From an optimization exercise on the open Yosys and OpenROAD flow, aimed at small area and a short achievable clock period; shortcuts taken in it are not production practice.
RTL that was checked went through simulation tests only; none was proved equivalent to the original.
The series may have gaps, and a smaller design here may also do less where the tests do not look.
For runs 1 to 8 and 10, only the layout was checked, not whether the RTL still works.

### flow/config.mk
export PLATFORM = sky130hd
export DESIGN_NAME = perceptron_top
export DESIGN_NICKNAME = perceptron_top
export VERILOG_FILES = /design/flow/design.v
export SDC_FILE = /design/flow/constraint.sdc
export NUM_CORES = 4
export LEC_CHECK = 0
export CAP_MARGIN = 20
export CORE_MARGIN = 2
export CORE_UTILIZATION = 40
export SETUP_SLACK_MARGIN = 4.5
export SLEW_MARGIN = 20
export SYNTH_HIERARCHICAL = 1
export SYNTH_MINIMUM_KEEP_SIZE = 0
### flow/constraint.sdc
create_clock -name core_clock -period 9.0 [get_ports {clk}]
set_input_delay 1.8000 -clock core_clock [delete_from_list [all_inputs] [get_ports {clk}]]
set_output_delay 1.8000 -clock core_clock [all_outputs]
set_load 0.01 [all_outputs]
### flow/run.sh
#!/bin/bash
# synth_recipe.tcl (not shown) runs the flow's synth.tcl, then flattens the netlist and writes it again
# the make line also repeats each setting of config.mk as NAME=value (left out here)
make -C /OpenROAD-flow-scripts/flow DESIGN_CONFIG=/design/flow/config.mk WORK_HOME=/design/flow/orfs CLKGATE_MAP_FILE= SYNTH_SCRIPT=/design/flow/synth_recipe.tcl finish
### flow/design.v
module rdy_gate (input rdy_i, input busy, input reset, input [1:0] en, output rdy);
  assign rdy = (rdy_i | ~busy) & ~(reset | en[1] | en[0]);
endmodule
module perceptron_ctrl (
    input        clk,
    input        reset,
    input  [1:0] W1W0b_en_i,
    output       en_egress,
    output       en_ingress,
    input        val_i,
    output       rdy_o,
    output reg   val_o,
    input        rdy_i
);
reg  val_o_reg;
wire reset_internal = reset | (|W1W0b_en_i);
wire busy = val_o & val_o_reg;
rdy_gate u_rdy_port (.rdy_i(rdy_i), .busy(busy), .reset(reset), .en(W1W0b_en_i), .rdy(rdy_o));
rdy_gate u_rdy_int  (.rdy_i(rdy_i), .busy(busy), .reset(reset), .en(W1W0b_en_i), .rdy(en_ingress));
assign en_egress = rdy_i | ~val_o;
always @ (posedge clk)
begin
  if (reset_internal == 1)
  begin
    val_o_reg <= 0;
    val_o     <= 0;
  end else begin
    if (en_ingress == 1)
      val_o_reg <= val_i;
    if (en_egress == 1)
      val_o <= val_o_reg;
  end
end
endmodule
module perceptron_dp (
    input clk,
    input reset,
    input en_egress,
    input en_ingress,
    input  [1:0] W1W0b_en_i,
    input        b_i,
    input        W0_i,
    input        W1_i,
    input  [15:0] X0_i,
    input  [15:0] X1_i,
    output Y_o
);
reg [15:0] w0, w1, b;
reg [15:0] x0, x1;      
wire [15:0] xn0 = ~x0;  
wire [15:0] xn1 = ~x1;
always @ (posedge clk)
begin
  if (reset == 1)
  begin
    w0 <= 0;
    w1 <= 0;
    b  <= 0;
  end else begin
    if (W1W0b_en_i == 2'b11) w1 <= {w1[14:0], W1_i};
    if (W1W0b_en_i == 2'b10) w0 <= {w0[14:0], W0_i};
    if (W1W0b_en_i == 2'b01) b  <= {b[14:0], b_i};
  end
end
always @ (posedge clk)
begin
  if (en_ingress == 1)
  begin
    x0 <= X0_i;
    x1 <= X1_i;
  end
end
wire onen0_0, twon0_0, nzn0_0, sel1, p2, sel3, p4, sel5, p6, sel7, p8, sel9;
wire p10, sel11, p12, sel13, p14, sel15, p16, sel17, p18, sel19, p20, sel21;
wire p22, sel23, p24, sel25, p26, sel27, p28, sel29, p30, sel31, p32, sel33;
wire p34, onen0_1, twon0_1, nzn0_1, sel35, p36, sel37, p38, sel39, p40, sel41, p42;
wire sel43, p44, sel45, p46, sel47, p48, sel49, p50, sel51, p52, sel53, p54;
wire sel55, p56, sel57, p58, sel59, p60, sel61, p62, sel63, p64, sel65, p66;
wire sel67, p68, onen0_2, twon0_2, nzn0_2, sel69, p70, sel71, p72, sel73, p74, sel75;
wire p76, sel77, p78, sel79, p80, sel81, p82, sel83, p84, sel85, p86, sel87;
wire p88, sel89, p90, sel91, p92, sel93, p94, sel95, p96, sel97, p98, sel99;
wire p100, sel101, p102, onen0_3, twon0_3, nzn0_3, sel103, p104, sel105, p106, sel107, p108;
wire sel109, p110, sel111, p112, sel113, p114, sel115, p116, sel117, p118, sel119, p120;
wire sel121, p122, sel123, p124, sel125, p126, sel127, p128, sel129, p130, sel131, p132;
wire sel133, p134, sel135, p136, onen0_4, twon0_4, nzn0_4, sel137, p138, sel139, p140, sel141;
wire p142, sel143, p144, sel145, p146, sel147, p148, sel149, p150, sel151, p152, sel153;
wire p154, sel155, p156, sel157, p158, sel159, p160, sel161, p162, sel163, p164, sel165;
wire p166, sel167, p168, sel169, p170, onen0_5, twon0_5, nzn0_5, sel171, p172, sel173, p174;
wire sel175, p176, sel177, p178, sel179, p180, sel181, p182, sel183, p184, sel185, p186;
wire sel187, p188, sel189, p190, sel191, p192, sel193, p194, sel195, p196, sel197, p198;
wire sel199, p200, sel201, p202, sel203, p204, onen0_6, twon0_6, nzn0_6, sel205, p206, sel207;
wire p208, sel209, p210, sel211, p212, sel213, p214, sel215, p216, sel217, p218, sel219;
wire p220, sel221, p222, sel223, p224, sel225, p226, sel227, p228, sel229, p230, sel231;
wire p232, sel233, p234, sel235, p236, sel237, p238, onen0_7, twon0_7, nzn0_7, sel239, p240;
wire sel241, p242, sel243, p244, sel245, p246, sel247, p248, sel249, p250, sel251, p252;
wire sel253, p254, sel255, p256, sel257, p258, sel259, p260, sel261, p262, sel263, p264;
wire sel265, p266, sel267, p268, sel269, p270, sel271, p272, onen1_0, twon1_0, nzn1_0, sel273;
wire p274, sel275, p276, sel277, p278, sel279, p280, sel281, p282, sel283, p284, sel285;
wire p286, sel287, p288, sel289, p290, sel291, p292, sel293, p294, sel295, p296, sel297;
wire p298, sel299, p300, sel301, p302, sel303, p304, sel305, p306, onen1_1, twon1_1, nzn1_1;
wire sel307, p308, sel309, p310, sel311, p312, sel313, p314, sel315, p316, sel317, p318;
wire sel319, p320, sel321, p322, sel323, p324, sel325, p326, sel327, p328, sel329, p330;
wire sel331, p332, sel333, p334, sel335, p336, sel337, p338, sel339, p340, onen1_2, twon1_2;
wire nzn1_2, sel341, p342, sel343, p344, sel345, p346, sel347, p348, sel349, p350, sel351;
wire p352, sel353, p354, sel355, p356, sel357, p358, sel359, p360, sel361, p362, sel363;
wire p364, sel365, p366, sel367, p368, sel369, p370, sel371, p372, sel373, p374, onen1_3;
wire twon1_3, nzn1_3, sel375, p376, sel377, p378, sel379, p380, sel381, p382, sel383, p384;
wire sel385, p386, sel387, p388, sel389, p390, sel391, p392, sel393, p394, sel395, p396;
wire sel397, p398, sel399, p400, sel401, p402, sel403, p404, sel405, p406, sel407, p408;
wire onen1_4, twon1_4, nzn1_4, sel409, p410, sel411, p412, sel413, p414, sel415, p416, sel417;
wire p418, sel419, p420, sel421, p422, sel423, p424, sel425, p426, sel427, p428, sel429;
wire p430, sel431, p432, sel433, p434, sel435, p436, sel437, p438, sel439, p440, sel441;
wire p442, onen1_5, twon1_5, nzn1_5, sel443, p444, sel445, p446, sel447, p448, sel449, p450;
wire sel451, p452, sel453, p454, sel455, p456, sel457, p458, sel459, p460, sel461, p462;
wire sel463, p464, sel465, p466, sel467, p468, sel469, p470, sel471, p472, sel473, p474;
wire sel475, p476, onen1_6, twon1_6, nzn1_6, sel477, p478, sel479, p480, sel481, p482, sel483;
wire p484, sel485, p486, sel487, p488, sel489, p490, sel491, p492, sel493, p494, sel495;
wire p496, sel497, p498, sel499, p500, sel501, p502, sel503, p504, sel505, p506, sel507;
wire p508, sel509, p510, onen1_7, twon1_7, nzn1_7, sel511, p512, sel513, p514, sel515, p516;
wire sel517, p518, sel519, p520, sel521, p522, sel523, p524, sel525, p526, sel527, p528;
wire sel529, p530, sel531, p532, sel533, p534, sel535, p536, sel537, p538, sel539, p540;
wire sel541, p542, sel543, p544, nb545, s546, c547, s548, c549, s550, c551, s552;
wire c553, s554, c555, s556, c557, s558, c559, s560, c561, s562, c563, s564;
wire c565, s566, c567, s568, c569, s570, c571, s572, c573, s574, c575, s576;
wire c577, s578, c579, s580, c581, s582, c583, s584, c585, s586, c587, s588;
wire c589, s590, c591, s592, c593, s594, c595, s596, c597, s598, c599, s600;
wire c601, s602, c603, s604, c605, s606, c607, s608, c609, s610, c611, s612;
wire c613, s614, c615, s616, c617, s618, c619, s620, c621, s622, c623, s624;
wire c625, s626, c627, s628, c629, s630, c631, s632, c633, s634, c635, s636;
wire c637, s638, c639, s640, c641, s642, c643, s644, c645, s646, c647, s648;
wire c649, s650, c651, s652, c653, s654, c655, s656, c657, s658, c659, s660;
wire c661, s662, c663, s664, c665, s666, c667, s668, c669, s670, c671, s672;
wire c673, s674, c675, s676, c677, s678, c679, s680, c681, s682, c683, s684;
wire c685, s686, c687, s688, c689, s690, c691, s692, c693, s694, c695, s696;
wire c697, s698, c699, s700, c701, s702, c703, s704, c705, s706, c707, s708;
wire c709, s710, c711, s712, c713, s714, c715, s716, c717, s718, c719, s720;
wire c721, s722, c723, s724, c725, s726, c727, s728, c729, s730, c731, s732;
wire c733, s734, c735, s736, c737, s738, c739, s740, c741, s742, c743, s744;
wire c745, s746, c747, s748, c749, s750, c751, s752, c753, s754, c755, s756;
wire c757, s758, c759, s760, c761, s762, c763, s764, c765, s766, c767, s768;
wire c769, s770, c771, s772, c773, s774, c775, s776, c777, s778, c779, s780;
wire c781, s782, c783, s784, c785, s786, c787, s788, c789, s790, c791, s792;
wire c793, s794, c795, s796, c797, s798, c799, s800, c801, s802, c803, s804;
wire c805, s806, c807, s808, c809, s810, c811, s812, c813, s814, c815, s816;
wire c817, s818, c819, s820, c821, s822, c823, s824, c825, s826, c827, s828;
wire c829, s830, c831, s832, c833, s834, c835, s836, c837, s838, c839, s840;
wire c841, s842, c843, s844, c845, s846, c847, s848, c849, s850, c851, s852;
wire c853, s854, c855, s856, c857, s858, c859, s860, c861, s862, c863, s864;
wire c865, s866, c867, s868, c869, s870, c871, s872, c873, s874, c875, s876;
wire c877, s878, c879, s880, c881, s882, c883, s884, c885, s886, c887, s888;
wire c889, s890, c891, s892, c893, s894, c895, s896, c897, s898, c899, s900;
wire c901, s902, c903, s904, c905, s906, c907, s908, c909, s910, c911, s912;
wire c913, s914, c915, s916, c917, s918, c919, s920, c921, s922, c923, s924;
wire c925, s926, c927, s928, c929, s930, c931, s932, c933, s934, c935, s936;
wire c937, s938, c939, s940, c941, s942, c943, s944, c945, s946, c947, s948;
wire c949, s950, c951, s952, c953, s954, c955, s956, c957, s958, c959, s960;
wire c961, s962, c963, s964, c965, s966, c967, s968, c969, s970, c971, s972;
wire c973, s974, c975, s976, c977, s978, c979, s980, c981, s982, c983, s984;
wire c985, s986, c987, s988, c989, s990, c991, s992, c993, s994, c995, s996;
wire c997, s998, c999, s1000, c1001, s1002, c1003, s1004, c1005, s1006, c1007, s1008;
wire c1009, s1010, c1011, s1012, c1013, s1014, c1015, s1016, c1017, s1018, c1019, s1020;
wire c1021, s1022, c1023, s1024, c1025, s1026, c1027, s1028, c1029, s1030, c1031, s1032;
wire c1033, s1034, c1035, s1036, c1037, s1038, c1039, s1040, c1041, s1042, c1043, s1044;
wire c1045, s1046, c1047, s1048, c1049, s1050, c1051, s1052, c1053, s1054, c1055, s1056;
wire c1057, s1058, c1059, s1060, c1061, s1062, c1063, s1064, c1065, s1066, c1067, s1068;
wire c1069, s1070, c1071, s1072, c1073, s1074, c1075, s1076, c1077, s1078, c1079, s1080;
wire c1081, s1082, c1083, s1084, c1085, s1086, c1087, s1088, c1089, g1090, q1091, g1092;
wire q1093, G1094, g1095, q1096, G1097, g1098, q1099, G1100, g1101, q1102, G1103, g1104;
wire q1105, G1106, g1107, q1108, g1109, q1110, G1111, P1112, g1113, q1114, G1115, g1116;
wire q1117, G1118, P1119, g1120, q1121, G1122, g1123, q1124, G1125, P1126, g1127, q1128;
wire G1129, g1130, q1131, G1132, P1133, g1134, q1135, G1136, g1137, q1138, G1139, P1140;
wire g1141, q1142, G1143, g1144, q1145, g1146, q1147, G1148, P1149, g1150, q1151, g1152;
wire q1153, G1154, P1155, g1156, q1157, g1158, q1159, G1160, P1161, g1162, q1163, g1164;
wire q1165, g1166, q1167, g1168, q1169, g1170, q1171, g1172, q1173, g1174, q1175, g1176;
wire q1177, g1178, q1179, G1180, G1181, P1182, G1183, P1184, G1185, P1186, G1187, P1188;
wire G1189, P1190, G1191, P1192, G1193, G1194, P1195, G1196, P1197, G1198, G1199, P1200;
wire G1201;
booth_enc u_enc0_0 (.wh(w0[1]), .wm(w0[0]), .wl(1'b0), .onen(onen0_0), .twon(twon0_0), .nzn(nzn0_0));
nor2m u_sel1 (.a(xn0[0]), .b(onen0_0), .y(sel1));
xor2m u_p2 (.a(sel1), .b(w0[1]), .y(p2));
oai22m u_sel3 (.a(xn0[1]), .b(onen0_0), .c(xn0[0]), .d(twon0_0), .y(sel3));
xor2m u_p4 (.a(sel3), .b(w0[1]), .y(p4));
oai22m u_sel5 (.a(xn0[2]), .b(onen0_0), .c(xn0[1]), .d(twon0_0), .y(sel5));
xor2m u_p6 (.a(sel5), .b(w0[1]), .y(p6));
oai22m u_sel7 (.a(xn0[3]), .b(onen0_0), .c(xn0[2]), .d(twon0_0), .y(sel7));
xor2m u_p8 (.a(sel7), .b(w0[1]), .y(p8));
oai22m u_sel9 (.a(xn0[4]), .b(onen0_0), .c(xn0[3]), .d(twon0_0), .y(sel9));
xor2m u_p10 (.a(sel9), .b(w0[1]), .y(p10));
oai22m u_sel11 (.a(xn0[5]), .b(onen0_0), .c(xn0[4]), .d(twon0_0), .y(sel11));
xor2m u_p12 (.a(sel11), .b(w0[1]), .y(p12));
oai22m u_sel13 (.a(xn0[6]), .b(onen0_0), .c(xn0[5]), .d(twon0_0), .y(sel13));
xor2m u_p14 (.a(sel13), .b(w0[1]), .y(p14));
oai22m u_sel15 (.a(xn0[7]), .b(onen0_0), .c(xn0[6]), .d(twon0_0), .y(sel15));
xor2m u_p16 (.a(sel15), .b(w0[1]), .y(p16));
oai22m u_sel17 (.a(xn0[8]), .b(onen0_0), .c(xn0[7]), .d(twon0_0), .y(sel17));
xor2m u_p18 (.a(sel17), .b(w0[1]), .y(p18));
oai22m u_sel19 (.a(xn0[9]), .b(onen0_0), .c(xn0[8]), .d(twon0_0), .y(sel19));
xor2m u_p20 (.a(sel19), .b(w0[1]), .y(p20));
oai22m u_sel21 (.a(xn0[10]), .b(onen0_0), .c(xn0[9]), .d(twon0_0), .y(sel21));
xor2m u_p22 (.a(sel21), .b(w0[1]), .y(p22));
oai22m u_sel23 (.a(xn0[11]), .b(onen0_0), .c(xn0[10]), .d(twon0_0), .y(sel23));
xor2m u_p24 (.a(sel23), .b(w0[1]), .y(p24));
oai22m u_sel25 (.a(xn0[12]), .b(onen0_0), .c(xn0[11]), .d(twon0_0), .y(sel25));
xor2m u_p26 (.a(sel25), .b(w0[1]), .y(p26));
oai22m u_sel27 (.a(xn0[13]), .b(onen0_0), .c(xn0[12]), .d(twon0_0), .y(sel27));
xor2m u_p28 (.a(sel27), .b(w0[1]), .y(p28));
oai22m u_sel29 (.a(xn0[14]), .b(onen0_0), .c(xn0[13]), .d(twon0_0), .y(sel29));
xor2m u_p30 (.a(sel29), .b(w0[1]), .y(p30));
oai22m u_sel31 (.a(xn0[15]), .b(onen0_0), .c(xn0[14]), .d(twon0_0), .y(sel31));
xor2m u_p32 (.a(sel31), .b(w0[1]), .y(p32));
nor2m u_sel33 (.a(xn0[15]), .b(nzn0_0), .y(sel33));
xnor2m u_p34 (.a(sel33), .b(w0[1]), .y(p34));
booth_enc u_enc0_1 (.wh(w0[3]), .wm(w0[2]), .wl(w0[1]), .onen(onen0_1), .twon(twon0_1), .nzn(nzn0_1));
nor2m u_sel35 (.a(xn0[0]), .b(onen0_1), .y(sel35));
xor2m u_p36 (.a(sel35), .b(w0[3]), .y(p36));
oai22m u_sel37 (.a(xn0[1]), .b(onen0_1), .c(xn0[0]), .d(twon0_1), .y(sel37));
xor2m u_p38 (.a(sel37), .b(w0[3]), .y(p38));
oai22m u_sel39 (.a(xn0[2]), .b(onen0_1), .c(xn0[1]), .d(twon0_1), .y(sel39));
xor2m u_p40 (.a(sel39), .b(w0[3]), .y(p40));
oai22m u_sel41 (.a(xn0[3]), .b(onen0_1), .c(xn0[2]), .d(twon0_1), .y(sel41));
xor2m u_p42 (.a(sel41), .b(w0[3]), .y(p42));
oai22m u_sel43 (.a(xn0[4]), .b(onen0_1), .c(xn0[3]), .d(twon0_1), .y(sel43));
xor2m u_p44 (.a(sel43), .b(w0[3]), .y(p44));
oai22m u_sel45 (.a(xn0[5]), .b(onen0_1), .c(xn0[4]), .d(twon0_1), .y(sel45));
xor2m u_p46 (.a(sel45), .b(w0[3]), .y(p46));
oai22m u_sel47 (.a(xn0[6]), .b(onen0_1), .c(xn0[5]), .d(twon0_1), .y(sel47));
xor2m u_p48 (.a(sel47), .b(w0[3]), .y(p48));
oai22m u_sel49 (.a(xn0[7]), .b(onen0_1), .c(xn0[6]), .d(twon0_1), .y(sel49));
xor2m u_p50 (.a(sel49), .b(w0[3]), .y(p50));
oai22m u_sel51 (.a(xn0[8]), .b(onen0_1), .c(xn0[7]), .d(twon0_1), .y(sel51));
xor2m u_p52 (.a(sel51), .b(w0[3]), .y(p52));
oai22m u_sel53 (.a(xn0[9]), .b(onen0_1), .c(xn0[8]), .d(twon0_1), .y(sel53));
xor2m u_p54 (.a(sel53), .b(w0[3]), .y(p54));
oai22m u_sel55 (.a(xn0[10]), .b(onen0_1), .c(xn0[9]), .d(twon0_1), .y(sel55));
xor2m u_p56 (.a(sel55), .b(w0[3]), .y(p56));
oai22m u_sel57 (.a(xn0[11]), .b(onen0_1), .c(xn0[10]), .d(twon0_1), .y(sel57));
xor2m u_p58 (.a(sel57), .b(w0[3]), .y(p58));
oai22m u_sel59 (.a(xn0[12]), .b(onen0_1), .c(xn0[11]), .d(twon0_1), .y(sel59));
xor2m u_p60 (.a(sel59), .b(w0[3]), .y(p60));
oai22m u_sel61 (.a(xn0[13]), .b(onen0_1), .c(xn0[12]), .d(twon0_1), .y(sel61));
xor2m u_p62 (.a(sel61), .b(w0[3]), .y(p62));
oai22m u_sel63 (.a(xn0[14]), .b(onen0_1), .c(xn0[13]), .d(twon0_1), .y(sel63));
xor2m u_p64 (.a(sel63), .b(w0[3]), .y(p64));
oai22m u_sel65 (.a(xn0[15]), .b(onen0_1), .c(xn0[14]), .d(twon0_1), .y(sel65));
xor2m u_p66 (.a(sel65), .b(w0[3]), .y(p66));
nor2m u_sel67 (.a(xn0[15]), .b(nzn0_1), .y(sel67));
xnor2m u_p68 (.a(sel67), .b(w0[3]), .y(p68));
booth_enc u_enc0_2 (.wh(w0[5]), .wm(w0[4]), .wl(w0[3]), .onen(onen0_2), .twon(twon0_2), .nzn(nzn0_2));
nor2m u_sel69 (.a(xn0[0]), .b(onen0_2), .y(sel69));
xor2m u_p70 (.a(sel69), .b(w0[5]), .y(p70));
oai22m u_sel71 (.a(xn0[1]), .b(onen0_2), .c(xn0[0]), .d(twon0_2), .y(sel71));
xor2m u_p72 (.a(sel71), .b(w0[5]), .y(p72));
oai22m u_sel73 (.a(xn0[2]), .b(onen0_2), .c(xn0[1]), .d(twon0_2), .y(sel73));
xor2m u_p74 (.a(sel73), .b(w0[5]), .y(p74));
oai22m u_sel75 (.a(xn0[3]), .b(onen0_2), .c(xn0[2]), .d(twon0_2), .y(sel75));
xor2m u_p76 (.a(sel75), .b(w0[5]), .y(p76));
oai22m u_sel77 (.a(xn0[4]), .b(onen0_2), .c(xn0[3]), .d(twon0_2), .y(sel77));
xor2m u_p78 (.a(sel77), .b(w0[5]), .y(p78));
oai22m u_sel79 (.a(xn0[5]), .b(onen0_2), .c(xn0[4]), .d(twon0_2), .y(sel79));
xor2m u_p80 (.a(sel79), .b(w0[5]), .y(p80));
oai22m u_sel81 (.a(xn0[6]), .b(onen0_2), .c(xn0[5]), .d(twon0_2), .y(sel81));
xor2m u_p82 (.a(sel81), .b(w0[5]), .y(p82));
oai22m u_sel83 (.a(xn0[7]), .b(onen0_2), .c(xn0[6]), .d(twon0_2), .y(sel83));
xor2m u_p84 (.a(sel83), .b(w0[5]), .y(p84));
oai22m u_sel85 (.a(xn0[8]), .b(onen0_2), .c(xn0[7]), .d(twon0_2), .y(sel85));
xor2m u_p86 (.a(sel85), .b(w0[5]), .y(p86));
oai22m u_sel87 (.a(xn0[9]), .b(onen0_2), .c(xn0[8]), .d(twon0_2), .y(sel87));
xor2m u_p88 (.a(sel87), .b(w0[5]), .y(p88));
oai22m u_sel89 (.a(xn0[10]), .b(onen0_2), .c(xn0[9]), .d(twon0_2), .y(sel89));
xor2m u_p90 (.a(sel89), .b(w0[5]), .y(p90));
oai22m u_sel91 (.a(xn0[11]), .b(onen0_2), .c(xn0[10]), .d(twon0_2), .y(sel91));
xor2m u_p92 (.a(sel91), .b(w0[5]), .y(p92));
oai22m u_sel93 (.a(xn0[12]), .b(onen0_2), .c(xn0[11]), .d(twon0_2), .y(sel93));
xor2m u_p94 (.a(sel93), .b(w0[5]), .y(p94));
oai22m u_sel95 (.a(xn0[13]), .b(onen0_2), .c(xn0[12]), .d(twon0_2), .y(sel95));
xor2m u_p96 (.a(sel95), .b(w0[5]), .y(p96));
oai22m u_sel97 (.a(xn0[14]), .b(onen0_2), .c(xn0[13]), .d(twon0_2), .y(sel97));
xor2m u_p98 (.a(sel97), .b(w0[5]), .y(p98));
oai22m u_sel99 (.a(xn0[15]), .b(onen0_2), .c(xn0[14]), .d(twon0_2), .y(sel99));
xor2m u_p100 (.a(sel99), .b(w0[5]), .y(p100));
nor2m u_sel101 (.a(xn0[15]), .b(nzn0_2), .y(sel101));
xnor2m u_p102 (.a(sel101), .b(w0[5]), .y(p102));
booth_enc u_enc0_3 (.wh(w0[7]), .wm(w0[6]), .wl(w0[5]), .onen(onen0_3), .twon(twon0_3), .nzn(nzn0_3));
nor2m u_sel103 (.a(xn0[0]), .b(onen0_3), .y(sel103));
xor2m u_p104 (.a(sel103), .b(w0[7]), .y(p104));
oai22m u_sel105 (.a(xn0[1]), .b(onen0_3), .c(xn0[0]), .d(twon0_3), .y(sel105));
xor2m u_p106 (.a(sel105), .b(w0[7]), .y(p106));
oai22m u_sel107 (.a(xn0[2]), .b(onen0_3), .c(xn0[1]), .d(twon0_3), .y(sel107));
xor2m u_p108 (.a(sel107), .b(w0[7]), .y(p108));
oai22m u_sel109 (.a(xn0[3]), .b(onen0_3), .c(xn0[2]), .d(twon0_3), .y(sel109));
xor2m u_p110 (.a(sel109), .b(w0[7]), .y(p110));
oai22m u_sel111 (.a(xn0[4]), .b(onen0_3), .c(xn0[3]), .d(twon0_3), .y(sel111));
xor2m u_p112 (.a(sel111), .b(w0[7]), .y(p112));
oai22m u_sel113 (.a(xn0[5]), .b(onen0_3), .c(xn0[4]), .d(twon0_3), .y(sel113));
xor2m u_p114 (.a(sel113), .b(w0[7]), .y(p114));
oai22m u_sel115 (.a(xn0[6]), .b(onen0_3), .c(xn0[5]), .d(twon0_3), .y(sel115));
xor2m u_p116 (.a(sel115), .b(w0[7]), .y(p116));
oai22m u_sel117 (.a(xn0[7]), .b(onen0_3), .c(xn0[6]), .d(twon0_3), .y(sel117));
xor2m u_p118 (.a(sel117), .b(w0[7]), .y(p118));
oai22m u_sel119 (.a(xn0[8]), .b(onen0_3), .c(xn0[7]), .d(twon0_3), .y(sel119));
xor2m u_p120 (.a(sel119), .b(w0[7]), .y(p120));
oai22m u_sel121 (.a(xn0[9]), .b(onen0_3), .c(xn0[8]), .d(twon0_3), .y(sel121));
xor2m u_p122 (.a(sel121), .b(w0[7]), .y(p122));
oai22m u_sel123 (.a(xn0[10]), .b(onen0_3), .c(xn0[9]), .d(twon0_3), .y(sel123));
xor2m u_p124 (.a(sel123), .b(w0[7]), .y(p124));
oai22m u_sel125 (.a(xn0[11]), .b(onen0_3), .c(xn0[10]), .d(twon0_3), .y(sel125));
xor2m u_p126 (.a(sel125), .b(w0[7]), .y(p126));
oai22m u_sel127 (.a(xn0[12]), .b(onen0_3), .c(xn0[11]), .d(twon0_3), .y(sel127));
xor2m u_p128 (.a(sel127), .b(w0[7]), .y(p128));
oai22m u_sel129 (.a(xn0[13]), .b(onen0_3), .c(xn0[12]), .d(twon0_3), .y(sel129));
xor2m u_p130 (.a(sel129), .b(w0[7]), .y(p130));
oai22m u_sel131 (.a(xn0[14]), .b(onen0_3), .c(xn0[13]), .d(twon0_3), .y(sel131));
xor2m u_p132 (.a(sel131), .b(w0[7]), .y(p132));
oai22m u_sel133 (.a(xn0[15]), .b(onen0_3), .c(xn0[14]), .d(twon0_3), .y(sel133));
xor2m u_p134 (.a(sel133), .b(w0[7]), .y(p134));
nor2m u_sel135 (.a(xn0[15]), .b(nzn0_3), .y(sel135));
xnor2m u_p136 (.a(sel135), .b(w0[7]), .y(p136));
booth_enc u_enc0_4 (.wh(w0[9]), .wm(w0[8]), .wl(w0[7]), .onen(onen0_4), .twon(twon0_4), .nzn(nzn0_4));
nor2m u_sel137 (.a(xn0[0]), .b(onen0_4), .y(sel137));
xor2m u_p138 (.a(sel137), .b(w0[9]), .y(p138));
oai22m u_sel139 (.a(xn0[1]), .b(onen0_4), .c(xn0[0]), .d(twon0_4), .y(sel139));
xor2m u_p140 (.a(sel139), .b(w0[9]), .y(p140));
oai22m u_sel141 (.a(xn0[2]), .b(onen0_4), .c(xn0[1]), .d(twon0_4), .y(sel141));
xor2m u_p142 (.a(sel141), .b(w0[9]), .y(p142));
oai22m u_sel143 (.a(xn0[3]), .b(onen0_4), .c(xn0[2]), .d(twon0_4), .y(sel143));
xor2m u_p144 (.a(sel143), .b(w0[9]), .y(p144));
oai22m u_sel145 (.a(xn0[4]), .b(onen0_4), .c(xn0[3]), .d(twon0_4), .y(sel145));
xor2m u_p146 (.a(sel145), .b(w0[9]), .y(p146));
oai22m u_sel147 (.a(xn0[5]), .b(onen0_4), .c(xn0[4]), .d(twon0_4), .y(sel147));
xor2m u_p148 (.a(sel147), .b(w0[9]), .y(p148));
oai22m u_sel149 (.a(xn0[6]), .b(onen0_4), .c(xn0[5]), .d(twon0_4), .y(sel149));
xor2m u_p150 (.a(sel149), .b(w0[9]), .y(p150));
oai22m u_sel151 (.a(xn0[7]), .b(onen0_4), .c(xn0[6]), .d(twon0_4), .y(sel151));
xor2m u_p152 (.a(sel151), .b(w0[9]), .y(p152));
oai22m u_sel153 (.a(xn0[8]), .b(onen0_4), .c(xn0[7]), .d(twon0_4), .y(sel153));
xor2m u_p154 (.a(sel153), .b(w0[9]), .y(p154));
oai22m u_sel155 (.a(xn0[9]), .b(onen0_4), .c(xn0[8]), .d(twon0_4), .y(sel155));
xor2m u_p156 (.a(sel155), .b(w0[9]), .y(p156));
oai22m u_sel157 (.a(xn0[10]), .b(onen0_4), .c(xn0[9]), .d(twon0_4), .y(sel157));
xor2m u_p158 (.a(sel157), .b(w0[9]), .y(p158));
oai22m u_sel159 (.a(xn0[11]), .b(onen0_4), .c(xn0[10]), .d(twon0_4), .y(sel159));
xor2m u_p160 (.a(sel159), .b(w0[9]), .y(p160));
oai22m u_sel161 (.a(xn0[12]), .b(onen0_4), .c(xn0[11]), .d(twon0_4), .y(sel161));
xor2m u_p162 (.a(sel161), .b(w0[9]), .y(p162));
oai22m u_sel163 (.a(xn0[13]), .b(onen0_4), .c(xn0[12]), .d(twon0_4), .y(sel163));
xor2m u_p164 (.a(sel163), .b(w0[9]), .y(p164));
oai22m u_sel165 (.a(xn0[14]), .b(onen0_4), .c(xn0[13]), .d(twon0_4), .y(sel165));
xor2m u_p166 (.a(sel165), .b(w0[9]), .y(p166));
oai22m u_sel167 (.a(xn0[15]), .b(onen0_4), .c(xn0[14]), .d(twon0_4), .y(sel167));
xor2m u_p168 (.a(sel167), .b(w0[9]), .y(p168));
nor2m u_sel169 (.a(xn0[15]), .b(nzn0_4), .y(sel169));
xnor2m u_p170 (.a(sel169), .b(w0[9]), .y(p170));
booth_enc u_enc0_5 (.wh(w0[11]), .wm(w0[10]), .wl(w0[9]), .onen(onen0_5), .twon(twon0_5), .nzn(nzn0_5));
nor2m u_sel171 (.a(xn0[0]), .b(onen0_5), .y(sel171));
xor2m u_p172 (.a(sel171), .b(w0[11]), .y(p172));
oai22m u_sel173 (.a(xn0[1]), .b(onen0_5), .c(xn0[0]), .d(twon0_5), .y(sel173));
xor2m u_p174 (.a(sel173), .b(w0[11]), .y(p174));
oai22m u_sel175 (.a(xn0[2]), .b(onen0_5), .c(xn0[1]), .d(twon0_5), .y(sel175));
xor2m u_p176 (.a(sel175), .b(w0[11]), .y(p176));
oai22m u_sel177 (.a(xn0[3]), .b(onen0_5), .c(xn0[2]), .d(twon0_5), .y(sel177));
xor2m u_p178 (.a(sel177), .b(w0[11]), .y(p178));
oai22m u_sel179 (.a(xn0[4]), .b(onen0_5), .c(xn0[3]), .d(twon0_5), .y(sel179));
xor2m u_p180 (.a(sel179), .b(w0[11]), .y(p180));
oai22m u_sel181 (.a(xn0[5]), .b(onen0_5), .c(xn0[4]), .d(twon0_5), .y(sel181));
xor2m u_p182 (.a(sel181), .b(w0[11]), .y(p182));
oai22m u_sel183 (.a(xn0[6]), .b(onen0_5), .c(xn0[5]), .d(twon0_5), .y(sel183));
xor2m u_p184 (.a(sel183), .b(w0[11]), .y(p184));
oai22m u_sel185 (.a(xn0[7]), .b(onen0_5), .c(xn0[6]), .d(twon0_5), .y(sel185));
xor2m u_p186 (.a(sel185), .b(w0[11]), .y(p186));
oai22m u_sel187 (.a(xn0[8]), .b(onen0_5), .c(xn0[7]), .d(twon0_5), .y(sel187));
xor2m u_p188 (.a(sel187), .b(w0[11]), .y(p188));
oai22m u_sel189 (.a(xn0[9]), .b(onen0_5), .c(xn0[8]), .d(twon0_5), .y(sel189));
xor2m u_p190 (.a(sel189), .b(w0[11]), .y(p190));
oai22m u_sel191 (.a(xn0[10]), .b(onen0_5), .c(xn0[9]), .d(twon0_5), .y(sel191));
xor2m u_p192 (.a(sel191), .b(w0[11]), .y(p192));
oai22m u_sel193 (.a(xn0[11]), .b(onen0_5), .c(xn0[10]), .d(twon0_5), .y(sel193));
xor2m u_p194 (.a(sel193), .b(w0[11]), .y(p194));
oai22m u_sel195 (.a(xn0[12]), .b(onen0_5), .c(xn0[11]), .d(twon0_5), .y(sel195));
xor2m u_p196 (.a(sel195), .b(w0[11]), .y(p196));
oai22m u_sel197 (.a(xn0[13]), .b(onen0_5), .c(xn0[12]), .d(twon0_5), .y(sel197));
xor2m u_p198 (.a(sel197), .b(w0[11]), .y(p198));
oai22m u_sel199 (.a(xn0[14]), .b(onen0_5), .c(xn0[13]), .d(twon0_5), .y(sel199));
xor2m u_p200 (.a(sel199), .b(w0[11]), .y(p200));
oai22m u_sel201 (.a(xn0[15]), .b(onen0_5), .c(xn0[14]), .d(twon0_5), .y(sel201));
xor2m u_p202 (.a(sel201), .b(w0[11]), .y(p202));
nor2m u_sel203 (.a(xn0[15]), .b(nzn0_5), .y(sel203));
xnor2m u_p204 (.a(sel203), .b(w0[11]), .y(p204));
booth_enc u_enc0_6 (.wh(w0[13]), .wm(w0[12]), .wl(w0[11]), .onen(onen0_6), .twon(twon0_6), .nzn(nzn0_6));
nor2m u_sel205 (.a(xn0[0]), .b(onen0_6), .y(sel205));
xor2m u_p206 (.a(sel205), .b(w0[13]), .y(p206));
oai22m u_sel207 (.a(xn0[1]), .b(onen0_6), .c(xn0[0]), .d(twon0_6), .y(sel207));
xor2m u_p208 (.a(sel207), .b(w0[13]), .y(p208));
oai22m u_sel209 (.a(xn0[2]), .b(onen0_6), .c(xn0[1]), .d(twon0_6), .y(sel209));
xor2m u_p210 (.a(sel209), .b(w0[13]), .y(p210));
oai22m u_sel211 (.a(xn0[3]), .b(onen0_6), .c(xn0[2]), .d(twon0_6), .y(sel211));
xor2m u_p212 (.a(sel211), .b(w0[13]), .y(p212));
oai22m u_sel213 (.a(xn0[4]), .b(onen0_6), .c(xn0[3]), .d(twon0_6), .y(sel213));
xor2m u_p214 (.a(sel213), .b(w0[13]), .y(p214));
oai22m u_sel215 (.a(xn0[5]), .b(onen0_6), .c(xn0[4]), .d(twon0_6), .y(sel215));
xor2m u_p216 (.a(sel215), .b(w0[13]), .y(p216));
oai22m u_sel217 (.a(xn0[6]), .b(onen0_6), .c(xn0[5]), .d(twon0_6), .y(sel217));
xor2m u_p218 (.a(sel217), .b(w0[13]), .y(p218));
oai22m u_sel219 (.a(xn0[7]), .b(onen0_6), .c(xn0[6]), .d(twon0_6), .y(sel219));
xor2m u_p220 (.a(sel219), .b(w0[13]), .y(p220));
oai22m u_sel221 (.a(xn0[8]), .b(onen0_6), .c(xn0[7]), .d(twon0_6), .y(sel221));
xor2m u_p222 (.a(sel221), .b(w0[13]), .y(p222));
oai22m u_sel223 (.a(xn0[9]), .b(onen0_6), .c(xn0[8]), .d(twon0_6), .y(sel223));
xor2m u_p224 (.a(sel223), .b(w0[13]), .y(p224));
oai22m u_sel225 (.a(xn0[10]), .b(onen0_6), .c(xn0[9]), .d(twon0_6), .y(sel225));
xor2m u_p226 (.a(sel225), .b(w0[13]), .y(p226));
oai22m u_sel227 (.a(xn0[11]), .b(onen0_6), .c(xn0[10]), .d(twon0_6), .y(sel227));
xor2m u_p228 (.a(sel227), .b(w0[13]), .y(p228));
oai22m u_sel229 (.a(xn0[12]), .b(onen0_6), .c(xn0[11]), .d(twon0_6), .y(sel229));
xor2m u_p230 (.a(sel229), .b(w0[13]), .y(p230));
oai22m u_sel231 (.a(xn0[13]), .b(onen0_6), .c(xn0[12]), .d(twon0_6), .y(sel231));
xor2m u_p232 (.a(sel231), .b(w0[13]), .y(p232));
oai22m u_sel233 (.a(xn0[14]), .b(onen0_6), .c(xn0[13]), .d(twon0_6), .y(sel233));
xor2m u_p234 (.a(sel233), .b(w0[13]), .y(p234));
oai22m u_sel235 (.a(xn0[15]), .b(onen0_6), .c(xn0[14]), .d(twon0_6), .y(sel235));
xor2m u_p236 (.a(sel235), .b(w0[13]), .y(p236));
nor2m u_sel237 (.a(xn0[15]), .b(nzn0_6), .y(sel237));
xnor2m u_p238 (.a(sel237), .b(w0[13]), .y(p238));
booth_enc u_enc0_7 (.wh(w0[15]), .wm(w0[14]), .wl(w0[13]), .onen(onen0_7), .twon(twon0_7), .nzn(nzn0_7));
nor2m u_sel239 (.a(xn0[0]), .b(onen0_7), .y(sel239));
xor2m u_p240 (.a(sel239), .b(w0[15]), .y(p240));
oai22m u_sel241 (.a(xn0[1]), .b(onen0_7), .c(xn0[0]), .d(twon0_7), .y(sel241));
xor2m u_p242 (.a(sel241), .b(w0[15]), .y(p242));
oai22m u_sel243 (.a(xn0[2]), .b(onen0_7), .c(xn0[1]), .d(twon0_7), .y(sel243));
xor2m u_p244 (.a(sel243), .b(w0[15]), .y(p244));
oai22m u_sel245 (.a(xn0[3]), .b(onen0_7), .c(xn0[2]), .d(twon0_7), .y(sel245));
xor2m u_p246 (.a(sel245), .b(w0[15]), .y(p246));
oai22m u_sel247 (.a(xn0[4]), .b(onen0_7), .c(xn0[3]), .d(twon0_7), .y(sel247));
xor2m u_p248 (.a(sel247), .b(w0[15]), .y(p248));
oai22m u_sel249 (.a(xn0[5]), .b(onen0_7), .c(xn0[4]), .d(twon0_7), .y(sel249));
xor2m u_p250 (.a(sel249), .b(w0[15]), .y(p250));
oai22m u_sel251 (.a(xn0[6]), .b(onen0_7), .c(xn0[5]), .d(twon0_7), .y(sel251));
xor2m u_p252 (.a(sel251), .b(w0[15]), .y(p252));
oai22m u_sel253 (.a(xn0[7]), .b(onen0_7), .c(xn0[6]), .d(twon0_7), .y(sel253));
xor2m u_p254 (.a(sel253), .b(w0[15]), .y(p254));
oai22m u_sel255 (.a(xn0[8]), .b(onen0_7), .c(xn0[7]), .d(twon0_7), .y(sel255));
xor2m u_p256 (.a(sel255), .b(w0[15]), .y(p256));
oai22m u_sel257 (.a(xn0[9]), .b(onen0_7), .c(xn0[8]), .d(twon0_7), .y(sel257));
xor2m u_p258 (.a(sel257), .b(w0[15]), .y(p258));
oai22m u_sel259 (.a(xn0[10]), .b(onen0_7), .c(xn0[9]), .d(twon0_7), .y(sel259));
xor2m u_p260 (.a(sel259), .b(w0[15]), .y(p260));
oai22m u_sel261 (.a(xn0[11]), .b(onen0_7), .c(xn0[10]), .d(twon0_7), .y(sel261));
xor2m u_p262 (.a(sel261), .b(w0[15]), .y(p262));
oai22m u_sel263 (.a(xn0[12]), .b(onen0_7), .c(xn0[11]), .d(twon0_7), .y(sel263));
xor2m u_p264 (.a(sel263), .b(w0[15]), .y(p264));
oai22m u_sel265 (.a(xn0[13]), .b(onen0_7), .c(xn0[12]), .d(twon0_7), .y(sel265));
xor2m u_p266 (.a(sel265), .b(w0[15]), .y(p266));
oai22m u_sel267 (.a(xn0[14]), .b(onen0_7), .c(xn0[13]), .d(twon0_7), .y(sel267));
xor2m u_p268 (.a(sel267), .b(w0[15]), .y(p268));
oai22m u_sel269 (.a(xn0[15]), .b(onen0_7), .c(xn0[14]), .d(twon0_7), .y(sel269));
xor2m u_p270 (.a(sel269), .b(w0[15]), .y(p270));
nor2m u_sel271 (.a(xn0[15]), .b(nzn0_7), .y(sel271));
xnor2m u_p272 (.a(sel271), .b(w0[15]), .y(p272));
booth_enc u_enc1_0 (.wh(w1[1]), .wm(w1[0]), .wl(1'b0), .onen(onen1_0), .twon(twon1_0), .nzn(nzn1_0));
nor2m u_sel273 (.a(xn1[0]), .b(onen1_0), .y(sel273));
xor2m u_p274 (.a(sel273), .b(w1[1]), .y(p274));
oai22m u_sel275 (.a(xn1[1]), .b(onen1_0), .c(xn1[0]), .d(twon1_0), .y(sel275));
xor2m u_p276 (.a(sel275), .b(w1[1]), .y(p276));
oai22m u_sel277 (.a(xn1[2]), .b(onen1_0), .c(xn1[1]), .d(twon1_0), .y(sel277));
xor2m u_p278 (.a(sel277), .b(w1[1]), .y(p278));
oai22m u_sel279 (.a(xn1[3]), .b(onen1_0), .c(xn1[2]), .d(twon1_0), .y(sel279));
xor2m u_p280 (.a(sel279), .b(w1[1]), .y(p280));
oai22m u_sel281 (.a(xn1[4]), .b(onen1_0), .c(xn1[3]), .d(twon1_0), .y(sel281));
xor2m u_p282 (.a(sel281), .b(w1[1]), .y(p282));
oai22m u_sel283 (.a(xn1[5]), .b(onen1_0), .c(xn1[4]), .d(twon1_0), .y(sel283));
xor2m u_p284 (.a(sel283), .b(w1[1]), .y(p284));
oai22m u_sel285 (.a(xn1[6]), .b(onen1_0), .c(xn1[5]), .d(twon1_0), .y(sel285));
xor2m u_p286 (.a(sel285), .b(w1[1]), .y(p286));
oai22m u_sel287 (.a(xn1[7]), .b(onen1_0), .c(xn1[6]), .d(twon1_0), .y(sel287));
xor2m u_p288 (.a(sel287), .b(w1[1]), .y(p288));
oai22m u_sel289 (.a(xn1[8]), .b(onen1_0), .c(xn1[7]), .d(twon1_0), .y(sel289));
xor2m u_p290 (.a(sel289), .b(w1[1]), .y(p290));
oai22m u_sel291 (.a(xn1[9]), .b(onen1_0), .c(xn1[8]), .d(twon1_0), .y(sel291));
xor2m u_p292 (.a(sel291), .b(w1[1]), .y(p292));
oai22m u_sel293 (.a(xn1[10]), .b(onen1_0), .c(xn1[9]), .d(twon1_0), .y(sel293));
xor2m u_p294 (.a(sel293), .b(w1[1]), .y(p294));
oai22m u_sel295 (.a(xn1[11]), .b(onen1_0), .c(xn1[10]), .d(twon1_0), .y(sel295));
xor2m u_p296 (.a(sel295), .b(w1[1]), .y(p296));
oai22m u_sel297 (.a(xn1[12]), .b(onen1_0), .c(xn1[11]), .d(twon1_0), .y(sel297));
xor2m u_p298 (.a(sel297), .b(w1[1]), .y(p298));
oai22m u_sel299 (.a(xn1[13]), .b(onen1_0), .c(xn1[12]), .d(twon1_0), .y(sel299));
xor2m u_p300 (.a(sel299), .b(w1[1]), .y(p300));
oai22m u_sel301 (.a(xn1[14]), .b(onen1_0), .c(xn1[13]), .d(twon1_0), .y(sel301));
xor2m u_p302 (.a(sel301), .b(w1[1]), .y(p302));
oai22m u_sel303 (.a(xn1[15]), .b(onen1_0), .c(xn1[14]), .d(twon1_0), .y(sel303));
xor2m u_p304 (.a(sel303), .b(w1[1]), .y(p304));
nor2m u_sel305 (.a(xn1[15]), .b(nzn1_0), .y(sel305));
xnor2m u_p306 (.a(sel305), .b(w1[1]), .y(p306));
booth_enc u_enc1_1 (.wh(w1[3]), .wm(w1[2]), .wl(w1[1]), .onen(onen1_1), .twon(twon1_1), .nzn(nzn1_1));
nor2m u_sel307 (.a(xn1[0]), .b(onen1_1), .y(sel307));
xor2m u_p308 (.a(sel307), .b(w1[3]), .y(p308));
oai22m u_sel309 (.a(xn1[1]), .b(onen1_1), .c(xn1[0]), .d(twon1_1), .y(sel309));
xor2m u_p310 (.a(sel309), .b(w1[3]), .y(p310));
oai22m u_sel311 (.a(xn1[2]), .b(onen1_1), .c(xn1[1]), .d(twon1_1), .y(sel311));
xor2m u_p312 (.a(sel311), .b(w1[3]), .y(p312));
oai22m u_sel313 (.a(xn1[3]), .b(onen1_1), .c(xn1[2]), .d(twon1_1), .y(sel313));
xor2m u_p314 (.a(sel313), .b(w1[3]), .y(p314));
oai22m u_sel315 (.a(xn1[4]), .b(onen1_1), .c(xn1[3]), .d(twon1_1), .y(sel315));
xor2m u_p316 (.a(sel315), .b(w1[3]), .y(p316));
oai22m u_sel317 (.a(xn1[5]), .b(onen1_1), .c(xn1[4]), .d(twon1_1), .y(sel317));
xor2m u_p318 (.a(sel317), .b(w1[3]), .y(p318));
oai22m u_sel319 (.a(xn1[6]), .b(onen1_1), .c(xn1[5]), .d(twon1_1), .y(sel319));
xor2m u_p320 (.a(sel319), .b(w1[3]), .y(p320));
oai22m u_sel321 (.a(xn1[7]), .b(onen1_1), .c(xn1[6]), .d(twon1_1), .y(sel321));
xor2m u_p322 (.a(sel321), .b(w1[3]), .y(p322));
oai22m u_sel323 (.a(xn1[8]), .b(onen1_1), .c(xn1[7]), .d(twon1_1), .y(sel323));
xor2m u_p324 (.a(sel323), .b(w1[3]), .y(p324));
oai22m u_sel325 (.a(xn1[9]), .b(onen1_1), .c(xn1[8]), .d(twon1_1), .y(sel325));
xor2m u_p326 (.a(sel325), .b(w1[3]), .y(p326));
oai22m u_sel327 (.a(xn1[10]), .b(onen1_1), .c(xn1[9]), .d(twon1_1), .y(sel327));
xor2m u_p328 (.a(sel327), .b(w1[3]), .y(p328));
oai22m u_sel329 (.a(xn1[11]), .b(onen1_1), .c(xn1[10]), .d(twon1_1), .y(sel329));
xor2m u_p330 (.a(sel329), .b(w1[3]), .y(p330));
oai22m u_sel331 (.a(xn1[12]), .b(onen1_1), .c(xn1[11]), .d(twon1_1), .y(sel331));
xor2m u_p332 (.a(sel331), .b(w1[3]), .y(p332));
oai22m u_sel333 (.a(xn1[13]), .b(onen1_1), .c(xn1[12]), .d(twon1_1), .y(sel333));
xor2m u_p334 (.a(sel333), .b(w1[3]), .y(p334));
oai22m u_sel335 (.a(xn1[14]), .b(onen1_1), .c(xn1[13]), .d(twon1_1), .y(sel335));
xor2m u_p336 (.a(sel335), .b(w1[3]), .y(p336));
oai22m u_sel337 (.a(xn1[15]), .b(onen1_1), .c(xn1[14]), .d(twon1_1), .y(sel337));
xor2m u_p338 (.a(sel337), .b(w1[3]), .y(p338));
nor2m u_sel339 (.a(xn1[15]), .b(nzn1_1), .y(sel339));
xnor2m u_p340 (.a(sel339), .b(w1[3]), .y(p340));
booth_enc u_enc1_2 (.wh(w1[5]), .wm(w1[4]), .wl(w1[3]), .onen(onen1_2), .twon(twon1_2), .nzn(nzn1_2));
nor2m u_sel341 (.a(xn1[0]), .b(onen1_2), .y(sel341));
xor2m u_p342 (.a(sel341), .b(w1[5]), .y(p342));
oai22m u_sel343 (.a(xn1[1]), .b(onen1_2), .c(xn1[0]), .d(twon1_2), .y(sel343));
xor2m u_p344 (.a(sel343), .b(w1[5]), .y(p344));
oai22m u_sel345 (.a(xn1[2]), .b(onen1_2), .c(xn1[1]), .d(twon1_2), .y(sel345));
xor2m u_p346 (.a(sel345), .b(w1[5]), .y(p346));
oai22m u_sel347 (.a(xn1[3]), .b(onen1_2), .c(xn1[2]), .d(twon1_2), .y(sel347));
xor2m u_p348 (.a(sel347), .b(w1[5]), .y(p348));
oai22m u_sel349 (.a(xn1[4]), .b(onen1_2), .c(xn1[3]), .d(twon1_2), .y(sel349));
xor2m u_p350 (.a(sel349), .b(w1[5]), .y(p350));
oai22m u_sel351 (.a(xn1[5]), .b(onen1_2), .c(xn1[4]), .d(twon1_2), .y(sel351));
xor2m u_p352 (.a(sel351), .b(w1[5]), .y(p352));
oai22m u_sel353 (.a(xn1[6]), .b(onen1_2), .c(xn1[5]), .d(twon1_2), .y(sel353));
xor2m u_p354 (.a(sel353), .b(w1[5]), .y(p354));
oai22m u_sel355 (.a(xn1[7]), .b(onen1_2), .c(xn1[6]), .d(twon1_2), .y(sel355));
xor2m u_p356 (.a(sel355), .b(w1[5]), .y(p356));
oai22m u_sel357 (.a(xn1[8]), .b(onen1_2), .c(xn1[7]), .d(twon1_2), .y(sel357));
xor2m u_p358 (.a(sel357), .b(w1[5]), .y(p358));
oai22m u_sel359 (.a(xn1[9]), .b(onen1_2), .c(xn1[8]), .d(twon1_2), .y(sel359));
xor2m u_p360 (.a(sel359), .b(w1[5]), .y(p360));
oai22m u_sel361 (.a(xn1[10]), .b(onen1_2), .c(xn1[9]), .d(twon1_2), .y(sel361));
xor2m u_p362 (.a(sel361), .b(w1[5]), .y(p362));
oai22m u_sel363 (.a(xn1[11]), .b(onen1_2), .c(xn1[10]), .d(twon1_2), .y(sel363));
xor2m u_p364 (.a(sel363), .b(w1[5]), .y(p364));
oai22m u_sel365 (.a(xn1[12]), .b(onen1_2), .c(xn1[11]), .d(twon1_2), .y(sel365));
xor2m u_p366 (.a(sel365), .b(w1[5]), .y(p366));
oai22m u_sel367 (.a(xn1[13]), .b(onen1_2), .c(xn1[12]), .d(twon1_2), .y(sel367));
xor2m u_p368 (.a(sel367), .b(w1[5]), .y(p368));
oai22m u_sel369 (.a(xn1[14]), .b(onen1_2), .c(xn1[13]), .d(twon1_2), .y(sel369));
xor2m u_p370 (.a(sel369), .b(w1[5]), .y(p370));
oai22m u_sel371 (.a(xn1[15]), .b(onen1_2), .c(xn1[14]), .d(twon1_2), .y(sel371));
xor2m u_p372 (.a(sel371), .b(w1[5]), .y(p372));
nor2m u_sel373 (.a(xn1[15]), .b(nzn1_2), .y(sel373));
xnor2m u_p374 (.a(sel373), .b(w1[5]), .y(p374));
booth_enc u_enc1_3 (.wh(w1[7]), .wm(w1[6]), .wl(w1[5]), .onen(onen1_3), .twon(twon1_3), .nzn(nzn1_3));
nor2m u_sel375 (.a(xn1[0]), .b(onen1_3), .y(sel375));
xor2m u_p376 (.a(sel375), .b(w1[7]), .y(p376));
oai22m u_sel377 (.a(xn1[1]), .b(onen1_3), .c(xn1[0]), .d(twon1_3), .y(sel377));
xor2m u_p378 (.a(sel377), .b(w1[7]), .y(p378));
oai22m u_sel379 (.a(xn1[2]), .b(onen1_3), .c(xn1[1]), .d(twon1_3), .y(sel379));
xor2m u_p380 (.a(sel379), .b(w1[7]), .y(p380));
oai22m u_sel381 (.a(xn1[3]), .b(onen1_3), .c(xn1[2]), .d(twon1_3), .y(sel381));
xor2m u_p382 (.a(sel381), .b(w1[7]), .y(p382));
oai22m u_sel383 (.a(xn1[4]), .b(onen1_3), .c(xn1[3]), .d(twon1_3), .y(sel383));
xor2m u_p384 (.a(sel383), .b(w1[7]), .y(p384));
oai22m u_sel385 (.a(xn1[5]), .b(onen1_3), .c(xn1[4]), .d(twon1_3), .y(sel385));
xor2m u_p386 (.a(sel385), .b(w1[7]), .y(p386));
oai22m u_sel387 (.a(xn1[6]), .b(onen1_3), .c(xn1[5]), .d(twon1_3), .y(sel387));
xor2m u_p388 (.a(sel387), .b(w1[7]), .y(p388));
oai22m u_sel389 (.a(xn1[7]), .b(onen1_3), .c(xn1[6]), .d(twon1_3), .y(sel389));
xor2m u_p390 (.a(sel389), .b(w1[7]), .y(p390));
oai22m u_sel391 (.a(xn1[8]), .b(onen1_3), .c(xn1[7]), .d(twon1_3), .y(sel391));
xor2m u_p392 (.a(sel391), .b(w1[7]), .y(p392));
oai22m u_sel393 (.a(xn1[9]), .b(onen1_3), .c(xn1[8]), .d(twon1_3), .y(sel393));
xor2m u_p394 (.a(sel393), .b(w1[7]), .y(p394));
oai22m u_sel395 (.a(xn1[10]), .b(onen1_3), .c(xn1[9]), .d(twon1_3), .y(sel395));
xor2m u_p396 (.a(sel395), .b(w1[7]), .y(p396));
oai22m u_sel397 (.a(xn1[11]), .b(onen1_3), .c(xn1[10]), .d(twon1_3), .y(sel397));
xor2m u_p398 (.a(sel397), .b(w1[7]), .y(p398));
oai22m u_sel399 (.a(xn1[12]), .b(onen1_3), .c(xn1[11]), .d(twon1_3), .y(sel399));
xor2m u_p400 (.a(sel399), .b(w1[7]), .y(p400));
oai22m u_sel401 (.a(xn1[13]), .b(onen1_3), .c(xn1[12]), .d(twon1_3), .y(sel401));
xor2m u_p402 (.a(sel401), .b(w1[7]), .y(p402));
oai22m u_sel403 (.a(xn1[14]), .b(onen1_3), .c(xn1[13]), .d(twon1_3), .y(sel403));
xor2m u_p404 (.a(sel403), .b(w1[7]), .y(p404));
oai22m u_sel405 (.a(xn1[15]), .b(onen1_3), .c(xn1[14]), .d(twon1_3), .y(sel405));
xor2m u_p406 (.a(sel405), .b(w1[7]), .y(p406));
nor2m u_sel407 (.a(xn1[15]), .b(nzn1_3), .y(sel407));
xnor2m u_p408 (.a(sel407), .b(w1[7]), .y(p408));
booth_enc u_enc1_4 (.wh(w1[9]), .wm(w1[8]), .wl(w1[7]), .onen(onen1_4), .twon(twon1_4), .nzn(nzn1_4));
nor2m u_sel409 (.a(xn1[0]), .b(onen1_4), .y(sel409));
xor2m u_p410 (.a(sel409), .b(w1[9]), .y(p410));
oai22m u_sel411 (.a(xn1[1]), .b(onen1_4), .c(xn1[0]), .d(twon1_4), .y(sel411));
xor2m u_p412 (.a(sel411), .b(w1[9]), .y(p412));
oai22m u_sel413 (.a(xn1[2]), .b(onen1_4), .c(xn1[1]), .d(twon1_4), .y(sel413));
xor2m u_p414 (.a(sel413), .b(w1[9]), .y(p414));
oai22m u_sel415 (.a(xn1[3]), .b(onen1_4), .c(xn1[2]), .d(twon1_4), .y(sel415));
xor2m u_p416 (.a(sel415), .b(w1[9]), .y(p416));
oai22m u_sel417 (.a(xn1[4]), .b(onen1_4), .c(xn1[3]), .d(twon1_4), .y(sel417));
xor2m u_p418 (.a(sel417), .b(w1[9]), .y(p418));
oai22m u_sel419 (.a(xn1[5]), .b(onen1_4), .c(xn1[4]), .d(twon1_4), .y(sel419));
xor2m u_p420 (.a(sel419), .b(w1[9]), .y(p420));
oai22m u_sel421 (.a(xn1[6]), .b(onen1_4), .c(xn1[5]), .d(twon1_4), .y(sel421));
xor2m u_p422 (.a(sel421), .b(w1[9]), .y(p422));
oai22m u_sel423 (.a(xn1[7]), .b(onen1_4), .c(xn1[6]), .d(twon1_4), .y(sel423));
xor2m u_p424 (.a(sel423), .b(w1[9]), .y(p424));
oai22m u_sel425 (.a(xn1[8]), .b(onen1_4), .c(xn1[7]), .d(twon1_4), .y(sel425));
xor2m u_p426 (.a(sel425), .b(w1[9]), .y(p426));
oai22m u_sel427 (.a(xn1[9]), .b(onen1_4), .c(xn1[8]), .d(twon1_4), .y(sel427));
xor2m u_p428 (.a(sel427), .b(w1[9]), .y(p428));
oai22m u_sel429 (.a(xn1[10]), .b(onen1_4), .c(xn1[9]), .d(twon1_4), .y(sel429));
xor2m u_p430 (.a(sel429), .b(w1[9]), .y(p430));
oai22m u_sel431 (.a(xn1[11]), .b(onen1_4), .c(xn1[10]), .d(twon1_4), .y(sel431));
xor2m u_p432 (.a(sel431), .b(w1[9]), .y(p432));
oai22m u_sel433 (.a(xn1[12]), .b(onen1_4), .c(xn1[11]), .d(twon1_4), .y(sel433));
xor2m u_p434 (.a(sel433), .b(w1[9]), .y(p434));
oai22m u_sel435 (.a(xn1[13]), .b(onen1_4), .c(xn1[12]), .d(twon1_4), .y(sel435));
xor2m u_p436 (.a(sel435), .b(w1[9]), .y(p436));
oai22m u_sel437 (.a(xn1[14]), .b(onen1_4), .c(xn1[13]), .d(twon1_4), .y(sel437));
xor2m u_p438 (.a(sel437), .b(w1[9]), .y(p438));
oai22m u_sel439 (.a(xn1[15]), .b(onen1_4), .c(xn1[14]), .d(twon1_4), .y(sel439));
xor2m u_p440 (.a(sel439), .b(w1[9]), .y(p440));
nor2m u_sel441 (.a(xn1[15]), .b(nzn1_4), .y(sel441));
xnor2m u_p442 (.a(sel441), .b(w1[9]), .y(p442));
booth_enc u_enc1_5 (.wh(w1[11]), .wm(w1[10]), .wl(w1[9]), .onen(onen1_5), .twon(twon1_5), .nzn(nzn1_5));
nor2m u_sel443 (.a(xn1[0]), .b(onen1_5), .y(sel443));
xor2m u_p444 (.a(sel443), .b(w1[11]), .y(p444));
oai22m u_sel445 (.a(xn1[1]), .b(onen1_5), .c(xn1[0]), .d(twon1_5), .y(sel445));
xor2m u_p446 (.a(sel445), .b(w1[11]), .y(p446));
oai22m u_sel447 (.a(xn1[2]), .b(onen1_5), .c(xn1[1]), .d(twon1_5), .y(sel447));
xor2m u_p448 (.a(sel447), .b(w1[11]), .y(p448));
oai22m u_sel449 (.a(xn1[3]), .b(onen1_5), .c(xn1[2]), .d(twon1_5), .y(sel449));
xor2m u_p450 (.a(sel449), .b(w1[11]), .y(p450));
oai22m u_sel451 (.a(xn1[4]), .b(onen1_5), .c(xn1[3]), .d(twon1_5), .y(sel451));
xor2m u_p452 (.a(sel451), .b(w1[11]), .y(p452));
oai22m u_sel453 (.a(xn1[5]), .b(onen1_5), .c(xn1[4]), .d(twon1_5), .y(sel453));
xor2m u_p454 (.a(sel453), .b(w1[11]), .y(p454));
oai22m u_sel455 (.a(xn1[6]), .b(onen1_5), .c(xn1[5]), .d(twon1_5), .y(sel455));
xor2m u_p456 (.a(sel455), .b(w1[11]), .y(p456));
oai22m u_sel457 (.a(xn1[7]), .b(onen1_5), .c(xn1[6]), .d(twon1_5), .y(sel457));
xor2m u_p458 (.a(sel457), .b(w1[11]), .y(p458));
oai22m u_sel459 (.a(xn1[8]), .b(onen1_5), .c(xn1[7]), .d(twon1_5), .y(sel459));
xor2m u_p460 (.a(sel459), .b(w1[11]), .y(p460));
oai22m u_sel461 (.a(xn1[9]), .b(onen1_5), .c(xn1[8]), .d(twon1_5), .y(sel461));
xor2m u_p462 (.a(sel461), .b(w1[11]), .y(p462));
oai22m u_sel463 (.a(xn1[10]), .b(onen1_5), .c(xn1[9]), .d(twon1_5), .y(sel463));
xor2m u_p464 (.a(sel463), .b(w1[11]), .y(p464));
oai22m u_sel465 (.a(xn1[11]), .b(onen1_5), .c(xn1[10]), .d(twon1_5), .y(sel465));
xor2m u_p466 (.a(sel465), .b(w1[11]), .y(p466));
oai22m u_sel467 (.a(xn1[12]), .b(onen1_5), .c(xn1[11]), .d(twon1_5), .y(sel467));
xor2m u_p468 (.a(sel467), .b(w1[11]), .y(p468));
oai22m u_sel469 (.a(xn1[13]), .b(onen1_5), .c(xn1[12]), .d(twon1_5), .y(sel469));
xor2m u_p470 (.a(sel469), .b(w1[11]), .y(p470));
oai22m u_sel471 (.a(xn1[14]), .b(onen1_5), .c(xn1[13]), .d(twon1_5), .y(sel471));
xor2m u_p472 (.a(sel471), .b(w1[11]), .y(p472));
oai22m u_sel473 (.a(xn1[15]), .b(onen1_5), .c(xn1[14]), .d(twon1_5), .y(sel473));
xor2m u_p474 (.a(sel473), .b(w1[11]), .y(p474));
nor2m u_sel475 (.a(xn1[15]), .b(nzn1_5), .y(sel475));
xnor2m u_p476 (.a(sel475), .b(w1[11]), .y(p476));
booth_enc u_enc1_6 (.wh(w1[13]), .wm(w1[12]), .wl(w1[11]), .onen(onen1_6), .twon(twon1_6), .nzn(nzn1_6));
nor2m u_sel477 (.a(xn1[0]), .b(onen1_6), .y(sel477));
xor2m u_p478 (.a(sel477), .b(w1[13]), .y(p478));
oai22m u_sel479 (.a(xn1[1]), .b(onen1_6), .c(xn1[0]), .d(twon1_6), .y(sel479));
xor2m u_p480 (.a(sel479), .b(w1[13]), .y(p480));
oai22m u_sel481 (.a(xn1[2]), .b(onen1_6), .c(xn1[1]), .d(twon1_6), .y(sel481));
xor2m u_p482 (.a(sel481), .b(w1[13]), .y(p482));
oai22m u_sel483 (.a(xn1[3]), .b(onen1_6), .c(xn1[2]), .d(twon1_6), .y(sel483));
xor2m u_p484 (.a(sel483), .b(w1[13]), .y(p484));
oai22m u_sel485 (.a(xn1[4]), .b(onen1_6), .c(xn1[3]), .d(twon1_6), .y(sel485));
xor2m u_p486 (.a(sel485), .b(w1[13]), .y(p486));
oai22m u_sel487 (.a(xn1[5]), .b(onen1_6), .c(xn1[4]), .d(twon1_6), .y(sel487));
xor2m u_p488 (.a(sel487), .b(w1[13]), .y(p488));
oai22m u_sel489 (.a(xn1[6]), .b(onen1_6), .c(xn1[5]), .d(twon1_6), .y(sel489));
xor2m u_p490 (.a(sel489), .b(w1[13]), .y(p490));
oai22m u_sel491 (.a(xn1[7]), .b(onen1_6), .c(xn1[6]), .d(twon1_6), .y(sel491));
xor2m u_p492 (.a(sel491), .b(w1[13]), .y(p492));
oai22m u_sel493 (.a(xn1[8]), .b(onen1_6), .c(xn1[7]), .d(twon1_6), .y(sel493));
xor2m u_p494 (.a(sel493), .b(w1[13]), .y(p494));
oai22m u_sel495 (.a(xn1[9]), .b(onen1_6), .c(xn1[8]), .d(twon1_6), .y(sel495));
xor2m u_p496 (.a(sel495), .b(w1[13]), .y(p496));
oai22m u_sel497 (.a(xn1[10]), .b(onen1_6), .c(xn1[9]), .d(twon1_6), .y(sel497));
xor2m u_p498 (.a(sel497), .b(w1[13]), .y(p498));
oai22m u_sel499 (.a(xn1[11]), .b(onen1_6), .c(xn1[10]), .d(twon1_6), .y(sel499));
xor2m u_p500 (.a(sel499), .b(w1[13]), .y(p500));
oai22m u_sel501 (.a(xn1[12]), .b(onen1_6), .c(xn1[11]), .d(twon1_6), .y(sel501));
xor2m u_p502 (.a(sel501), .b(w1[13]), .y(p502));
oai22m u_sel503 (.a(xn1[13]), .b(onen1_6), .c(xn1[12]), .d(twon1_6), .y(sel503));
xor2m u_p504 (.a(sel503), .b(w1[13]), .y(p504));
oai22m u_sel505 (.a(xn1[14]), .b(onen1_6), .c(xn1[13]), .d(twon1_6), .y(sel505));
xor2m u_p506 (.a(sel505), .b(w1[13]), .y(p506));
oai22m u_sel507 (.a(xn1[15]), .b(onen1_6), .c(xn1[14]), .d(twon1_6), .y(sel507));
xor2m u_p508 (.a(sel507), .b(w1[13]), .y(p508));
nor2m u_sel509 (.a(xn1[15]), .b(nzn1_6), .y(sel509));
xnor2m u_p510 (.a(sel509), .b(w1[13]), .y(p510));
booth_enc u_enc1_7 (.wh(w1[15]), .wm(w1[14]), .wl(w1[13]), .onen(onen1_7), .twon(twon1_7), .nzn(nzn1_7));
nor2m u_sel511 (.a(xn1[0]), .b(onen1_7), .y(sel511));
xor2m u_p512 (.a(sel511), .b(w1[15]), .y(p512));
oai22m u_sel513 (.a(xn1[1]), .b(onen1_7), .c(xn1[0]), .d(twon1_7), .y(sel513));
xor2m u_p514 (.a(sel513), .b(w1[15]), .y(p514));
oai22m u_sel515 (.a(xn1[2]), .b(onen1_7), .c(xn1[1]), .d(twon1_7), .y(sel515));
xor2m u_p516 (.a(sel515), .b(w1[15]), .y(p516));
oai22m u_sel517 (.a(xn1[3]), .b(onen1_7), .c(xn1[2]), .d(twon1_7), .y(sel517));
xor2m u_p518 (.a(sel517), .b(w1[15]), .y(p518));
oai22m u_sel519 (.a(xn1[4]), .b(onen1_7), .c(xn1[3]), .d(twon1_7), .y(sel519));
xor2m u_p520 (.a(sel519), .b(w1[15]), .y(p520));
oai22m u_sel521 (.a(xn1[5]), .b(onen1_7), .c(xn1[4]), .d(twon1_7), .y(sel521));
xor2m u_p522 (.a(sel521), .b(w1[15]), .y(p522));
oai22m u_sel523 (.a(xn1[6]), .b(onen1_7), .c(xn1[5]), .d(twon1_7), .y(sel523));
xor2m u_p524 (.a(sel523), .b(w1[15]), .y(p524));
oai22m u_sel525 (.a(xn1[7]), .b(onen1_7), .c(xn1[6]), .d(twon1_7), .y(sel525));
xor2m u_p526 (.a(sel525), .b(w1[15]), .y(p526));
oai22m u_sel527 (.a(xn1[8]), .b(onen1_7), .c(xn1[7]), .d(twon1_7), .y(sel527));
xor2m u_p528 (.a(sel527), .b(w1[15]), .y(p528));
oai22m u_sel529 (.a(xn1[9]), .b(onen1_7), .c(xn1[8]), .d(twon1_7), .y(sel529));
xor2m u_p530 (.a(sel529), .b(w1[15]), .y(p530));
oai22m u_sel531 (.a(xn1[10]), .b(onen1_7), .c(xn1[9]), .d(twon1_7), .y(sel531));
xor2m u_p532 (.a(sel531), .b(w1[15]), .y(p532));
oai22m u_sel533 (.a(xn1[11]), .b(onen1_7), .c(xn1[10]), .d(twon1_7), .y(sel533));
xor2m u_p534 (.a(sel533), .b(w1[15]), .y(p534));
oai22m u_sel535 (.a(xn1[12]), .b(onen1_7), .c(xn1[11]), .d(twon1_7), .y(sel535));
xor2m u_p536 (.a(sel535), .b(w1[15]), .y(p536));
oai22m u_sel537 (.a(xn1[13]), .b(onen1_7), .c(xn1[12]), .d(twon1_7), .y(sel537));
xor2m u_p538 (.a(sel537), .b(w1[15]), .y(p538));
oai22m u_sel539 (.a(xn1[14]), .b(onen1_7), .c(xn1[13]), .d(twon1_7), .y(sel539));
xor2m u_p540 (.a(sel539), .b(w1[15]), .y(p540));
oai22m u_sel541 (.a(xn1[15]), .b(onen1_7), .c(xn1[14]), .d(twon1_7), .y(sel541));
xor2m u_p542 (.a(sel541), .b(w1[15]), .y(p542));
nor2m u_sel543 (.a(xn1[15]), .b(nzn1_7), .y(sel543));
xnor2m u_p544 (.a(sel543), .b(w1[15]), .y(p544));
assign nb545 = ~b[15];
fa u_s546 (.a(b[0]), .b(w0[1]), .c(w1[1]), .s(s546), .co(c547));
ha u_s548 (.a(p2), .b(p274), .s(s548), .co(c549));
fa u_s550 (.a(b[1]), .b(c547), .c(p4), .s(s550), .co(c551));
ha u_s552 (.a(p276), .b(c549), .s(s552), .co(c553));
fa u_s554 (.a(b[2]), .b(w0[3]), .c(w1[3]), .s(s554), .co(c555));
fa u_s556 (.a(p6), .b(p36), .c(p278), .s(s556), .co(c557));
fa u_s558 (.a(p308), .b(s554), .c(c551), .s(s558), .co(c559));
ha u_s560 (.a(c553), .b(s556), .s(s560), .co(c561));
fa u_s562 (.a(b[3]), .b(c555), .c(p8), .s(s562), .co(c563));
fa u_s564 (.a(p38), .b(p280), .c(p310), .s(s564), .co(c565));
fa u_s566 (.a(c557), .b(s562), .c(s564), .s(s566), .co(c567));
ha u_s568 (.a(c561), .b(c559), .s(s568), .co(c569));
fa u_s570 (.a(b[4]), .b(w0[5]), .c(w1[5]), .s(s570), .co(c571));
fa u_s572 (.a(p10), .b(p40), .c(p70), .s(s572), .co(c573));
fa u_s574 (.a(p282), .b(p312), .c(p342), .s(s574), .co(c575));
fa u_s576 (.a(s570), .b(c563), .c(c565), .s(s576), .co(c577));
fa u_s578 (.a(s572), .b(s574), .c(c567), .s(s578), .co(c579));
ha u_s580 (.a(s576), .b(c569), .s(s580), .co(c581));
fa u_s582 (.a(b[5]), .b(c571), .c(p12), .s(s582), .co(c583));
fa u_s584 (.a(p42), .b(p72), .c(p284), .s(s584), .co(c585));
fa u_s586 (.a(p314), .b(p344), .c(c573), .s(s586), .co(c587));
fa u_s588 (.a(c575), .b(s582), .c(s584), .s(s588), .co(c589));
fa u_s590 (.a(c577), .b(s586), .c(s588), .s(s590), .co(c591));
ha u_s592 (.a(c581), .b(c579), .s(s592), .co(c593));
fa u_s594 (.a(b[6]), .b(w0[7]), .c(w1[7]), .s(s594), .co(c595));
fa u_s596 (.a(p14), .b(p44), .c(p74), .s(s596), .co(c597));
fa u_s598 (.a(p104), .b(p286), .c(p316), .s(s598), .co(c599));
fa u_s600 (.a(p346), .b(p376), .c(s594), .s(s600), .co(c601));
fa u_s602 (.a(c583), .b(c585), .c(s596), .s(s602), .co(c603));
fa u_s604 (.a(s598), .b(s600), .c(c587), .s(s604), .co(c605));
fa u_s606 (.a(c589), .b(s602), .c(s604), .s(s606), .co(c607));
ha u_s608 (.a(c591), .b(c593), .s(s608), .co(c609));
fa u_s610 (.a(b[7]), .b(c595), .c(p16), .s(s610), .co(c611));
fa u_s612 (.a(p46), .b(p76), .c(p106), .s(s612), .co(c613));
fa u_s614 (.a(p288), .b(p318), .c(p348), .s(s614), .co(c615));
fa u_s616 (.a(p378), .b(c597), .c(c599), .s(s616), .co(c617));
fa u_s618 (.a(c601), .b(s610), .c(s612), .s(s618), .co(c619));
fa u_s620 (.a(s614), .b(c603), .c(s616), .s(s620), .co(c621));
fa u_s622 (.a(s618), .b(c605), .c(s620), .s(s622), .co(c623));
ha u_s624 (.a(c607), .b(c609), .s(s624), .co(c625));
fa u_s626 (.a(b[8]), .b(w0[9]), .c(w1[9]), .s(s626), .co(c627));
fa u_s628 (.a(p18), .b(p48), .c(p78), .s(s628), .co(c629));
fa u_s630 (.a(p108), .b(p138), .c(p290), .s(s630), .co(c631));
fa u_s632 (.a(p320), .b(p350), .c(p380), .s(s632), .co(c633));
fa u_s634 (.a(p410), .b(s626), .c(c611), .s(s634), .co(c635));
fa u_s636 (.a(c613), .b(c615), .c(s628), .s(s636), .co(c637));
fa u_s638 (.a(s630), .b(s632), .c(c617), .s(s638), .co(c639));
fa u_s640 (.a(c619), .b(s634), .c(s636), .s(s640), .co(c641));
fa u_s642 (.a(c621), .b(s638), .c(s640), .s(s642), .co(c643));
ha u_s644 (.a(c623), .b(s642), .s(s644), .co(c645));
fa u_s646 (.a(b[9]), .b(c627), .c(p20), .s(s646), .co(c647));
fa u_s648 (.a(p50), .b(p80), .c(p110), .s(s648), .co(c649));
fa u_s650 (.a(p140), .b(p292), .c(p322), .s(s650), .co(c651));
fa u_s652 (.a(p352), .b(p382), .c(p412), .s(s652), .co(c653));
fa u_s654 (.a(c629), .b(c631), .c(c633), .s(s654), .co(c655));
fa u_s656 (.a(s646), .b(s648), .c(s650), .s(s656), .co(c657));
fa u_s658 (.a(s652), .b(c635), .c(c637), .s(s658), .co(c659));
fa u_s660 (.a(s654), .b(s656), .c(c639), .s(s660), .co(c661));
fa u_s662 (.a(c641), .b(s658), .c(s660), .s(s662), .co(c663));
ha u_s664 (.a(c643), .b(c645), .s(s664), .co(c665));
fa u_s666 (.a(b[10]), .b(w0[11]), .c(w1[11]), .s(s666), .co(c667));
fa u_s668 (.a(p22), .b(p52), .c(p82), .s(s668), .co(c669));
fa u_s670 (.a(p112), .b(p142), .c(p172), .s(s670), .co(c671));
fa u_s672 (.a(p294), .b(p324), .c(p354), .s(s672), .co(c673));
fa u_s674 (.a(p384), .b(p414), .c(p444), .s(s674), .co(c675));
fa u_s676 (.a(s666), .b(c647), .c(c649), .s(s676), .co(c677));
fa u_s678 (.a(c651), .b(c653), .c(s668), .s(s678), .co(c679));
fa u_s680 (.a(s670), .b(s672), .c(s674), .s(s680), .co(c681));
fa u_s682 (.a(c655), .b(c657), .c(s676), .s(s682), .co(c683));
fa u_s684 (.a(s678), .b(s680), .c(c659), .s(s684), .co(c685));
fa u_s686 (.a(s682), .b(c661), .c(s684), .s(s686), .co(c687));
ha u_s688 (.a(c663), .b(s686), .s(s688), .co(c689));
fa u_s690 (.a(b[11]), .b(c667), .c(p24), .s(s690), .co(c691));
fa u_s692 (.a(p54), .b(p84), .c(p114), .s(s692), .co(c693));
fa u_s694 (.a(p144), .b(p174), .c(p296), .s(s694), .co(c695));
fa u_s696 (.a(p326), .b(p356), .c(p386), .s(s696), .co(c697));
fa u_s698 (.a(p416), .b(p446), .c(c669), .s(s698), .co(c699));
fa u_s700 (.a(c671), .b(c673), .c(c675), .s(s700), .co(c701));
fa u_s702 (.a(s690), .b(s692), .c(s694), .s(s702), .co(c703));
fa u_s704 (.a(s696), .b(c677), .c(c679), .s(s704), .co(c705));
fa u_s706 (.a(c681), .b(s698), .c(s700), .s(s706), .co(c707));
fa u_s708 (.a(s702), .b(c683), .c(s704), .s(s708), .co(c709));
fa u_s710 (.a(s706), .b(c685), .c(s708), .s(s710), .co(c711));
ha u_s712 (.a(c687), .b(s710), .s(s712), .co(c713));
fa u_s714 (.a(b[12]), .b(w0[13]), .c(w1[13]), .s(s714), .co(c715));
fa u_s716 (.a(p26), .b(p56), .c(p86), .s(s716), .co(c717));
fa u_s718 (.a(p116), .b(p146), .c(p176), .s(s718), .co(c719));
fa u_s720 (.a(p206), .b(p298), .c(p328), .s(s720), .co(c721));
fa u_s722 (.a(p358), .b(p388), .c(p418), .s(s722), .co(c723));
fa u_s724 (.a(p448), .b(p478), .c(s714), .s(s724), .co(c725));
fa u_s726 (.a(c691), .b(c693), .c(c695), .s(s726), .co(c727));
fa u_s728 (.a(c697), .b(s716), .c(s718), .s(s728), .co(c729));
fa u_s730 (.a(s720), .b(s722), .c(s724), .s(s730), .co(c731));
fa u_s732 (.a(c699), .b(c701), .c(c703), .s(s732), .co(c733));
fa u_s734 (.a(s726), .b(s728), .c(s730), .s(s734), .co(c735));
fa u_s736 (.a(c705), .b(c707), .c(s732), .s(s736), .co(c737));
fa u_s738 (.a(s734), .b(c709), .c(s736), .s(s738), .co(c739));
ha u_s740 (.a(c711), .b(s738), .s(s740), .co(c741));
fa u_s742 (.a(b[13]), .b(c715), .c(p28), .s(s742), .co(c743));
fa u_s744 (.a(p58), .b(p88), .c(p118), .s(s744), .co(c745));
fa u_s746 (.a(p148), .b(p178), .c(p208), .s(s746), .co(c747));
fa u_s748 (.a(p300), .b(p330), .c(p360), .s(s748), .co(c749));
fa u_s750 (.a(p390), .b(p420), .c(p450), .s(s750), .co(c751));
fa u_s752 (.a(p480), .b(c717), .c(c719), .s(s752), .co(c753));
fa u_s754 (.a(c721), .b(c723), .c(c725), .s(s754), .co(c755));
fa u_s756 (.a(s742), .b(s744), .c(s746), .s(s756), .co(c757));
fa u_s758 (.a(s748), .b(s750), .c(c727), .s(s758), .co(c759));
fa u_s760 (.a(c729), .b(c731), .c(s752), .s(s760), .co(c761));
fa u_s762 (.a(s754), .b(s756), .c(c733), .s(s762), .co(c763));
fa u_s764 (.a(s758), .b(c735), .c(s760), .s(s764), .co(c765));
fa u_s766 (.a(c737), .b(s762), .c(s764), .s(s766), .co(c767));
ha u_s768 (.a(c739), .b(s766), .s(s768), .co(c769));
fa u_s770 (.a(b[14]), .b(w0[15]), .c(w1[15]), .s(s770), .co(c771));
fa u_s772 (.a(p30), .b(p60), .c(p90), .s(s772), .co(c773));
fa u_s774 (.a(p120), .b(p150), .c(p180), .s(s774), .co(c775));
fa u_s776 (.a(p210), .b(p240), .c(p302), .s(s776), .co(c777));
fa u_s778 (.a(p332), .b(p362), .c(p392), .s(s778), .co(c779));
fa u_s780 (.a(p422), .b(p452), .c(p482), .s(s780), .co(c781));
fa u_s782 (.a(p512), .b(s770), .c(c743), .s(s782), .co(c783));
fa u_s784 (.a(c745), .b(c747), .c(c749), .s(s784), .co(c785));
fa u_s786 (.a(c751), .b(s772), .c(s774), .s(s786), .co(c787));
fa u_s788 (.a(s776), .b(s778), .c(s780), .s(s788), .co(c789));
fa u_s790 (.a(c753), .b(c755), .c(c757), .s(s790), .co(c791));
fa u_s792 (.a(s782), .b(s784), .c(s786), .s(s792), .co(c793));
fa u_s794 (.a(s788), .b(c759), .c(c761), .s(s794), .co(c795));
fa u_s796 (.a(s790), .b(s792), .c(c763), .s(s796), .co(c797));
fa u_s798 (.a(c765), .b(s794), .c(s796), .s(s798), .co(c799));
ha u_s800 (.a(c767), .b(c769), .s(s800), .co(c801));
xnor2m u_s802 (.a(nb545), .b(c771), .y(s802));
or2m u_c803 (.a(nb545), .b(c771), .y(c803));
fa u_s804 (.a(p32), .b(p62), .c(p92), .s(s804), .co(c805));
fa u_s806 (.a(p122), .b(p152), .c(p182), .s(s806), .co(c807));
fa u_s808 (.a(p212), .b(p242), .c(p304), .s(s808), .co(c809));
fa u_s810 (.a(p334), .b(p364), .c(p394), .s(s810), .co(c811));
fa u_s812 (.a(p424), .b(p454), .c(p484), .s(s812), .co(c813));
fa u_s814 (.a(p514), .b(c773), .c(c775), .s(s814), .co(c815));
fa u_s816 (.a(c777), .b(c779), .c(c781), .s(s816), .co(c817));
fa u_s818 (.a(s802), .b(s804), .c(s806), .s(s818), .co(c819));
fa u_s820 (.a(s808), .b(s810), .c(s812), .s(s820), .co(c821));
fa u_s822 (.a(c783), .b(c785), .c(c787), .s(s822), .co(c823));
fa u_s824 (.a(c789), .b(s814), .c(s816), .s(s824), .co(c825));
fa u_s826 (.a(s818), .b(s820), .c(c791), .s(s826), .co(c827));
fa u_s828 (.a(c793), .b(s822), .c(s824), .s(s828), .co(c829));
fa u_s830 (.a(c795), .b(s826), .c(s828), .s(s830), .co(c831));
fa u_s832 (.a(c797), .b(s830), .c(c799), .s(s832), .co(c833));
xnor2m u_s834 (.a(p34), .b(p64), .y(s834));
or2m u_c835 (.a(p34), .b(p64), .y(c835));
fa u_s836 (.a(p94), .b(p124), .c(p154), .s(s836), .co(c837));
fa u_s838 (.a(p184), .b(p214), .c(p244), .s(s838), .co(c839));
fa u_s840 (.a(p306), .b(p336), .c(p366), .s(s840), .co(c841));
fa u_s842 (.a(p396), .b(p426), .c(p456), .s(s842), .co(c843));
fa u_s844 (.a(p486), .b(p516), .c(c803), .s(s844), .co(c845));
fa u_s846 (.a(c805), .b(c807), .c(c809), .s(s846), .co(c847));
fa u_s848 (.a(c811), .b(c813), .c(s834), .s(s848), .co(c849));
fa u_s850 (.a(s836), .b(s838), .c(s840), .s(s850), .co(c851));
fa u_s852 (.a(s842), .b(c815), .c(c817), .s(s852), .co(c853));
fa u_s854 (.a(s844), .b(c819), .c(c821), .s(s854), .co(c855));
fa u_s856 (.a(s846), .b(s848), .c(s850), .s(s856), .co(c857));
fa u_s858 (.a(c823), .b(c825), .c(s852), .s(s858), .co(c859));
fa u_s860 (.a(s854), .b(s856), .c(c827), .s(s860), .co(c861));
fa u_s862 (.a(c829), .b(s858), .c(s860), .s(s862), .co(c863));
ha u_s864 (.a(c831), .b(s862), .s(s864), .co(c865));
fa u_s866 (.a(p66), .b(p96), .c(p126), .s(s866), .co(c867));
fa u_s868 (.a(p156), .b(p186), .c(p216), .s(s868), .co(c869));
fa u_s870 (.a(p246), .b(p338), .c(p368), .s(s870), .co(c871));
fa u_s872 (.a(p398), .b(p428), .c(p458), .s(s872), .co(c873));
fa u_s874 (.a(p488), .b(p518), .c(c835), .s(s874), .co(c875));
fa u_s876 (.a(c837), .b(c839), .c(c841), .s(s876), .co(c877));
fa u_s878 (.a(c843), .b(s866), .c(s868), .s(s878), .co(c879));
fa u_s880 (.a(s870), .b(s872), .c(c845), .s(s880), .co(c881));
fa u_s882 (.a(c847), .b(c849), .c(c851), .s(s882), .co(c883));
fa u_s884 (.a(s874), .b(s876), .c(s878), .s(s884), .co(c885));
fa u_s886 (.a(c853), .b(s880), .c(c855), .s(s886), .co(c887));
fa u_s888 (.a(c857), .b(s882), .c(s884), .s(s888), .co(c889));
fa u_s890 (.a(c859), .b(s886), .c(s888), .s(s890), .co(c891));
fa u_s892 (.a(c861), .b(s890), .c(c863), .s(s892), .co(c893));
xnor2m u_s894 (.a(p68), .b(p98), .y(s894));
or2m u_c895 (.a(p68), .b(p98), .y(c895));
fa u_s896 (.a(p128), .b(p158), .c(p188), .s(s896), .co(c897));
fa u_s898 (.a(p218), .b(p248), .c(p340), .s(s898), .co(c899));
fa u_s900 (.a(p370), .b(p400), .c(p430), .s(s900), .co(c901));
fa u_s902 (.a(p460), .b(p490), .c(p520), .s(s902), .co(c903));
fa u_s904 (.a(c867), .b(c869), .c(c871), .s(s904), .co(c905));
fa u_s906 (.a(c873), .b(s894), .c(s896), .s(s906), .co(c907));
fa u_s908 (.a(s898), .b(s900), .c(s902), .s(s908), .co(c909));
fa u_s910 (.a(c875), .b(c877), .c(c879), .s(s910), .co(c911));
fa u_s912 (.a(s904), .b(s906), .c(s908), .s(s912), .co(c913));
fa u_s914 (.a(c881), .b(c883), .c(c885), .s(s914), .co(c915));
fa u_s916 (.a(s910), .b(s912), .c(c887), .s(s916), .co(c917));
fa u_s918 (.a(c889), .b(s914), .c(s916), .s(s918), .co(c919));
ha u_s920 (.a(c891), .b(s918), .s(s920), .co(c921));
fa u_s922 (.a(p100), .b(p130), .c(p160), .s(s922), .co(c923));
fa u_s924 (.a(p190), .b(p220), .c(p250), .s(s924), .co(c925));
fa u_s926 (.a(p372), .b(p402), .c(p432), .s(s926), .co(c927));
fa u_s928 (.a(p462), .b(p492), .c(p522), .s(s928), .co(c929));
fa u_s930 (.a(c895), .b(c897), .c(c899), .s(s930), .co(c931));
fa u_s932 (.a(c901), .b(c903), .c(s922), .s(s932), .co(c933));
fa u_s934 (.a(s924), .b(s926), .c(s928), .s(s934), .co(c935));
fa u_s936 (.a(c905), .b(c907), .c(c909), .s(s936), .co(c937));
fa u_s938 (.a(s930), .b(s932), .c(s934), .s(s938), .co(c939));
fa u_s940 (.a(c911), .b(c913), .c(s936), .s(s940), .co(c941));
fa u_s942 (.a(s938), .b(c915), .c(s940), .s(s942), .co(c943));
fa u_s944 (.a(c917), .b(s942), .c(c919), .s(s944), .co(c945));
xnor2m u_s946 (.a(p102), .b(p132), .y(s946));
or2m u_c947 (.a(p102), .b(p132), .y(c947));
fa u_s948 (.a(p162), .b(p192), .c(p222), .s(s948), .co(c949));
fa u_s950 (.a(p252), .b(p374), .c(p404), .s(s950), .co(c951));
fa u_s952 (.a(p434), .b(p464), .c(p494), .s(s952), .co(c953));
fa u_s954 (.a(p524), .b(c923), .c(c925), .s(s954), .co(c955));
fa u_s956 (.a(c927), .b(c929), .c(s946), .s(s956), .co(c957));
fa u_s958 (.a(s948), .b(s950), .c(s952), .s(s958), .co(c959));
fa u_s960 (.a(c931), .b(c933), .c(c935), .s(s960), .co(c961));
fa u_s962 (.a(s954), .b(s956), .c(s958), .s(s962), .co(c963));
fa u_s964 (.a(c937), .b(c939), .c(s960), .s(s964), .co(c965));
fa u_s966 (.a(s962), .b(c941), .c(s964), .s(s966), .co(c967));
ha u_s968 (.a(c943), .b(s966), .s(s968), .co(c969));
fa u_s970 (.a(p134), .b(p164), .c(p194), .s(s970), .co(c971));
fa u_s972 (.a(p224), .b(p254), .c(p406), .s(s972), .co(c973));
fa u_s974 (.a(p436), .b(p466), .c(p496), .s(s974), .co(c975));
fa u_s976 (.a(p526), .b(c947), .c(c949), .s(s976), .co(c977));
fa u_s978 (.a(c951), .b(c953), .c(s970), .s(s978), .co(c979));
fa u_s980 (.a(s972), .b(s974), .c(c955), .s(s980), .co(c981));
fa u_s982 (.a(c957), .b(c959), .c(s976), .s(s982), .co(c983));
fa u_s984 (.a(s978), .b(c961), .c(s980), .s(s984), .co(c985));
fa u_s986 (.a(c963), .b(s982), .c(c965), .s(s986), .co(c987));
fa u_s988 (.a(s984), .b(c967), .c(s986), .s(s988), .co(c989));
xnor2m u_s990 (.a(p136), .b(p166), .y(s990));
or2m u_c991 (.a(p136), .b(p166), .y(c991));
fa u_s992 (.a(p196), .b(p226), .c(p256), .s(s992), .co(c993));
fa u_s994 (.a(p408), .b(p438), .c(p468), .s(s994), .co(c995));
fa u_s996 (.a(p498), .b(p528), .c(c971), .s(s996), .co(c997));
fa u_s998 (.a(c973), .b(c975), .c(s990), .s(s998), .co(c999));
fa u_s1000 (.a(s992), .b(s994), .c(c977), .s(s1000), .co(c1001));
fa u_s1002 (.a(c979), .b(s996), .c(s998), .s(s1002), .co(c1003));
fa u_s1004 (.a(c981), .b(c983), .c(s1000), .s(s1004), .co(c1005));
fa u_s1006 (.a(s1002), .b(c985), .c(s1004), .s(s1006), .co(c1007));
ha u_s1008 (.a(c987), .b(s1006), .s(s1008), .co(c1009));
fa u_s1010 (.a(p168), .b(p198), .c(p228), .s(s1010), .co(c1011));
fa u_s1012 (.a(p258), .b(p440), .c(p470), .s(s1012), .co(c1013));
fa u_s1014 (.a(p500), .b(p530), .c(c991), .s(s1014), .co(c1015));
fa u_s1016 (.a(c993), .b(c995), .c(s1010), .s(s1016), .co(c1017));
fa u_s1018 (.a(s1012), .b(c997), .c(c999), .s(s1018), .co(c1019));
fa u_s1020 (.a(s1014), .b(s1016), .c(c1001), .s(s1020), .co(c1021));
fa u_s1022 (.a(c1003), .b(s1018), .c(c1005), .s(s1022), .co(c1023));
fa u_s1024 (.a(s1020), .b(c1007), .c(s1022), .s(s1024), .co(c1025));
xnor2m u_s1026 (.a(p170), .b(p200), .y(s1026));
or2m u_c1027 (.a(p170), .b(p200), .y(c1027));
fa u_s1028 (.a(p230), .b(p260), .c(p442), .s(s1028), .co(c1029));
fa u_s1030 (.a(p472), .b(p502), .c(p532), .s(s1030), .co(c1031));
fa u_s1032 (.a(c1011), .b(c1013), .c(s1026), .s(s1032), .co(c1033));
fa u_s1034 (.a(s1028), .b(s1030), .c(c1015), .s(s1034), .co(c1035));
fa u_s1036 (.a(c1017), .b(s1032), .c(c1019), .s(s1036), .co(c1037));
fa u_s1038 (.a(s1034), .b(c1021), .c(s1036), .s(s1038), .co(c1039));
ha u_s1040 (.a(c1023), .b(s1038), .s(s1040), .co(c1041));
fa u_s1042 (.a(p202), .b(p232), .c(p262), .s(s1042), .co(c1043));
fa u_s1044 (.a(p474), .b(p504), .c(p534), .s(s1044), .co(c1045));
fa u_s1046 (.a(c1027), .b(c1029), .c(c1031), .s(s1046), .co(c1047));
fa u_s1048 (.a(s1042), .b(s1044), .c(c1033), .s(s1048), .co(c1049));
fa u_s1050 (.a(s1046), .b(c1035), .c(s1048), .s(s1050), .co(c1051));
fa u_s1052 (.a(c1037), .b(s1050), .c(c1039), .s(s1052), .co(c1053));
xnor2m u_s1054 (.a(p204), .b(p234), .y(s1054));
or2m u_c1055 (.a(p204), .b(p234), .y(c1055));
fa u_s1056 (.a(p264), .b(p476), .c(p506), .s(s1056), .co(c1057));
fa u_s1058 (.a(p536), .b(c1043), .c(c1045), .s(s1058), .co(c1059));
fa u_s1060 (.a(s1054), .b(s1056), .c(c1047), .s(s1060), .co(c1061));
fa u_s1062 (.a(s1058), .b(c1049), .c(s1060), .s(s1062), .co(c1063));
ha u_s1064 (.a(c1051), .b(s1062), .s(s1064), .co(c1065));
fa u_s1066 (.a(p236), .b(p266), .c(p508), .s(s1066), .co(c1067));
fa u_s1068 (.a(p538), .b(c1055), .c(c1057), .s(s1068), .co(c1069));
fa u_s1070 (.a(s1066), .b(c1059), .c(s1068), .s(s1070), .co(c1071));
fa u_s1072 (.a(c1061), .b(s1070), .c(c1063), .s(s1072), .co(c1073));
xnor2m u_s1074 (.a(p238), .b(p268), .y(s1074));
or2m u_c1075 (.a(p238), .b(p268), .y(c1075));
fa u_s1076 (.a(p510), .b(p540), .c(c1067), .s(s1076), .co(c1077));
fa u_s1078 (.a(s1074), .b(c1069), .c(s1076), .s(s1078), .co(c1079));
ha u_s1080 (.a(c1071), .b(s1078), .s(s1080), .co(c1081));
fa u_s1082 (.a(p270), .b(p542), .c(c1075), .s(s1082), .co(c1083));
fa u_s1084 (.a(c1077), .b(s1082), .c(c1079), .s(s1084), .co(c1085));
xnor2m u_s1086 (.a(p272), .b(p544), .y(s1086));
or2m u_c1087 (.a(p272), .b(p544), .y(c1087));
ha u_s1088 (.a(s1086), .b(c1083), .s(s1088), .co(c1089));
assign g1090 = s546 & s548;
assign q1091 = s546 | s548;
assign g1092 = s550 & s552;
assign q1093 = s550 | s552;
assign G1094 = g1092 | (q1093 & g1090);
assign g1095 = s558 & s560;
assign q1096 = s558 | s560;
assign G1097 = g1095 | (q1096 & G1094);
assign g1098 = s566 & s568;
assign q1099 = s566 | s568;
assign G1100 = g1098 | (q1099 & G1097);
assign g1101 = s578 & s580;
assign q1102 = s578 | s580;
assign G1103 = g1101 | (q1102 & G1100);
assign g1104 = s590 & s592;
assign q1105 = s590 | s592;
assign G1106 = g1104 | (q1105 & G1103);
assign g1107 = c1085 & s1088;
assign q1108 = c1085 | s1088;
assign g1109 = c1087 & c1089;
assign q1110 = c1087 | c1089;
assign G1111 = g1109 | (q1110 & g1107);
assign P1112 = q1110 & q1108;
assign g1113 = s606 & s608;
assign q1114 = s606 | s608;
assign G1115 = g1113 | (q1114 & G1106);
assign g1116 = c1081 & s1084;
assign q1117 = c1081 | s1084;
assign G1118 = G1111 | (P1112 & g1116);
assign P1119 = P1112 & q1117;
assign g1120 = s622 & s624;
assign q1121 = s622 | s624;
assign G1122 = g1120 | (q1121 & G1115);
assign g1123 = c1073 & s1080;
assign q1124 = c1073 | s1080;
assign G1125 = G1118 | (P1119 & g1123);
assign P1126 = P1119 & q1124;
assign g1127 = c625 & s644;
assign q1128 = c625 | s644;
assign G1129 = g1127 | (q1128 & G1122);
assign g1130 = c1065 & s1072;
assign q1131 = c1065 | s1072;
assign G1132 = G1125 | (P1126 & g1130);
assign P1133 = P1126 & q1131;
assign g1134 = s662 & s664;
assign q1135 = s662 | s664;
assign G1136 = g1134 | (q1135 & G1129);
assign g1137 = c1053 & s1064;
assign q1138 = c1053 | s1064;
assign G1139 = G1132 | (P1133 & g1137);
assign P1140 = P1133 & q1138;
assign g1141 = c665 & s688;
assign q1142 = c665 | s688;
assign G1143 = g1141 | (q1142 & G1136);
assign g1144 = c689 & s712;
assign q1145 = c689 | s712;
assign g1146 = c713 & s740;
assign q1147 = c713 | s740;
assign G1148 = g1146 | (q1147 & g1144);
assign P1149 = q1147 & q1145;
assign g1150 = c989 & s1008;
assign q1151 = c989 | s1008;
assign g1152 = c1009 & s1024;
assign q1153 = c1009 | s1024;
assign G1154 = g1152 | (q1153 & g1150);
assign P1155 = q1153 & q1151;
assign g1156 = c1025 & s1040;
assign q1157 = c1025 | s1040;
assign g1158 = c1041 & s1052;
assign q1159 = c1041 | s1052;
assign G1160 = g1158 | (q1159 & g1156);
assign P1161 = q1159 & q1157;
reg [26:0] cs;
always @ (posedge clk)
begin
  if (en_egress == 1)
    cs <= {P1140, G1139, P1161, G1160, P1155, G1154, s988, c969, s968, c945, s944, c921, s920, c893, s892, c865, s864, c833, s832, c801, s800, s798, s768, c741, P1149, G1148, G1143};
end
assign g1162 = cs[3] & cs[4];
assign q1163 = cs[3] | cs[4];
assign g1164 = cs[5] & cs[6];
assign q1165 = cs[5] | cs[6];
assign g1166 = cs[7] & cs[8];
assign q1167 = cs[7] | cs[8];
assign g1168 = cs[9] & cs[10];
assign q1169 = cs[9] | cs[10];
assign g1170 = cs[11] & cs[12];
assign q1171 = cs[11] | cs[12];
assign g1172 = cs[13] & cs[14];
assign q1173 = cs[13] | cs[14];
assign g1174 = cs[15] & cs[16];
assign q1175 = cs[15] | cs[16];
assign g1176 = cs[17] & cs[18];
assign q1177 = cs[17] | cs[18];
assign g1178 = cs[19] & cs[20];
assign q1179 = cs[19] | cs[20];
assign G1180 = cs[1] | (cs[2] & cs[0]);
assign G1181 = cs[23] | (cs[24] & cs[21]);
assign P1182 = cs[24] & cs[22];
assign G1183 = g1164 | (q1165 & g1162);
assign P1184 = q1165 & q1163;
assign G1185 = g1168 | (q1169 & g1166);
assign P1186 = q1169 & q1167;
assign G1187 = g1172 | (q1173 & g1170);
assign P1188 = q1173 & q1171;
assign G1189 = g1176 | (q1177 & g1174);
assign P1190 = q1177 & q1175;
assign G1191 = G1181 | (P1182 & g1178);
assign P1192 = P1182 & q1179;
assign G1193 = G1183 | (P1184 & G1180);
assign G1194 = G1187 | (P1188 & G1185);
assign P1195 = P1188 & P1186;
assign G1196 = G1191 | (P1192 & G1189);
assign P1197 = P1192 & P1190;
assign G1198 = G1194 | (P1195 & G1193);
assign G1199 = cs[25] | (cs[26] & G1196);
assign P1200 = cs[26] & P1197;
assign G1201 = G1199 | (P1200 & G1198);
assign Y_o = ~(1'b1 ^ G1201);
endmodule
module booth_enc (input wh, input wm, input wl,
                  output onen, output twon, output nzn);
  wire one = wm ^ wl;
  wire two = (wh ^ wm) & ~(wm ^ wl);
  assign onen = ~one;
  assign twon = ~two;
  assign nzn  = ~(one | two);
endmodule
module oai22m (input a, input b, input c, input d, output y);
  assign y = ~((a | b) & (c | d));
endmodule
module nor2m (input a, input b, output y);
  assign y = ~(a | b);
endmodule
module xor2m (input a, input b, output y);
  assign y = a ^ b;
endmodule
module xnor2m (input a, input b, output y);
  assign y = ~(a ^ b);
endmodule
module maj3m (input a, input b, input c, output y);
  assign y = (a & b) | (a & c) | (b & c);
endmodule
module fa (input a, input b, input c, output s, output co);
  assign s  = a ^ b ^ c;
  assign co = (a & b) | (a & c) | (b & c);
endmodule
module or2m (input a, input b, output y);
  assign y = a | b;
endmodule
module ha (input a, input b, output s, output co);
  assign s  = a ^ b;
  assign co = a & b;
endmodule
module perceptron_top #(
    parameter WIDTH = 16
  ) (
    input clk,
    input reset,
    input      val_i,
    output     rdy_o,
    output     val_o,
    input      rdy_i,
    input  [1:0] W1W0b_en_i,
    input        b_i,
    input        W0_i,
    input        W1_i,
    input signed [WIDTH-1:0] X0_i,
    input signed [WIDTH-1:0] X1_i,
    output     Y_o
);
wire en_egress;
wire en_ingress;
perceptron_ctrl ctrl (
  .clk        (clk),
  .reset      (reset),
  .W1W0b_en_i (W1W0b_en_i),
  .en_egress  (en_egress),
  .en_ingress (en_ingress),
  .val_i      (val_i),
  .rdy_o      (rdy_o),
  .val_o      (val_o),
  .rdy_i      (rdy_i)
);
perceptron_dp dp (
  .clk        (clk),
  .reset      (reset),
  .en_egress  (en_egress),
  .en_ingress (en_ingress),
  .W1W0b_en_i (W1W0b_en_i),
  .b_i        (b_i),
  .W0_i       (W0_i),
  .W1_i       (W1_i),
  .X0_i       (X0_i),
  .X1_i       (X1_i),
  .Y_o        (Y_o)
);
endmodule
Figure 1. Cells coloured by class (run 1).
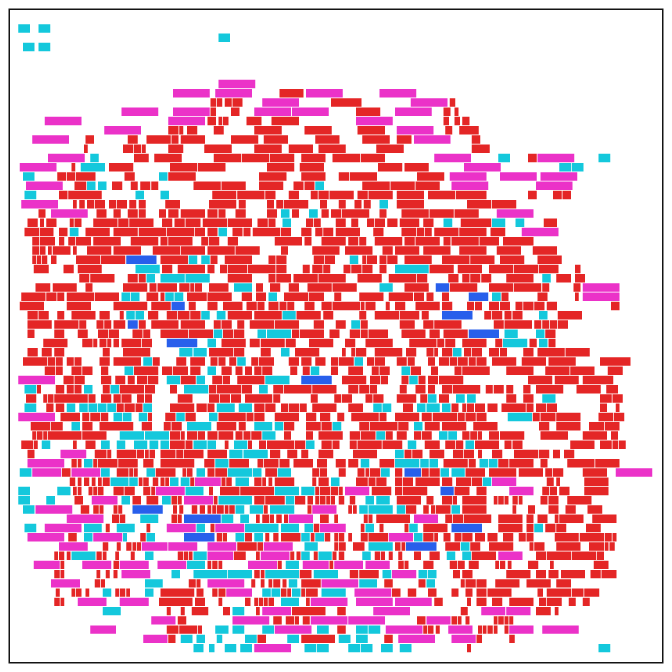
[cyan] remaining buffers and delay cells | cells: 256 | share of their area: 14%
[magenta] registers | cells: 109 | share of their area: 16%
[red] remaining logic cells | cells: 1216 | share of their area: 68%
[blue] clock drivers and dummy loads | cells: 16 | share of their area: 1.8%

Figure 2. Congestion heat map (run 1).
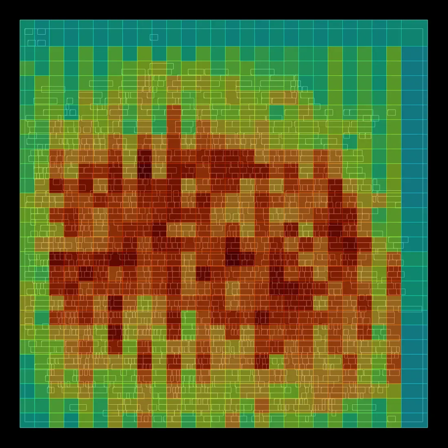
global-route usage over all layers: 28.4%
met3 track demand over resource: 4.93%
Global Route met1 Usage: 34.8%
Core Util, Final: 54.8%
Routed WL per cell: 24.5 µm

Figure 3. Register map, names as in the netlist (run 1).
Other sequential cells in the stronger grey, the rest of the logic in the fainter grey.
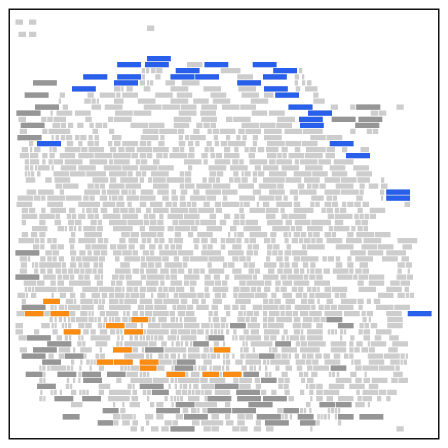
[blue] dp.cs | sequential cells: 27
[orange] dp.w1 | sequential cells: 16
not coloured: 66

==> results.cfg, run 1 <==
[cells_and_area]
fin_cells = 2052
nonClockInverterCount = 37
layout_common_cells = 245 x xor2_1, 208 x o22ai_1, 154 x fa_1
clkCellAreaFrac_pct = 1.73
antenna_cells = 0
dominant_cells = multi-input gates
top_register = dp.cs
area_growth_from_synthesis_to_final_layout_pct = 34.5
seq-cell-share_pct = 15.1
final_design_area_no_fill_um2 = 19000
final_net_count = 1896
multi_input_area_share_pct = 65.1
fillcell_total = 2924
layout.cells.most_common = xor2_1

[timing]
grt_setup_unrepaired = true
layout_min_cycle_time_ns = 4.74
final_critical_path_setup_slack_ns = 4.26
setup-tns-final_ns = 0
worst_slew_pin_slew_ns = 0.772
timing_hold_violations_final = 0
finalSetupViolCount = 0
final_min_period_over_clock_period_pct = 52.7
whs_ns = 0.479
fin_skew_ns = 0.0127
max_clock_freq_ghz = 0.211
finalMaxSlewViolations = 0

[route]
post_detailed_route_via_to_cell_ratio = 6.12
top_layer_used = met4
route.layer.met1.wl_um = 18600
postRouteAntennaNets = 0
post-route-drc-count = 0
dr_total_vias = 12500
drt-initial-drc-count = 1291
routed-wl-met2_um = 23800
wl_met3_um = 4170

[floorplanning]
floorplan.io_pins = 44
area_of_the_core_um2 = 34600
floorplan.tapcells = 455
die_y_um = 192
die_width_um = 192
placementRows = 68
floorplan_die_area_um2 = 36800

[cts]
cts_root_buffer = clkbuf_16
clock_tree.buffer_depth = 2
clock_sinks = 109
worstSkewPairLatency_ns = 0.38
clock_pin_slew_on_the_worst_setup_and_hold_paths_ns = 0.09
tritoncts_clock_tree = built

[synth]
synth_enable_flop_cells = 59
synth.cell_area_um2 = 14100
synth_compound_area_share_pct = 15.7
synth_flop_cell = edfxtp_1
synth.largest_area_cell = fa_1
yosysWarnings = 8
yosys.area_share.xor_xnor_pct = 18.4
synthesis.instances = 1332
ys_ff_latch = 109
yosys.area_share.simple_pct = 8.31
synth.area.mux_share_pct = 0.0710
ys_top_cells_by_area = fa_1 34%, xor2_1 16%, edfxtp_1 13%, o22ai_1 11%, dfxtp_1 7.1%
combinational_family_with_the_most_area_after_synthesis = adder cells
synth_adder_area_share_pct = 36.3
synth_most_common_cell = xor2_1

[grt]
grt_overflow = 0
grt_antenna_before_repair = 0
top_usage_layer = met2
first_global_vias = 13100
maximum_number_of_pins_on_one_net_before_global_route_repair = 53
grt_util_met2_pct = 46.2

[placement]
place_hpwl_um = 31100
port_buffers = 43

[setup_path]
crit_chain = buf_6 > and3b_2 > a21oi_4 > buf_12 > buf_12 > o22ai_1 > xor2_1 > fa_1 > fa_2 > fa_1 > fa_1 > ha_4 > o22ai_2 > o21ai_2 > or3_1 > o22ai_2 > nor3_2
critical-path-slowest-cell = fa_1
path_max_fanout = 4
worst_path_most_repeated_cell = fa_1
cp_num_buf_inv = 3
criticalPathCategory = register to register
critical_path.endpoint_type = register
worst_path_dominant_cell_family = adder cells
required_ns = 9.14
timing.critical_path.slowest_cell_delay_ns = 0.58

[run]
maxcap_viol_count = 0

[run_status]
outcome = timing/DRC/antenna clean

[min_path]
class_of_the_tightest_hold_or_removal_check = register to register
## run 1: final timing paths
path / from / end / slack [ns] / depth (start not counted)
worst min register to register: dp.b[15]$_SDFFE_PP0N_ / dp.b[15]$_SDFFE_PP0N_ / 0.48 / 2
worst min-delay path: dp.b[15]$_SDFFE_PP0N_ / dp.b[15]$_SDFFE_PP0N_ / 0.48 / 2
worst max register to register: dp.w1[5]$_SDFFE_PP0N_ / dp.cs[0]$_DFFE_PP_ / 4.26 / 17
worst max-delay path: dp.w1[5]$_SDFFE_PP0N_ / dp.cs[0]$_DFFE_PP_ / 4.26 / 17
## run 1: timing repair
item,in CTS,in global routing
buffers inserted,183,19
pin swaps,111,83
cloned,1,0
resized for setup,184,73
setup endpoints to repair,29,24
## run 1: per-module statistics from Yosys (local to each module, per instance), excerpt
module	times used	cells inside	flops+latches	cell area (µm²)
nor2m	32	1	0	3.75
rdy_gate	2	2	0	18.8
fa	240	1	0	20.0
perceptron_dp	1	383	107	4050
perceptron_ctrl	1	8	2	109
ha	23	1	0	12.5
xnor2m	25	1	0	8.76
xor2m	256	1	0	8.76
oai22m	240	1	0	6.26
booth_enc	16	7	0	42.5
or2m	9	1	0	6.26
Figure 4. Signal wires by layer (run 1).
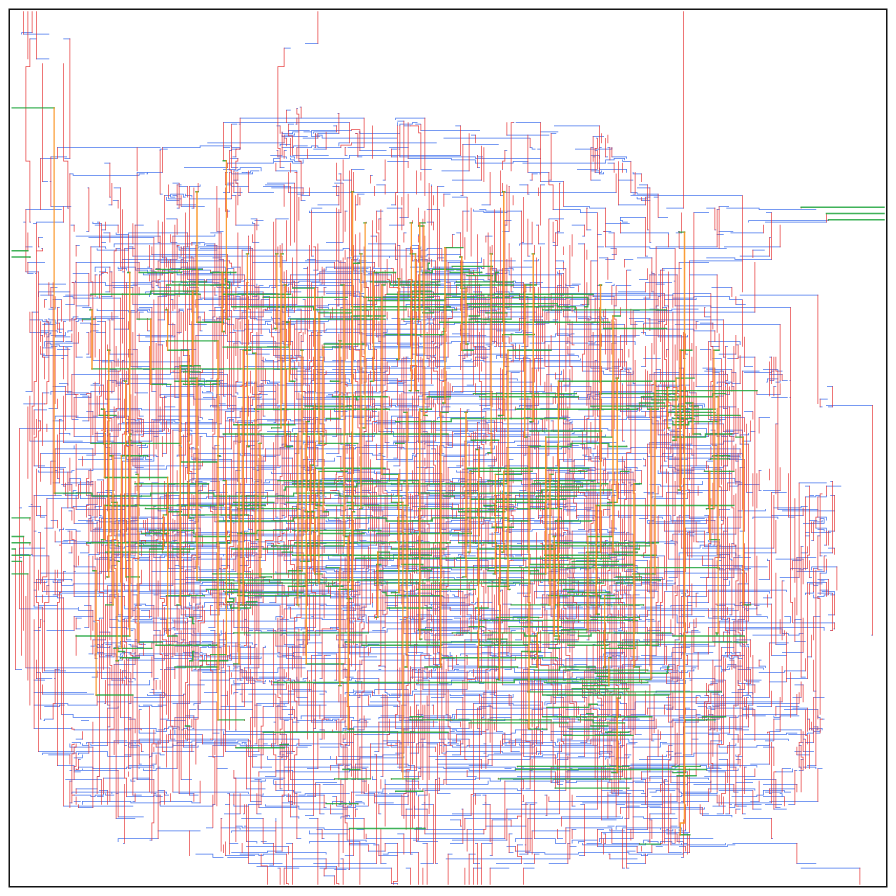

## Run 2: large edit since run 1, in outline
flow/design.v: 1217 -> 1220 lines; modules unchanged: 11
  perceptron_dp: edited, 1105 -> 1107 lines
  booth_enc: edited, 8 -> 9 lines
==> module booth_enc as of run 2 <==
module booth_enc (input wh, input wm, input wl,
                  output onen, output twon, output nzn, output negn);
  assign negn = ~wh;
  wire one = wm ^ wl;
  wire two = (wh ^ wm) & ~(wm ^ wl);
  assign onen = ~one;
  assign twon = ~two;
  assign nzn  = ~(one | two);
endmodule
Figure 5. Signal wires by layer (run 2).
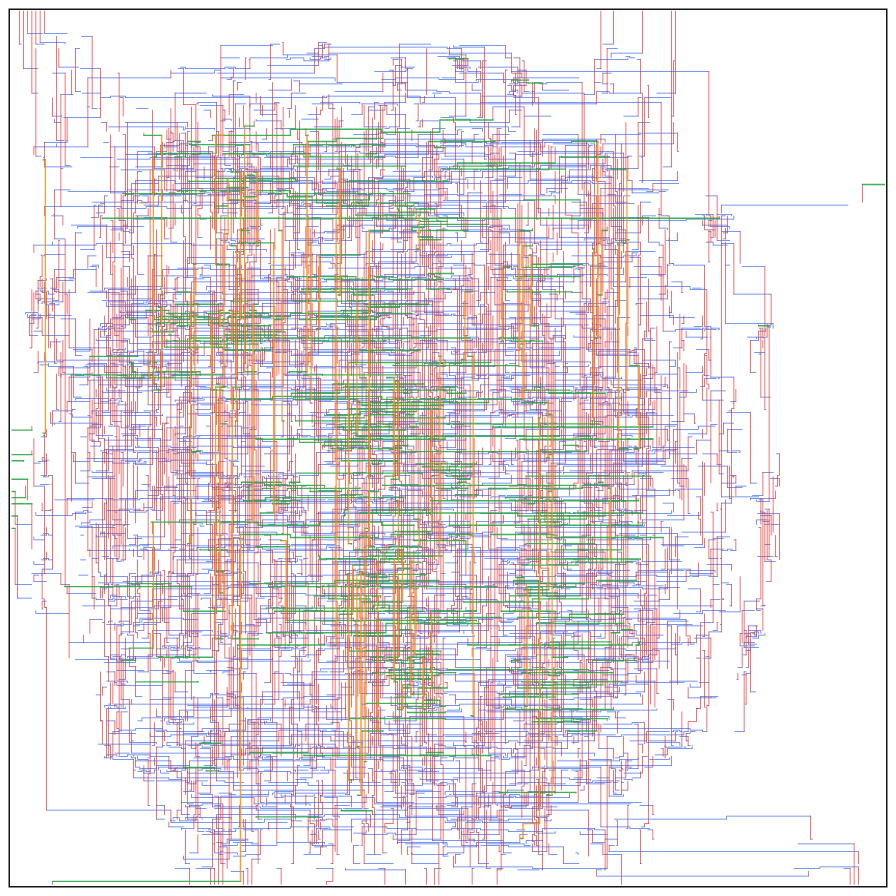
[orange] M4 | wire length: 2470 µm
[blue] M1 | wire length: 19600 µm
[red] M2 | wire length: 22.8 mm
[green] M3 | wire length: 4320 µm

Figure 6. Register map, names as in the netlist (run 2).
Other sequential cells in the stronger grey, the rest of the logic in the fainter grey.
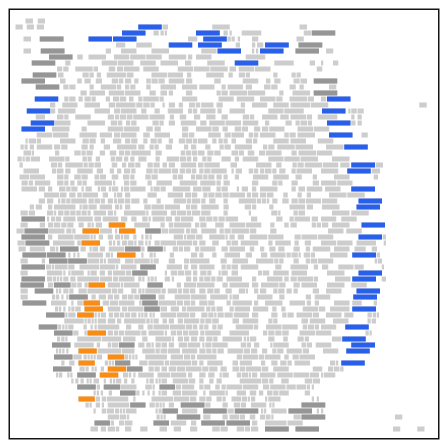
fraction of area in registers: 16.8%
FF+latch area: 3230 µm²

==> results.cfg, run 2 <==
[cts]
clock_pin_slew_on_the_worst_setup_and_hold_paths_ns = 0.07
tritoncts_clock_tree = built
cts_root_buffer = clkbuf_16
post_cts_resize_count = 139
worstSkewPairLatency_ns = 0.45

[setup_path]
crit_reg_reg_startpoint = dp.w0[3]$_SDFFE_PP0N_
r2r_slack_ns = 4.42
path_max_fanout = 8
crit_start = dp.w0[3]$_SDFFE_PP0N_
cp_num_cells = 11
worst_path_dominant_cell_family = adder cells
timing.critical_path.slowest_cell_delay_ns = 0.64
cp_num_buf_inv = 1
required_ns = 9.19
crit-reg2reg-capture = dp.cs[18]$_DFFE_PP_
rr_worst_depth = 11

[synth]
yosys.area_share.xor_xnor_pct = 18.0
synth_most_common_cell = xnor2_1
synth_adder_area_share_pct = 35.5
ys_ff_latch = 121
combinational_family_with_the_most_area_after_synthesis = adder cells
synth_compound_area_share_pct = 15.9
synth_enable_flop_cells = 71
yosys.area_share.simple_pct = 6.94

[cells_and_area]
area_growth_from_synthesis_to_final_layout_pct = 32.9
final_core_utilization_pct = 54.0
top_register = dp.cs
final_design_area_no_fill_um2 = 19200
final_net_count = 1893
layout.cells.most_common = xnor2_1

[grt]
first_global_vias = 12900
grt_antenna_before_repair = 0
maximum_number_of_pins_on_one_net_before_global_route_repair = 53
grt_util_all_layers_pct = 26.2

[timing]
layout_min_cycle_time_ns = 4.58
grt_setup_unrepaired = true
finalSetupViolCount = 0
setup-tns-final_ns = 0

[route]
dr_total_vias = 12600
postRouteAntennaNets = 0
post_detailed_route_via_to_cell_ratio = 6.09

[placement]
place_hpwl_um = 32300
port_buffers = 43

[min_path]
hp-start = dp.b[7]$_SDFFE_PP0N_
class_of_the_tightest_hold_or_removal_check = register to register
worstHoldEndpoint = dp.b[7]$_SDFFE_PP0N_

[run_status]
outcome = timing/DRC/antenna clean

[floorplanning]
area_of_the_core_um2 = 35600
die_width_um = 194
Figure 7. Cells coloured by class (run 2).
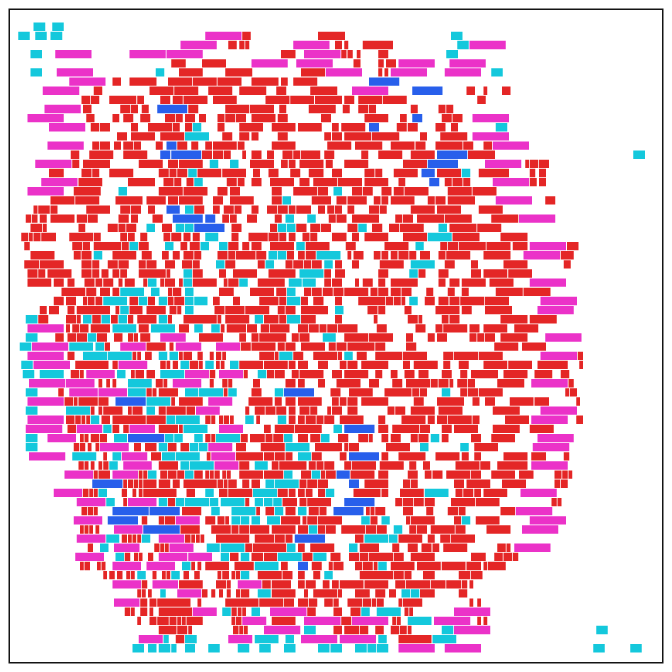
[magenta] registers | cells: 121 | share of their area: 17%
[cyan] remaining buffers and delay cells | cells: 237 | share of their area: 13%
[red] remaining logic cells | cells: 1212 | share of their area: 66%
[blue] clock drivers and dummy loads | cells: 32 | share of their area: 3.5%

## run 2: cell types whose count changed after synthesis, moves of 16 or more
cell,previous run,this run
and3b_1,0,16
and3b_2,16,0
nand3_1,18,1
inv_1,37,53
xnor2_1,41,281
xor2_1,256,16
or3_1,18,0
## run 2: layout make-up
type	count	area, µm²
repair buffers	237	2430
flip-flops and latches	121	3230
clock inverters	14	194
multi-input cells	1159	12000
inverters	53	334
fillers	2991	16400
well taps	461	577
clock buffers	18	450
## run 2: layer usage
| layer | vias up | GRT usage [%] | share of wire, % |
|---|---|---|---|
| li1 | 5294 | - | - |
| met1 | 6354 | 34.7 | 40 |
| met2 | 756 | 41.9 | 46 |
| met3 | 167 | 4.82 | 8.8 |
| met4 | 0 | 11.8 | 5.0 |
| met5 | - | 0 | 0 |
## run 2: per-module statistics from Yosys (local to each module, per instance), excerpt
module         cell area, µm²  flip-flops and latches
ha                       12.5                       0
rdy_gate                 18.8                       0
xor2m                    8.76                       0
perceptron_dp            4370                     119
oai22m                   6.26                       0
nor2m                    3.75                       0
Figure 8. Hierarchy map of the flops (run 2).
Other cells in grey.
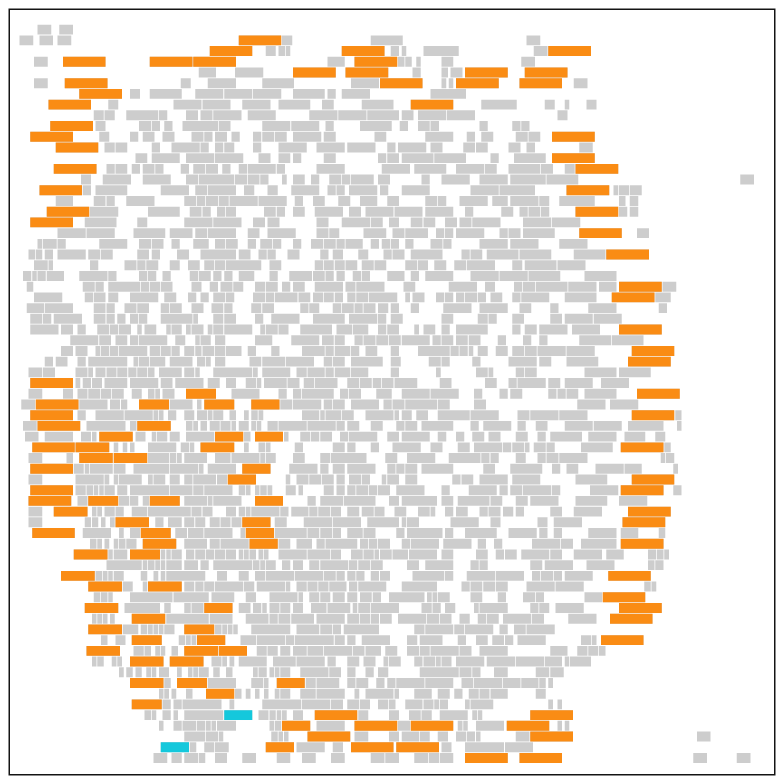

==> run 2 -> run 3 <==
--- a/flow/config.mk
+++ b/flow/config.mk
@@ -8,7 +8,7 @@
 export CAP_MARGIN = 20
 export CORE_MARGIN = 2
 export CORE_UTILIZATION = 40
-export SETUP_SLACK_MARGIN = 4.5
+export SETUP_SLACK_MARGIN = 3.5
 export SLEW_MARGIN = 20
 export SYNTH_HIERARCHICAL = 1
 export SYNTH_MINIMUM_KEEP_SIZE = 0
Figure 9. Hierarchy map of the flops (run 3).
Other cells in grey.
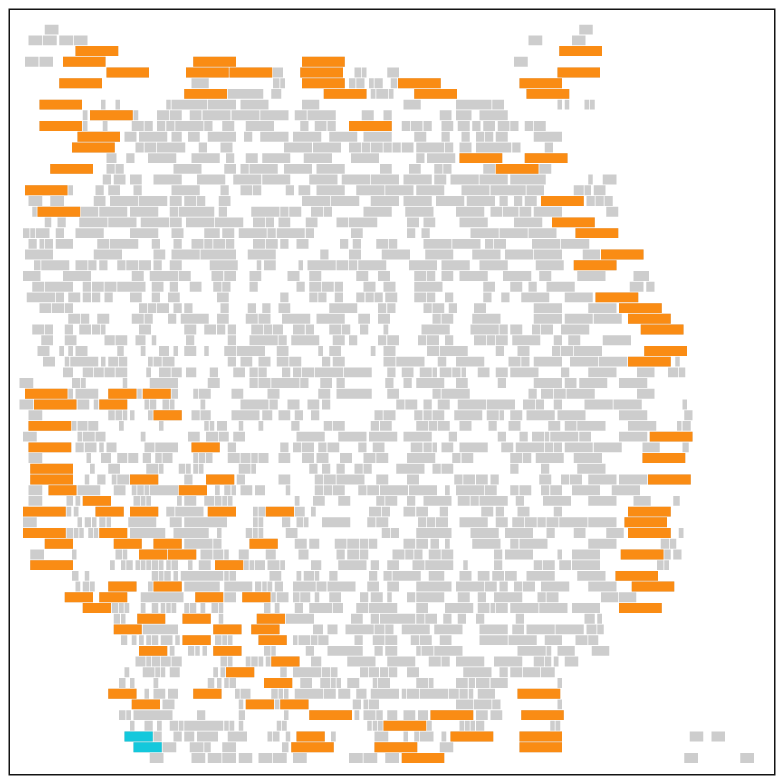
[cyan] ctrl | sequential cells: 2
[orange] dp | sequential cells: 119 | where: all over the die
floorplan die area: 37600 µm²
Core Util, Final: 46.1%

Figure 10. Congestion heat map (run 3).
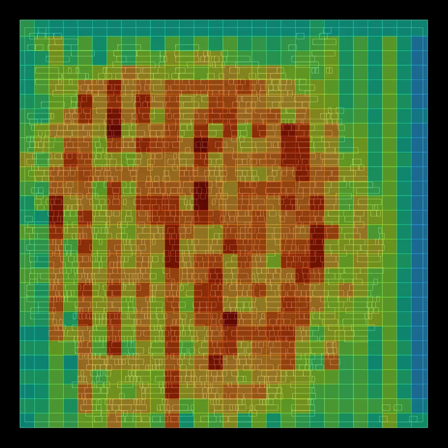
met2 capacity usage during global routing: 37.5%
busiest layer in global routing: met2
Routed WL per cell: 23.3 µm
Global Route met1 Usage: 33.8%

==> results.cfg, run 3 <==
[route]
route.layer.met1.wl_um = 18900
routed-wl-met2_um = 20600
wl_met3_um = 3920
post-route-drc-count = 0
postRouteAntennaNets = 0
post_detailed_route_via_to_cell_ratio = 5.98
top_layer_used = met5
dr_total_vias = 11400

[grt]
maximum_number_of_pins_on_one_net_before_global_route_repair = 53
grt_util_all_layers_pct = 24.0
grt_overflow = 0
met3_usage_pct = 4.73

[cells_and_area]
dominant_cells = multi-input gates
layout_common_cells = 276 x xnor2_1, 247 x o22ai_1, 240 x fa_1
num-clock-buffers = 17
layout.buffer.nonclock.area_share_pct = 4.38
buffers_excl_clock = 82
comb.multi_input.count = 1158
multiInputGateArea_um2 = 11100
layout.sequential_cells = 121
area_growth_from_synthesis_to_final_layout_pct = 13.5
top_register = dp.cs
final_net_count = 1737
nonClockInverterCount = 53
fillcell_total = 3359
fin_cells = 1907
sequential_cell_area_um2 = 3130

[setup_path]
cp_num_cells = 11
criticalPathCategory = register to register
path_max_fanout = 15
cp_num_buf_inv = 0
crit_start = dp.w1[7]$_SDFFE_PP0N_
critical_path.endpoint_type = register
rr_worst_depth = 11
crit-reg2reg-capture = dp.cs[22]$_DFFE_PP_
worst_path_most_repeated_cell = fa_1
crit_reg_reg_startpoint = dp.w1[7]$_SDFFE_PP0N_
required_ns = 9.17
worst_path_dominant_cell_family = adder cells
r2r_slack_ns = 3.67

[synth]
synth_adder_area_share_pct = 35.5
synth_flop_cell = edfxtp_1
synth.cell_area_um2 = 14400
synth.largest_area_cell = fa_1
yosysWarnings = 8
synth.area.mux_share_pct = 0.0693
yosys.area_share.simple_pct = 6.94
ys_top_cells_by_area = fa_1 33%, xnor2_1 17%, edfxtp_1 15%, o22ai_1 11%, dfxtp_1 6.9%
synth_most_common_cell = xnor2_1
synth_compound_area_share_pct = 15.9
combinational_family_with_the_most_area_after_synthesis = adder cells
yosys.area_share.xor_xnor_pct = 18.0
ys_ff_latch = 121

[timing]
setup-tns-final_ns = 0
timing_hold_violations_final = 0
fin_skew_ns = 0.0135
layout_min_cycle_time_ns = 5.33
max_clock_freq_ghz = 0.188
finalSetupViolCount = 0
final_critical_path_setup_slack_ns = 3.67
finalMaxSlewViolations = 0
final_min_period_over_clock_period_pct = 59.2
worst_slew_pin_slew_ns = 1.05

[min_path]
worstHoldEndpoint = dp.b[15]$_SDFFE_PP0N_
worstHoldPathCells = 2
class_of_the_tightest_hold_or_removal_check = register to register
hp-start = dp.b[15]$_SDFFE_PP0N_

[run]
maxcap_viol_count = 0

[cts]
worstSkewPairLatency_ns = 0.44
tritoncts_clock_tree = built
clock_pin_slew_on_the_worst_setup_and_hold_paths_ns = 0.06
clock_sinks = 121
clock_tree.buffer_depth = 2

[run_status]
outcome = timing/DRC/antenna clean

[floorplanning]
floorplan.tapcells = 461
die_y_um = 194
floorplan.io_pins = 44

[placement]
place_hpwl_um = 32300
port_buffers = 43

[power_and_ir_drop]
Figure 11. Cells coloured by class (run 3).
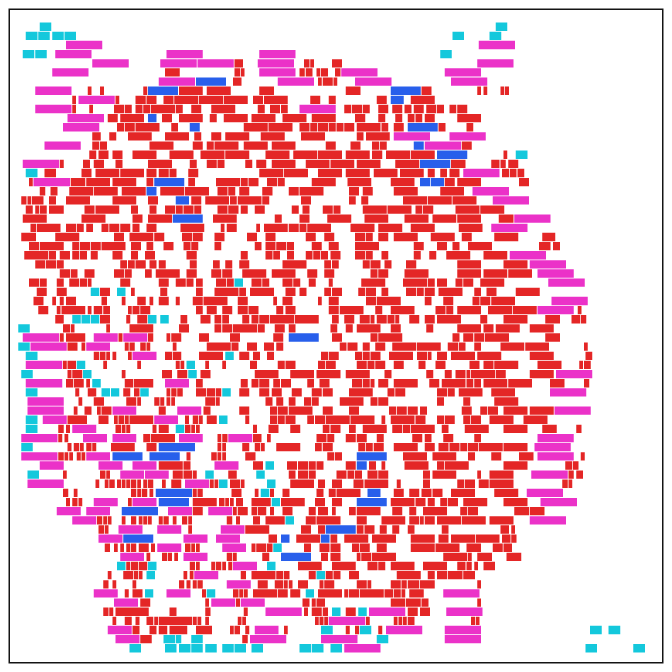
[magenta] registers | cells: 121 | share of their area: 20%
[cyan] remaining buffers and delay cells | cells: 82 | share of their area: 4.5%
[red] remaining logic cells | cells: 1211 | share of their area: 72%
[blue] clock drivers and dummy loads | cells: 32 | share of their area: 4.0%
cell area after layout: 16400 µm²
row count: 69
fraction of area in registers: 19.1%
area of the core: 35600 µm²

-- run 3: per-module statistics from Yosys, one instance, submodules excluded, excerpt --
| module | times used | cells inside |
|---|---|---|
| nor2m | 32 | 1 |
| oai22m | 240 | 1 |
| booth_enc | 16 | 7 |
| perceptron_ctrl | 1 | 8 |
| perceptron_dp | 1 | 392 |
| xnor2m | 265 | 1 |
| or2m | 9 | 1 |
| xor2m | 16 | 1 |
| ha | 23 | 1 |
| fa | 240 | 1 |
| rdy_gate | 2 | 2 |
-- run 3: cell families after synthesis --
kind of cell / count (synthesis)
simple gates: 218
fa+ha+maj: 267
xor+xnor: 297
buf+inv: 69
other cells: 1
mux: 1
compound gates: 367
flops: 121
-- run 3: worst min-delay path, delay by kind of cell (launching register included) --
kind               cells  cell delay, ns
AOI/OAI and AO/OA      1            0.05
DFF                    1            0.33
and+or+nand+nor        1            0.06
-- run 3: through the flow --
step / hold WS (ns)
floorplan: 0.436
global placement: 0.488
detailed placement: 0.488
CTS: 0.497
global route: 0.524
finish: 0.491
Figure 12. Register map, names as in the netlist (run 3).
Other sequential cells in the stronger grey, the rest of the logic in the fainter grey.
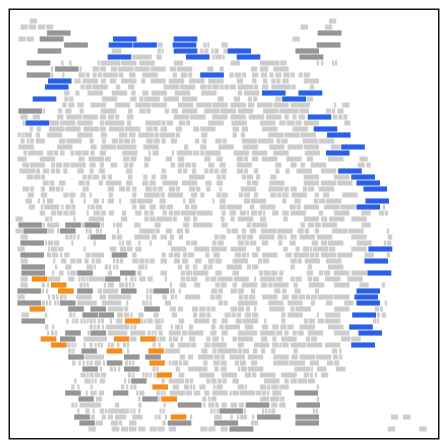

==> run 3 -> run 4 <==
--- a/flow/design.v
+++ b/flow/design.v
@@ -165,17 +165,19 @@
 wire c1041, s1042, c1043, s1044, c1045, s1046, c1047, s1048, c1049, s1050, c1051, s1052;
 wire c1053, s1054, c1055, s1056, c1057, s1058, c1059, s1060, c1061, s1062, c1063, s1064;
 wire c1065, s1066, c1067, s1068, c1069, s1070, c1071, s1072, c1073, s1074, c1075, s1076;
-wire c1077, s1078, c1079, s1080, c1081, s1082, c1083, s1084, c1085, s1086, c1087, s1088;
-wire c1089, g1090, q1091, g1092, q1093, G1094, g1095, q1096, G1097, g1098, q1099, G1100;
-wire g1101, q1102, G1103, g1104, q1105, G1106, g1107, q1108, g1109, q1110, G1111, P1112;
-wire g1113, q1114, G1115, g1116, q1117, G1118, P1119, g1120, q1121, G1122, g1123, q1124;
-wire G1125, P1126, g1127, q1128, G1129, g1130, q1131, G1132, P1133, g1134, q1135, g1136;
-wire q1137, g1138, q1139, g1140, q1141, g1142, q1143, g1144, q1145, g1146, q1147, g1148;
+wire c1077, s1078, c1079, s1080, c1081, s1082, c1083, g1084, q1085, g1086, q1087, G1088;
+wire g1089, q1090, G1091, g1092, q1093, G1094, g1095, q1096, G1097, g1098, q1099, G1100;
+wire g1101, q1102, G1103, g1104, q1105, G1106, g1107, q1108, G1109, s1110, c1111, s1112;
+wire c1113, s1114, c1115, s1116, c1117, s1118, c1119, s1120, c1121, s1122, c1123, s1124;
+wire c1125, s1126, c1127, s1128, c1129, s1130, c1131, s1132, c1133, s1134, c1135, s1136;
+wire c1137, s1138, c1139, s1140, c1141, s1142, c1143, s1144, c1145, g1146, q1147, g1148;
 wire q1149, g1150, q1151, g1152, q1153, g1154, q1155, g1156, q1157, g1158, q1159, g1160;
-wire q1161, g1162, q1163, g1164, q1165, g1166, q1167, g1168, q1169, G1170, G1171, P1172;
-wire G1173, P1174, G1175, P1176, G1177, P1178, G1179, P1180, G1181, P1182, G1183, P1184;
-wire G1185, P1186, G1187, P1188, G1189, G1190, P1191, G1192, P1193, G1194, P1195, G1196;
-wire P1197, G1198, G1199, P1200, G1201, G1202;
+wire q1161, g1162, q1163, g1164, q1165, g1166, q1167, g1168, q1169, g1170, q1171, g1172;
+wire q1173, g1174, q1175, g1176, q1177, g1178, q1179, g1180, q1181, g1182, q1183, g1184;
+wire q1185, g1186, q1187, g1188, q1189, G1190, G1191, P1192, G1193, P1194, G1195, G1196;
+wire P1197, G1198, P1199, G1200, P1201, G1202, P1203, G1204, P1205, G1206, P1207, G1208;
+wire P1209, G1210, P1211, G1212, P1213, G1214, P1215, G1216, P1217, G1218, P1219, G1220;
+wire G1221, P1222, G1223, P1224, G1225, P1226, G1227, G1228, P1229, G1230;
 booth_enc u_enc0_0 (.wh(w0[1]), .wm(w0[0]), .wl(1'b0), .onen(onen0_0), .twon(twon0_0), .nzn(nzn0_0), .negn(negn0_0));
 nor2m u_sel1 (.a(xn0[0]), .b(onen0_0), .y(sel1));
 xnor2m u_p2 (.a(sel1), .b(negn0_0), .y(p2));
@@ -784,8 +786,8 @@
 fa u_s634 (.a(p410), .b(s626), .c(c611), .s(s634), .co(c635));
 fa u_s636 (.a(c613), .b(c615), .c(s628), .s(s636), .co(c637));
 fa u_s638 (.a(s630), .b(s632), .c(c617), .s(s638), .co(c639));
-fa u_s640 (.a(c619), .b(s634), .c(s636), .s(s640), .co(c641));
-fa u_s642 (.a(c621), .b(s638), .c(s640), .s(s642), .co(c643));
+fa u_s640 (.a(s634), .b(c619), .c(s636), .s(s640), .co(c641));
+fa u_s642 (.a(s638), .b(c621), .c(s640), .s(s642), .co(c643));
 ha u_s644 (.a(c623), .b(s642), .s(s644), .co(c645));
 fa u_s646 (.a(b[9]), .b(c627), .c(p20), .s(s646), .co(c647));
 fa u_s648 (.a(p50), .b(p80), .c(p110), .s(s648), .co(c649));
@@ -805,7 +807,7 @@
 fa u_s676 (.a(s666), .b(c647), .c(c649), .s(s676), .co(c677));
 fa u_s678 (.a(c651), .b(c653), .c(s668), .s(s678), .co(c679));
 fa u_s680 (.a(s670), .b(s672), .c(s674), .s(s680), .co(c681));
-fa u_s682 (.a(c655), .b(c657), .c(s676), .s(s682), .co(c683));
+fa u_s682 (.a(c655), .b(s676), .c(c657), .s(s682), .co(c683));
 fa u_s684 (.a(s678), .b(s680), .c(c659), .s(s684), .co(c685));
 fa u_s686 (.a(s682), .b(c661), .c(s684), .s(s686), .co(c687));
 ha u_s688 (.a(c663), .b(s686), .s(s688), .co(c689));
@@ -817,7 +819,7 @@
 fa u_s700 (.a(c671), .b(c673), .c(c675), .s(s700), .co(c701));
 fa u_s702 (.a(s690), .b(s692), .c(s694), .s(s702), .co(c703));
 fa u_s704 (.a(s696), .b(c677), .c(c679), .s(s704), .co(c705));
-fa u_s706 (.a(c681), .b(s698), .c(s700), .s(s706), .co(c707));
+fa u_s706 (.a(s698), .b(s700), .c(c681), .s(s706), .co(c707));
 fa u_s708 (.a(s702), .b(c683), .c(s704), .s(s708), .co(c709));
 fa u_s710 (.a(s706), .b(c685), .c(s708), .s(s710), .co(c711));
 ha u_s712 (.a(c687), .b(s710), .s(s712), .co(c713));
@@ -844,8 +846,8 @@
 fa u_s754 (.a(c721), .b(c723), .c(c725), .s(s754), .co(c755));
 fa u_s756 (.a(s742), .b(s744), .c(s746), .s(s756), .co(c757));
 fa u_s758 (.a(s748), .b(s750), .c(c727), .s(s758), .co(c759));
-fa u_s760 (.a(c729), .b(c731), .c(s752), .s(s760), .co(c761));
-fa u_s762 (.a(s754), .b(s756), .c(c733), .s(s762), .co(c763));
+fa u_s760 (.a(c729), .b(s752), .c(s754), .s(s760), .co(c761));
+fa u_s762 (.a(c731), .b(s756), .c(c733), .s(s762), .co(c763));
 fa u_s764 (.a(s758), .b(c735), .c(s760), .s(s764), .co(c765));
 fa u_s766 (.a(c737), .b(s762), .c(s764), .s(s766), .co(c767));
 ha u_s768 (.a(c739), .b(s766), .s(s768), .co(c769));
@@ -859,285 +861,298 @@
 fa u_s784 (.a(c745), .b(c747), .c(c749), .s(s784), .co(c785));
 fa u_s786 (.a(c751), .b(s772), .c(s774), .s(s786), .co(c787));
 fa u_s788 (.a(s776), .b(s778), .c(s780), .s(s788), .co(c789));
-fa u_s790 (.a(c753), .b(c755), .c(c757), .s(s790), .co(c791));
-fa u_s792 (.a(s782), .b(s784), .c(s786), .s(s792), .co(c793));
-fa u_s794 (.a(s788), .b(c759), .c(c761), .s(s794), .co(c795));
-fa u_s796 (.a(s790), .b(s792), .c(c763), .s(s796), .co(c797));
+fa u_s790 (.a(c753), .b(s782), .c(c755), .s(s790), .co(c791));
+fa u_s792 (.a(c757), .b(s784), .c(s786), .s(s792), .co(c793));
+fa u_s794 (.a(s788), .b(c759), .c(s790), .s(s794), .co(c795));
+fa u_s796 (.a(c761), .b(s792), .c(c763), .s(s796), .co(c797));
 fa u_s798 (.a(c765), .b(s794), .c(s796), .s(s798), .co(c799));
-ha u_s800 (.a(c767), .b(c769), .s(s800), .co(c801));
-xnor2m u_s802 (.a(nb545), .b(c771), .y(s802));
-or2m u_c803 (.a(nb545), .b(c771), .y(c803));
-fa u_s804 (.a(p32), .b(p62), .c(p92), .s(s804), .co(c805));
-fa u_s806 (.a(p122), .b(p152), .c(p182), .s(s806), .co(c807));
-fa u_s808 (.a(p212), .b(p242), .c(p304), .s(s808), .co(c809));
-fa u_s810 (.a(p334), .b(p364), .c(p394), .s(s810), .co(c811));
-fa u_s812 (.a(p424), .b(p454), .c(p484), .s(s812), .co(c813));
-fa u_s814 (.a(p514), .b(c773), .c(c775), .s(s814), .co(c815));
-fa u_s816 (.a(c777), .b(c779), .c(c781), .s(s816), .co(c817));
-fa u_s818 (.a(s802), .b(s804), .c(s806), .s(s818), .co(c819));
-fa u_s820 (.a(s808), .b(s810), .c(s812), .s(s820), .co(c821));
-fa u_s822 (.a(c783), .b(c785), .c(c787), .s(s822), .co(c823));
-fa u_s824 (.a(c789), .b(s814), .c(s816), .s(s824), .co(c825));
-fa u_s826 (.a(s818), .b(s820), .c(c791), .s(s826), .co(c827));
-fa u_s828 (.a(c793), .b(s822), .c(s824), .s(s828), .co(c829));
-fa u_s830 (.a(c795), .b(s826), .c(s828), .s(s830), .co(c831));
-fa u_s832 (.a(c797), .b(s830), .c(c799), .s(s832), .co(c833));
-xnor2m u_s834 (.a(p34), .b(p64), .y(s834));
-or2m u_c835 (.a(p34), .b(p64), .y(c835));
-fa u_s836 (.a(p94), .b(p124), .c(p154), .s(s836), .co(c837));
-fa u_s838 (.a(p184), .b(p214), .c(p244), .s(s838), .co(c839));
-fa u_s840 (.a(p306), .b(p336), .c(p366), .s(s840), .co(c841));
-fa u_s842 (.a(p396), .b(p426), .c(p456), .s(s842), .co(c843));
-fa u_s844 (.a(p486), .b(p516), .c(c803), .s(s844), .co(c845));
-fa u_s846 (.a(c805), .b(c807), .c(c809), .s(s846), .co(c847));
-fa u_s848 (.a(c811), .b(c813), .c(s834), .s(s848), .co(c849));
-fa u_s850 (.a(s836), .b(s838), .c(s840), .s(s850), .co(c851));
-fa u_s852 (.a(s842), .b(c815), .c(c817), .s(s852), .co(c853));
-fa u_s854 (.a(s844), .b(c819), .c(c821), .s(s854), .co(c855));
-fa u_s856 (.a(s846), .b(s848), .c(s850), .s(s856), .co(c857));
-fa u_s858 (.a(c823), .b(c825), .c(s852), .s(s858), .co(c859));
-fa u_s860 (.a(s854), .b(s856), .c(c827), .s(s860), .co(c861));
-fa u_s862 (.a(c829), .b(s858), .c(s860), .s(s862), .co(c863));
-ha u_s864 (.a(c831), .b(s862), .s(s864), .co(c865));
-fa u_s866 (.a(p66), .b(p96), .c(p126), .s(s866), .co(c867));
-fa u_s868 (.a(p156), .b(p186), .c(p216), .s(s868), .co(c869));
-fa u_s870 (.a(p246), .b(p338), .c(p368), .s(s870), .co(c871));
-fa u_s872 (.a(p398), .b(p428), .c(p458), .s(s872), .co(c873));
-fa u_s874 (.a(p488), .b(p518), .c(c835), .s(s874), .co(c875));
-fa u_s876 (.a(c837), .b(c839), .c(c841), .s(s876), .co(c877));
-fa u_s878 (.a(c843), .b(s866), .c(s868), .s(s878), .co(c879));
-fa u_s880 (.a(s870), .b(s872), .c(c845), .s(s880), .co(c881));
-fa u_s882 (.a(c847), .b(c849), .c(c851), .s(s882), .co(c883));
-fa u_s884 (.a(s874), .b(s876), .c(s878), .s(s884), .co(c885));
-fa u_s886 (.a(c853), .b(s880), .c(c855), .s(s886), .co(c887));
-fa u_s888 (.a(c857), .b(s882), .c(s884), .s(s888), .co(c889));
-fa u_s890 (.a(c859), .b(s886), .c(s888), .s(s890), .co(c891));
-fa u_s892 (.a(c861), .b(s890), .c(c863), .s(s892), .co(c893));
-xnor2m u_s894 (.a(p68), .b(p98), .y(s894));
-or2m u_c895 (.a(p68), .b(p98), .y(c895));
-fa u_s896 (.a(p128), .b(p158), .c(p188), .s(s896), .co(c897));
-fa u_s898 (.a(p218), .b(p248), .c(p340), .s(s898), .co(c899));
-fa u_s900 (.a(p370), .b(p400), .c(p430), .s(s900), .co(c901));
-fa u_s902 (.a(p460), .b(p490), .c(p520), .s(s902), .co(c903));
-fa u_s904 (.a(c867), .b(c869), .c(c871), .s(s904), .co(c905));
-fa u_s906 (.a(c873), .b(s894), .c(s896), .s(s906), .co(c907));
-fa u_s908 (.a(s898), .b(s900), .c(s902), .s(s908), .co(c909));
-fa u_s910 (.a(c875), .b(c877), .c(c879), .s(s910), .co(c911));
-fa u_s912 (.a(s904), .b(s906), .c(s908), .s(s912), .co(c913));
-fa u_s914 (.a(c881), .b(c883), .c(c885), .s(s914), .co(c915));
-fa u_s916 (.a(s910), .b(s912), .c(c887), .s(s916), .co(c917));
-fa u_s918 (.a(c889), .b(s914), .c(s916), .s(s918), .co(c919));
-ha u_s920 (.a(c891), .b(s918), .s(s920), .co(c921));
-fa u_s922 (.a(p100), .b(p130), .c(p160), .s(s922), .co(c923));
-fa u_s924 (.a(p190), .b(p220), .c(p250), .s(s924), .co(c925));
-fa u_s926 (.a(p372), .b(p402), .c(p432), .s(s926), .co(c927));
-fa u_s928 (.a(p462), .b(p492), .c(p522), .s(s928), .co(c929));
-fa u_s930 (.a(c895), .b(c897), .c(c899), .s(s930), .co(c931));
-fa u_s932 (.a(c901), .b(c903), .c(s922), .s(s932), .co(c933));
-fa u_s934 (.a(s924), .b(s926), .c(s928), .s(s934), .co(c935));
-fa u_s936 (.a(c905), .b(c907), .c(c909), .s(s936), .co(c937));
-fa u_s938 (.a(s930), .b(s932), .c(s934), .s(s938), .co(c939));
-fa u_s940 (.a(c911), .b(c913), .c(s936), .s(s940), .co(c941));
-fa u_s942 (.a(s938), .b(c915), .c(s940), .s(s942), .co(c943));
-fa u_s944 (.a(c917), .b(s942), .c(c919), .s(s944), .co(c945));
-xnor2m u_s946 (.a(p102), .b(p132), .y(s946));
-or2m u_c947 (.a(p102), .b(p132), .y(c947));
-fa u_s948 (.a(p162), .b(p192), .c(p222), .s(s948), .co(c949));
-fa u_s950 (.a(p252), .b(p374), .c(p404), .s(s950), .co(c951));
-fa u_s952 (.a(p434), .b(p464), .c(p494), .s(s952), .co(c953));
-fa u_s954 (.a(p524), .b(c923), .c(c925), .s(s954), .co(c955));
-fa u_s956 (.a(c927), .b(c929), .c(s946), .s(s956), .co(c957));
-fa u_s958 (.a(s948), .b(s950), .c(s952), .s(s958), .co(c959));
-fa u_s960 (.a(c931), .b(c933), .c(c935), .s(s960), .co(c961));
-fa u_s962 (.a(s954), .b(s956), .c(s958), .s(s962), .co(c963));
-fa u_s964 (.a(c937), .b(c939), .c(s960), .s(s964), .co(c965));
-fa u_s966 (.a(s962), .b(c941), .c(s964), .s(s966), .co(c967));
-ha u_s968 (.a(c943), .b(s966), .s(s968), .co(c969));
-fa u_s970 (.a(p134), .b(p164), .c(p194), .s(s970), .co(c971));
-fa u_s972 (.a(p224), .b(p254), .c(p406), .s(s972), .co(c973));
-fa u_s974 (.a(p436), .b(p466), .c(p496), .s(s974), .co(c975));
-fa u_s976 (.a(p526), .b(c947), .c(c949), .s(s976), .co(c977));
-fa u_s978 (.a(c951), .b(c953), .c(s970), .s(s978), .co(c979));
-fa u_s980 (.a(s972), .b(s974), .c(c955), .s(s980), .co(c981));
-fa u_s982 (.a(c957), .b(c959), .c(s976), .s(s982), .co(c983));
-fa u_s984 (.a(s978), .b(c961), .c(s980), .s(s984), .co(c985));
-fa u_s986 (.a(c963), .b(s982), .c(c965), .s(s986), .co(c987));
-fa u_s988 (.a(s984), .b(c967), .c(s986), .s(s988), .co(c989));
-xnor2m u_s990 (.a(p136), .b(p166), .y(s990));
-or2m u_c991 (.a(p136), .b(p166), .y(c991));
-fa u_s992 (.a(p196), .b(p226), .c(p256), .s(s992), .co(c993));
-fa u_s994 (.a(p408), .b(p438), .c(p468), .s(s994), .co(c995));
-fa u_s996 (.a(p498), .b(p528), .c(c971), .s(s996), .co(c997));
-fa u_s998 (.a(c973), .b(c975), .c(s990), .s(s998), .co(c999));
-fa u_s1000 (.a(s992), .b(s994), .c(c977), .s(s1000), .co(c1001));
-fa u_s1002 (.a(c979), .b(s996), .c(s998), .s(s1002), .co(c1003));
-fa u_s1004 (.a(c981), .b(c983), .c(s1000), .s(s1004), .co(c1005));
-fa u_s1006 (.a(s1002), .b(c985), .c(s1004), .s(s1006), .co(c1007));
-ha u_s1008 (.a(c987), .b(s1006), .s(s1008), .co(c1009));
-fa u_s1010 (.a(p168), .b(p198), .c(p228), .s(s1010), .co(c1011));
-fa u_s1012 (.a(p258), .b(p440), .c(p470), .s(s1012), .co(c1013));
-fa u_s1014 (.a(p500), .b(p530), .c(c991), .s(s1014), .co(c1015));
-fa u_s1016 (.a(c993), .b(c995), .c(s1010), .s(s1016), .co(c1017));
-fa u_s1018 (.a(s1012), .b(c997), .c(c999), .s(s1018), .co(c1019));
-fa u_s1020 (.a(s1014), .b(s1016), .c(c1001), .s(s1020), .co(c1021));
-fa u_s1022 (.a(c1003), .b(s1018), .c(c1005), .s(s1022), .co(c1023));
-fa u_s1024 (.a(s1020), .b(c1007), .c(s1022), .s(s1024), .co(c1025));
-xnor2m u_s1026 (.a(p170), .b(p200), .y(s1026));
-or2m u_c1027 (.a(p170), .b(p200), .y(c1027));
-fa u_s1028 (.a(p230), .b(p260), .c(p442), .s(s1028), .co(c1029));
-fa u_s1030 (.a(p472), .b(p502), .c(p532), .s(s1030), .co(c1031));
-fa u_s1032 (.a(c1011), .b(c1013), .c(s1026), .s(s1032), .co(c1033));
-fa u_s1034 (.a(s1028), .b(s1030), .c(c1015), .s(s1034), .co(c1035));
-fa u_s1036 (.a(c1017), .b(s1032), .c(c1019), .s(s1036), .co(c1037));
-fa u_s1038 (.a(s1034), .b(c1021), .c(s1036), .s(s1038), .co(c1039));
-ha u_s1040 (.a(c1023), .b(s1038), .s(s1040), .co(c1041));
-fa u_s1042 (.a(p202), .b(p232), .c(p262), .s(s1042), .co(c1043));
-fa u_s1044 (.a(p474), .b(p504), .c(p534), .s(s1044), .co(c1045));
-fa u_s1046 (.a(c1027), .b(c1029), .c(c1031), .s(s1046), .co(c1047));
-fa u_s1048 (.a(s1042), .b(s1044), .c(c1033), .s(s1048), .co(c1049));
-fa u_s1050 (.a(s1046), .b(c1035), .c(s1048), .s(s1050), .co(c1051));
-fa u_s1052 (.a(c1037), .b(s1050), .c(c1039), .s(s1052), .co(c1053));
-xnor2m u_s1054 (.a(p204), .b(p234), .y(s1054));
-or2m u_c1055 (.a(p204), .b(p234), .y(c1055));
-fa u_s1056 (.a(p264), .b(p476), .c(p506), .s(s1056), .co(c1057));
-fa u_s1058 (.a(p536), .b(c1043), .c(c1045), .s(s1058), .co(c1059));
-fa u_s1060 (.a(s1054), .b(s1056), .c(c1047), .s(s1060), .co(c1061));
-fa u_s1062 (.a(s1058), .b(c1049), .c(s1060), .s(s1062), .co(c1063));
-ha u_s1064 (.a(c1051), .b(s1062), .s(s1064), .co(c1065));
-fa u_s1066 (.a(p236), .b(p266), .c(p508), .s(s1066), .co(c1067));
-fa u_s1068 (.a(p538), .b(c1055), .c(c1057), .s(s1068), .co(c1069));
-fa u_s1070 (.a(s1066), .b(c1059), .c(s1068), .s(s1070), .co(c1071));
+xnor2m u_s800 (.a(nb545), .b(c771), .y(s800));
+or2m u_c801 (.a(nb545), .b(c771), .y(c801));
+fa u_s802 (.a(p32), .b(p62), .c(p92), .s(s802), .co(c803));
+fa u_s804 (.a(p122), .b(p152), .c(p182), .s(s804), .co(c805));
+fa u_s806 (.a(p212), .b(p242), .c(p304), .s(s806), .co(c807));
+fa u_s808 (.a(p334), .b(p364), .c(p394), .s(s808), .co(c809));
+fa u_s810 (.a(p424), .b(p454), .c(p484), .s(s810), .co(c811));
+fa u_s812 (.a(p514), .b(s800), .c(c773), .s(s812), .co(c813));
+fa u_s814 (.a(c775), .b(c777), .c(c779), .s(s814), .co(c815));
+fa u_s816 (.a(c781), .b(s802), .c(s804), .s(s816), .co(c817));
+fa u_s818 (.a(s806), .b(s808), .c(s810), .s(s818), .co(c819));
+fa u_s820 (.a(c783), .b(c785), .c(s812), .s(s820), .co(c821));
+fa u_s822 (.a(c787), .b(s814), .c(c789), .s(s822), .co(c823));
+fa u_s824 (.a(s816), .b(s818), .c(c791), .s(s824), .co(c825));
+fa u_s826 (.a(s820), .b(c793), .c(s822), .s(s826), .co(c827));
+fa u_s828 (.a(c795), .b(s824), .c(s826), .s(s828), .co(c829));
+ha u_s830 (.a(c797), .b(s828), .s(s830), .co(c831));
+xnor2m u_s832 (.a(p34), .b(p64), .y(s832));
+or2m u_c833 (.a(p34), .b(p64), .y(c833));
+fa u_s834 (.a(p94), .b(p124), .c(p154), .s(s834), .co(c835));
+fa u_s836 (.a(p184), .b(p214), .c(p244), .s(s836), .co(c837));
+fa u_s838 (.a(p306), .b(p336), .c(p366), .s(s838), .co(c839));
+fa u_s840 (.a(p396), .b(p426), .c(p456), .s(s840), .co(c841));
+fa u_s842 (.a(p486), .b(p516), .c(c801), .s(s842), .co(c843));
+fa u_s844 (.a(s832), .b(c803), .c(c805), .s(s844), .co(c845));
+fa u_s846 (.a(c807), .b(c809), .c(c811), .s(s846), .co(c847));
+fa u_s848 (.a(s834), .b(s836), .c(s838), .s(s848), .co(c849));
+fa u_s850 (.a(s840), .b(s842), .c(c813), .s(s850), .co(c851));
+fa u_s852 (.a(c815), .b(c817), .c(s844), .s(s852), .co(c853));
+fa u_s854 (.a(s846), .b(c819), .c(s848), .s(s854), .co(c855));
+fa u_s856 (.a(c821), .b(s850), .c(c823), .s(s856), .co(c857));
+fa u_s858 (.a(s852), .b(s854), .c(c825), .s(s858), .co(c859));
+fa u_s860 (.a(s856), .b(c827), .c(s858), .s(s860), .co(c861));
+fa u_s862 (.a(p66), .b(p96), .c(p126), .s(s862), .co(c863));
+fa u_s864 (.a(p156), .b(p186), .c(p216), .s(s864), .co(c865));
+fa u_s866 (.a(p246), .b(p338), .c(p368), .s(s866), .co(c867));
+fa u_s868 (.a(p398), .b(p428), .c(p458), .s(s868), .co(c869));
+fa u_s870 (.a(p488), .b(p518), .c(c833), .s(s870), .co(c871));
+fa u_s872 (.a(c835), .b(c837), .c(c839), .s(s872), .co(c873));
+fa u_s874 (.a(c841), .b(c843), .c(s862), .s(s874), .co(c875));
+fa u_s876 (.a(s864), .b(s866), .c(s868), .s(s876), .co(c877));
+fa u_s878 (.a(s870), .b(c845), .c(c847), .s(s878), .co(c879));
+fa u_s880 (.a(s872), .b(c849), .c(s874), .s(s880), .co(c881));
+fa u_s882 (.a(s876), .b(c851), .c(c853), .s(s882), .co(c883));
+fa u_s884 (.a(s878), .b(c855), .c(s880), .s(s884), .co(c885));
+fa u_s886 (.a(c857), .b(s882), .c(s884), .s(s886), .co(c887));
+ha u_s888 (.a(c859), .b(s886), .s(s888), .co(c889));
+xnor2m u_s890 (.a(p68), .b(p98), .y(s890));
+or2m u_c891 (.a(p68), .b(p98), .y(c891));
+fa u_s892 (.a(p128), .b(p158), .c(p188), .s(s892), .co(c893));
+fa u_s894 (.a(p218), .b(p248), .c(p340), .s(s894), .co(c895));
+fa u_s896 (.a(p370), .b(p400), .c(p430), .s(s896), .co(c897));
+fa u_s898 (.a(p460), .b(p490), .c(p520), .s(s898), .co(c899));
+fa u_s900 (.a(s890), .b(c863), .c(c865), .s(s900), .co(c901));
+fa u_s902 (.a(c867), .b(c869), .c(s892), .s(s902), .co(c903));
+fa u_s904 (.a(s894), .b(s896), .c(s898), .s(s904), .co(c905));
+fa u_s906 (.a(c871), .b(c873), .c(c875), .s(s906), .co(c907));
+fa u_s908 (.a(s900), .b(c877), .c(s902), .s(s908), .co(c909));
+fa u_s910 (.a(s904), .b(c879), .c(s906), .s(s910), .co(c911));
+fa u_s912 (.a(c881), .b(s908), .c(c883), .s(s912), .co(c913));
+fa u_s914 (.a(s910), .b(c885), .c(s912), .s(s914), .co(c915));
+fa u_s916 (.a(p100), .b(p130), .c(p160), .s(s916), .co(c917));
+fa u_s918 (.a(p190), .b(p220), .c(p250), .s(s918), .co(c919));
+fa u_s920 (.a(p372), .b(p402), .c(p432), .s(s920), .co(c921));
+fa u_s922 (.a(p462), .b(p492), .c(p522), .s(s922), .co(c923));
+fa u_s924 (.a(c891), .b(c893), .c(c895), .s(s924), .co(c925));
+fa u_s926 (.a(c897), .b(c899), .c(s916), .s(s926), .co(c927));
+fa u_s928 (.a(s918), .b(s920), .c(s922), .s(s928), .co(c929));
+fa u_s930 (.a(c901), .b(c903), .c(s924), .s(s930), .co(c931));
+fa u_s932 (.a(c905), .b(s926), .c(s928), .s(s932), .co(c933));
+fa u_s934 (.a(c907), .b(c909), .c(s930), .s(s934), .co(c935));
+fa u_s936 (.a(s932), .b(c911), .c(s934), .s(s936), .co(c937));
+ha u_s938 (.a(c913), .b(s936), .s(s938), .co(c939));
+xnor2m u_s940 (.a(p102), .b(p132), .y(s940));
+or2m u_c941 (.a(p102), .b(p132), .y(c941));
+fa u_s942 (.a(p162), .b(p192), .c(p222), .s(s942), .co(c943));
+fa u_s944 (.a(p252), .b(p374), .c(p404), .s(s944), .co(c945));
+fa u_s946 (.a(p434), .b(p464), .c(p494), .s(s946), .co(c947));
+fa u_s948 (.a(p524), .b(s940), .c(c917), .s(s948), .co(c949));
+fa u_s950 (.a(c919), .b(c921), .c(c923), .s(s950), .co(c951));
+fa u_s952 (.a(s942), .b(s944), .c(s946), .s(s952), .co(c953));
+fa u_s954 (.a(c925), .b(c927), .c(s948), .s(s954), .co(c955));
+fa u_s956 (.a(s950), .b(c929), .c(s952), .s(s956), .co(c957));
+fa u_s958 (.a(c931), .b(s954), .c(c933), .s(s958), .co(c959));
+fa u_s960 (.a(s956), .b(c935), .c(s958), .s(s960), .co(c961));
+ha u_s962 (.a(c937), .b(s960), .s(s962), .co(c963));
+fa u_s964 (.a(p134), .b(p164), .c(p194), .s(s964), .co(c965));
+fa u_s966 (.a(p224), .b(p254), .c(p406), .s(s966), .co(c967));
+fa u_s968 (.a(p436), .b(p466), .c(p496), .s(s968), .co(c969));
+fa u_s970 (.a(p526), .b(c941), .c(c943), .s(s970), .co(c971));
+fa u_s972 (.a(c945), .b(c947), .c(s964), .s(s972), .co(c973));
+fa u_s974 (.a(s966), .b(s968), .c(c949), .s(s974), .co(c975));
+fa u_s976 (.a(c951), .b(s970), .c(c953), .s(s976), .co(c977));
+fa u_s978 (.a(s972), .b(s974), .c(c955), .s(s978), .co(c979));
+fa u_s980 (.a(c957), .b(s976), .c(s978), .s(s980), .co(c981));
+fa u_s982 (.a(c959), .b(s980), .c(c961), .s(s982), .co(c983));
+xnor2m u_s984 (.a(p136), .b(p166), .y(s984));
+or2m u_c985 (.a(p136), .b(p166), .y(c985));
+fa u_s986 (.a(p196), .b(p226), .c(p256), .s(s986), .co(c987));
+fa u_s988 (.a(p408), .b(p438), .c(p468), .s(s988), .co(c989));
+fa u_s990 (.a(p498), .b(p528), .c(s984), .s(s990), .co(c991));
+fa u_s992 (.a(c965), .b(c967), .c(c969), .s(s992), .co(c993));
+fa u_s994 (.a(s986), .b(s988), .c(s990), .s(s994), .co(c995));
+fa u_s996 (.a(c971), .b(c973), .c(s992), .s(s996), .co(c997));
+fa u_s998 (.a(s994), .b(c975), .c(c977), .s(s998), .co(c999));
+fa u_s1000 (.a(s996), .b(c979), .c(s998), .s(s1000), .co(c1001));
+ha u_s1002 (.a(c981), .b(s1000), .s(s1002), .co(c1003));
+fa u_s1004 (.a(p168), .b(p198), .c(p228), .s(s1004), .co(c1005));
+fa u_s1006 (.a(p258), .b(p440), .c(p470), .s(s1006), .co(c1007));
+fa u_s1008 (.a(p500), .b(p530), .c(c985), .s(s1008), .co(c1009));
+fa u_s1010 (.a(c987), .b(c989), .c(s1004), .s(s1010), .co(c1011));
+fa u_s1012 (.a(s1006), .b(c991), .c(s1008), .s(s1012), .co(c1013));
+fa u_s1014 (.a(c993), .b(s1010), .c(c995), .s(s1014), .co(c1015));
+fa u_s1016 (.a(s1012), .b(c997), .c(s1014), .s(s1016), .co(c1017));
+fa u_s1018 (.a(c999), .b(s1016), .c(c1001), .s(s1018), .co(c1019));
+xnor2m u_s1020 (.a(p170), .b(p200), .y(s1020));
+or2m u_c1021 (.a(p170), .b(p200), .y(c1021));
+fa u_s1022 (.a(p230), .b(p260), .c(p442), .s(s1022), .co(c1023));
+fa u_s1024 (.a(p472), .b(p502), .c(p532), .s(s1024), .co(c1025));
+fa u_s1026 (.a(s1020), .b(c1005), .c(c1007), .s(s1026), .co(c1027));
+fa u_s1028 (.a(s1022), .b(s1024), .c(c1009), .s(s1028), .co(c1029));
+fa u_s1030 (.a(c1011), .b(s1026), .c(c1013), .s(s1030), .co(c1031));
+fa u_s1032 (.a(s1028), .b(c1015), .c(s1030), .s(s1032), .co(c1033));
+ha u_s1034 (.a(c1017), .b(s1032), .s(s1034), .co(c1035));
+fa u_s1036 (.a(p202), .b(p232), .c(p262), .s(s1036), .co(c1037));
+fa u_s1038 (.a(p474), .b(p504), .c(p534), .s(s1038), .co(c1039));
+fa u_s1040 (.a(c1021), .b(c1023), .c(c1025), .s(s1040), .co(c1041));
+fa u_s1042 (.a(s1036), .b(s1038), .c(c1027), .s(s1042), .co(c1043));
+fa u_s1044 (.a(s1040), .b(c1029), .c(s1042), .s(s1044), .co(c1045));
+fa u_s1046 (.a(c1031), .b(s1044), .c(c1033), .s(s1046), .co(c1047));
+xnor2m u_s1048 (.a(p204), .b(p234), .y(s1048));
+or2m u_c1049 (.a(p204), .b(p234), .y(c1049));
+fa u_s1050 (.a(p264), .b(p476), .c(p506), .s(s1050), .co(c1051));
+fa u_s1052 (.a(p536), .b(s1048), .c(c1037), .s(s1052), .co(c1053));
+fa u_s1054 (.a(c1039), .b(s1050), .c(c1041), .s(s1054), .co(c1055));
+fa u_s1056 (.a(s1052), .b(c1043), .c(s1054), .s(s1056), .co(c1057));
+ha u_s1058 (.a(c1045), .b(s1056), .s(s1058), .co(c1059));
+fa u_s1060 (.a(p236), .b(p266), .c(p508), .s(s1060), .co(c1061));
+fa u_s1062 (.a(p538), .b(c1049), .c(c1051), .s(s1062), .co(c1063));
+fa u_s1064 (.a(s1060), .b(c1053), .c(s1062), .s(s1064), .co(c1065));
+fa u_s1066 (.a(c1055), .b(s1064), .c(c1057), .s(s1066), .co(c1067));
+xnor2m u_s1068 (.a(p238), .b(p268), .y(s1068));
+or2m u_c1069 (.a(p238), .b(p268), .y(c1069));
+fa u_s1070 (.a(p510), .b(p540), .c(s1068), .s(s1070), .co(c1071));
 fa u_s1072 (.a(c1061), .b(s1070), .c(c1063), .s(s1072), .co(c1073));
-xnor2m u_s1074 (.a(p238), .b(p268), .y(s1074));
-or2m u_c1075 (.a(p238), .b(p268), .y(c1075));
-fa u_s1076 (.a(p510), .b(p540), .c(c1067), .s(s1076), .co(c1077));
-fa u_s1078 (.a(s1074), .b(c1069), .c(s1076), .s(s1078), .co(c1079));
-ha u_s1080 (.a(c1071), .b(s1078), .s(s1080), .co(c1081));
-fa u_s1082 (.a(p270), .b(p542), .c(c1075), .s(s1082), .co(c1083));
-fa u_s1084 (.a(c1077), .b(s1082), .c(c1079), .s(s1084), .co(c1085));
-xnor2m u_s1086 (.a(p272), .b(p544), .y(s1086));
-or2m u_c1087 (.a(p272), .b(p544), .y(c1087));
-ha u_s1088 (.a(s1086), .b(c1083), .s(s1088), .co(c1089));
-assign g1090 = s546 & s548;
-assign q1091 = s546 | s548;
-assign g1092 = s550 & s552;
-assign q1093 = s550 | s552;
-assign G1094 = g1092 | (q1093 & g1090);
-assign g1095 = s558 & s560;
-assign q1096 = s558 | s560;
+ha u_s1074 (.a(c1065), .b(s1072), .s(s1074), .co(c1075));
+fa u_s1076 (.a(p270), .b(p542), .c(c1069), .s(s1076), .co(c1077));
+fa u_s1078 (.a(c1071), .b(s1076), .c(c1073), .s(s1078), .co(c1079));
+xnor2m u_s1080 (.a(p272), .b(p544), .y(s1080));
+or2m u_c1081 (.a(p272), .b(p544), .y(c1081));
+ha u_s1082 (.a(s1080), .b(c1077), .s(s1082), .co(c1083));
+assign g1084 = s546 & s548;
+assign q1085 = s546 | s548;
+assign g1086 = s550 & s552;
+assign q1087 = s550 | s552;
+assign G1088 = g1086 | (q1087 & g1084);
+assign g1089 = s558 & s560;
+assign q1090 = s558 | s560;
+assign G1091 = g1089 | (q1090 & G1088);
+assign g1092 = s566 & s568;
+assign q1093 = s566 | s568;
+assign G1094 = g1092 | (q1093 & G1091);
+assign g1095 = s578 & s580;
+assign q1096 = s578 | s580;
 assign G1097 = g1095 | (q1096 & G1094);
-assign g1098 = s566 & s568;
-assign q1099 = s566 | s568;
+assign g1098 = s590 & s592;
+assign q1099 = s590 | s592;
 assign G1100 = g1098 | (q1099 & G1097);
-assign g1101 = s578 & s580;
-assign q1102 = s578 | s580;
+assign g1101 = s606 & s608;
+assign q1102 = s606 | s608;
 assign G1103 = g1101 | (q1102 & G1100);
-assign g1104 = s590 & s592;
-assign q1105 = s590 | s592;
+assign g1104 = s622 & s624;
+assign q1105 = s622 | s624;
 assign G1106 = g1104 | (q1105 & G1103);
-assign g1107 = c1085 & s1088;
-assign q1108 = c1085 | s1088;
-assign g1109 = c1087 & c1089;
-assign q1110 = c1087 | c1089;
-assign G1111 = g1109 | (q1110 & g1107);
-assign P1112 = q1110 & q1108;
-assign g1113 = s606 & s608;
-assign q1114 = s606 | s608;
-assign G1115 = g1113 | (q1114 & G1106);
-assign g1116 = c1081 & s1084;
-assign q1117 = c1081 | s1084;
-assign G1118 = G1111 | (P1112 & g1116);
-assign P1119 = P1112 & q1117;
-assign g1120 = s622 & s624;
-assign q1121 = s622 | s624;
-assign G1122 = g1120 | (q1121 & G1115);
-assign g1123 = c1073 & s1080;
-assign q1124 = c1073 | s1080;
-assign G1125 = G1118 | (P1119 & g1123);
-assign P1126 = P1119 & q1124;
-assign g1127 = c625 & s644;
-assign q1128 = c625 | s644;
-assign G1129 = g1127 | (q1128 & G1122);
-assign g1130 = c1065 & s1072;
-assign q1131 = c1065 | s1072;
-assign G1132 = G1125 | (P1126 & g1130);
-assign P1133 = P1126 & q1131;
-reg [38:0] cs;
+assign g1107 = c625 & s644;
+assign q1108 = c625 | s644;
+assign G1109 = g1107 | (q1108 & G1106);
+reg [49:0] cs;
 always @ (posedge clk)
 begin
   if (en_egress == 1)
-    cs <= {P1133, G1132, s1064, c1053, s1052, c1041, s1040, c1025, s1024, c1009, s1008, c989, s988, c969, s968, c945, s944, c921, s920, c893, s892, c865, s864, c833, s832, c801, s800, s798, s768, c741, s740, c713, s712, c689, s688, c665, s664, s662, G1129};
+    cs <= {c1083, c1081, s1082, c1079, s1078, c1075, s1074, c1067, s1066, c1059, s1058, c1047, s1046, c1035, s1034, c1019, s1018, c1003, s1002, c983, s982, c963, s962, c939, s938, c915, s914, c889, c887, s888, c861, c831, s860, c829, s830, c799, s798, c769, c767, s768, c741, s740, c713, s712, c689, s688, c665, s664, s662, G1109};
 end
-assign g1134 = cs[1] & cs[2];
-assign q1135 = cs[1] | cs[2];
-assign g1136 = cs[3] & cs[4];
-assign q1137 = cs[3] | cs[4];
-assign g1138 = cs[5] & cs[6];
-assign q1139 = cs[5] | cs[6];
-assign g1140 = cs[7] & cs[8];
-assign q1141 = cs[7] | cs[8];
-assign g1142 = cs[9] & cs[10];
-assign q1143 = cs[9] | cs[10];
-assign g1144 = cs[11] & cs[12];
-assign q1145 = cs[11] | cs[12];
-assign g1146 = cs[13] & cs[14];
-assign q1147 = cs[13] | cs[14];
-assign g1148 = cs[15] & cs[16];
-assign q1149 = cs[15] | cs[16];
-assign g1150 = cs[17] & cs[18];
-assign q1151 = cs[17] | cs[18];
-assign g1152 = cs[19] & cs[20];
-assign q1153 = cs[19] | cs[20];
-assign g1154 = cs[21] & cs[22];
-assign q1155 = cs[21] | cs[22];
-assign g1156 = cs[23] & cs[24];
-assign q1157 = cs[23] | cs[24];
-assign g1158 = cs[25] & cs[26];
-assign q1159 = cs[25] | cs[26];
-assign g1160 = cs[27] & cs[28];
-assign q1161 = cs[27] | cs[28];
-assign g1162 = cs[29] & cs[30];
-assign q1163 = cs[29] | cs[30];
-assign g1164 = cs[31] & cs[32];
-assign q1165 = cs[31] | cs[32];
-assign g1166 = cs[33] & cs[34];
-assign q1167 = cs[33] | cs[34];
-assign g1168 = cs[35] & cs[36];
-assign q1169 = cs[35] | cs[36];
-assign G1170 = g1134 | (q1135 & cs[0]);
-assign G1171 = g1138 | (q1139 & g1136);
-assign P1172 = q1139 & q1137;
-assign G1173 = g1142 | (q1143 & g1140);
-assign P1174 = q1143 & q1141;
-assign G1175 = g1146 | (q1147 & g1144);
-assign P1176 = q1147 & q1145;
-assign G1177 = g1150 | (q1151 & g1148);
-assign P1178 = q1151 & q1149;
-assign G1179 = g1154 | (q1155 & g1152);
-assign P1180 = q1155 & q1153;
-assign G1181 = g1158 | (q1159 & g1156);
-assign P1182 = q1159 & q1157;
-assign G1183 = g1162 | (q1163 & g1160);
-assign P1184 = q1163 & q1161;
-assign G1185 = g1166 | (q1167 & g1164);
-assign P1186 = q1167 & q1165;
-assign G1187 = cs[37] | (cs[38] & g1168);
-assign P1188 = cs[38] & q1169;
-assign G1189 = G1171 | (P1172 & G1170);
-assign G1190 = G1175 | (P1176 & G1173);
-assign P1191 = P1176 & P1174;
-assign G1192 = G1179 | (P1180 & G1177);
-assign P1193 = P1180 & P1178;
-assign G1194 = G1183 | (P1184 & G1181);
-assign P1195 = P1184 & P1182;
-assign G1196 = G1187 | (P1188 & G1185);
-assign P1197 = P1188 & P1186;
-assign G1198 = G1190 | (P1191 & G1189);
-assign G1199 = G1194 | (P1195 & G1192);
-assign P1200 = P1195 & P1193;
-assign G1201 = G1199 | (P1200 & G1198);
-assign G1202 = G1196 | (P1197 & G1201);
-assign Y_o = ~(1'b1 ^ G1202);
+fa u_s1110 (.a(cs[11]), .b(cs[12]), .c(cs[13]), .s(s1110), .co(c1111));
+ha u_s1112 (.a(cs[14]), .b(cs[15]), .s(s1112), .co(c1113));
+fa u_s1114 (.a(cs[16]), .b(cs[17]), .c(cs[18]), .s(s1114), .co(c1115));
+ha u_s1116 (.a(cs[19]), .b(cs[20]), .s(s1116), .co(c1117));
+fa u_s1118 (.a(cs[21]), .b(cs[22]), .c(cs[23]), .s(s1118), .co(c1119));
+ha u_s1120 (.a(cs[24]), .b(cs[25]), .s(s1120), .co(c1121));
+ha u_s1122 (.a(cs[26]), .b(cs[27]), .s(s1122), .co(c1123));
+ha u_s1124 (.a(cs[28]), .b(cs[29]), .s(s1124), .co(c1125));
+ha u_s1126 (.a(cs[30]), .b(cs[31]), .s(s1126), .co(c1127));
+ha u_s1128 (.a(cs[32]), .b(cs[33]), .s(s1128), .co(c1129));
+ha u_s1130 (.a(cs[34]), .b(cs[35]), .s(s1130), .co(c1131));
+ha u_s1132 (.a(cs[36]), .b(cs[37]), .s(s1132), .co(c1133));
+ha u_s1134 (.a(cs[38]), .b(cs[39]), .s(s1134), .co(c1135));
+ha u_s1136 (.a(cs[40]), .b(cs[41]), .s(s1136), .co(c1137));
+ha u_s1138 (.a(cs[42]), .b(cs[43]), .s(s1138), .co(c1139));
+ha u_s1140 (.a(cs[44]), .b(cs[45]), .s(s1140), .co(c1141));
+ha u_s1142 (.a(cs[46]), .b(cs[47]), .s(s1142), .co(c1143));
+ha u_s1144 (.a(cs[48]), .b(cs[49]), .s(s1144), .co(c1145));
+assign g1146 = cs[1] & cs[2];
+assign q1147 = cs[1] | cs[2];
+assign g1148 = cs[3] & cs[4];
+assign q1149 = cs[3] | cs[4];
+assign g1150 = cs[5] & cs[6];
+assign q1151 = cs[5] | cs[6];
+assign g1152 = cs[7] & cs[8];
+assign q1153 = cs[7] | cs[8];
+assign g1154 = cs[9] & cs[10];
+assign q1155 = cs[9] | cs[10];
+assign g1156 = s1112 & c1111;
+assign q1157 = s1112 | c1111;
+assign g1158 = s1114 & c1113;
+assign q1159 = s1114 | c1113;
+assign g1160 = s1116 & c1115;
+assign q1161 = s1116 | c1115;
+assign g1162 = s1118 & c1117;
+assign q1163 = s1118 | c1117;
+assign g1164 = s1120 & c1119;
+assign q1165 = s1120 | c1119;
+assign g1166 = s1122 & c1121;
+assign q1167 = s1122 | c1121;
+assign g1168 = s1124 & c1123;
+assign q1169 = s1124 | c1123;
+assign g1170 = s1126 & c1125;
+assign q1171 = s1126 | c1125;
+assign g1172 = s1128 & c1127;
+assign q1173 = s1128 | c1127;
+assign g1174 = s1130 & c1129;
+assign q1175 = s1130 | c1129;
+assign g1176 = s1132 & c1131;
+assign q1177 = s1132 | c1131;
+assign g1178 = s1134 & c1133;
+assign q1179 = s1134 | c1133;
+assign g1180 = s1136 & c1135;
+assign q1181 = s1136 | c1135;
+assign g1182 = s1138 & c1137;
+assign q1183 = s1138 | c1137;
+assign g1184 = s1140 & c1139;
+assign q1185 = s1140 | c1139;
+assign g1186 = s1142 & c1141;
+assign q1187 = s1142 | c1141;
+assign g1188 = s1144 & c1143;
+assign q1189 = s1144 | c1143;
+assign G1190 = g1146 | (q1147 & cs[0]);
+assign G1191 = g1150 | (q1151 & g1148);
+assign P1192 = q1151 & q1149;
+assign G1193 = g1154 | (q1155 & g1152);
+assign P1194 = q1155 & q1153;
+assign G1195 = G1191 | (P1192 & G1190);
+assign G1196 = g1168 | (q1169 & g1166);
+assign P1197 = q1169 & q1167;
+assign G1198 = g1172 | (q1173 & g1170);
+assign P1199 = q1173 & q1171;
+assign G1200 = g1176 | (q1177 & g1174);
+assign P1201 = q1177 & q1175;
+assign G1202 = g1180 | (q1181 & g1178);
+assign P1203 = q1181 & q1179;
+assign G1204 = g1184 | (q1185 & g1182);
+assign P1205 = q1185 & q1183;
+assign G1206 = g1188 | (q1189 & g1186);
+assign P1207 = q1189 & q1187;
+assign G1208 = 1'b0 | (s1110 & G1193);
+assign P1209 = s1110 & P1194;
+assign G1210 = g1158 | (q1159 & g1156);
+assign P1211 = q1159 & q1157;
+assign G1212 = g1162 | (q1163 & g1160);
+assign P1213 = q1163 & q1161;
+assign G1214 = G1196 | (P1197 & g1164);
+assign P1215 = P1197 & q1165;
+assign G1216 = G1200 | (P1201 & G1198);
+assign P1217 = P1201 & P1199;
+assign G1218 = G1204 | (P1205 & G1202);
+assign P1219 = P1205 & P1203;
+assign G1220 = G1208 | (P1209 & G1195);
+assign G1221 = G1212 | (P1213 & G1210);
+assign P1222 = P1213 & P1211;
+assign G1223 = G1216 | (P1217 & G1214);
+assign P1224 = P1217 & P1215;
+assign G1225 = G1206 | (P1207 & G1218);
+assign P1226 = P1207 & P1219;
+assign G1227 = G1221 | (P1222 & G1220);
+assign G1228 = G1225 | (P1226 & G1223);
+assign P1229 = P1226 & P1224;
+assign G1230 = G1228 | (P1229 & G1227);
+assign Y_o = ~(1'b1 ^ c1145 ^ G1230);
 endmodule
 module booth_enc (input wh, input wm, input wl,
                   output onen, output twon, output nzn, output negn);
Figure 13. Register map, names as in the netlist (run 4).
Other sequential cells in the stronger grey, the rest of the logic in the fainter grey.
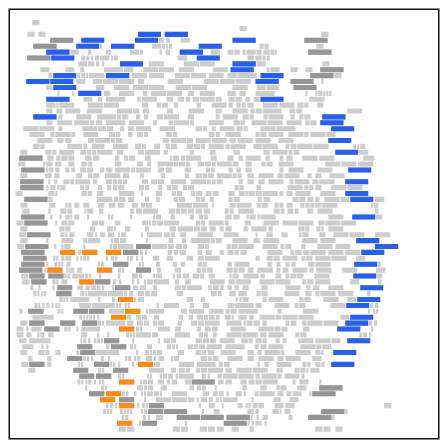
FF+latch area: 3460 µm²
Core Util, Final: 46.0%
fraction of area in registers: 20.5%

Figure 14. Signal wires by layer (run 4).
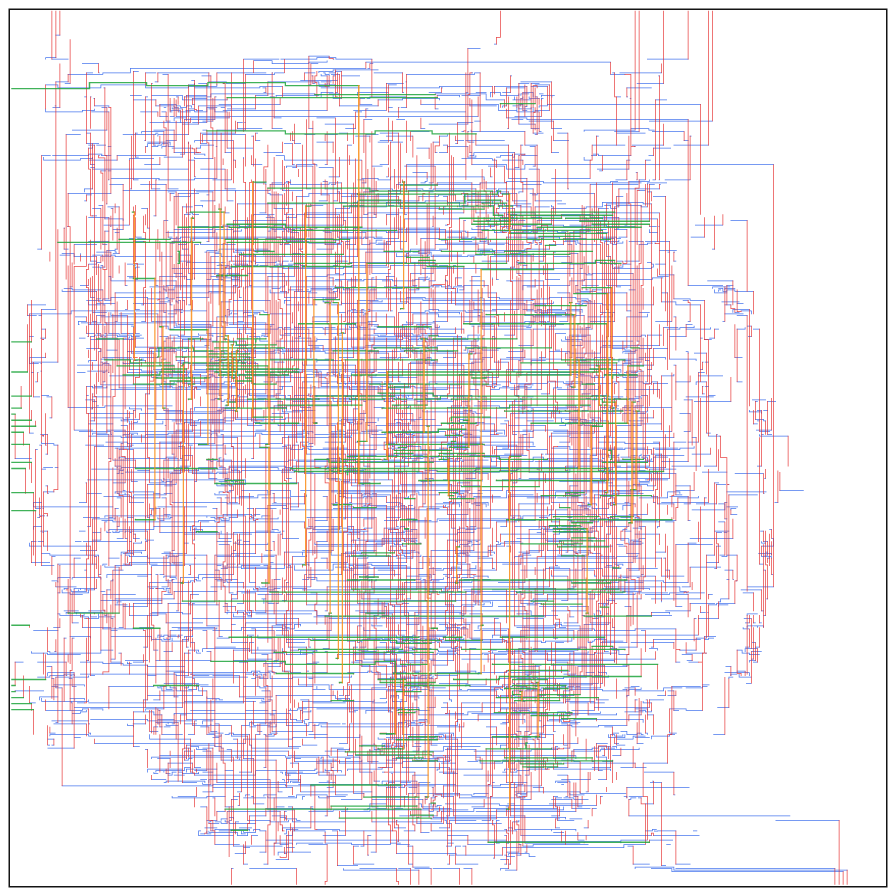
[orange] M4 | wire length: 1580 µm
[blue] M1 | wire length: 18600 µm
[red] M2 | wire length: 20.5 mm
[green] M3 | wire length: 4170 µm
Routed WL per cell: 23.1 µm
Via Count: 11800
global-route usage over all layers: 23.9%
final routed wirelength across all metal layers: 44800 µm

==> results.cfg, run 4 <==
[route]
wl_met3_um = 4170
drt-initial-drc-count = 1261
post-route-drc-count = 0
top_layer_used = met4

[grt]
grt_overflow = 0
maximum_number_of_pins_on_one_net_before_global_route_repair = 53
grt_antenna_before_repair = 0
first_global_vias = 12100

[cells_and_area]
layout.cells.most_common = xnor2_1
final_design_area_no_fill_um2 = 16900
layout_common_cells = 277 x xnor2_1, 247 x o22ai_1, 240 x fa_1
final_net_count = 1779
clkCellAreaFrac_pct = 3.72
fin_cells = 1941
multiInputGateArea_um2 = 11400
fillcell_total = 3410
num-clock-buffers = 17
comb.multi_input.count = 1179
dominant_cells = multi-input gates
top_register = dp.cs
nonClockInverterCount = 53
layout.sequential_cells = 132
multi_input_area_share_pct = 67.1
layout.buffer.nonclock.area_share_pct = 4.02

[cts]
clock_pin_slew_on_the_worst_setup_and_hold_paths_ns = 0.08
worstSkewPairLatency_ns = 0.45
cts_root_buffer = clkbuf_16
clock_sinks = 132
clock_tree.buffer_depth = 2
post_cts_resize_count = 0
tritoncts_clock_tree = built
postCtsSetupRepairBufs = 0

[synth]
synth_compound_area_share_pct = 15.7
synth_enable_flop_cells = 82
synth.area.mux_share_pct = 0.0668
yosys.area_share.simple_pct = 6.70
yosys.area_share.xor_xnor_pct = 17.4
yosysWarnings = 8
synth_adder_area_share_pct = 35.2
synth.largest_area_cell = fa_1
synthesis.instances = 1373
combinational_family_with_the_most_area_after_synthesis = adder cells
ys_ff_latch = 132
synth_most_common_cell = xnor2_1

[min_path]
class_of_the_tightest_hold_or_removal_check = register to register
worstHoldPathCells = 2
hp-start = dp.b[15]$_SDFFE_PP0N_
worstHoldEndpoint = dp.b[15]$_SDFFE_PP0N_

[setup_path]
critical_path.endpoint_type = output port
r2r_slack_ns = 3.90
rr_worst_depth = 10
worst_path_most_repeated_cell = clkdlybuf4s50_1
criticalPathCategory = input pin to output port
crit_reg_reg_startpoint = dp.w1[7]$_SDFFE_PP0N_
timing.critical_path.slowest_cell_delay_ns = 0.63
crit-reg2reg-capture = dp.cs[29]$_DFFE_PP_

[timing]
max_clock_freq_ghz = 0.191
layout_min_cycle_time_ns = 5.23
finalSetupViolCount = 0
worst_slew_pin_slew_ns = 1.18
grt_setup_unrepaired = false
finalMaxSlewViolations = 0
final_critical_path_setup_slack_ns = 3.77
whs_ns = 0.459
timing_hold_violations_final = 0

[floorplanning]
floorplan.tapcells = 468
die_y_um = 198
floorplan_die_area_um2 = 39000
placementRows = 70

[run_status]
outcome = timing/DRC/antenna clean

[placement]
port_buffers = 43
place_hpwl_um = 32700

[run]
maxcap_viol_count = 0
Figure 15. Hierarchy map of the flops (run 4).
Other cells in grey.
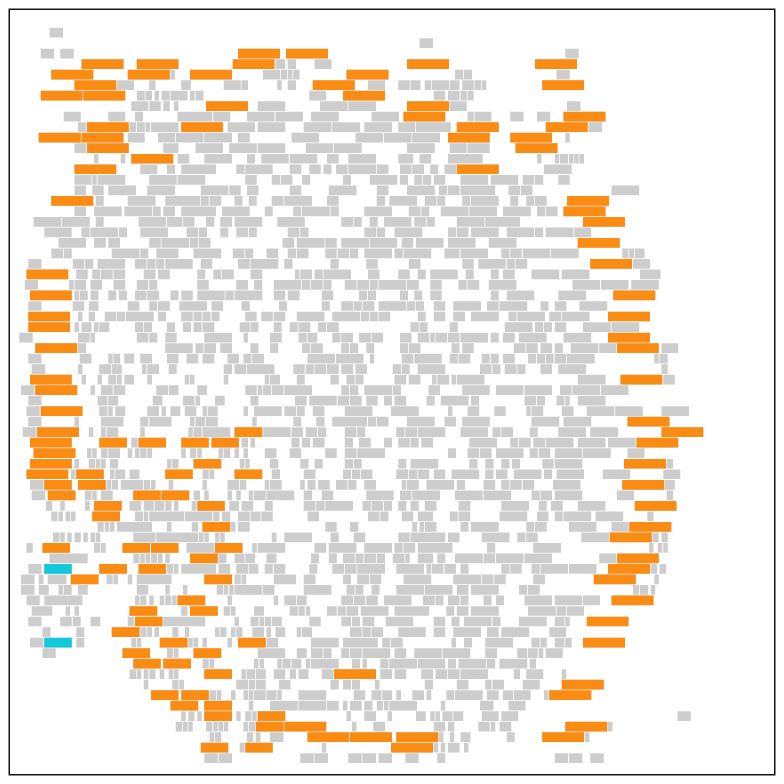
[cyan] ctrl | sequential cells: 2
[orange] dp | sequential cells: 130 | where: all over the die

## run 4: cell types whose count changed after synthesis, sizes merged, moves of 3 or more
cell and delta:
nor2 -3, ha +15, a21oi +4, a211oi +3
a22oi +3, nand3 +3, edfxtp +11, maj3 -4
o21ai +3
## run 4: worst max path at each step
| stage | startpoint | endpoint | slack, ns | cells after the start |
|---|---|---|---|---|
| 2_1_floorplan | dp.w0[7]$_SDFFE_PP0N_ | dp.cs[29]$_DFFE_PP_ | 4.38 | 10 |
| 3_3_place_gp | W1W0b_en_i[0] | rdy_o | 3.80 | 3 |
| 3_5_place_dp | W1W0b_en_i[0] | rdy_o | 3.78 | 3 |
| 4_1_cts | W1W0b_en_i[0] | rdy_o | 3.77 | 3 |
| 5_1_grt | W1W0b_en_i[0] | rdy_o | 3.66 | 3 |
| 6_report | W1W0b_en_i[0] | rdy_o | 3.77 | 3 |
## run 4: metal layers
layer  up-vias  track usage [%]
met5         -                0
met4         0             9.50
met3        99             4.30
met2       653             37.9
met1      5932             32.6
li1       5087                -
## run 4: worst max-delay path: cells and delay by family
kind                   cells  cell delay [ns]
buffers and inverters      2             1.22
AO/OA/AOI/OAI              1             0.41
Figure 16. Cells coloured by class (run 4).
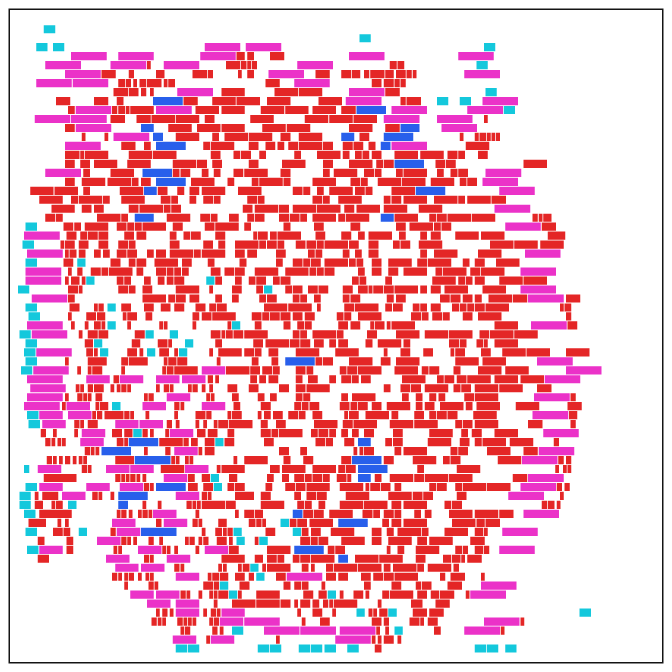

==> run 4 -> run 5 <==
==> flow/flow/run.sh (new file) <==
#!/bin/bash
# The standard layout (standard.sh, unchanged synthesis and steps), with
# the port buffers made of a plain buffer cell instead of the delay buffer
# that buffer_ports picks by default.  ORFS keeps each step's log under
# orfs/logs/; make's own output goes to make.log here.
set -euo pipefail
bash standard.sh BUFFER_PORTS_ARGS="-buffer_cell sky130_fd_sc_hd__buf_2" finish > make.log 2>&1
==> flow/standard.sh (new file) <==
#!/bin/bash
# synth_recipe.tcl (not shown) runs the flow's synth.tcl, then flattens the netlist and writes it again
# the make line also repeats each setting of config.mk as NAME=value (left out here)
make -C /OpenROAD-flow-scripts/flow DESIGN_CONFIG=/design/flow/config.mk WORK_HOME=/design/flow/orfs CLKGATE_MAP_FILE= SYNTH_SCRIPT=/design/flow/synth_recipe.tcl "${@:-finish}"
removed: flow/run.sh
Figure 17. Cells coloured by class (run 5).
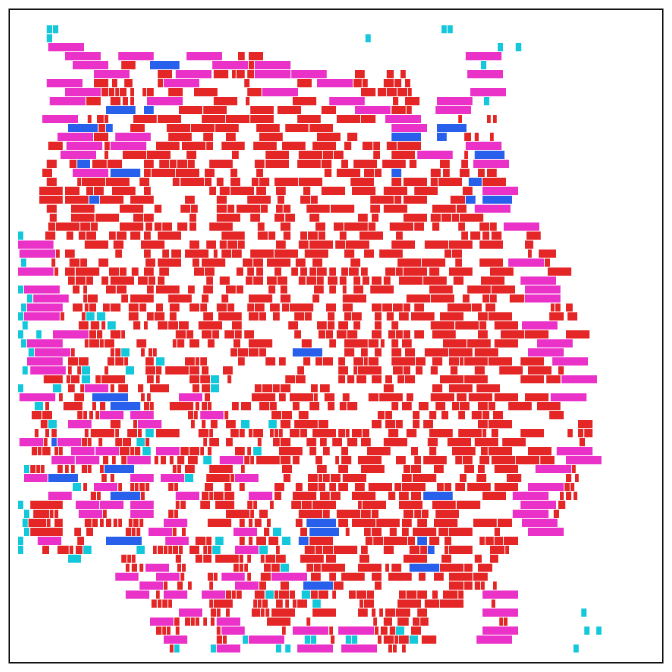
row count: 70
area of the core: 36800 µm²
fraction of area in registers: 20.7%

Figure 18. Hierarchy map of the flops (run 5).
Other cells in grey.
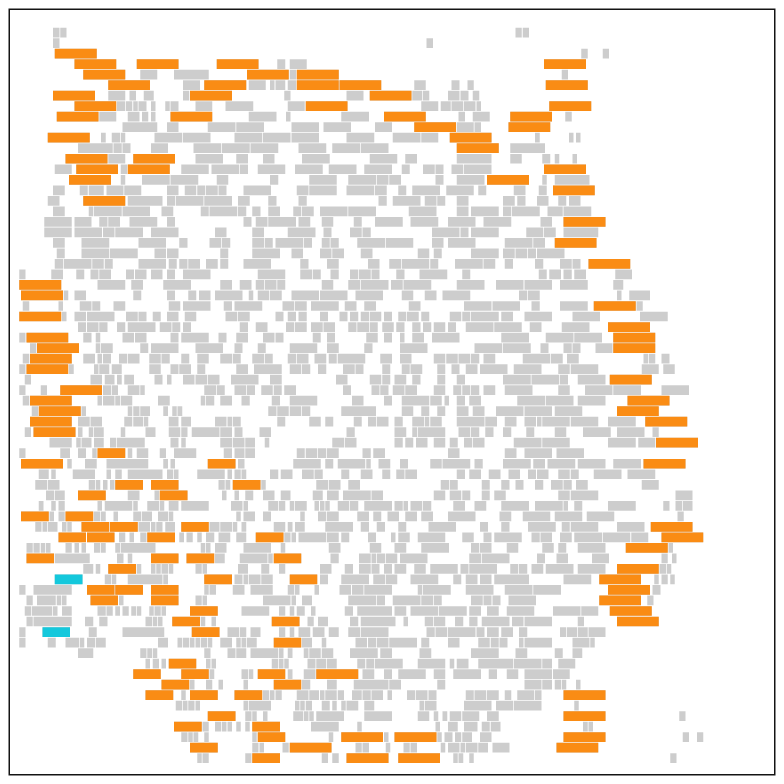
[orange] dp | sequential cells: 130 | where: all over the die
[cyan] ctrl | sequential cells: 2

Figure 19. Register map, names as in the netlist (run 5).
Other sequential cells in the stronger grey, the rest of the logic in the fainter grey.
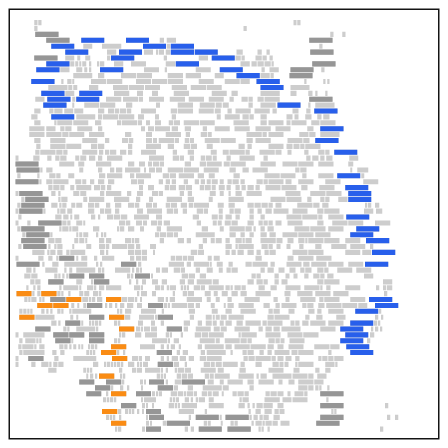
[blue] dp.cs | sequential cells: 50 | where: all over the die
[orange] dp.w1 | sequential cells: 16 | where: south-west
Core Util, Final: 45.4%

==> results.cfg, run 5 <==
[run_status]
outcome = timing/DRC/antenna clean

[setup_path]
crit_reg_reg_startpoint = dp.w1[9]$_SDFFE_PP0N_
crit_start = dp.w1[9]$_SDFFE_PP0N_
worst_path_dominant_cell_family = adder cells
cp_num_cells = 10
crit-reg2reg-capture = dp.cs[23]$_DFFE_PP_
critical-path-slowest-cell = a21oi_2
timing.critical_path.slowest_cell_delay_ns = 0.82
r2r_slack_ns = 3.97
worst_path_most_repeated_cell = fa_1
rr_worst_depth = 10
capturing_instance_or_port_of_the_critical_path = dp.cs[23]$_DFFE_PP_

[min_path]
worstHoldEndpoint = dp.b[15]$_SDFFE_PP0N_
hp-start = dp.b[15]$_SDFFE_PP0N_
class_of_the_tightest_hold_or_removal_check = register to register

[grt]
first_global_vias = 12200
grt_antenna_before_repair = 0
maximum_number_of_pins_on_one_net_before_global_route_repair = 53
met3_usage_pct = 5.36
top_usage_layer = met2
globalRouteMet1Util_pct = 32.5
grt_util_met2_pct = 39.8

[timing]
final_critical_path_setup_slack_ns = 3.97
finalMaxSlewViolations = 0
grt_setup_unrepaired = false
worst_slew_pin_slew_ns = 1.15
final_min_period_over_clock_period_pct = 55.9
layout_min_cycle_time_ns = 5.03
fin_skew_ns = 0.00931

[route]
wire_per_inst_um = 23.3
totalWireLength_um = 45200
post_detailed_route_via_to_cell_ratio = 6.00
postRouteAntennaNets = 0
top_layer_used = met4
post-route-drc-count = 0
dr_total_vias = 11700

[synth]
yosys.area_share.simple_pct = 6.70
synth_adder_area_share_pct = 35.2
yosys.area_share.xor_xnor_pct = 17.4
synth.largest_area_cell = fa_1
yosysWarnings = 8
synth.cell_area_um2 = 15000
ys_ff_latch = 132
synth_compound_area_share_pct = 15.7
ys_top_cells_by_area = fa_1 32%, xnor2_1 16%, edfxtp_1 16%, o22ai_1 10%, dfxtp_1 6.7%
synth.area.mux_share_pct = 0.0668
synth_most_common_cell = xnor2_1

[cells_and_area]
clkCellAreaFrac_pct = 3.66
multi_input_area_share_pct = 68.0
nonClockInverterCount = 53
layout.cells.most_common = xnor2_1
dominant_cells = multi-input gates
antenna_cells = 0
layout_common_cells = 277 x xnor2_1, 247 x o22ai_1, 240 x fa_1
layout.buffer.nonclock.area_share_pct = 2.93
multiInputGateArea_um2 = 11400
fillcell_total = 3451
area_growth_from_synthesis_to_final_layout_pct = 11.4

[placement]
place_hpwl_um = 33400

[cts]
tritoncts_clock_tree = built
postCtsSetupRepairBufs = 0
clock_pin_slew_on_the_worst_setup_and_hold_paths_ns = 0.06
cts_root_buffer = clkbuf_16

[floorplanning]
floorplan.io_pins = 44
floorplan.tapcells = 468
## run 5: changes by cell type in the layout (fill, tap and decap cells not counted), sizes merged
cell	before	now
clkdlybuf4s50	42	0
clkbuf	17	18
inv	64	63
buf	35	79
## run 5: per-module statistics from Yosys, one instance, submodules excluded, a selection
| module | cell area, µm² | flip-flops and latches |
|---|---|---|
| xnor2m | 8.76 | 0 |
| perceptron_ctrl | 109 | 2 |
| fa | 20.0 | 0 |
| ha | 12.5 | 0 |
| perceptron_dp | 4720 | 130 |
| nor2m | 3.75 | 0 |
| or2m | 6.26 | 0 |
| rdy_gate | 18.8 | 0 |
| booth_enc | 43.8 | 0 |
| oai22m | 6.26 | 0 |
| xor2m | 8.76 | 0 |
## run 5: per-stage QoR
stage,util (%),hold WS (ns),area (µm²),instances
global route,45.4,0.524,16700,1943
finish,45.4,0.473,16700,1943
global placement,43.7,0.459,16100,1909
detailed placement,43.7,0.469,16100,1909
CTS,45.4,0.478,16700,1941
floorplan,-,0.436,15000,1380
Figure 20. Signal wires by layer (run 5).
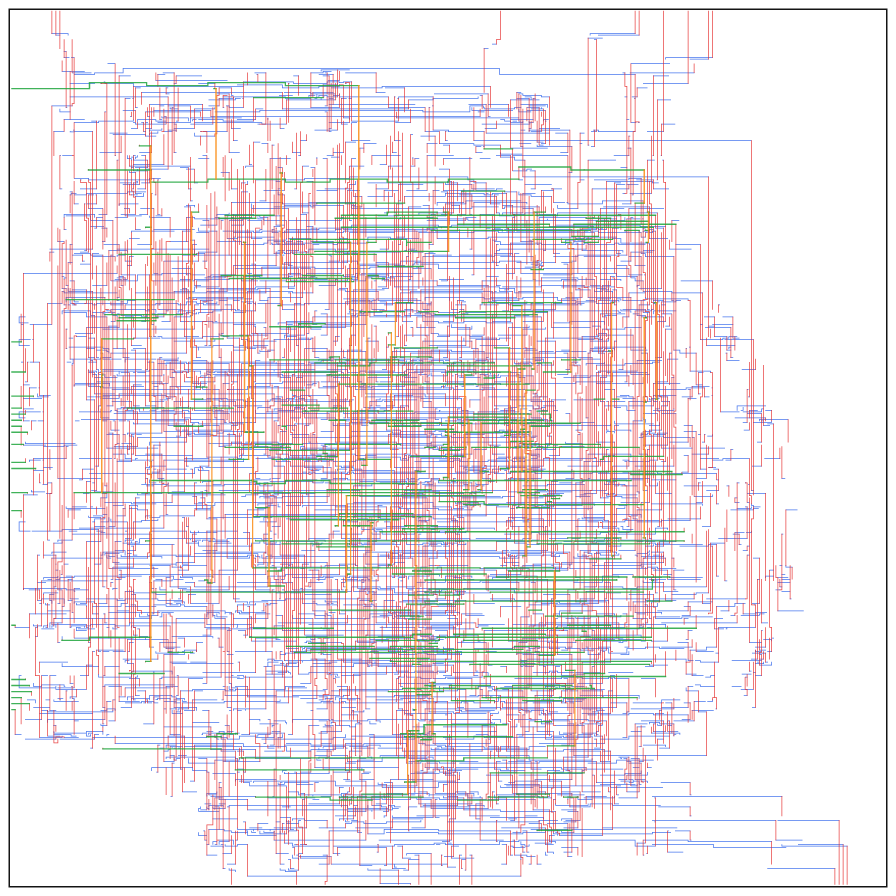

--- run 6: outline of the changes from run 5 ---
flow/design.v: 1235 -> 1202 lines; modules unchanged: 10
  perceptron_dp: edited, 1122 -> 1096 lines
  booth_enc: edited, 9 -> 5 lines
  removed: maj3m
==> module booth_enc as of run 6 <==
module booth_enc (input xh, input xm, input xl, output neg, output one, output two);
  assign neg = xh;
  assign one = xm ^ xl;
  assign two = (xh ^ xm) & ~(xm ^ xl);
endmodule
Figure 21. Signal wires by layer (run 6).
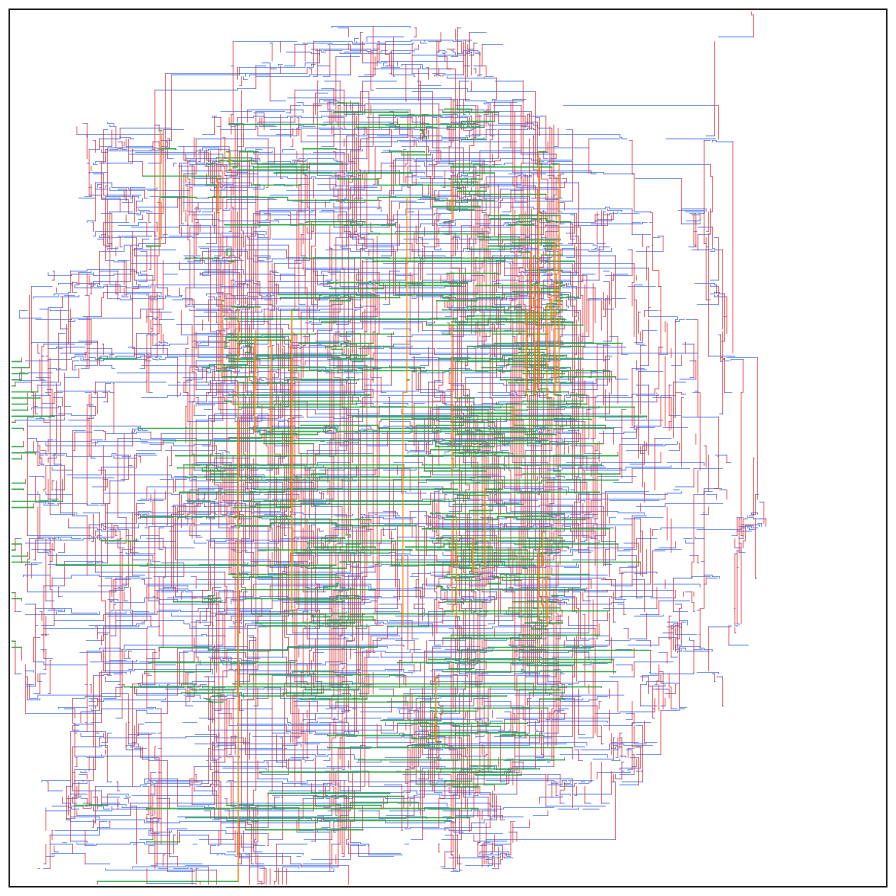
global-route usage over all layers: 23.7%
final routed wirelength across all metal layers: 44600 µm
Routed WL per cell: 23.7 µm
Via Count: 11300

Figure 22. Cells coloured by class (run 6).
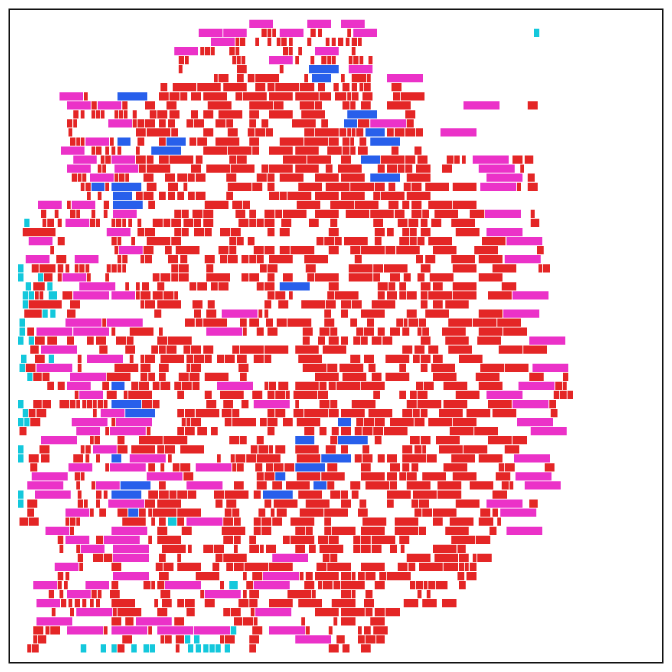
[cyan] remaining buffers and delay cells | cells: 46 | share of their area: 1.5%
[blue] clock drivers and dummy loads | cells: 32 | share of their area: 4.0%
[magenta] registers | cells: 125 | share of their area: 21%
[red] remaining logic cells | cells: 1213 | share of their area: 73%

Figure 23. Congestion heat map (run 6).
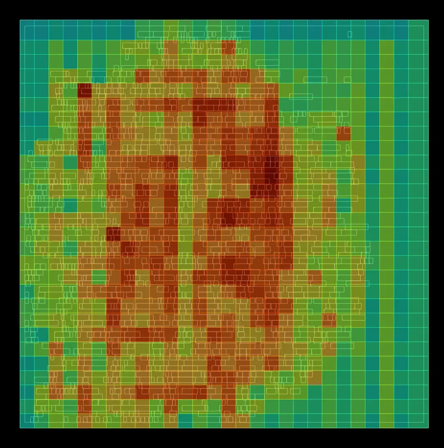
Global Route met1 Usage: 34.6%
Core Util, Final: 44.0%

==> results.cfg, run 6 <==
[floorplanning]
placementRows = 70
die_y_um = 196

[cells_and_area]
seq-cell-share_pct = 20.3
layout.cells.most_common = xnor2_1
antenna_cells = 0
final_net_count = 1707
dominant_cells = multi-input gates
sequential_cell_area_um2 = 3250
num-clock-buffers = 17
top_register = dp.cs
clkCellAreaFrac_pct = 3.85
buffers_excl_clock = 46

[synth]
synth.area.mux_share_pct = 0.0679
synth_compound_area_share_pct = 15.8
combinational_family_with_the_most_area_after_synthesis = adder cells
synth_adder_area_share_pct = 34.8
ys_ff_latch = 125
synthesis.instances = 1365
synth.largest_area_cell = fa_1
synth_flop_cell = edfxtp_1
yosys.area_share.xor_xnor_pct = 17.7
yosys.area_share.simple_pct = 6.16
synth_enable_flop_cells = 75

[grt]
grt_overflow = 0
grt_antenna_before_repair = 0
maximum_number_of_pins_on_one_net_before_global_route_repair = 53

[cts]
worstSkewPairLatency_ns = 0.45
tritoncts_clock_tree = built
clock_sinks = 125
post_cts_resize_count = 0

[timing]
layout_min_cycle_time_ns = 5.02
timing_hold_violations_final = 0
final_min_period_over_clock_period_pct = 55.8

[setup_path]
timing.critical_path.slowest_cell_delay_ns = 0.85
critical_path.endpoint_type = register
crit_reg_reg_startpoint = dp.neg1[4]$_DFFE_PP_
crit_start = dp.neg1[4]$_DFFE_PP_
criticalPathCategory = register to register
crit_chain = inv_1 > xnor2_1 > fa_1 > fa_1 > fa_1 > fa_1 > fa_1 > fa_1 > a31oi_1 > nor2_1 > maj3_1

[route]
drt-initial-drc-count = 1506
post-route-drc-count = 0
postRouteAntennaNets = 0

[run_status]
outcome = timing/DRC/antenna clean

[min_path]
class_of_the_tightest_hold_or_removal_check = register to register
-- run 6: per-stage QoR --
stage	area [µm²]	util, %	std cells
floorplan	14800	-	1370
global placement	15400	42.3	1852
detailed placement	15400	42.3	1852
CTS	16000	43.9	1884
global route	16000	44.0	1884
finish	16000	44.0	1884
-- run 6: final timing paths --
| check | endpoint | slack, ns | depth (start not counted) |
|---|---|---|---|
| setup / recovery | dp.cs[23]$_DFFE_PP_ | 3.98 | 11 |
| hold reg to reg | dp.w1[15]$_SDFFE_PP0N_ | 0.46 | 2 |
| setup reg to reg | dp.cs[23]$_DFFE_PP_ | 3.98 | 11 |
| hold / removal | dp.w1[15]$_SDFFE_PP0N_ | 0.46 | 2 |
-- run 6: layer usage --
layer | routed length (µm) | GRT usage, % | part of all wire [%]
met4 | 776 | 5.72 | 1.7
met3 | 6100 | 8.37 | 14
met2 | 18500 | 33.4 | 41
met5 | 0 | 0 | 0
met1 | 19300 | 34.6 | 43
-- run 6: critical path, delay by kind of cell, from the launching register on --
kind / cells / cell delay [ns]
simple gates: 1 / 0.07
fa+ha+maj: 7 / 2.96
xor+xnor: 1 / 0.25
compound gates: 1 / 0.19
flops: 1 / 0.43
buf+inv: 1 / 0.85
Figure 24. Hierarchy map of the flops (run 6).
Other cells in grey.
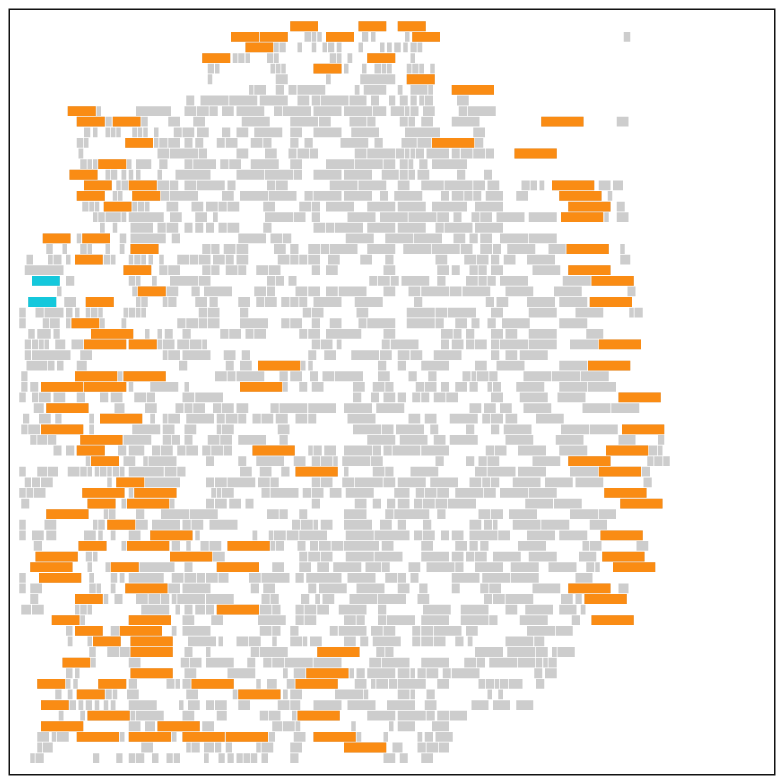

==> run 6 -> run 7 <==
--- a/flow/design.v
+++ b/flow/design.v
@@ -174,13 +174,13 @@
 wire q1093, G1094, g1095, q1096, G1097, g1098, q1099, G1100, g1101, q1102, G1103, g1104;
 wire q1105, g1106, q1107, G1108, P1109, g1110, q1111, G1112, g1113, q1114, G1115, P1116;
 wire g1117, q1118, G1119, g1120, q1121, G1122, g1123, q1124, G1125, P1126, g1127, q1128;
-wire G1129, g1130, q1131, G1132, P1133, g1134, q1135, g1136, q1137, G1138, P1139, g1140;
-wire q1141, G1142, g1143, q1144, g1145, q1146, G1147, P1148, g1149, q1150, G1151, P1152;
-wire g1153, q1154, g1155, q1156, G1157, P1158, g1159, q1160, g1161, q1162, G1163, P1164;
-wire g1165, q1166, g1167, q1168, g1169, q1170, g1171, q1172, g1173, q1174, g1175, q1176;
-wire g1177, q1178, g1179, q1180, G1181, G1182, P1183, G1184, P1185, G1186, P1187, G1188;
-wire P1189, G1190, P1191, G1192, P1193, G1194, G1195, P1196, G1197, P1198, G1199, G1200;
-wire P1201, G1202;
+wire G1129, g1130, q1131, G1132, P1133, g1134, q1135, g1136, q1137, g1138, q1139, g1140;
+wire q1141, g1142, q1143, g1144, q1145, g1146, q1147, g1148, q1149, g1150, q1151, g1152;
+wire q1153, g1154, q1155, g1156, q1157, g1158, q1159, g1160, q1161, g1162, q1163, g1164;
+wire q1165, g1166, q1167, g1168, q1169, G1170, G1171, P1172, G1173, P1174, G1175, P1176;
+wire G1177, P1178, G1179, P1180, G1181, P1182, G1183, P1184, G1185, P1186, G1187, P1188;
+wire G1189, G1190, P1191, G1192, P1193, G1194, P1195, G1196, P1197, G1198, G1199, P1200;
+wire G1201, G1202;
 nor2m u_sel1 (.a(wn0[0]), .b(onen0[0]), .y(sel1));
 xnor2m u_p2 (.a(sel1), .b(negn0[0]), .y(p2));
 oai22m u_sel3 (.a(wn0[1]), .b(onen0[0]), .c(wn0[0]), .d(twon0[0]), .y(sel3));
@@ -1051,81 +1051,81 @@
 assign q1131 = c1065 | s1072;
 assign G1132 = G1125 | (P1126 & g1130);
 assign P1133 = P1126 & q1131;
-assign g1134 = c1041 & s1052;
-assign q1135 = c1041 | s1052;
-assign g1136 = c1053 & s1064;
-assign q1137 = c1053 | s1064;
-assign G1138 = g1136 | (q1137 & g1134);
-assign P1139 = q1137 & q1135;
-assign g1140 = s662 & s664;
-assign q1141 = s662 | s664;
-assign G1142 = g1140 | (q1141 & G1129);
-assign g1143 = c665 & s688;
-assign q1144 = c665 | s688;
-assign g1145 = c689 & s712;
-assign q1146 = c689 | s712;
-assign G1147 = g1145 | (q1146 & g1143);
-assign P1148 = q1146 & q1144;
-assign g1149 = c1025 & s1040;
-assign q1150 = c1025 | s1040;
-assign G1151 = G1138 | (P1139 & g1149);
-assign P1152 = P1139 & q1150;
-assign g1153 = c989 & s1008;
-assign q1154 = c989 | s1008;
-assign g1155 = c1009 & s1024;
-assign q1156 = c1009 | s1024;
-assign G1157 = g1155 | (q1156 & g1153);
-assign P1158 = q1156 & q1154;
-assign g1159 = c713 & s740;
-assign q1160 = c713 | s740;
-assign g1161 = c741 & s768;
-assign q1162 = c741 | s768;
-assign G1163 = g1161 | (q1162 & g1159);
-assign P1164 = q1162 & q1160;
-reg [26:0] cs;
+reg [38:0] cs;
 always @ (posedge clk)
 begin
   if (en_egress == 1)
-    cs <= {P1133, G1132, P1152, G1151, P1158, G1157, s988, c969, s968, c945, s944, c921, s920, c893, s892, c865, s864, c833, s832, c801, s800, s798, P1164, G1163, P1148, G1147, G1142};
+    cs <= {P1133, G1132, s1064, c1053, s1052, c1041, s1040, c1025, s1024, c1009, s1008, c989, s988, c969, s968, c945, s944, c921, s920, c893, s892, c865, s864, c833, s832, c801, s800, s798, s768, c741, s740, c713, s712, c689, s688, c665, s664, s662, G1129};
 end
-assign g1165 = cs[5] & cs[6];
-assign q1166 = cs[5] | cs[6];
-assign g1167 = cs[7] & cs[8];
-assign q1168 = cs[7] | cs[8];
-assign g1169 = cs[9] & cs[10];
-assign q1170 = cs[9] | cs[10];
-assign g1171 = cs[11] & cs[12];
-assign q1172 = cs[11] | cs[12];
-assign g1173 = cs[13] & cs[14];
-assign q1174 = cs[13] | cs[14];
-assign g1175 = cs[15] & cs[16];
-assign q1176 = cs[15] | cs[16];
-assign g1177 = cs[17] & cs[18];
-assign q1178 = cs[17] | cs[18];
-assign g1179 = cs[19] & cs[20];
-assign q1180 = cs[19] | cs[20];
-assign G1181 = cs[1] | (cs[2] & cs[0]);
-assign G1182 = cs[23] | (cs[24] & cs[21]);
-assign P1183 = cs[24] & cs[22];
-assign G1184 = g1165 | (q1166 & cs[3]);
-assign P1185 = q1166 & cs[4];
-assign G1186 = g1169 | (q1170 & g1167);
-assign P1187 = q1170 & q1168;
-assign G1188 = g1173 | (q1174 & g1171);
-assign P1189 = q1174 & q1172;
-assign G1190 = g1177 | (q1178 & g1175);
-assign P1191 = q1178 & q1176;
-assign G1192 = G1182 | (P1183 & g1179);
-assign P1193 = P1183 & q1180;
-assign G1194 = G1184 | (P1185 & G1181);
-assign G1195 = G1188 | (P1189 & G1186);
-assign P1196 = P1189 & P1187;
-assign G1197 = G1192 | (P1193 & G1190);
-assign P1198 = P1193 & P1191;
-assign G1199 = G1195 | (P1196 & G1194);
-assign G1200 = cs[25] | (cs[26] & G1197);
-assign P1201 = cs[26] & P1198;
-assign G1202 = G1200 | (P1201 & G1199);
+assign g1134 = cs[1] & cs[2];
+assign q1135 = cs[1] | cs[2];
+assign g1136 = cs[3] & cs[4];
+assign q1137 = cs[3] | cs[4];
+assign g1138 = cs[5] & cs[6];
+assign q1139 = cs[5] | cs[6];
+assign g1140 = cs[7] & cs[8];
+assign q1141 = cs[7] | cs[8];
+assign g1142 = cs[9] & cs[10];
+assign q1143 = cs[9] | cs[10];
+assign g1144 = cs[11] & cs[12];
+assign q1145 = cs[11] | cs[12];
+assign g1146 = cs[13] & cs[14];
+assign q1147 = cs[13] | cs[14];
+assign g1148 = cs[15] & cs[16];
+assign q1149 = cs[15] | cs[16];
+assign g1150 = cs[17] & cs[18];
+assign q1151 = cs[17] | cs[18];
+assign g1152 = cs[19] & cs[20];
+assign q1153 = cs[19] | cs[20];
+assign g1154 = cs[21] & cs[22];
+assign q1155 = cs[21] | cs[22];
+assign g1156 = cs[23] & cs[24];
+assign q1157 = cs[23] | cs[24];
+assign g1158 = cs[25] & cs[26];
+assign q1159 = cs[25] | cs[26];
+assign g1160 = cs[27] & cs[28];
+assign q1161 = cs[27] | cs[28];
+assign g1162 = cs[29] & cs[30];
+assign q1163 = cs[29] | cs[30];
+assign g1164 = cs[31] & cs[32];
+assign q1165 = cs[31] | cs[32];
+assign g1166 = cs[33] & cs[34];
+assign q1167 = cs[33] | cs[34];
+assign g1168 = cs[35] & cs[36];
+assign q1169 = cs[35] | cs[36];
+assign G1170 = g1134 | (q1135 & cs[0]);
+assign G1171 = g1138 | (q1139 & g1136);
+assign P1172 = q1139 & q1137;
+assign G1173 = g1142 | (q1143 & g1140);
+assign P1174 = q1143 & q1141;
+assign G1175 = g1146 | (q1147 & g1144);
+assign P1176 = q1147 & q1145;
+assign G1177 = g1150 | (q1151 & g1148);
+assign P1178 = q1151 & q1149;
+assign G1179 = g1154 | (q1155 & g1152);
+assign P1180 = q1155 & q1153;
+assign G1181 = g1158 | (q1159 & g1156);
+assign P1182 = q1159 & q1157;
+assign G1183 = g1162 | (q1163 & g1160);
+assign P1184 = q1163 & q1161;
+assign G1185 = g1166 | (q1167 & g1164);
+assign P1186 = q1167 & q1165;
+assign G1187 = cs[37] | (cs[38] & g1168);
+assign P1188 = cs[38] & q1169;
+assign G1189 = G1171 | (P1172 & G1170);
+assign G1190 = G1175 | (P1176 & G1173);
+assign P1191 = P1176 & P1174;
+assign G1192 = G1179 | (P1180 & G1177);
+assign P1193 = P1180 & P1178;
+assign G1194 = G1183 | (P1184 & G1181);
+assign P1195 = P1184 & P1182;
+assign G1196 = G1187 | (P1188 & G1185);
+assign P1197 = P1188 & P1186;
+assign G1198 = G1190 | (P1191 & G1189);
+assign G1199 = G1194 | (P1195 & G1192);
+assign P1200 = P1195 & P1193;
+assign G1201 = G1199 | (P1200 & G1198);
+assign G1202 = G1196 | (P1197 & G1201);
 assign Y_o = ~(1'b1 ^ G1202);
 endmodule
 module booth_enc (input xh, input xm, input xl, output neg, output one, output two);
Figure 25. Hierarchy map of the flops (run 7).
Other cells in grey.
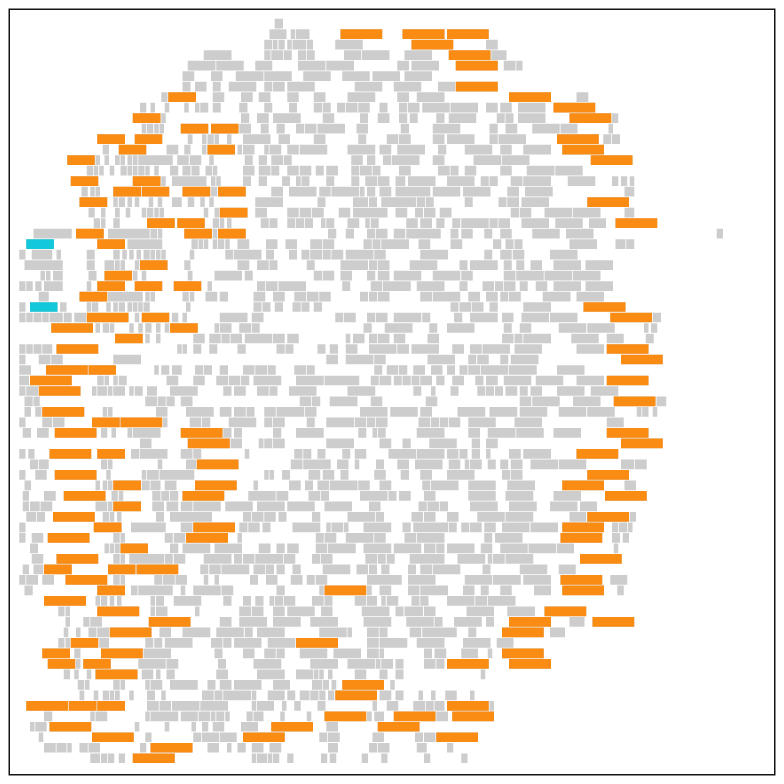
[orange] dp | sequential cells: 135 | where: all over the die
[cyan] ctrl | sequential cells: 2

Figure 26. Congestion heat map (run 7).
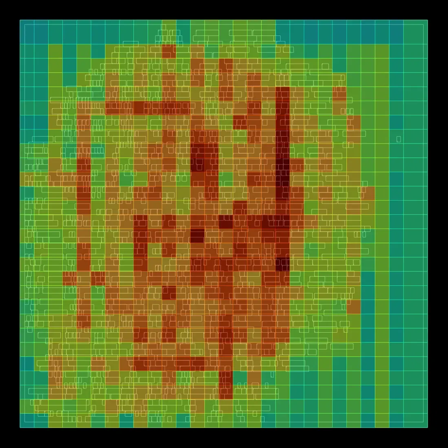
met3 track demand over resource: 5.40%
global-route usage over all layers: 23.4%
Core Util, Final: 43.8%

Figure 27. Cells coloured by class (run 7).
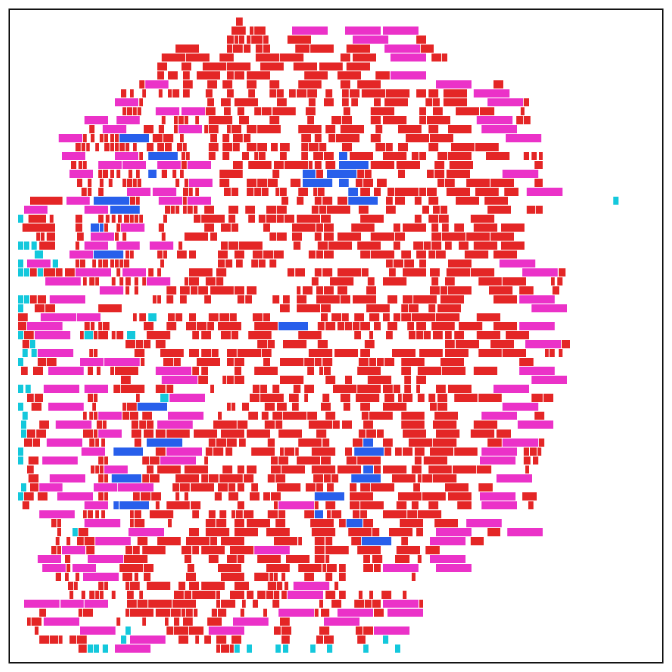
[red] remaining logic cells | cells: 1208 | share of their area: 72%
[blue] clock drivers and dummy loads | cells: 31 | share of their area: 3.7%
[magenta] registers | cells: 137 | share of their area: 23%
[cyan] remaining buffers and delay cells | cells: 48 | share of their area: 1.6%
fraction of area in registers: 22.1%
cell area after layout: 16400 µm²

==> results.cfg, run 7 <==
[run_status]
outcome = timing/DRC/antenna clean

[synth]
synth_enable_flop_cells = 87
synth_adder_area_share_pct = 34.0
yosysUniqueCellTypes = 48
yosysWarnings = 8
synthesis.instances = 1372
synth.cell_area_um2 = 15100
ys_top_cells_by_area = fa_1 32%, edfxtp_1 17%, xnor2_1 15%, o22ai_1 11%, dfxtp_1 6.6%
yosys.area_share.simple_pct = 5.86
synth_compound_area_share_pct = 15.4
synth_flop_cell = edfxtp_1
synth.largest_area_cell = fa_1
ys_ff_latch = 137
synth_most_common_cell = xnor2_1
yosys.area_share.xor_xnor_pct = 17.3
combinational_family_with_the_most_area_after_synthesis = adder cells

[cells_and_area]
layout.sequential_cells = 137
sequential_cell_area_um2 = 3610
fin_cells = 1935
dominant_cells = multi-input gates
multi_input_area_share_pct = 67.0
layout_common_cells = 265 x xnor2_1, 263 x o22ai_1, 240 x fa_1
buffers_excl_clock = 48
final_net_count = 1716
multiInputGateArea_um2 = 11000
antenna_cells = 0
num-clock-buffers = 19
nonClockInverterCount = 85
area_growth_from_synthesis_to_final_layout_pct = 8.79
layout.buffer.nonclock.area_share_pct = 1.54
layout.cells.most_common = xnor2_1
fillcell_total = 3557
comb.multi_input.count = 1123
top_register = dp.cs

[run]
maxcap_viol_count = 0

[route]
top_layer_used = met4
post_detailed_route_via_to_cell_ratio = 5.80
post-route-drc-count = 0
drt-initial-drc-count = 989
route.layer.met1.wl_um = 19500
dr_total_vias = 11200
wire_per_inst_um = 22.7
routed-wl-met2_um = 18900
wl_met3_um = 4490

[setup_path]
timing.critical_path.slowest_cell_delay_ns = 0.76
rr_worst_depth = 9
critical_path.endpoint_type = register
crit_chain = inv_1 > xnor2_1 > fa_1 > fa_1 > fa_1 > fa_1 > fa_1 > fa_1 > fa_1
path_max_fanout = 17
worst_path_most_repeated_cell = fa_1
worst_path_dominant_cell_family = adder cells
crit_reg_reg_startpoint = dp.neg1[3]$_DFFE_PP_
crit_start = dp.neg1[3]$_DFFE_PP_
r2r_slack_ns = 4.14
criticalPathCategory = register to register
critical_path.startpoint_type = register
cp_num_buf_inv = 1
critical-path-slowest-cell = inv_1
cp_num_cells = 9
crit-reg2reg-capture = dp.cs[22]$_DFFE_PP_
required_ns = 9.18

[floorplanning]
floorplan.io_pins = 44
die_width_um = 198
floorplan.tapcells = 511
die_y_um = 198
area_of_the_core_um2 = 37400
floorplan_die_area_um2 = 39200
placementRows = 71

[timing]
timing_hold_violations_final = 0
grt_setup_unrepaired = false
worst_slew_pin_slew_ns = 1.07
finalSetupViolCount = 0
finalMaxSlewViolations = 0
final_min_period_over_clock_period_pct = 54.0
fin_skew_ns = 0.0161
setup-tns-final_ns = 0
whs_ns = 0.453
max_clock_freq_ghz = 0.206

[cts]
post_cts_hold_buffer_count = 0
cts_root_buffer = clkbuf_16
clock_tree.buffer_depth = 2
postCtsSetupRepairBufs = 0
clock_sinks = 137
post_cts_resize_count = 0
clock_pin_slew_on_the_worst_setup_and_hold_paths_ns = 0.07
tritoncts_clock_tree = built

[placement]
dp.cells = 1904
port_buffers = 43
placement.cell_area_um2 = 15800

[min_path]
class_of_the_tightest_hold_or_removal_check = register to register
hp-start = dp.b[15]$_SDFFE_PP0N_
worstHoldEndpoint = dp.b[15]$_SDFFE_PP0N_
worstHoldPathCells = 2

[grt]
globalRouteMet1Util_pct = 33.8
grt_antenna_before_repair = 0
first_global_vias = 11500
grt_util_met2_pct = 35.0
top_usage_layer = met2
grt_overflow = 0
run 7: cell types whose count changed after synthesis, sizes merged, moves of 2 or more:
cell | previous run | this run
a2111oi | 5 | 3
o22a | 3 | 0
nand4 | 4 | 0
a31oi | 7 | 5
nand3 | 0 | 3
nor2 | 31 | 28
a21o | 2 | 0
o211ai | 0 | 2
a22oi | 1 | 3
edfxtp | 75 | 87
nor3 | 2 | 5
run 7: Yosys stat by module, one instance, submodules excluded, a selection:
module           cells inside  cell area (µm²)
nor2m                       1             3.75
ha                          1             12.5
xor2m                       1             8.76
perceptron_dp             455             5020
fa                          1             20.0
oai22m                      1             6.26
or2m                        1             6.26
rdy_gate                    2             18.8
perceptron_ctrl             8              109
xnor2m                      1             8.76
booth_enc                   5             38.8
run 7: worst register-to-register path, stage by stage (launching register included):
cell,delay [ns]
edfxtp_1,0.44
inv_1,0.76
xnor2_1,0.23
fa_1,0.49
fa_1,0.46
fa_1,0.50
fa_1,0.43
fa_1,0.47
fa_1,0.40
fa_1,0.44
run 7: cell families (layout without fill, tap and decap cells):
family	Yosys count	count (layout)
compound gates	363	363
xor+xnor	297	297
fa+ha+maj	266	266
simple gates	190	190
flops	137	137
buf+inv	117	164
other cells	1	6
mux	1	1
Figure 28. Signal wires by layer (run 7).
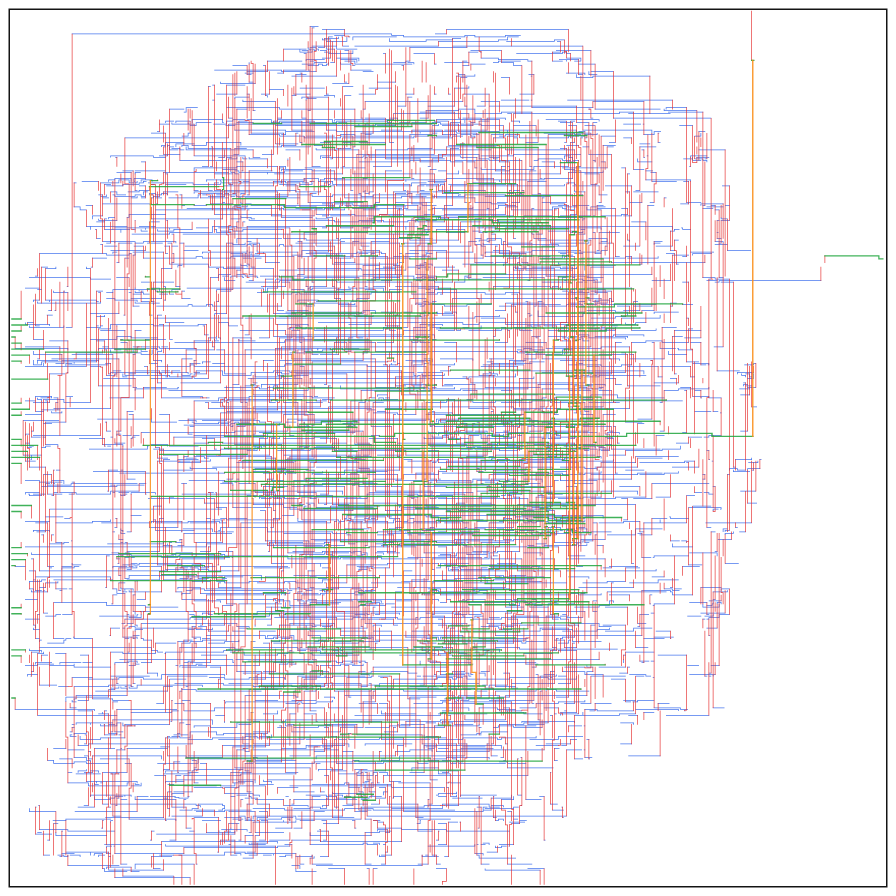

==> run 7 -> run 8 <==
--- a/flow/config.mk
+++ b/flow/config.mk
@@ -8,7 +8,7 @@
 export CAP_MARGIN = 20
 export CORE_MARGIN = 2
 export CORE_UTILIZATION = 40
-export SETUP_SLACK_MARGIN = 3.5
+export SETUP_SLACK_MARGIN = 4.2
 export SLEW_MARGIN = 20
 export SYNTH_HIERARCHICAL = 1
 export SYNTH_MINIMUM_KEEP_SIZE = 0
Figure 29. Signal wires by layer (run 8).
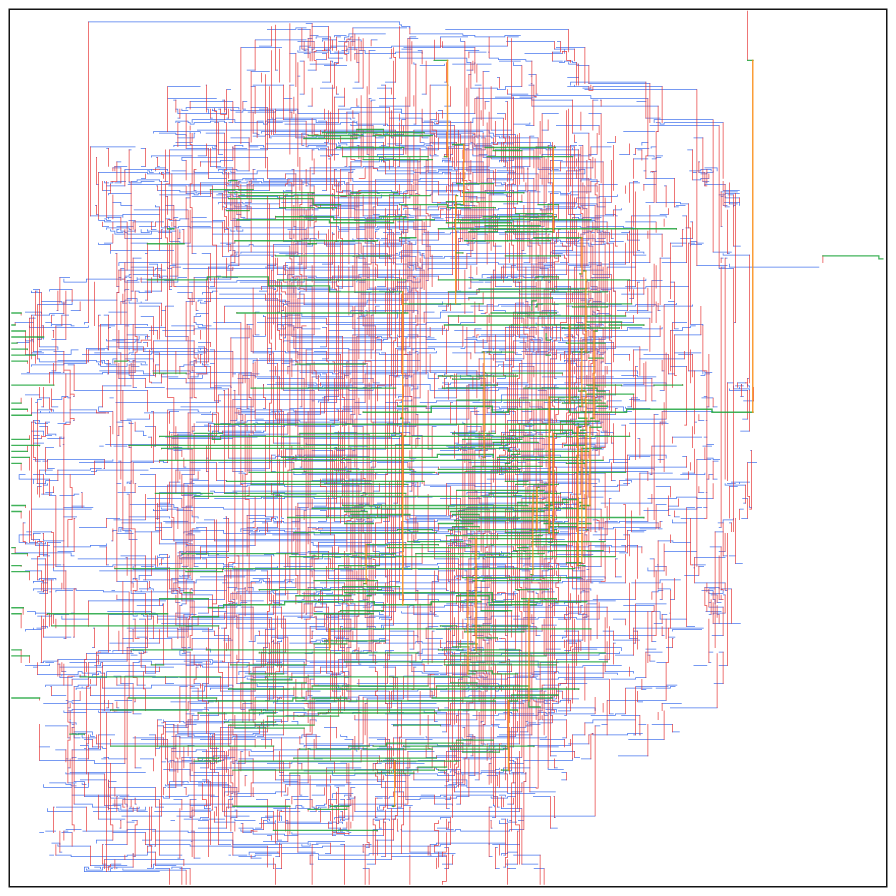
global-route usage over all layers: 23.5%
final routed wirelength across all metal layers: 43900 µm
Via Count: 11300

Figure 30. Cells coloured by class (run 8).
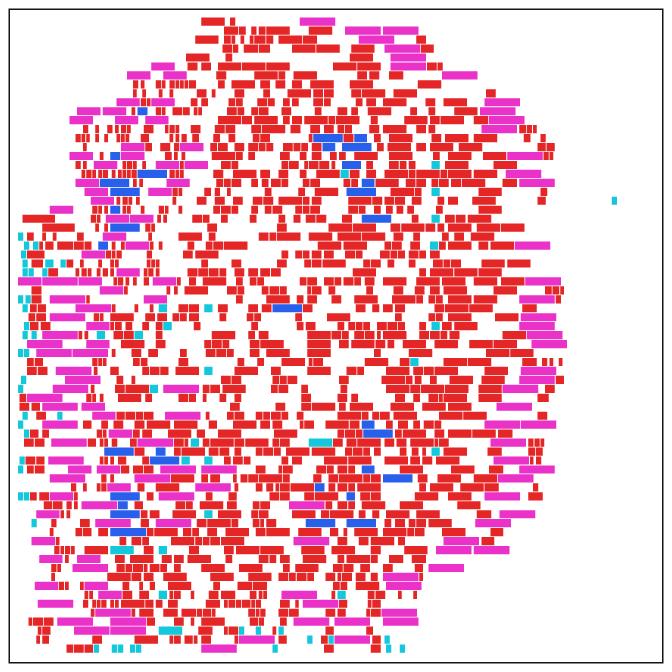
[magenta] registers | cells: 137 | share of their area: 23%
[cyan] remaining buffers and delay cells | cells: 69 | share of their area: 2.8%
[red] remaining logic cells | cells: 1209 | share of their area: 71%
[blue] clock drivers and dummy loads | cells: 32 | share of their area: 3.7%
row count: 71
Core Util, Final: 44.6%
area of the core: 37400 µm²

==> results.cfg, run 8 <==
[floorplanning]
floorplan.tapcells = 511
floorplan.io_pins = 44
floorplan_die_area_um2 = 39200
die_width_um = 198
die_y_um = 198

[setup_path]
critical_path.startpoint_type = register
worst_path_most_repeated_cell = fa_1
rr_worst_depth = 10
critical_path.endpoint_type = register
required_ns = 9.18
cp_num_buf_inv = 1
capturing_instance_or_port_of_the_critical_path = dp.cs[22]$_DFFE_PP_
critical-path-slowest-cell = inv_1
worst_path_dominant_cell_family = adder cells
crit_start = dp.w1[3]$_SDFFE_PP0N_
path_max_fanout = 16
timing.critical_path.slowest_cell_delay_ns = 0.71
cp_num_cells = 10
crit_reg_reg_startpoint = dp.w1[3]$_SDFFE_PP0N_

[synth]
yosysWarnings = 8
synth.area.mux_share_pct = 0.0665
synth.cell_area_um2 = 15100
synth_compound_area_share_pct = 15.4
yosysUniqueCellTypes = 48
ys_ff_latch = 137
synth_enable_flop_cells = 87
synth.largest_area_cell = fa_1
synth_flop_cell = edfxtp_1
yosys.area_share.simple_pct = 5.86

[timing]
final_min_period_over_clock_period_pct = 53.0
final_critical_path_setup_slack_ns = 4.23
grt_setup_unrepaired = true
finalMaxSlewViolations = 0
fin_skew_ns = 0.0126
setup-tns-final_ns = 0
finalSetupViolCount = 0
max_clock_freq_ghz = 0.210
layout_min_cycle_time_ns = 4.77
worst_slew_pin_slew_ns = 0.994

[route]
post_detailed_route_via_to_cell_ratio = 5.77
drt-initial-drc-count = 947

[run]
maxcap_viol_count = 0

[cells_and_area]
dominant_cells = multi-input gates
clkCellAreaFrac_pct = 3.58
seq-cell-share_pct = 21.7
buffers_excl_clock = 69
nonClockInverterCount = 86
area_growth_from_synthesis_to_final_layout_pct = 10.8
multiInputGateArea_um2 = 11000
top_register = dp.cs
layout.sequential_cells = 137
layout_common_cells = 265 x xnor2_1, 263 x o22ai_1, 240 x fa_1
comb.multi_input.count = 1123
fin_cells = 1958

[min_path]
class_of_the_tightest_hold_or_removal_check = register to register
worstHoldEndpoint = dp.b[15]$_SDFFE_PP0N_
hp-start = dp.b[15]$_SDFFE_PP0N_

[placement]
place_hpwl_um = 32200
dp.cells = 1906

[run_status]
outcome = timing/DRC/antenna clean

[cts]
cts_root_buffer = clkbuf_16
clock_tree.buffer_depth = 2
worstSkewPairLatency_ns = 0.44
post_cts_hold_buffer_count = 0

[grt]
grt_overflow = 0
grt_antenna_before_repair = 0
first_global_vias = 11600
Figure 31. Congestion heat map (run 8).
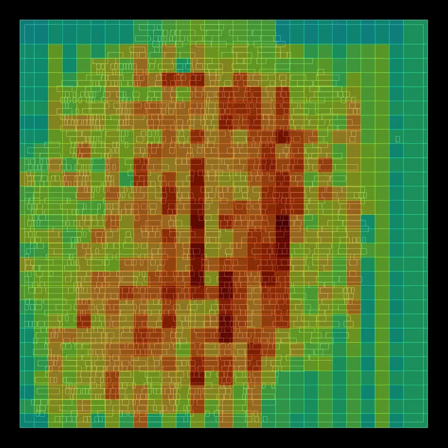
Routed WL per cell: 22.4 µm
met2 capacity usage during global routing: 35.1%
Global Route met1 Usage: 34.1%
met3 track demand over resource: 6.15%

==> run 8: cell counts after synthesis <==
Identical to the previous run, type by type.
==> run 8: Yosys stat by module, one instance, submodules excluded, excerpt <==
module,flip-flops and latches,cell area [µm²],cells inside
perceptron_dp,135,5020,455
perceptron_ctrl,2,109,8
booth_enc,0,38.8,5
fa,0,20.0,1
rdy_gate,0,18.8,2
ha,0,12.5,1
xnor2m,0,8.76,1
xor2m,0,8.76,1
oai22m,0,6.26,1
or2m,0,6.26,1
nor2m,0,3.75,1
==> run 8: routing by layer <==
layer	routed length (µm)	GRT usage [%]
met1	18800	34.1
met2	19400	35.1
met3	5170	6.15
met4	626	5.46
met5	0	0
==> run 8: metrics by stage <==
stage                     hold slack (ns)  area, µm²
after floorplan                     0.436      15100
after global placement              0.444      15800
after detailed placement            0.447      15800
after CTS                           0.456      16400
after global routing                0.478      16700
final                               0.455      16700
==> run 8: what timing repair did <==
| item | CTS | global route |
|---|---|---|
| resized for setup | 2 | 20 |
| setup endpoints to repair | 2 | 10 |
| cloned | 0 | 1 |
| buffers inserted | 0 | 19 |
Figure 32. Register map, names as in the netlist (run 8).
Other sequential cells in the stronger grey, the rest of the logic in the fainter grey.
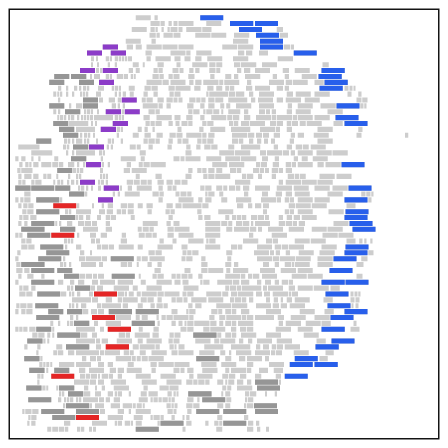

==> run 8 -> run 9 <==
--- a/flow/design.v
+++ b/flow/design.v
@@ -46,18 +46,17 @@
     output Y_o
 );
 reg [15:0] w0, w1, b;
+wire sh_w1 = ~reset & (W1W0b_en_i == 2'b11);
+wire sh_w0 = ~reset & (W1W0b_en_i == 2'b10);
+wire sh_b  = ~reset & (W1W0b_en_i == 2'b01);
+wire ho_w1 = ~reset & ~(W1W0b_en_i == 2'b11);
+wire ho_w0 = ~reset & ~(W1W0b_en_i == 2'b10);
+wire ho_b  = ~reset & ~(W1W0b_en_i == 2'b01);
 always @ (posedge clk)
 begin
-  if (reset == 1)
-  begin
-    w0 <= 0;
-    w1 <= 0;
-    b  <= 0;
-  end else begin
-    if (W1W0b_en_i == 2'b11) w1 <= {w1[14:0], W1_i};
-    if (W1W0b_en_i == 2'b10) w0 <= {w0[14:0], W0_i};
-    if (W1W0b_en_i == 2'b01) b  <= {b[14:0], b_i};
-  end
+  w1 <= ({w1[14:0], W1_i} & {16{sh_w1}}) | (w1 & {16{ho_w1}});
+  w0 <= ({w0[14:0], W0_i} & {16{sh_w0}}) | (w0 & {16{ho_w0}});
+  b  <= ({b[14:0],  b_i}  & {16{sh_b}})  | (b  & {16{ho_b}});
 end
 wire [15:0] wn0 = ~w0;
 wire [15:0] wn1 = ~w1;
--- a/flow/config.mk
+++ b/flow/config.mk
@@ -8,7 +8,7 @@
 export CAP_MARGIN = 20
 export CORE_MARGIN = 2
 export CORE_UTILIZATION = 40
-export SETUP_SLACK_MARGIN = 4.2
+export SETUP_SLACK_MARGIN = 3.5
 export SLEW_MARGIN = 20
 export SYNTH_HIERARCHICAL = 1
 export SYNTH_MINIMUM_KEEP_SIZE = 0
Figure 33. Register map, names as in the netlist (run 9).
Other sequential cells in the stronger grey, the rest of the logic in the fainter grey.
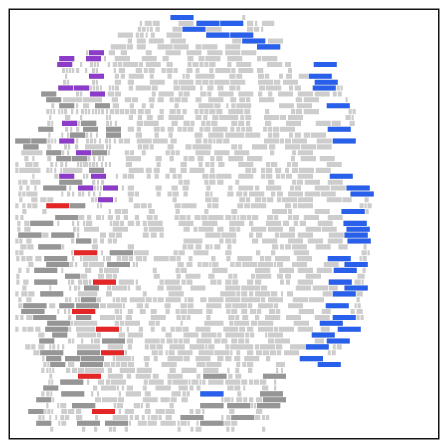
[red] dp.neg0 | sequential cells: 8
[purple] dp.w1 | sequential cells: 16 | where: north-west
[blue] dp.cs | sequential cells: 39
fraction of area in registers: 22.1%
FF+latch area: 3610 µm²

Figure 34. Congestion heat map (run 9).
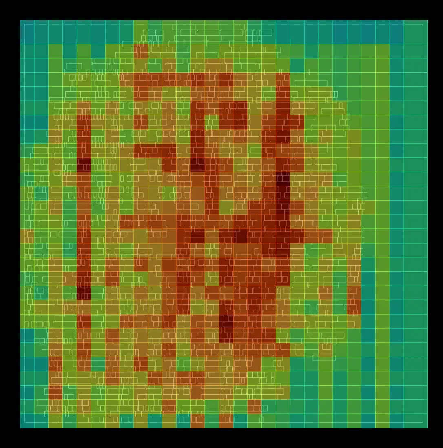
met3 track demand over resource: 4.53%
global-route usage over all layers: 23.3%

Figure 35. Hierarchy map of the flops (run 9).
Other cells in grey.
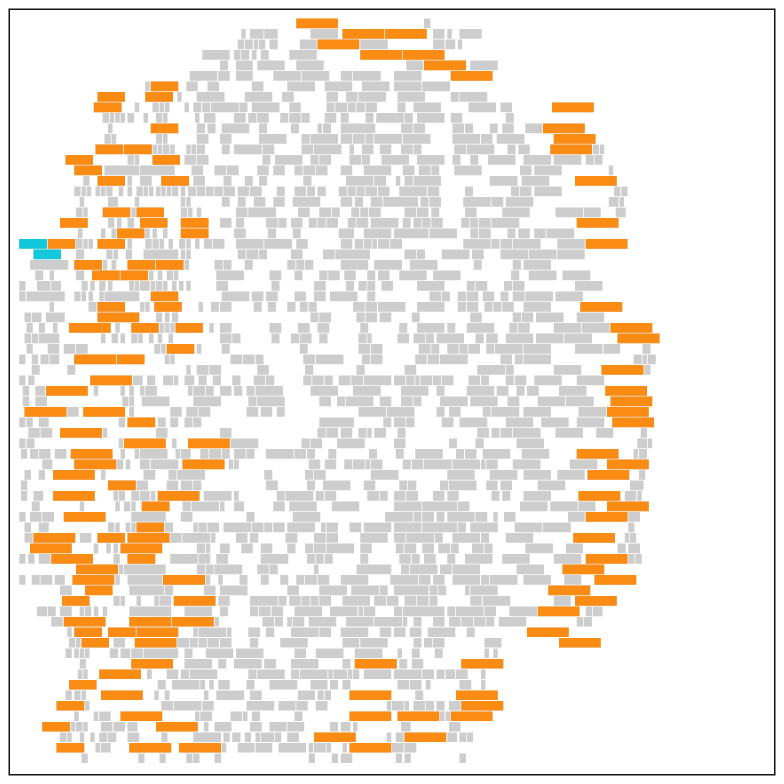
[orange] dp | sequential cells: 135 | where: all over the die
[cyan] ctrl | sequential cells: 2

==> results.cfg, run 9 <==
[cts]
post_cts_resize_count = 0

[setup_path]
critical_path.endpoint_type = register
crit_start = dp.neg0[2]$_DFFE_PP_
timing.critical_path.slowest_cell_delay_ns = 0.72
critical-path-slowest-cell = inv_1
required_ns = 9.18
crit_reg_reg_startpoint = dp.neg0[2]$_DFFE_PP_
crit_chain = inv_1 > xnor2_1 > fa_1 > fa_1 > fa_1 > fa_1 > fa_1 > fa_1 > fa_1

[grt]
grt_overflow = 0
grt_antenna_before_repair = 0

[cells_and_area]
multi_input_area_share_pct = 67.0
multiInputGateArea_um2 = 11000
layout.sequential_cells = 137
comb.multi_input.count = 1123
clkCellAreaFrac_pct = 3.73
top_register = dp.cs
area_growth_from_synthesis_to_final_layout_pct = 8.86
buffers_excl_clock = 51
fillcell_total = 3528
nonClockInverterCount = 84
final_net_count = 1718
final_design_area_no_fill_um2 = 16400

[timing]
fin_skew_ns = 0.0125
whs_ns = 0.455
finalSetupViolCount = 0
finalMaxSlewViolations = 0

[route]
wl_met3_um = 4440
post_detailed_route_via_to_cell_ratio = 5.91
post-route-drc-count = 0
routed-wl-met2_um = 19300
totalWireLength_um = 43700
top_layer_used = met4

[synth]
synth_flop_cell = edfxtp_1

[run_status]
outcome = timing/DRC/antenna clean

[floorplanning]
area_of_the_core_um2 = 37300
die_width_um = 198
floorplan.io_pins = 44

[placement]
place_hpwl_um = 31900

[min_path]
class_of_the_tightest_hold_or_removal_check = register to register
worstHoldEndpoint = dp.w1[15]$_DFF_P_
run 9: cell count changes after synthesis, moves of 3 or more:
cell	previous run	this run
buf_2	5	0
clkbuf_1	10	15
nand2_1	102	97
nor2_1	28	32
nand3_1	3	0
nor3_1	5	8
run 9: Yosys stat by module, one instance, submodules excluded, a selection:
module           cell area [µm²]  cells inside  times used
perceptron_dp               5010           454           1
perceptron_ctrl              109             8           1
booth_enc                   38.8             5          16
fa                          20.0             1         240
rdy_gate                    18.8             2           2
ha                          12.5             1          23
xnor2m                      8.76             1         265
xor2m                       8.76             1          16
oai22m                      6.26             1         256
or2m                        6.26             1           9
nor2m                       3.75             1          16
run 9: through the flow:
stage	setup WS [ns]
2_1_floorplan	3.51
3_3_place_gp	4.25
3_5_place_dp	4.23
4_1_cts	4.22
5_1_grt	4.00
6_report	4.18
run 9: cell families after synthesis:
family | count (synthesis) | share of synthesized area (%)
AOI/OAI and AO/OA | 365 | 15.5
xor gates and xnor gates | 297 | 17.3
adders and majority gates | 265 | 34.0
buffers and inverters | 116 | 3.29
DFF | 137 | 24.0
muxes | 1 | 0.0665
other | 1 | 0.0249
and+or+nand+nor | 189 | 5.84
Figure 36. Cells coloured by class (run 9).
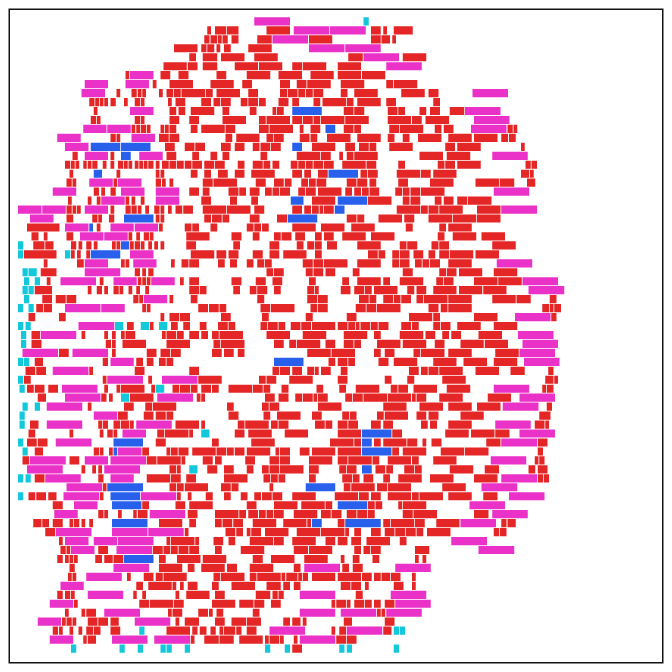

## Run 10: large edit since run 9, in outline
flow/design.v: 1201 -> 1219 lines; modules unchanged: 11
  perceptron_dp: edited, 1095 -> 1110 lines
  invm: new, 3 lines
==> module invm as of run 10 <==
module invm (input a, output y);
  assign y = ~a;
endmodule
Figure 37. Cells coloured by class (run 10).
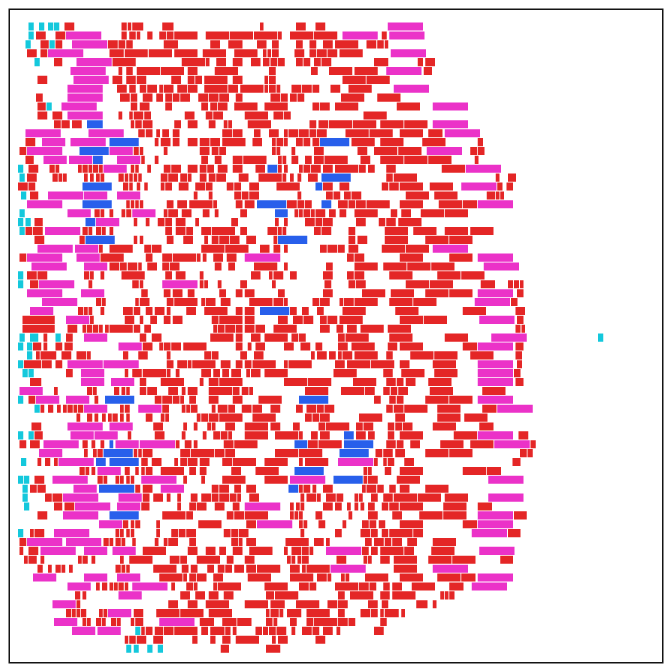
[blue] clock drivers and dummy loads | cells: 32 | share of their area: 3.8%
[cyan] remaining buffers and delay cells | cells: 44 | share of their area: 1.4%
[magenta] registers | cells: 135 | share of their area: 22%
[red] remaining logic cells | cells: 1289 | share of their area: 73%
cell area after layout: 16600 µm²
area of the core: 37700 µm²
fraction of area in registers: 21.4%
Core Util, Final: 44.1%

Figure 38. Hierarchy map of the flops (run 10).
Other cells in grey.
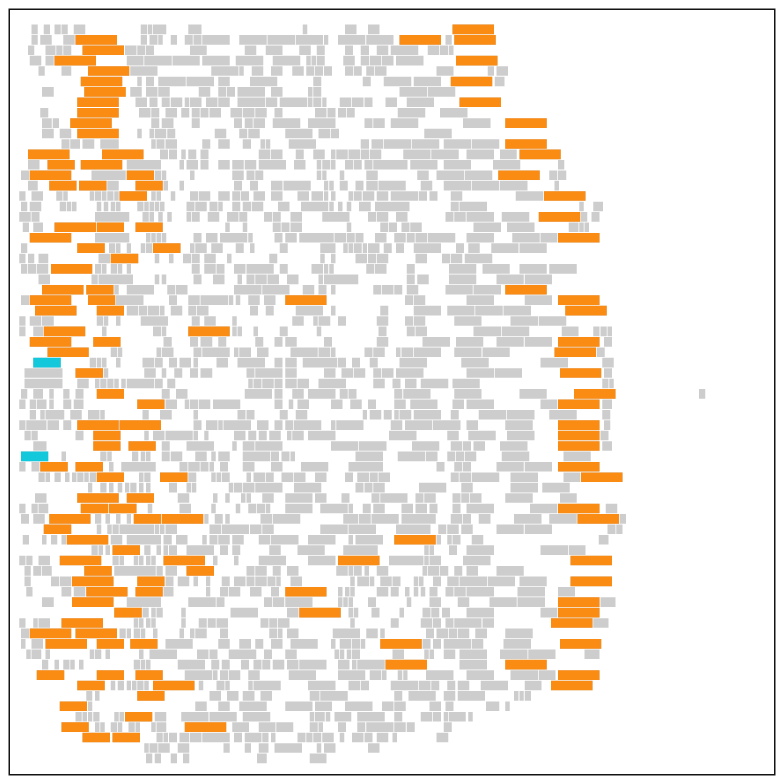
floorplan die area: 39800 µm²
Post-Layout Cell Count: 2011

Figure 39. Signal wires by layer (run 10).
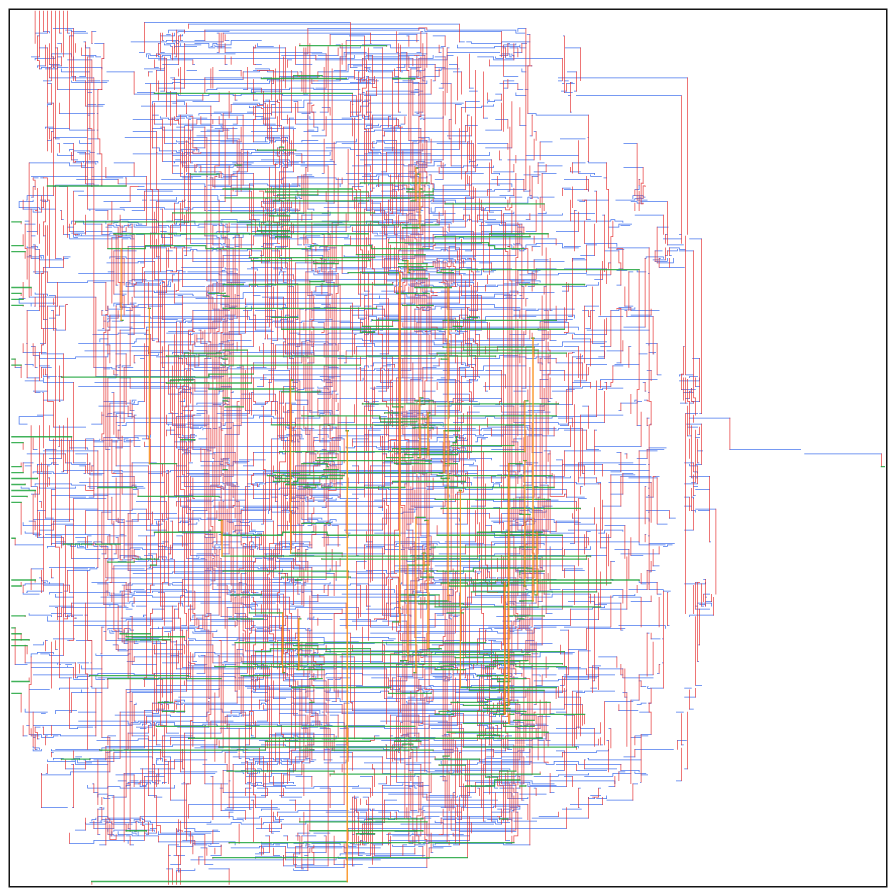
global-route usage over all layers: 22.8%
final routed wirelength across all metal layers: 43900 µm
Via Count: 11200

==> results.cfg, run 10 <==
[min_path]
hp-start = dp.b[15]$_DFF_P_
class_of_the_tightest_hold_or_removal_check = register to register
worstHoldEndpoint = dp.b[15]$_DFF_P_
worstHoldPathCells = 2

[setup_path]
critical_path.endpoint_type = register
crit-reg2reg-capture = dp.cs[22]$_DFFE_PP_
path_max_fanout = 9
crit_reg_reg_startpoint = dp.neg0[3]$_DFFE_PP_
crit_chain = inv_1 > xnor2_1 > fa_1 > fa_1 > fa_1 > fa_1 > fa_1 > fa_1 > fa_1
cp_num_buf_inv = 1
rr_worst_depth = 9
critical_path.startpoint_type = register
required_ns = 9.17

[cts]
worstSkewPairLatency_ns = 0.44
clock_pin_slew_on_the_worst_setup_and_hold_paths_ns = 0.06
post_cts_resize_count = 0
post_cts_hold_buffer_count = 0
clock_sinks = 135
tritoncts_clock_tree = built

[synth]
synth_adder_area_share_pct = 33.6
ys_top_cells_by_area = fa_1 31%, edfxtp_1 17%, xnor2_1 15%, o22ai_1 11%, dfxtp_1 6.5%
synthesis.instances = 1451
combinational_family_with_the_most_area_after_synthesis = adder cells
synth_most_common_cell = xnor2_1
yosys.area_share.simple_pct = 5.63
synth_enable_flop_cells = 85
synth.largest_area_cell = fa_1
synth_compound_area_share_pct = 15.1
yosys.area_share.xor_xnor_pct = 17.0
yosysWarnings = 8
ys_ff_latch = 135
yosysUniqueCellTypes = 41

[floorplanning]
die_y_um = 200
floorplan.io_pins = 44
die_width_um = 200
placementRows = 71

[grt]
maximum_number_of_pins_on_one_net_before_global_route_repair = 53
grt_antenna_before_repair = 0
grt_overflow = 0

[route]
postRouteAntennaNets = 0
post_detailed_route_via_to_cell_ratio = 5.58
wire_per_inst_um = 21.8
drt-initial-drc-count = 1250
post-route-drc-count = 0

[run]
maxcap_viol_count = 0

[timing]
setup-tns-final_ns = 0
final_critical_path_setup_slack_ns = 4.39
timing_hold_violations_final = 0
finalSetupViolCount = 0
layout_min_cycle_time_ns = 4.61
worst_slew_pin_slew_ns = 1.02
fin_skew_ns = 0.0125
final_min_period_over_clock_period_pct = 51.2

[cells_and_area]
top_register = dp.cs
final_net_count = 1791
antenna_cells = 0
layout.cells.most_common = xnor2_1
area_growth_from_synthesis_to_final_layout_pct = 8.70
layout_common_cells = 265 x xnor2_1, 263 x o22ai_1, 240 x fa_1
fillcell_total = 3640

[placement]
port_buffers = 43
dp.cells = 1979
preCtsSetupSlack_ns = 4.41

[run_status]
outcome = timing/DRC/antenna clean
## run 10: how the worst max path moves through the flow
stage / startpoint / endpoint / slack, ns / cells after the start
6_report: dp.neg0[3]$_DFFE_PP_ / dp.cs[22]$_DFFE_PP_ / 4.39 / 9
3_5_place_dp: reset / rdy_o / 4.41 / 3
3_3_place_gp: reset / rdy_o / 4.41 / 3
5_1_grt: dp.neg0[3]$_DFFE_PP_ / dp.cs[22]$_DFFE_PP_ / 4.29 / 9
4_1_cts: reset / rdy_o / 4.41 / 3
2_1_floorplan: W1W0b_en_i[0] / ctrl.val_o_reg$_SDFFE_PP0P_ / 3.51 / 3
## run 10: cell type report
class | instances | area (µm²) | area share [%]
repair buffers | 44 | 223 | 1.34
flip-flops and latches | 135 | 3550 | 21.4
clock buffers | 20 | 489 | 2.94
multi-input cells | 1123 | 11000 | 66.0
inverters | 166 | 623 | 3.75
clock inverters | 12 | 124 | 0.745
well taps | 511 | 639 | 3.85
## run 10: per-layer routing
metal  track usage (%)  routed length [µm]  vias up
li1                  -                   -     5065
met2              35.0               19400      524
met3              5.42                4070       61
met5                 0                   0        -
met1              32.8               19600     5581
met4              5.38                 769        0
Figure 40. Congestion heat map (run 10).
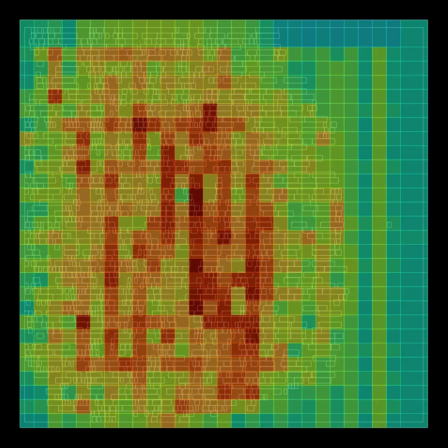

==> run 10 -> run 11 <==
--- a/flow/design.v
+++ b/flow/design.v
@@ -52,11 +52,15 @@
 wire ho_w1 = ~reset & ~(W1W0b_en_i == 2'b11);
 wire ho_w0 = ~reset & ~(W1W0b_en_i == 2'b10);
 wire ho_b  = ~reset & ~(W1W0b_en_i == 2'b01);
+wire [15:0] w1_d, w0_d, b_d;
+ao22m u_w1d [15:0] (.a({w1[14:0], W1_i}), .b(sh_w1), .c(w1), .d(ho_w1), .y(w1_d));
+ao22m u_w0d [15:0] (.a({w0[14:0], W0_i}), .b(sh_w0), .c(w0), .d(ho_w0), .y(w0_d));
+ao22m u_bd  [15:0] (.a({b[14:0],  b_i}),  .b(sh_b),  .c(b),  .d(ho_b),  .y(b_d));
 always @ (posedge clk)
 begin
-  w1 <= ({w1[14:0], W1_i} & {16{sh_w1}}) | (w1 & {16{ho_w1}});
-  w0 <= ({w0[14:0], W0_i} & {16{sh_w0}}) | (w0 & {16{ho_w0}});
-  b  <= ({b[14:0],  b_i}  & {16{sh_b}})  | (b  & {16{ho_b}});
+  w1 <= w1_d;
+  w0 <= w0_d;
+  b  <= b_d;
 end
 wire [15:0] wn0a, wn0b, wn1a, wn1b;
 invm u_wn0a [15:0] (.a(w0), .y(wn0a));
@@ -1147,6 +1151,9 @@
   assign one = xm ^ xl;
   assign two = (xh ^ xm) & ~(xm ^ xl);
 endmodule
+module ao22m (input a, input b, input c, input d, output y);
+  assign y = (a & b) | (c & d);
+endmodule
 module invm (input a, output y);
   assign y = ~a;
 endmodule
Figure 41. Congestion heat map (run 11).
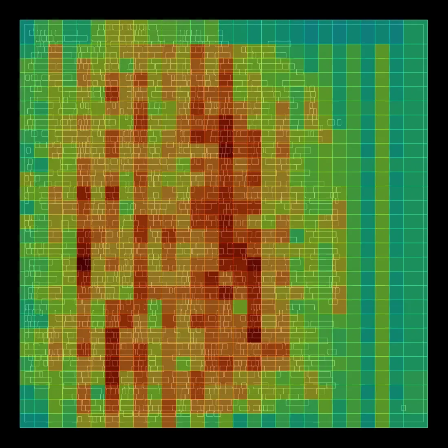
met3 track demand over resource: 4.02%
Core Util, Final: 44.0%
Global Route met1 Usage: 32.6%

Figure 42. Signal wires by layer (run 11).
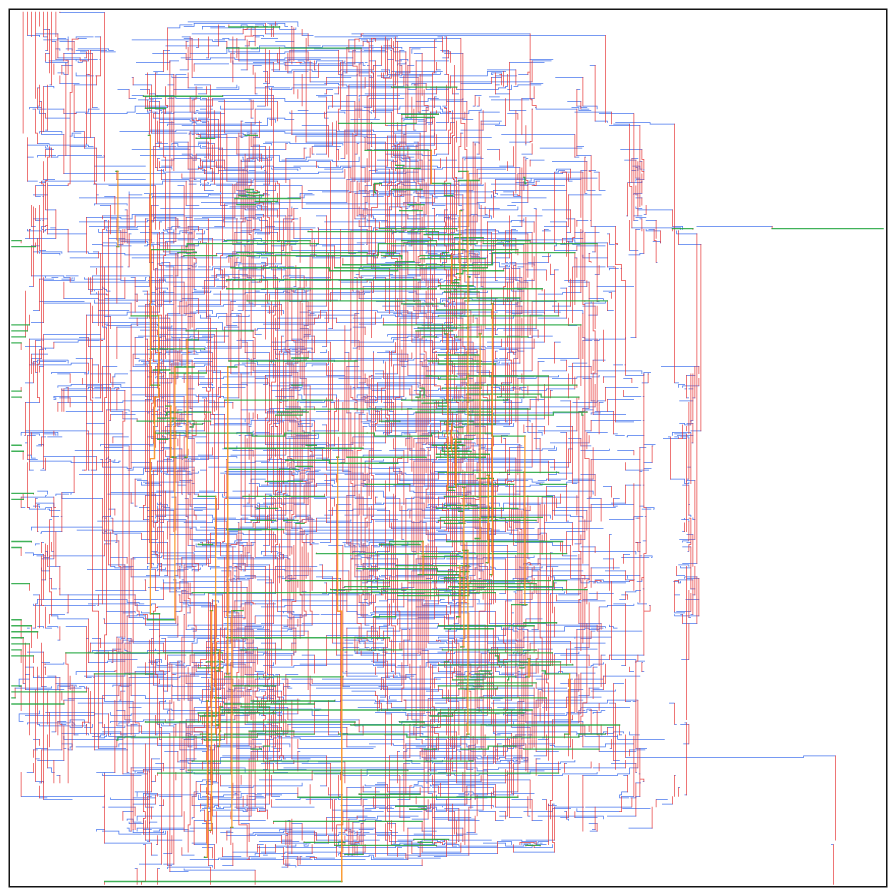
[orange] M4 | wire length: 1030 µm
[green] M3 | wire length: 3790 µm
[blue] M1 | wire length: 19200 µm
[red] M2 | wire length: 19500 µm

Figure 43. Hierarchy map of the flops (run 11).
Other cells in grey.
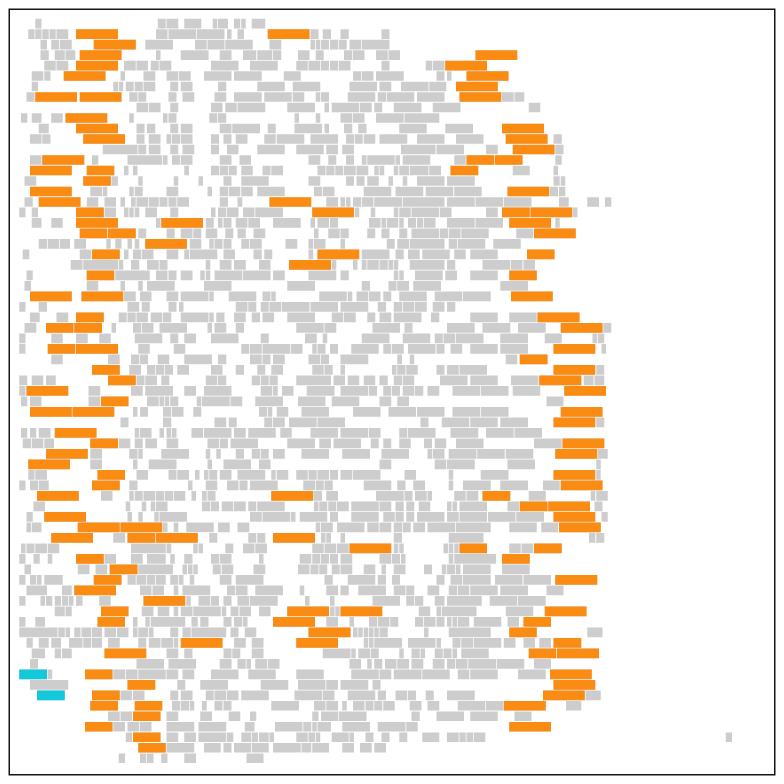
[orange] dp | sequential cells: 133 | where: all over the die
[cyan] ctrl | sequential cells: 2
floorplan die area: 39200 µm²
Post-Layout Cell Count: 1919

==> results.cfg, run 11 <==
[synth]
combinational_family_with_the_most_area_after_synthesis = adder cells
yosysWarnings = 8
synth_compound_area_share_pct = 16.8
synth.area.mux_share_pct = 0.0665
ys_ff_latch = 135
synth_flop_cell = edfxtp_1
yosys.area_share.xor_xnor_pct = 17.3
ys_seq_area_share_pct = 23.6
ys_top_cells_by_area = fa_1 32%, edfxtp_1 17%, xnor2_1 15%, o22ai_1 11%, dfxtp_1 6.6%
synth_enable_flop_cells = 85
yosysUniqueCellTypes = 42
synth.cell_area_um2 = 15100
yosys.area_share.simple_pct = 3.13
synthesis.instances = 1337
synth_adder_area_share_pct = 34.2
synth_most_common_cell = xnor2_1
synth.largest_area_cell = fa_1

[placement]
dp.cells = 1887
port_buffers = 43
routabilityCongestion = 0.980
preCtsSetupSlack_ns = 4.49
place_hpwl_um = 35400
placement.cell_area_um2 = 15900

[setup_path]
crit-reg2reg-capture = dp.cs[14]$_DFFE_PP_
capturing_instance_or_port_of_the_critical_path = dp.cs[14]$_DFFE_PP_
criticalPathCategory = register to register
worst_path_dominant_cell_family = adder cells
r2r_slack_ns = 4.44
path_max_fanout = 9
worst_path_most_repeated_cell = fa_1
required_ns = 9.18
timing.critical_path.slowest_cell_delay_ns = 0.51
crit_reg_reg_startpoint = dp.neg0[5]$_DFFE_PP_
critical_path.startpoint_type = register
critical_path.endpoint_type = register
crit_chain = inv_1 > xnor2_1 > fa_1 > fa_1 > fa_1 > fa_1 > fa_1 > fa_1 > fa_1
rr_worst_depth = 9
cp_num_buf_inv = 1
cp_num_cells = 9
crit_start = dp.neg0[5]$_DFFE_PP_
critical-path-slowest-cell = edfxtp_1

[floorplanning]
floorplan.io_pins = 44
area_of_the_core_um2 = 37400
die_width_um = 198
die_y_um = 198
placementRows = 71

[cells_and_area]
layout.cells.most_common = xnor2_1
top_register = dp.cs
area_growth_from_synthesis_to_final_layout_pct = 9.41
final_net_count = 1699
layout_common_cells = 265 x xnor2_1, 260 x o22ai_1, 240 x fa_1
final_design_area_no_fill_um2 = 16500
fillcell_total = 3495
antenna_cells = 0

[timing]
whs_ns = 0.480
final_critical_path_setup_slack_ns = 4.44
finalMaxSlewViolations = 0
finalSetupViolCount = 0
setup-tns-final_ns = 0
worst_slew_pin_slew_ns = 0.714
final_min_period_over_clock_period_pct = 50.7
max_clock_freq_ghz = 0.219
fin_skew_ns = 0.0116
timing_hold_violations_final = 0
layout_min_cycle_time_ns = 4.56
grt_setup_unrepaired = false

[cts]
clock_tree.buffer_depth = 2
cts_root_buffer = clkbuf_16
tritoncts_clock_tree = built
postCtsSetupRepairBufs = 0
clock_sinks = 135
clock_pin_slew_on_the_worst_setup_and_hold_paths_ns = 0.06
worstSkewPairLatency_ns = 0.44
post_cts_resize_count = 0
numCtsBuffers = 17
post_cts_hold_buffer_count = 0

[grt]
first_global_vias = 11100
maximum_number_of_pins_on_one_net_before_global_route_repair = 50
grt_overflow = 0
grt_util_all_layers_pct = 23.1
grt_antenna_before_repair = 0

[route]
totalWireLength_um = 43500
post_detailed_route_via_to_cell_ratio = 5.69
dr_total_vias = 10900
drt-initial-drc-count = 1263
post-route-drc-count = 0
postRouteAntennaNets = 0
wire_per_inst_um = 22.7

[min_path]
class_of_the_tightest_hold_or_removal_check = register to register
worstHoldEndpoint = dp.b[15]$_DFF_P_
hp-start = dp.b[15]$_DFF_P_
worstHoldPathCells = 1

[run_status]
outcome = timing/DRC/antenna clean

[run]
maxcap_viol_count = 0
## run 11: modules after synthesis (local to each module, per instance), a selection
module           cell area, µm²  times used  flops+latches  cells
ao22m                      8.76          48              0      1
booth_enc                  38.8          16              0      5
ha                         12.5          23              0      1
invm                       3.75         160              0      1
nor2m                      3.75          16              0      1
oai22m                     6.26         256              0      1
or2m                       6.26           9              0      1
perceptron_ctrl             109           1              2      8
perceptron_dp              3990           1            133    212
xnor2m                     8.76         265              0      1
xor2m                      8.76          16              0      1
## run 11: area by class of cell
class                   instances  area (µm²)  area share [%]
multi-input cells            1025       10800            65.5
flip-flops and latches        135        3550            21.6
well taps                     511         639            3.88
inverters                     166         623            3.78
clock buffers                  23         468            2.84
repair buffers                 50         268            1.63
clock inverters                 9         125           0.760
## run 11: layer usage
layer	part of all wire, %	global-route usage (%)	wire (µm)
met1	44	32.6	19200
met2	45	36.2	19500
met3	8.7	4.02	3790
met4	2.4	7.38	1030
met5	0	0	0
Figure 44. Register map, names as in the netlist (run 11).
Other sequential cells in the stronger grey, the rest of the logic in the fainter grey.
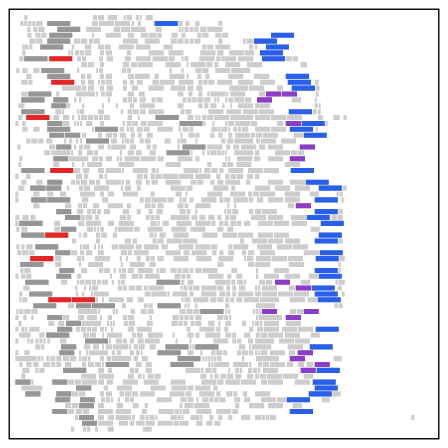

==> run 11 -> run 12 <==
==> flow/flow/run.sh (replaced) <==
#!/bin/bash
# The standard layout (standard.sh: unchanged synthesis and steps), with
#  - the port buffers made of a plain buffer cell instead of the delay buffer
#    that buffer_ports picks by default, and
#  - setup repair limited to resizing gates and swapping pins (no buffer
#    insertion or gate cloning).
# ORFS keeps each step's full log under orfs/logs/; make's own output goes to
# make.log here.
set -euo pipefail
bash standard.sh BUFFER_PORTS_ARGS="-buffer_cell sky130_fd_sc_hd__buf_1" \
  SETUP_MOVE_SEQUENCE="unbuffer,sizeup,swap" finish > make.log 2>&1
--- a/flow/config.mk
+++ b/flow/config.mk
@@ -7,8 +7,9 @@
 export LEC_CHECK = 0
 export CAP_MARGIN = 20
 export CORE_MARGIN = 2
-export CORE_UTILIZATION = 40
-export SETUP_SLACK_MARGIN = 3.5
+export CORE_UTILIZATION = 55
+export CTS_BUF_LIST = sky130_fd_sc_hd__clkbuf_8
+export SETUP_SLACK_MARGIN = 4.6
 export SLEW_MARGIN = 20
 export SYNTH_HIERARCHICAL = 1
 export SYNTH_MINIMUM_KEEP_SIZE = 0
Figure 45. Register map, names as in the netlist (run 12).
Other sequential cells in the stronger grey, the rest of the logic in the fainter grey.
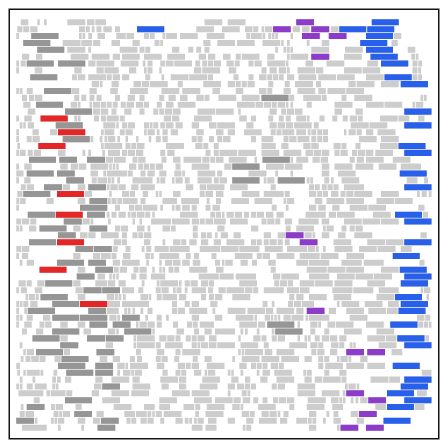
FF+latch area: 3550 µm²
Core Util, Final: 60.3%
fraction of area in registers: 21.9%

Figure 46. Congestion heat map (run 12).
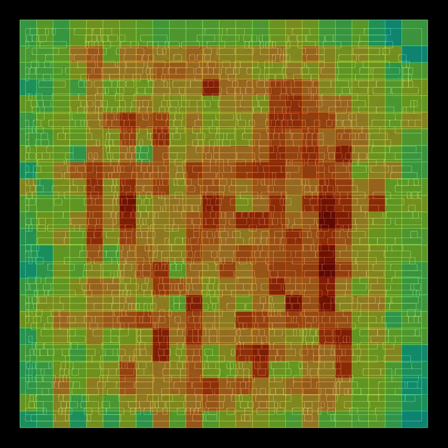
Routed WL per cell: 24.1 µm
met3 track demand over resource: 5.50%
busiest layer in global routing: met1

==> results.cfg, run 12 <==
[run_status]
outcome = timing/DRC/antenna clean

[floorplanning]
floorplan.io_pins = 44
die_width_um = 169
area_of_the_core_um2 = 26900
die_y_um = 169
floorplan_die_area_um2 = 28700
floorplan.tapcells = 341

[synth]
ys_top_cells_by_area = fa_1 32%, edfxtp_1 17%, xnor2_1 15%, o22ai_1 11%, dfxtp_1 6.6%
synth_enable_flop_cells = 85
synth.cell_area_um2 = 15100
synth_flop_cell = edfxtp_1
synth_most_common_cell = xnor2_1
yosys.area_share.simple_pct = 3.13
synth_compound_area_share_pct = 16.8
synth.area.mux_share_pct = 0.0665
ys_seq_area_share_pct = 23.6
synthesis.instances = 1337
synth.largest_area_cell = fa_1

[cells_and_area]
top_register = dp.cs
layout.cells.most_common = o22ai_1
dominant_cells = multi-input gates
layout.buffer.nonclock.area_share_pct = 1.28
clkCellAreaFrac_pct = 2.57
layout_common_cells = 260 x o22ai_1, 253 x xnor2_1, 213 x fa_1
nonClockInverterCount = 166
fin_cells = 1748
antenna_cells = 0

[route]
top_layer_used = met4
dr_total_vias = 10800
totalWireLength_um = 42200
wl_met3_um = 4280

[cts]
post_cts_resize_count = 21
clock_sinks = 135
tritoncts_clock_tree = built
clock_tree.buffer_depth = 2
clock_pin_slew_on_the_worst_setup_and_hold_paths_ns = 0.10
worstSkewPairLatency_ns = 0.46
numCtsBuffers = 17

[timing]
final_critical_path_setup_slack_ns = 4.62
final_min_period_over_clock_period_pct = 48.6
worst_slew_pin_slew_ns = 0.997
whs_ns = 0.499
layout_min_cycle_time_ns = 4.38
timing_hold_violations_final = 0
finalSetupViolCount = 0

[placement]
preCtsSetupSlack_ns = 4.52
placement.cell_area_um2 = 15600

[setup_path]
critical_path.endpoint_type = register
crit-reg2reg-capture = dp.cs[18]$_DFFE_PP_
crit_reg_reg_startpoint = dp.neg0[0]$_DFFE_PP_
crit_start = dp.neg0[0]$_DFFE_PP_
criticalPathCategory = register to register
required_ns = 9.21
rr_worst_depth = 9

[grt]
grt_util_met2_pct = 43.9
grt_overflow = 0
first_global_vias = 10700
grt_antenna_before_repair = 1
maximum_number_of_pins_on_one_net_before_global_route_repair = 50

[run]
maxcap_viol_count = 0
Figure 47. Cells coloured by class (run 12).
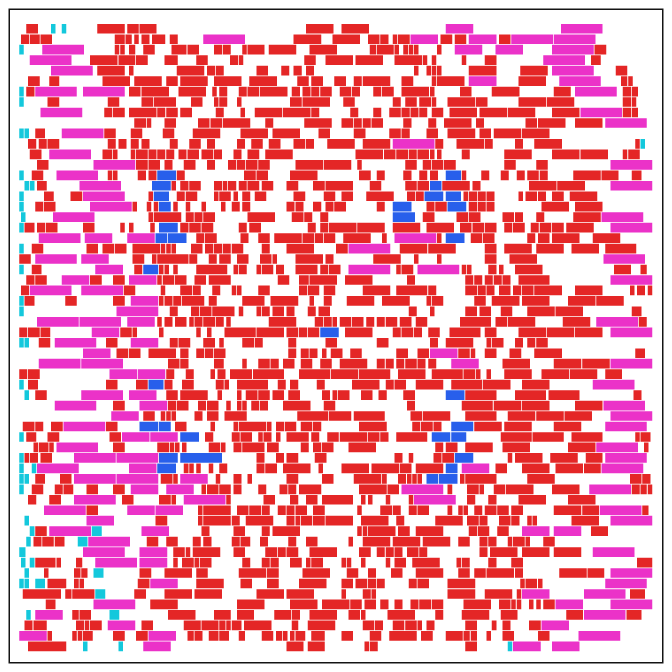
[blue] clock drivers and dummy loads | cells: 32 | share of their area: 2.6%
[magenta] registers | cells: 135 | share of their area: 23%
[red] remaining logic cells | cells: 1191 | share of their area: 74%
[cyan] remaining buffers and delay cells | cells: 49 | share of their area: 1.3%

-- run 12: cell types whose count changed in the layout (fill, tap and decap cells not counted), sizes merged --
cell,delta
clkbuf,-5
inv,+5
buf,-2
bufinv,-2
clkinvlp,+2
clkinv,+1
-- run 12: how the worst min path moves through the flow --
| stage | startpoint | to | slack, ns | cells after the start |
|---|---|---|---|---|
| global route | dp.b[15]$_DFF_P_ | dp.b[15]$_DFF_P_ | 0.53 | 1 |
| detailed placement | dp.b[15]$_DFF_P_ | dp.b[15]$_DFF_P_ | 0.46 | 1 |
| CTS | dp.b[15]$_DFF_P_ | dp.b[15]$_DFF_P_ | 0.49 | 1 |
| floorplan | dp.b[15]$_DFF_P_ | dp.b[15]$_DFF_P_ | 0.44 | 1 |
| global placement | dp.b[15]$_DFF_P_ | dp.b[15]$_DFF_P_ | 0.47 | 1 |
| finish | dp.b[15]$_DFF_P_ | dp.b[15]$_DFF_P_ | 0.50 | 1 |
-- run 12: worst max-delay path, stage by stage (launching register included) --
cell,delay (ns)
edfxtp_1,0.47
inv_1,0.39
xnor2_1,0.16
fa_1,0.52
fa_1,0.51
fa_2,0.39
fa_1,0.38
fa_1,0.47
fa_1,0.40
fa_1,0.43

[separate check: timing with driven ports]
In the flow no input, the clock included, has a driving cell. The finished layouts below were timed again as built, in two steps.
Step 1: set_driving_cell puts a clkbuf_16 on clk and a buf_2 on each other input, an assumption about the parent block.
Step 2 adds t to the input delays and takes it off the output delays; t is the mean of the earliest and latest rising clock arrival at the registers after step 1. Input paths then give back, and output paths get back, about the clock's delay inside the block.
a / b / c = ideal / step 1 / step 2; a / b = the first two.
run | t, ns | slack for setup (ns) | latest minus earliest clock arrival (ns) | worst data-port slew with drivers (ns)
run 1 | 0.433 | 4.260 / 4.260 / 4.260 | 0.013 / 0.013 | 0.05
run 2 | 0.487 | 4.420 / 4.420 / 4.420 | 0.014 / 0.015 | 0.04
run 3 | 0.486 | 3.674 / 3.674 / 3.674 | 0.013 / 0.013 | 0.04
run 4 | 0.492 | 3.768 / 3.746 / 3.746 | 0.020 / 0.020 | 0.07
run 5 | 0.507 | 3.971 / 3.971 / 3.971 | 0.010 / 0.010 | 0.04
run 6 | 0.493 | 3.979 / 3.979 / 3.979 | 0.026 / 0.026 | 0.06
run 7 | 0.487 | 4.139 / 4.139 / 4.139 | 0.017 / 0.016 | 0.05
run 8 | 0.488 | 4.229 / 4.229 / 4.229 | 0.013 / 0.013 | 0.05
run 9 | 0.489 | 4.181 / 4.181 / 4.181 | 0.013 / 0.013 | 0.07
run 10 | 0.478 | 4.394 / 4.393 / 4.393 | 0.013 / 0.013 | 0.04
run 11 | 0.478 | 4.436 / 4.436 / 4.436 | 0.013 / 0.013 | 0.04
run 12 | 0.497 | 4.623 / 4.623 / 4.623 | 0.021 / 0.022 | 0.04
After both steps every run listed still meets setup and hold. For run 4, which loses most, drivers alone change the setup slack by -0.022 ns; drivers and shift together by -0.022 ns.
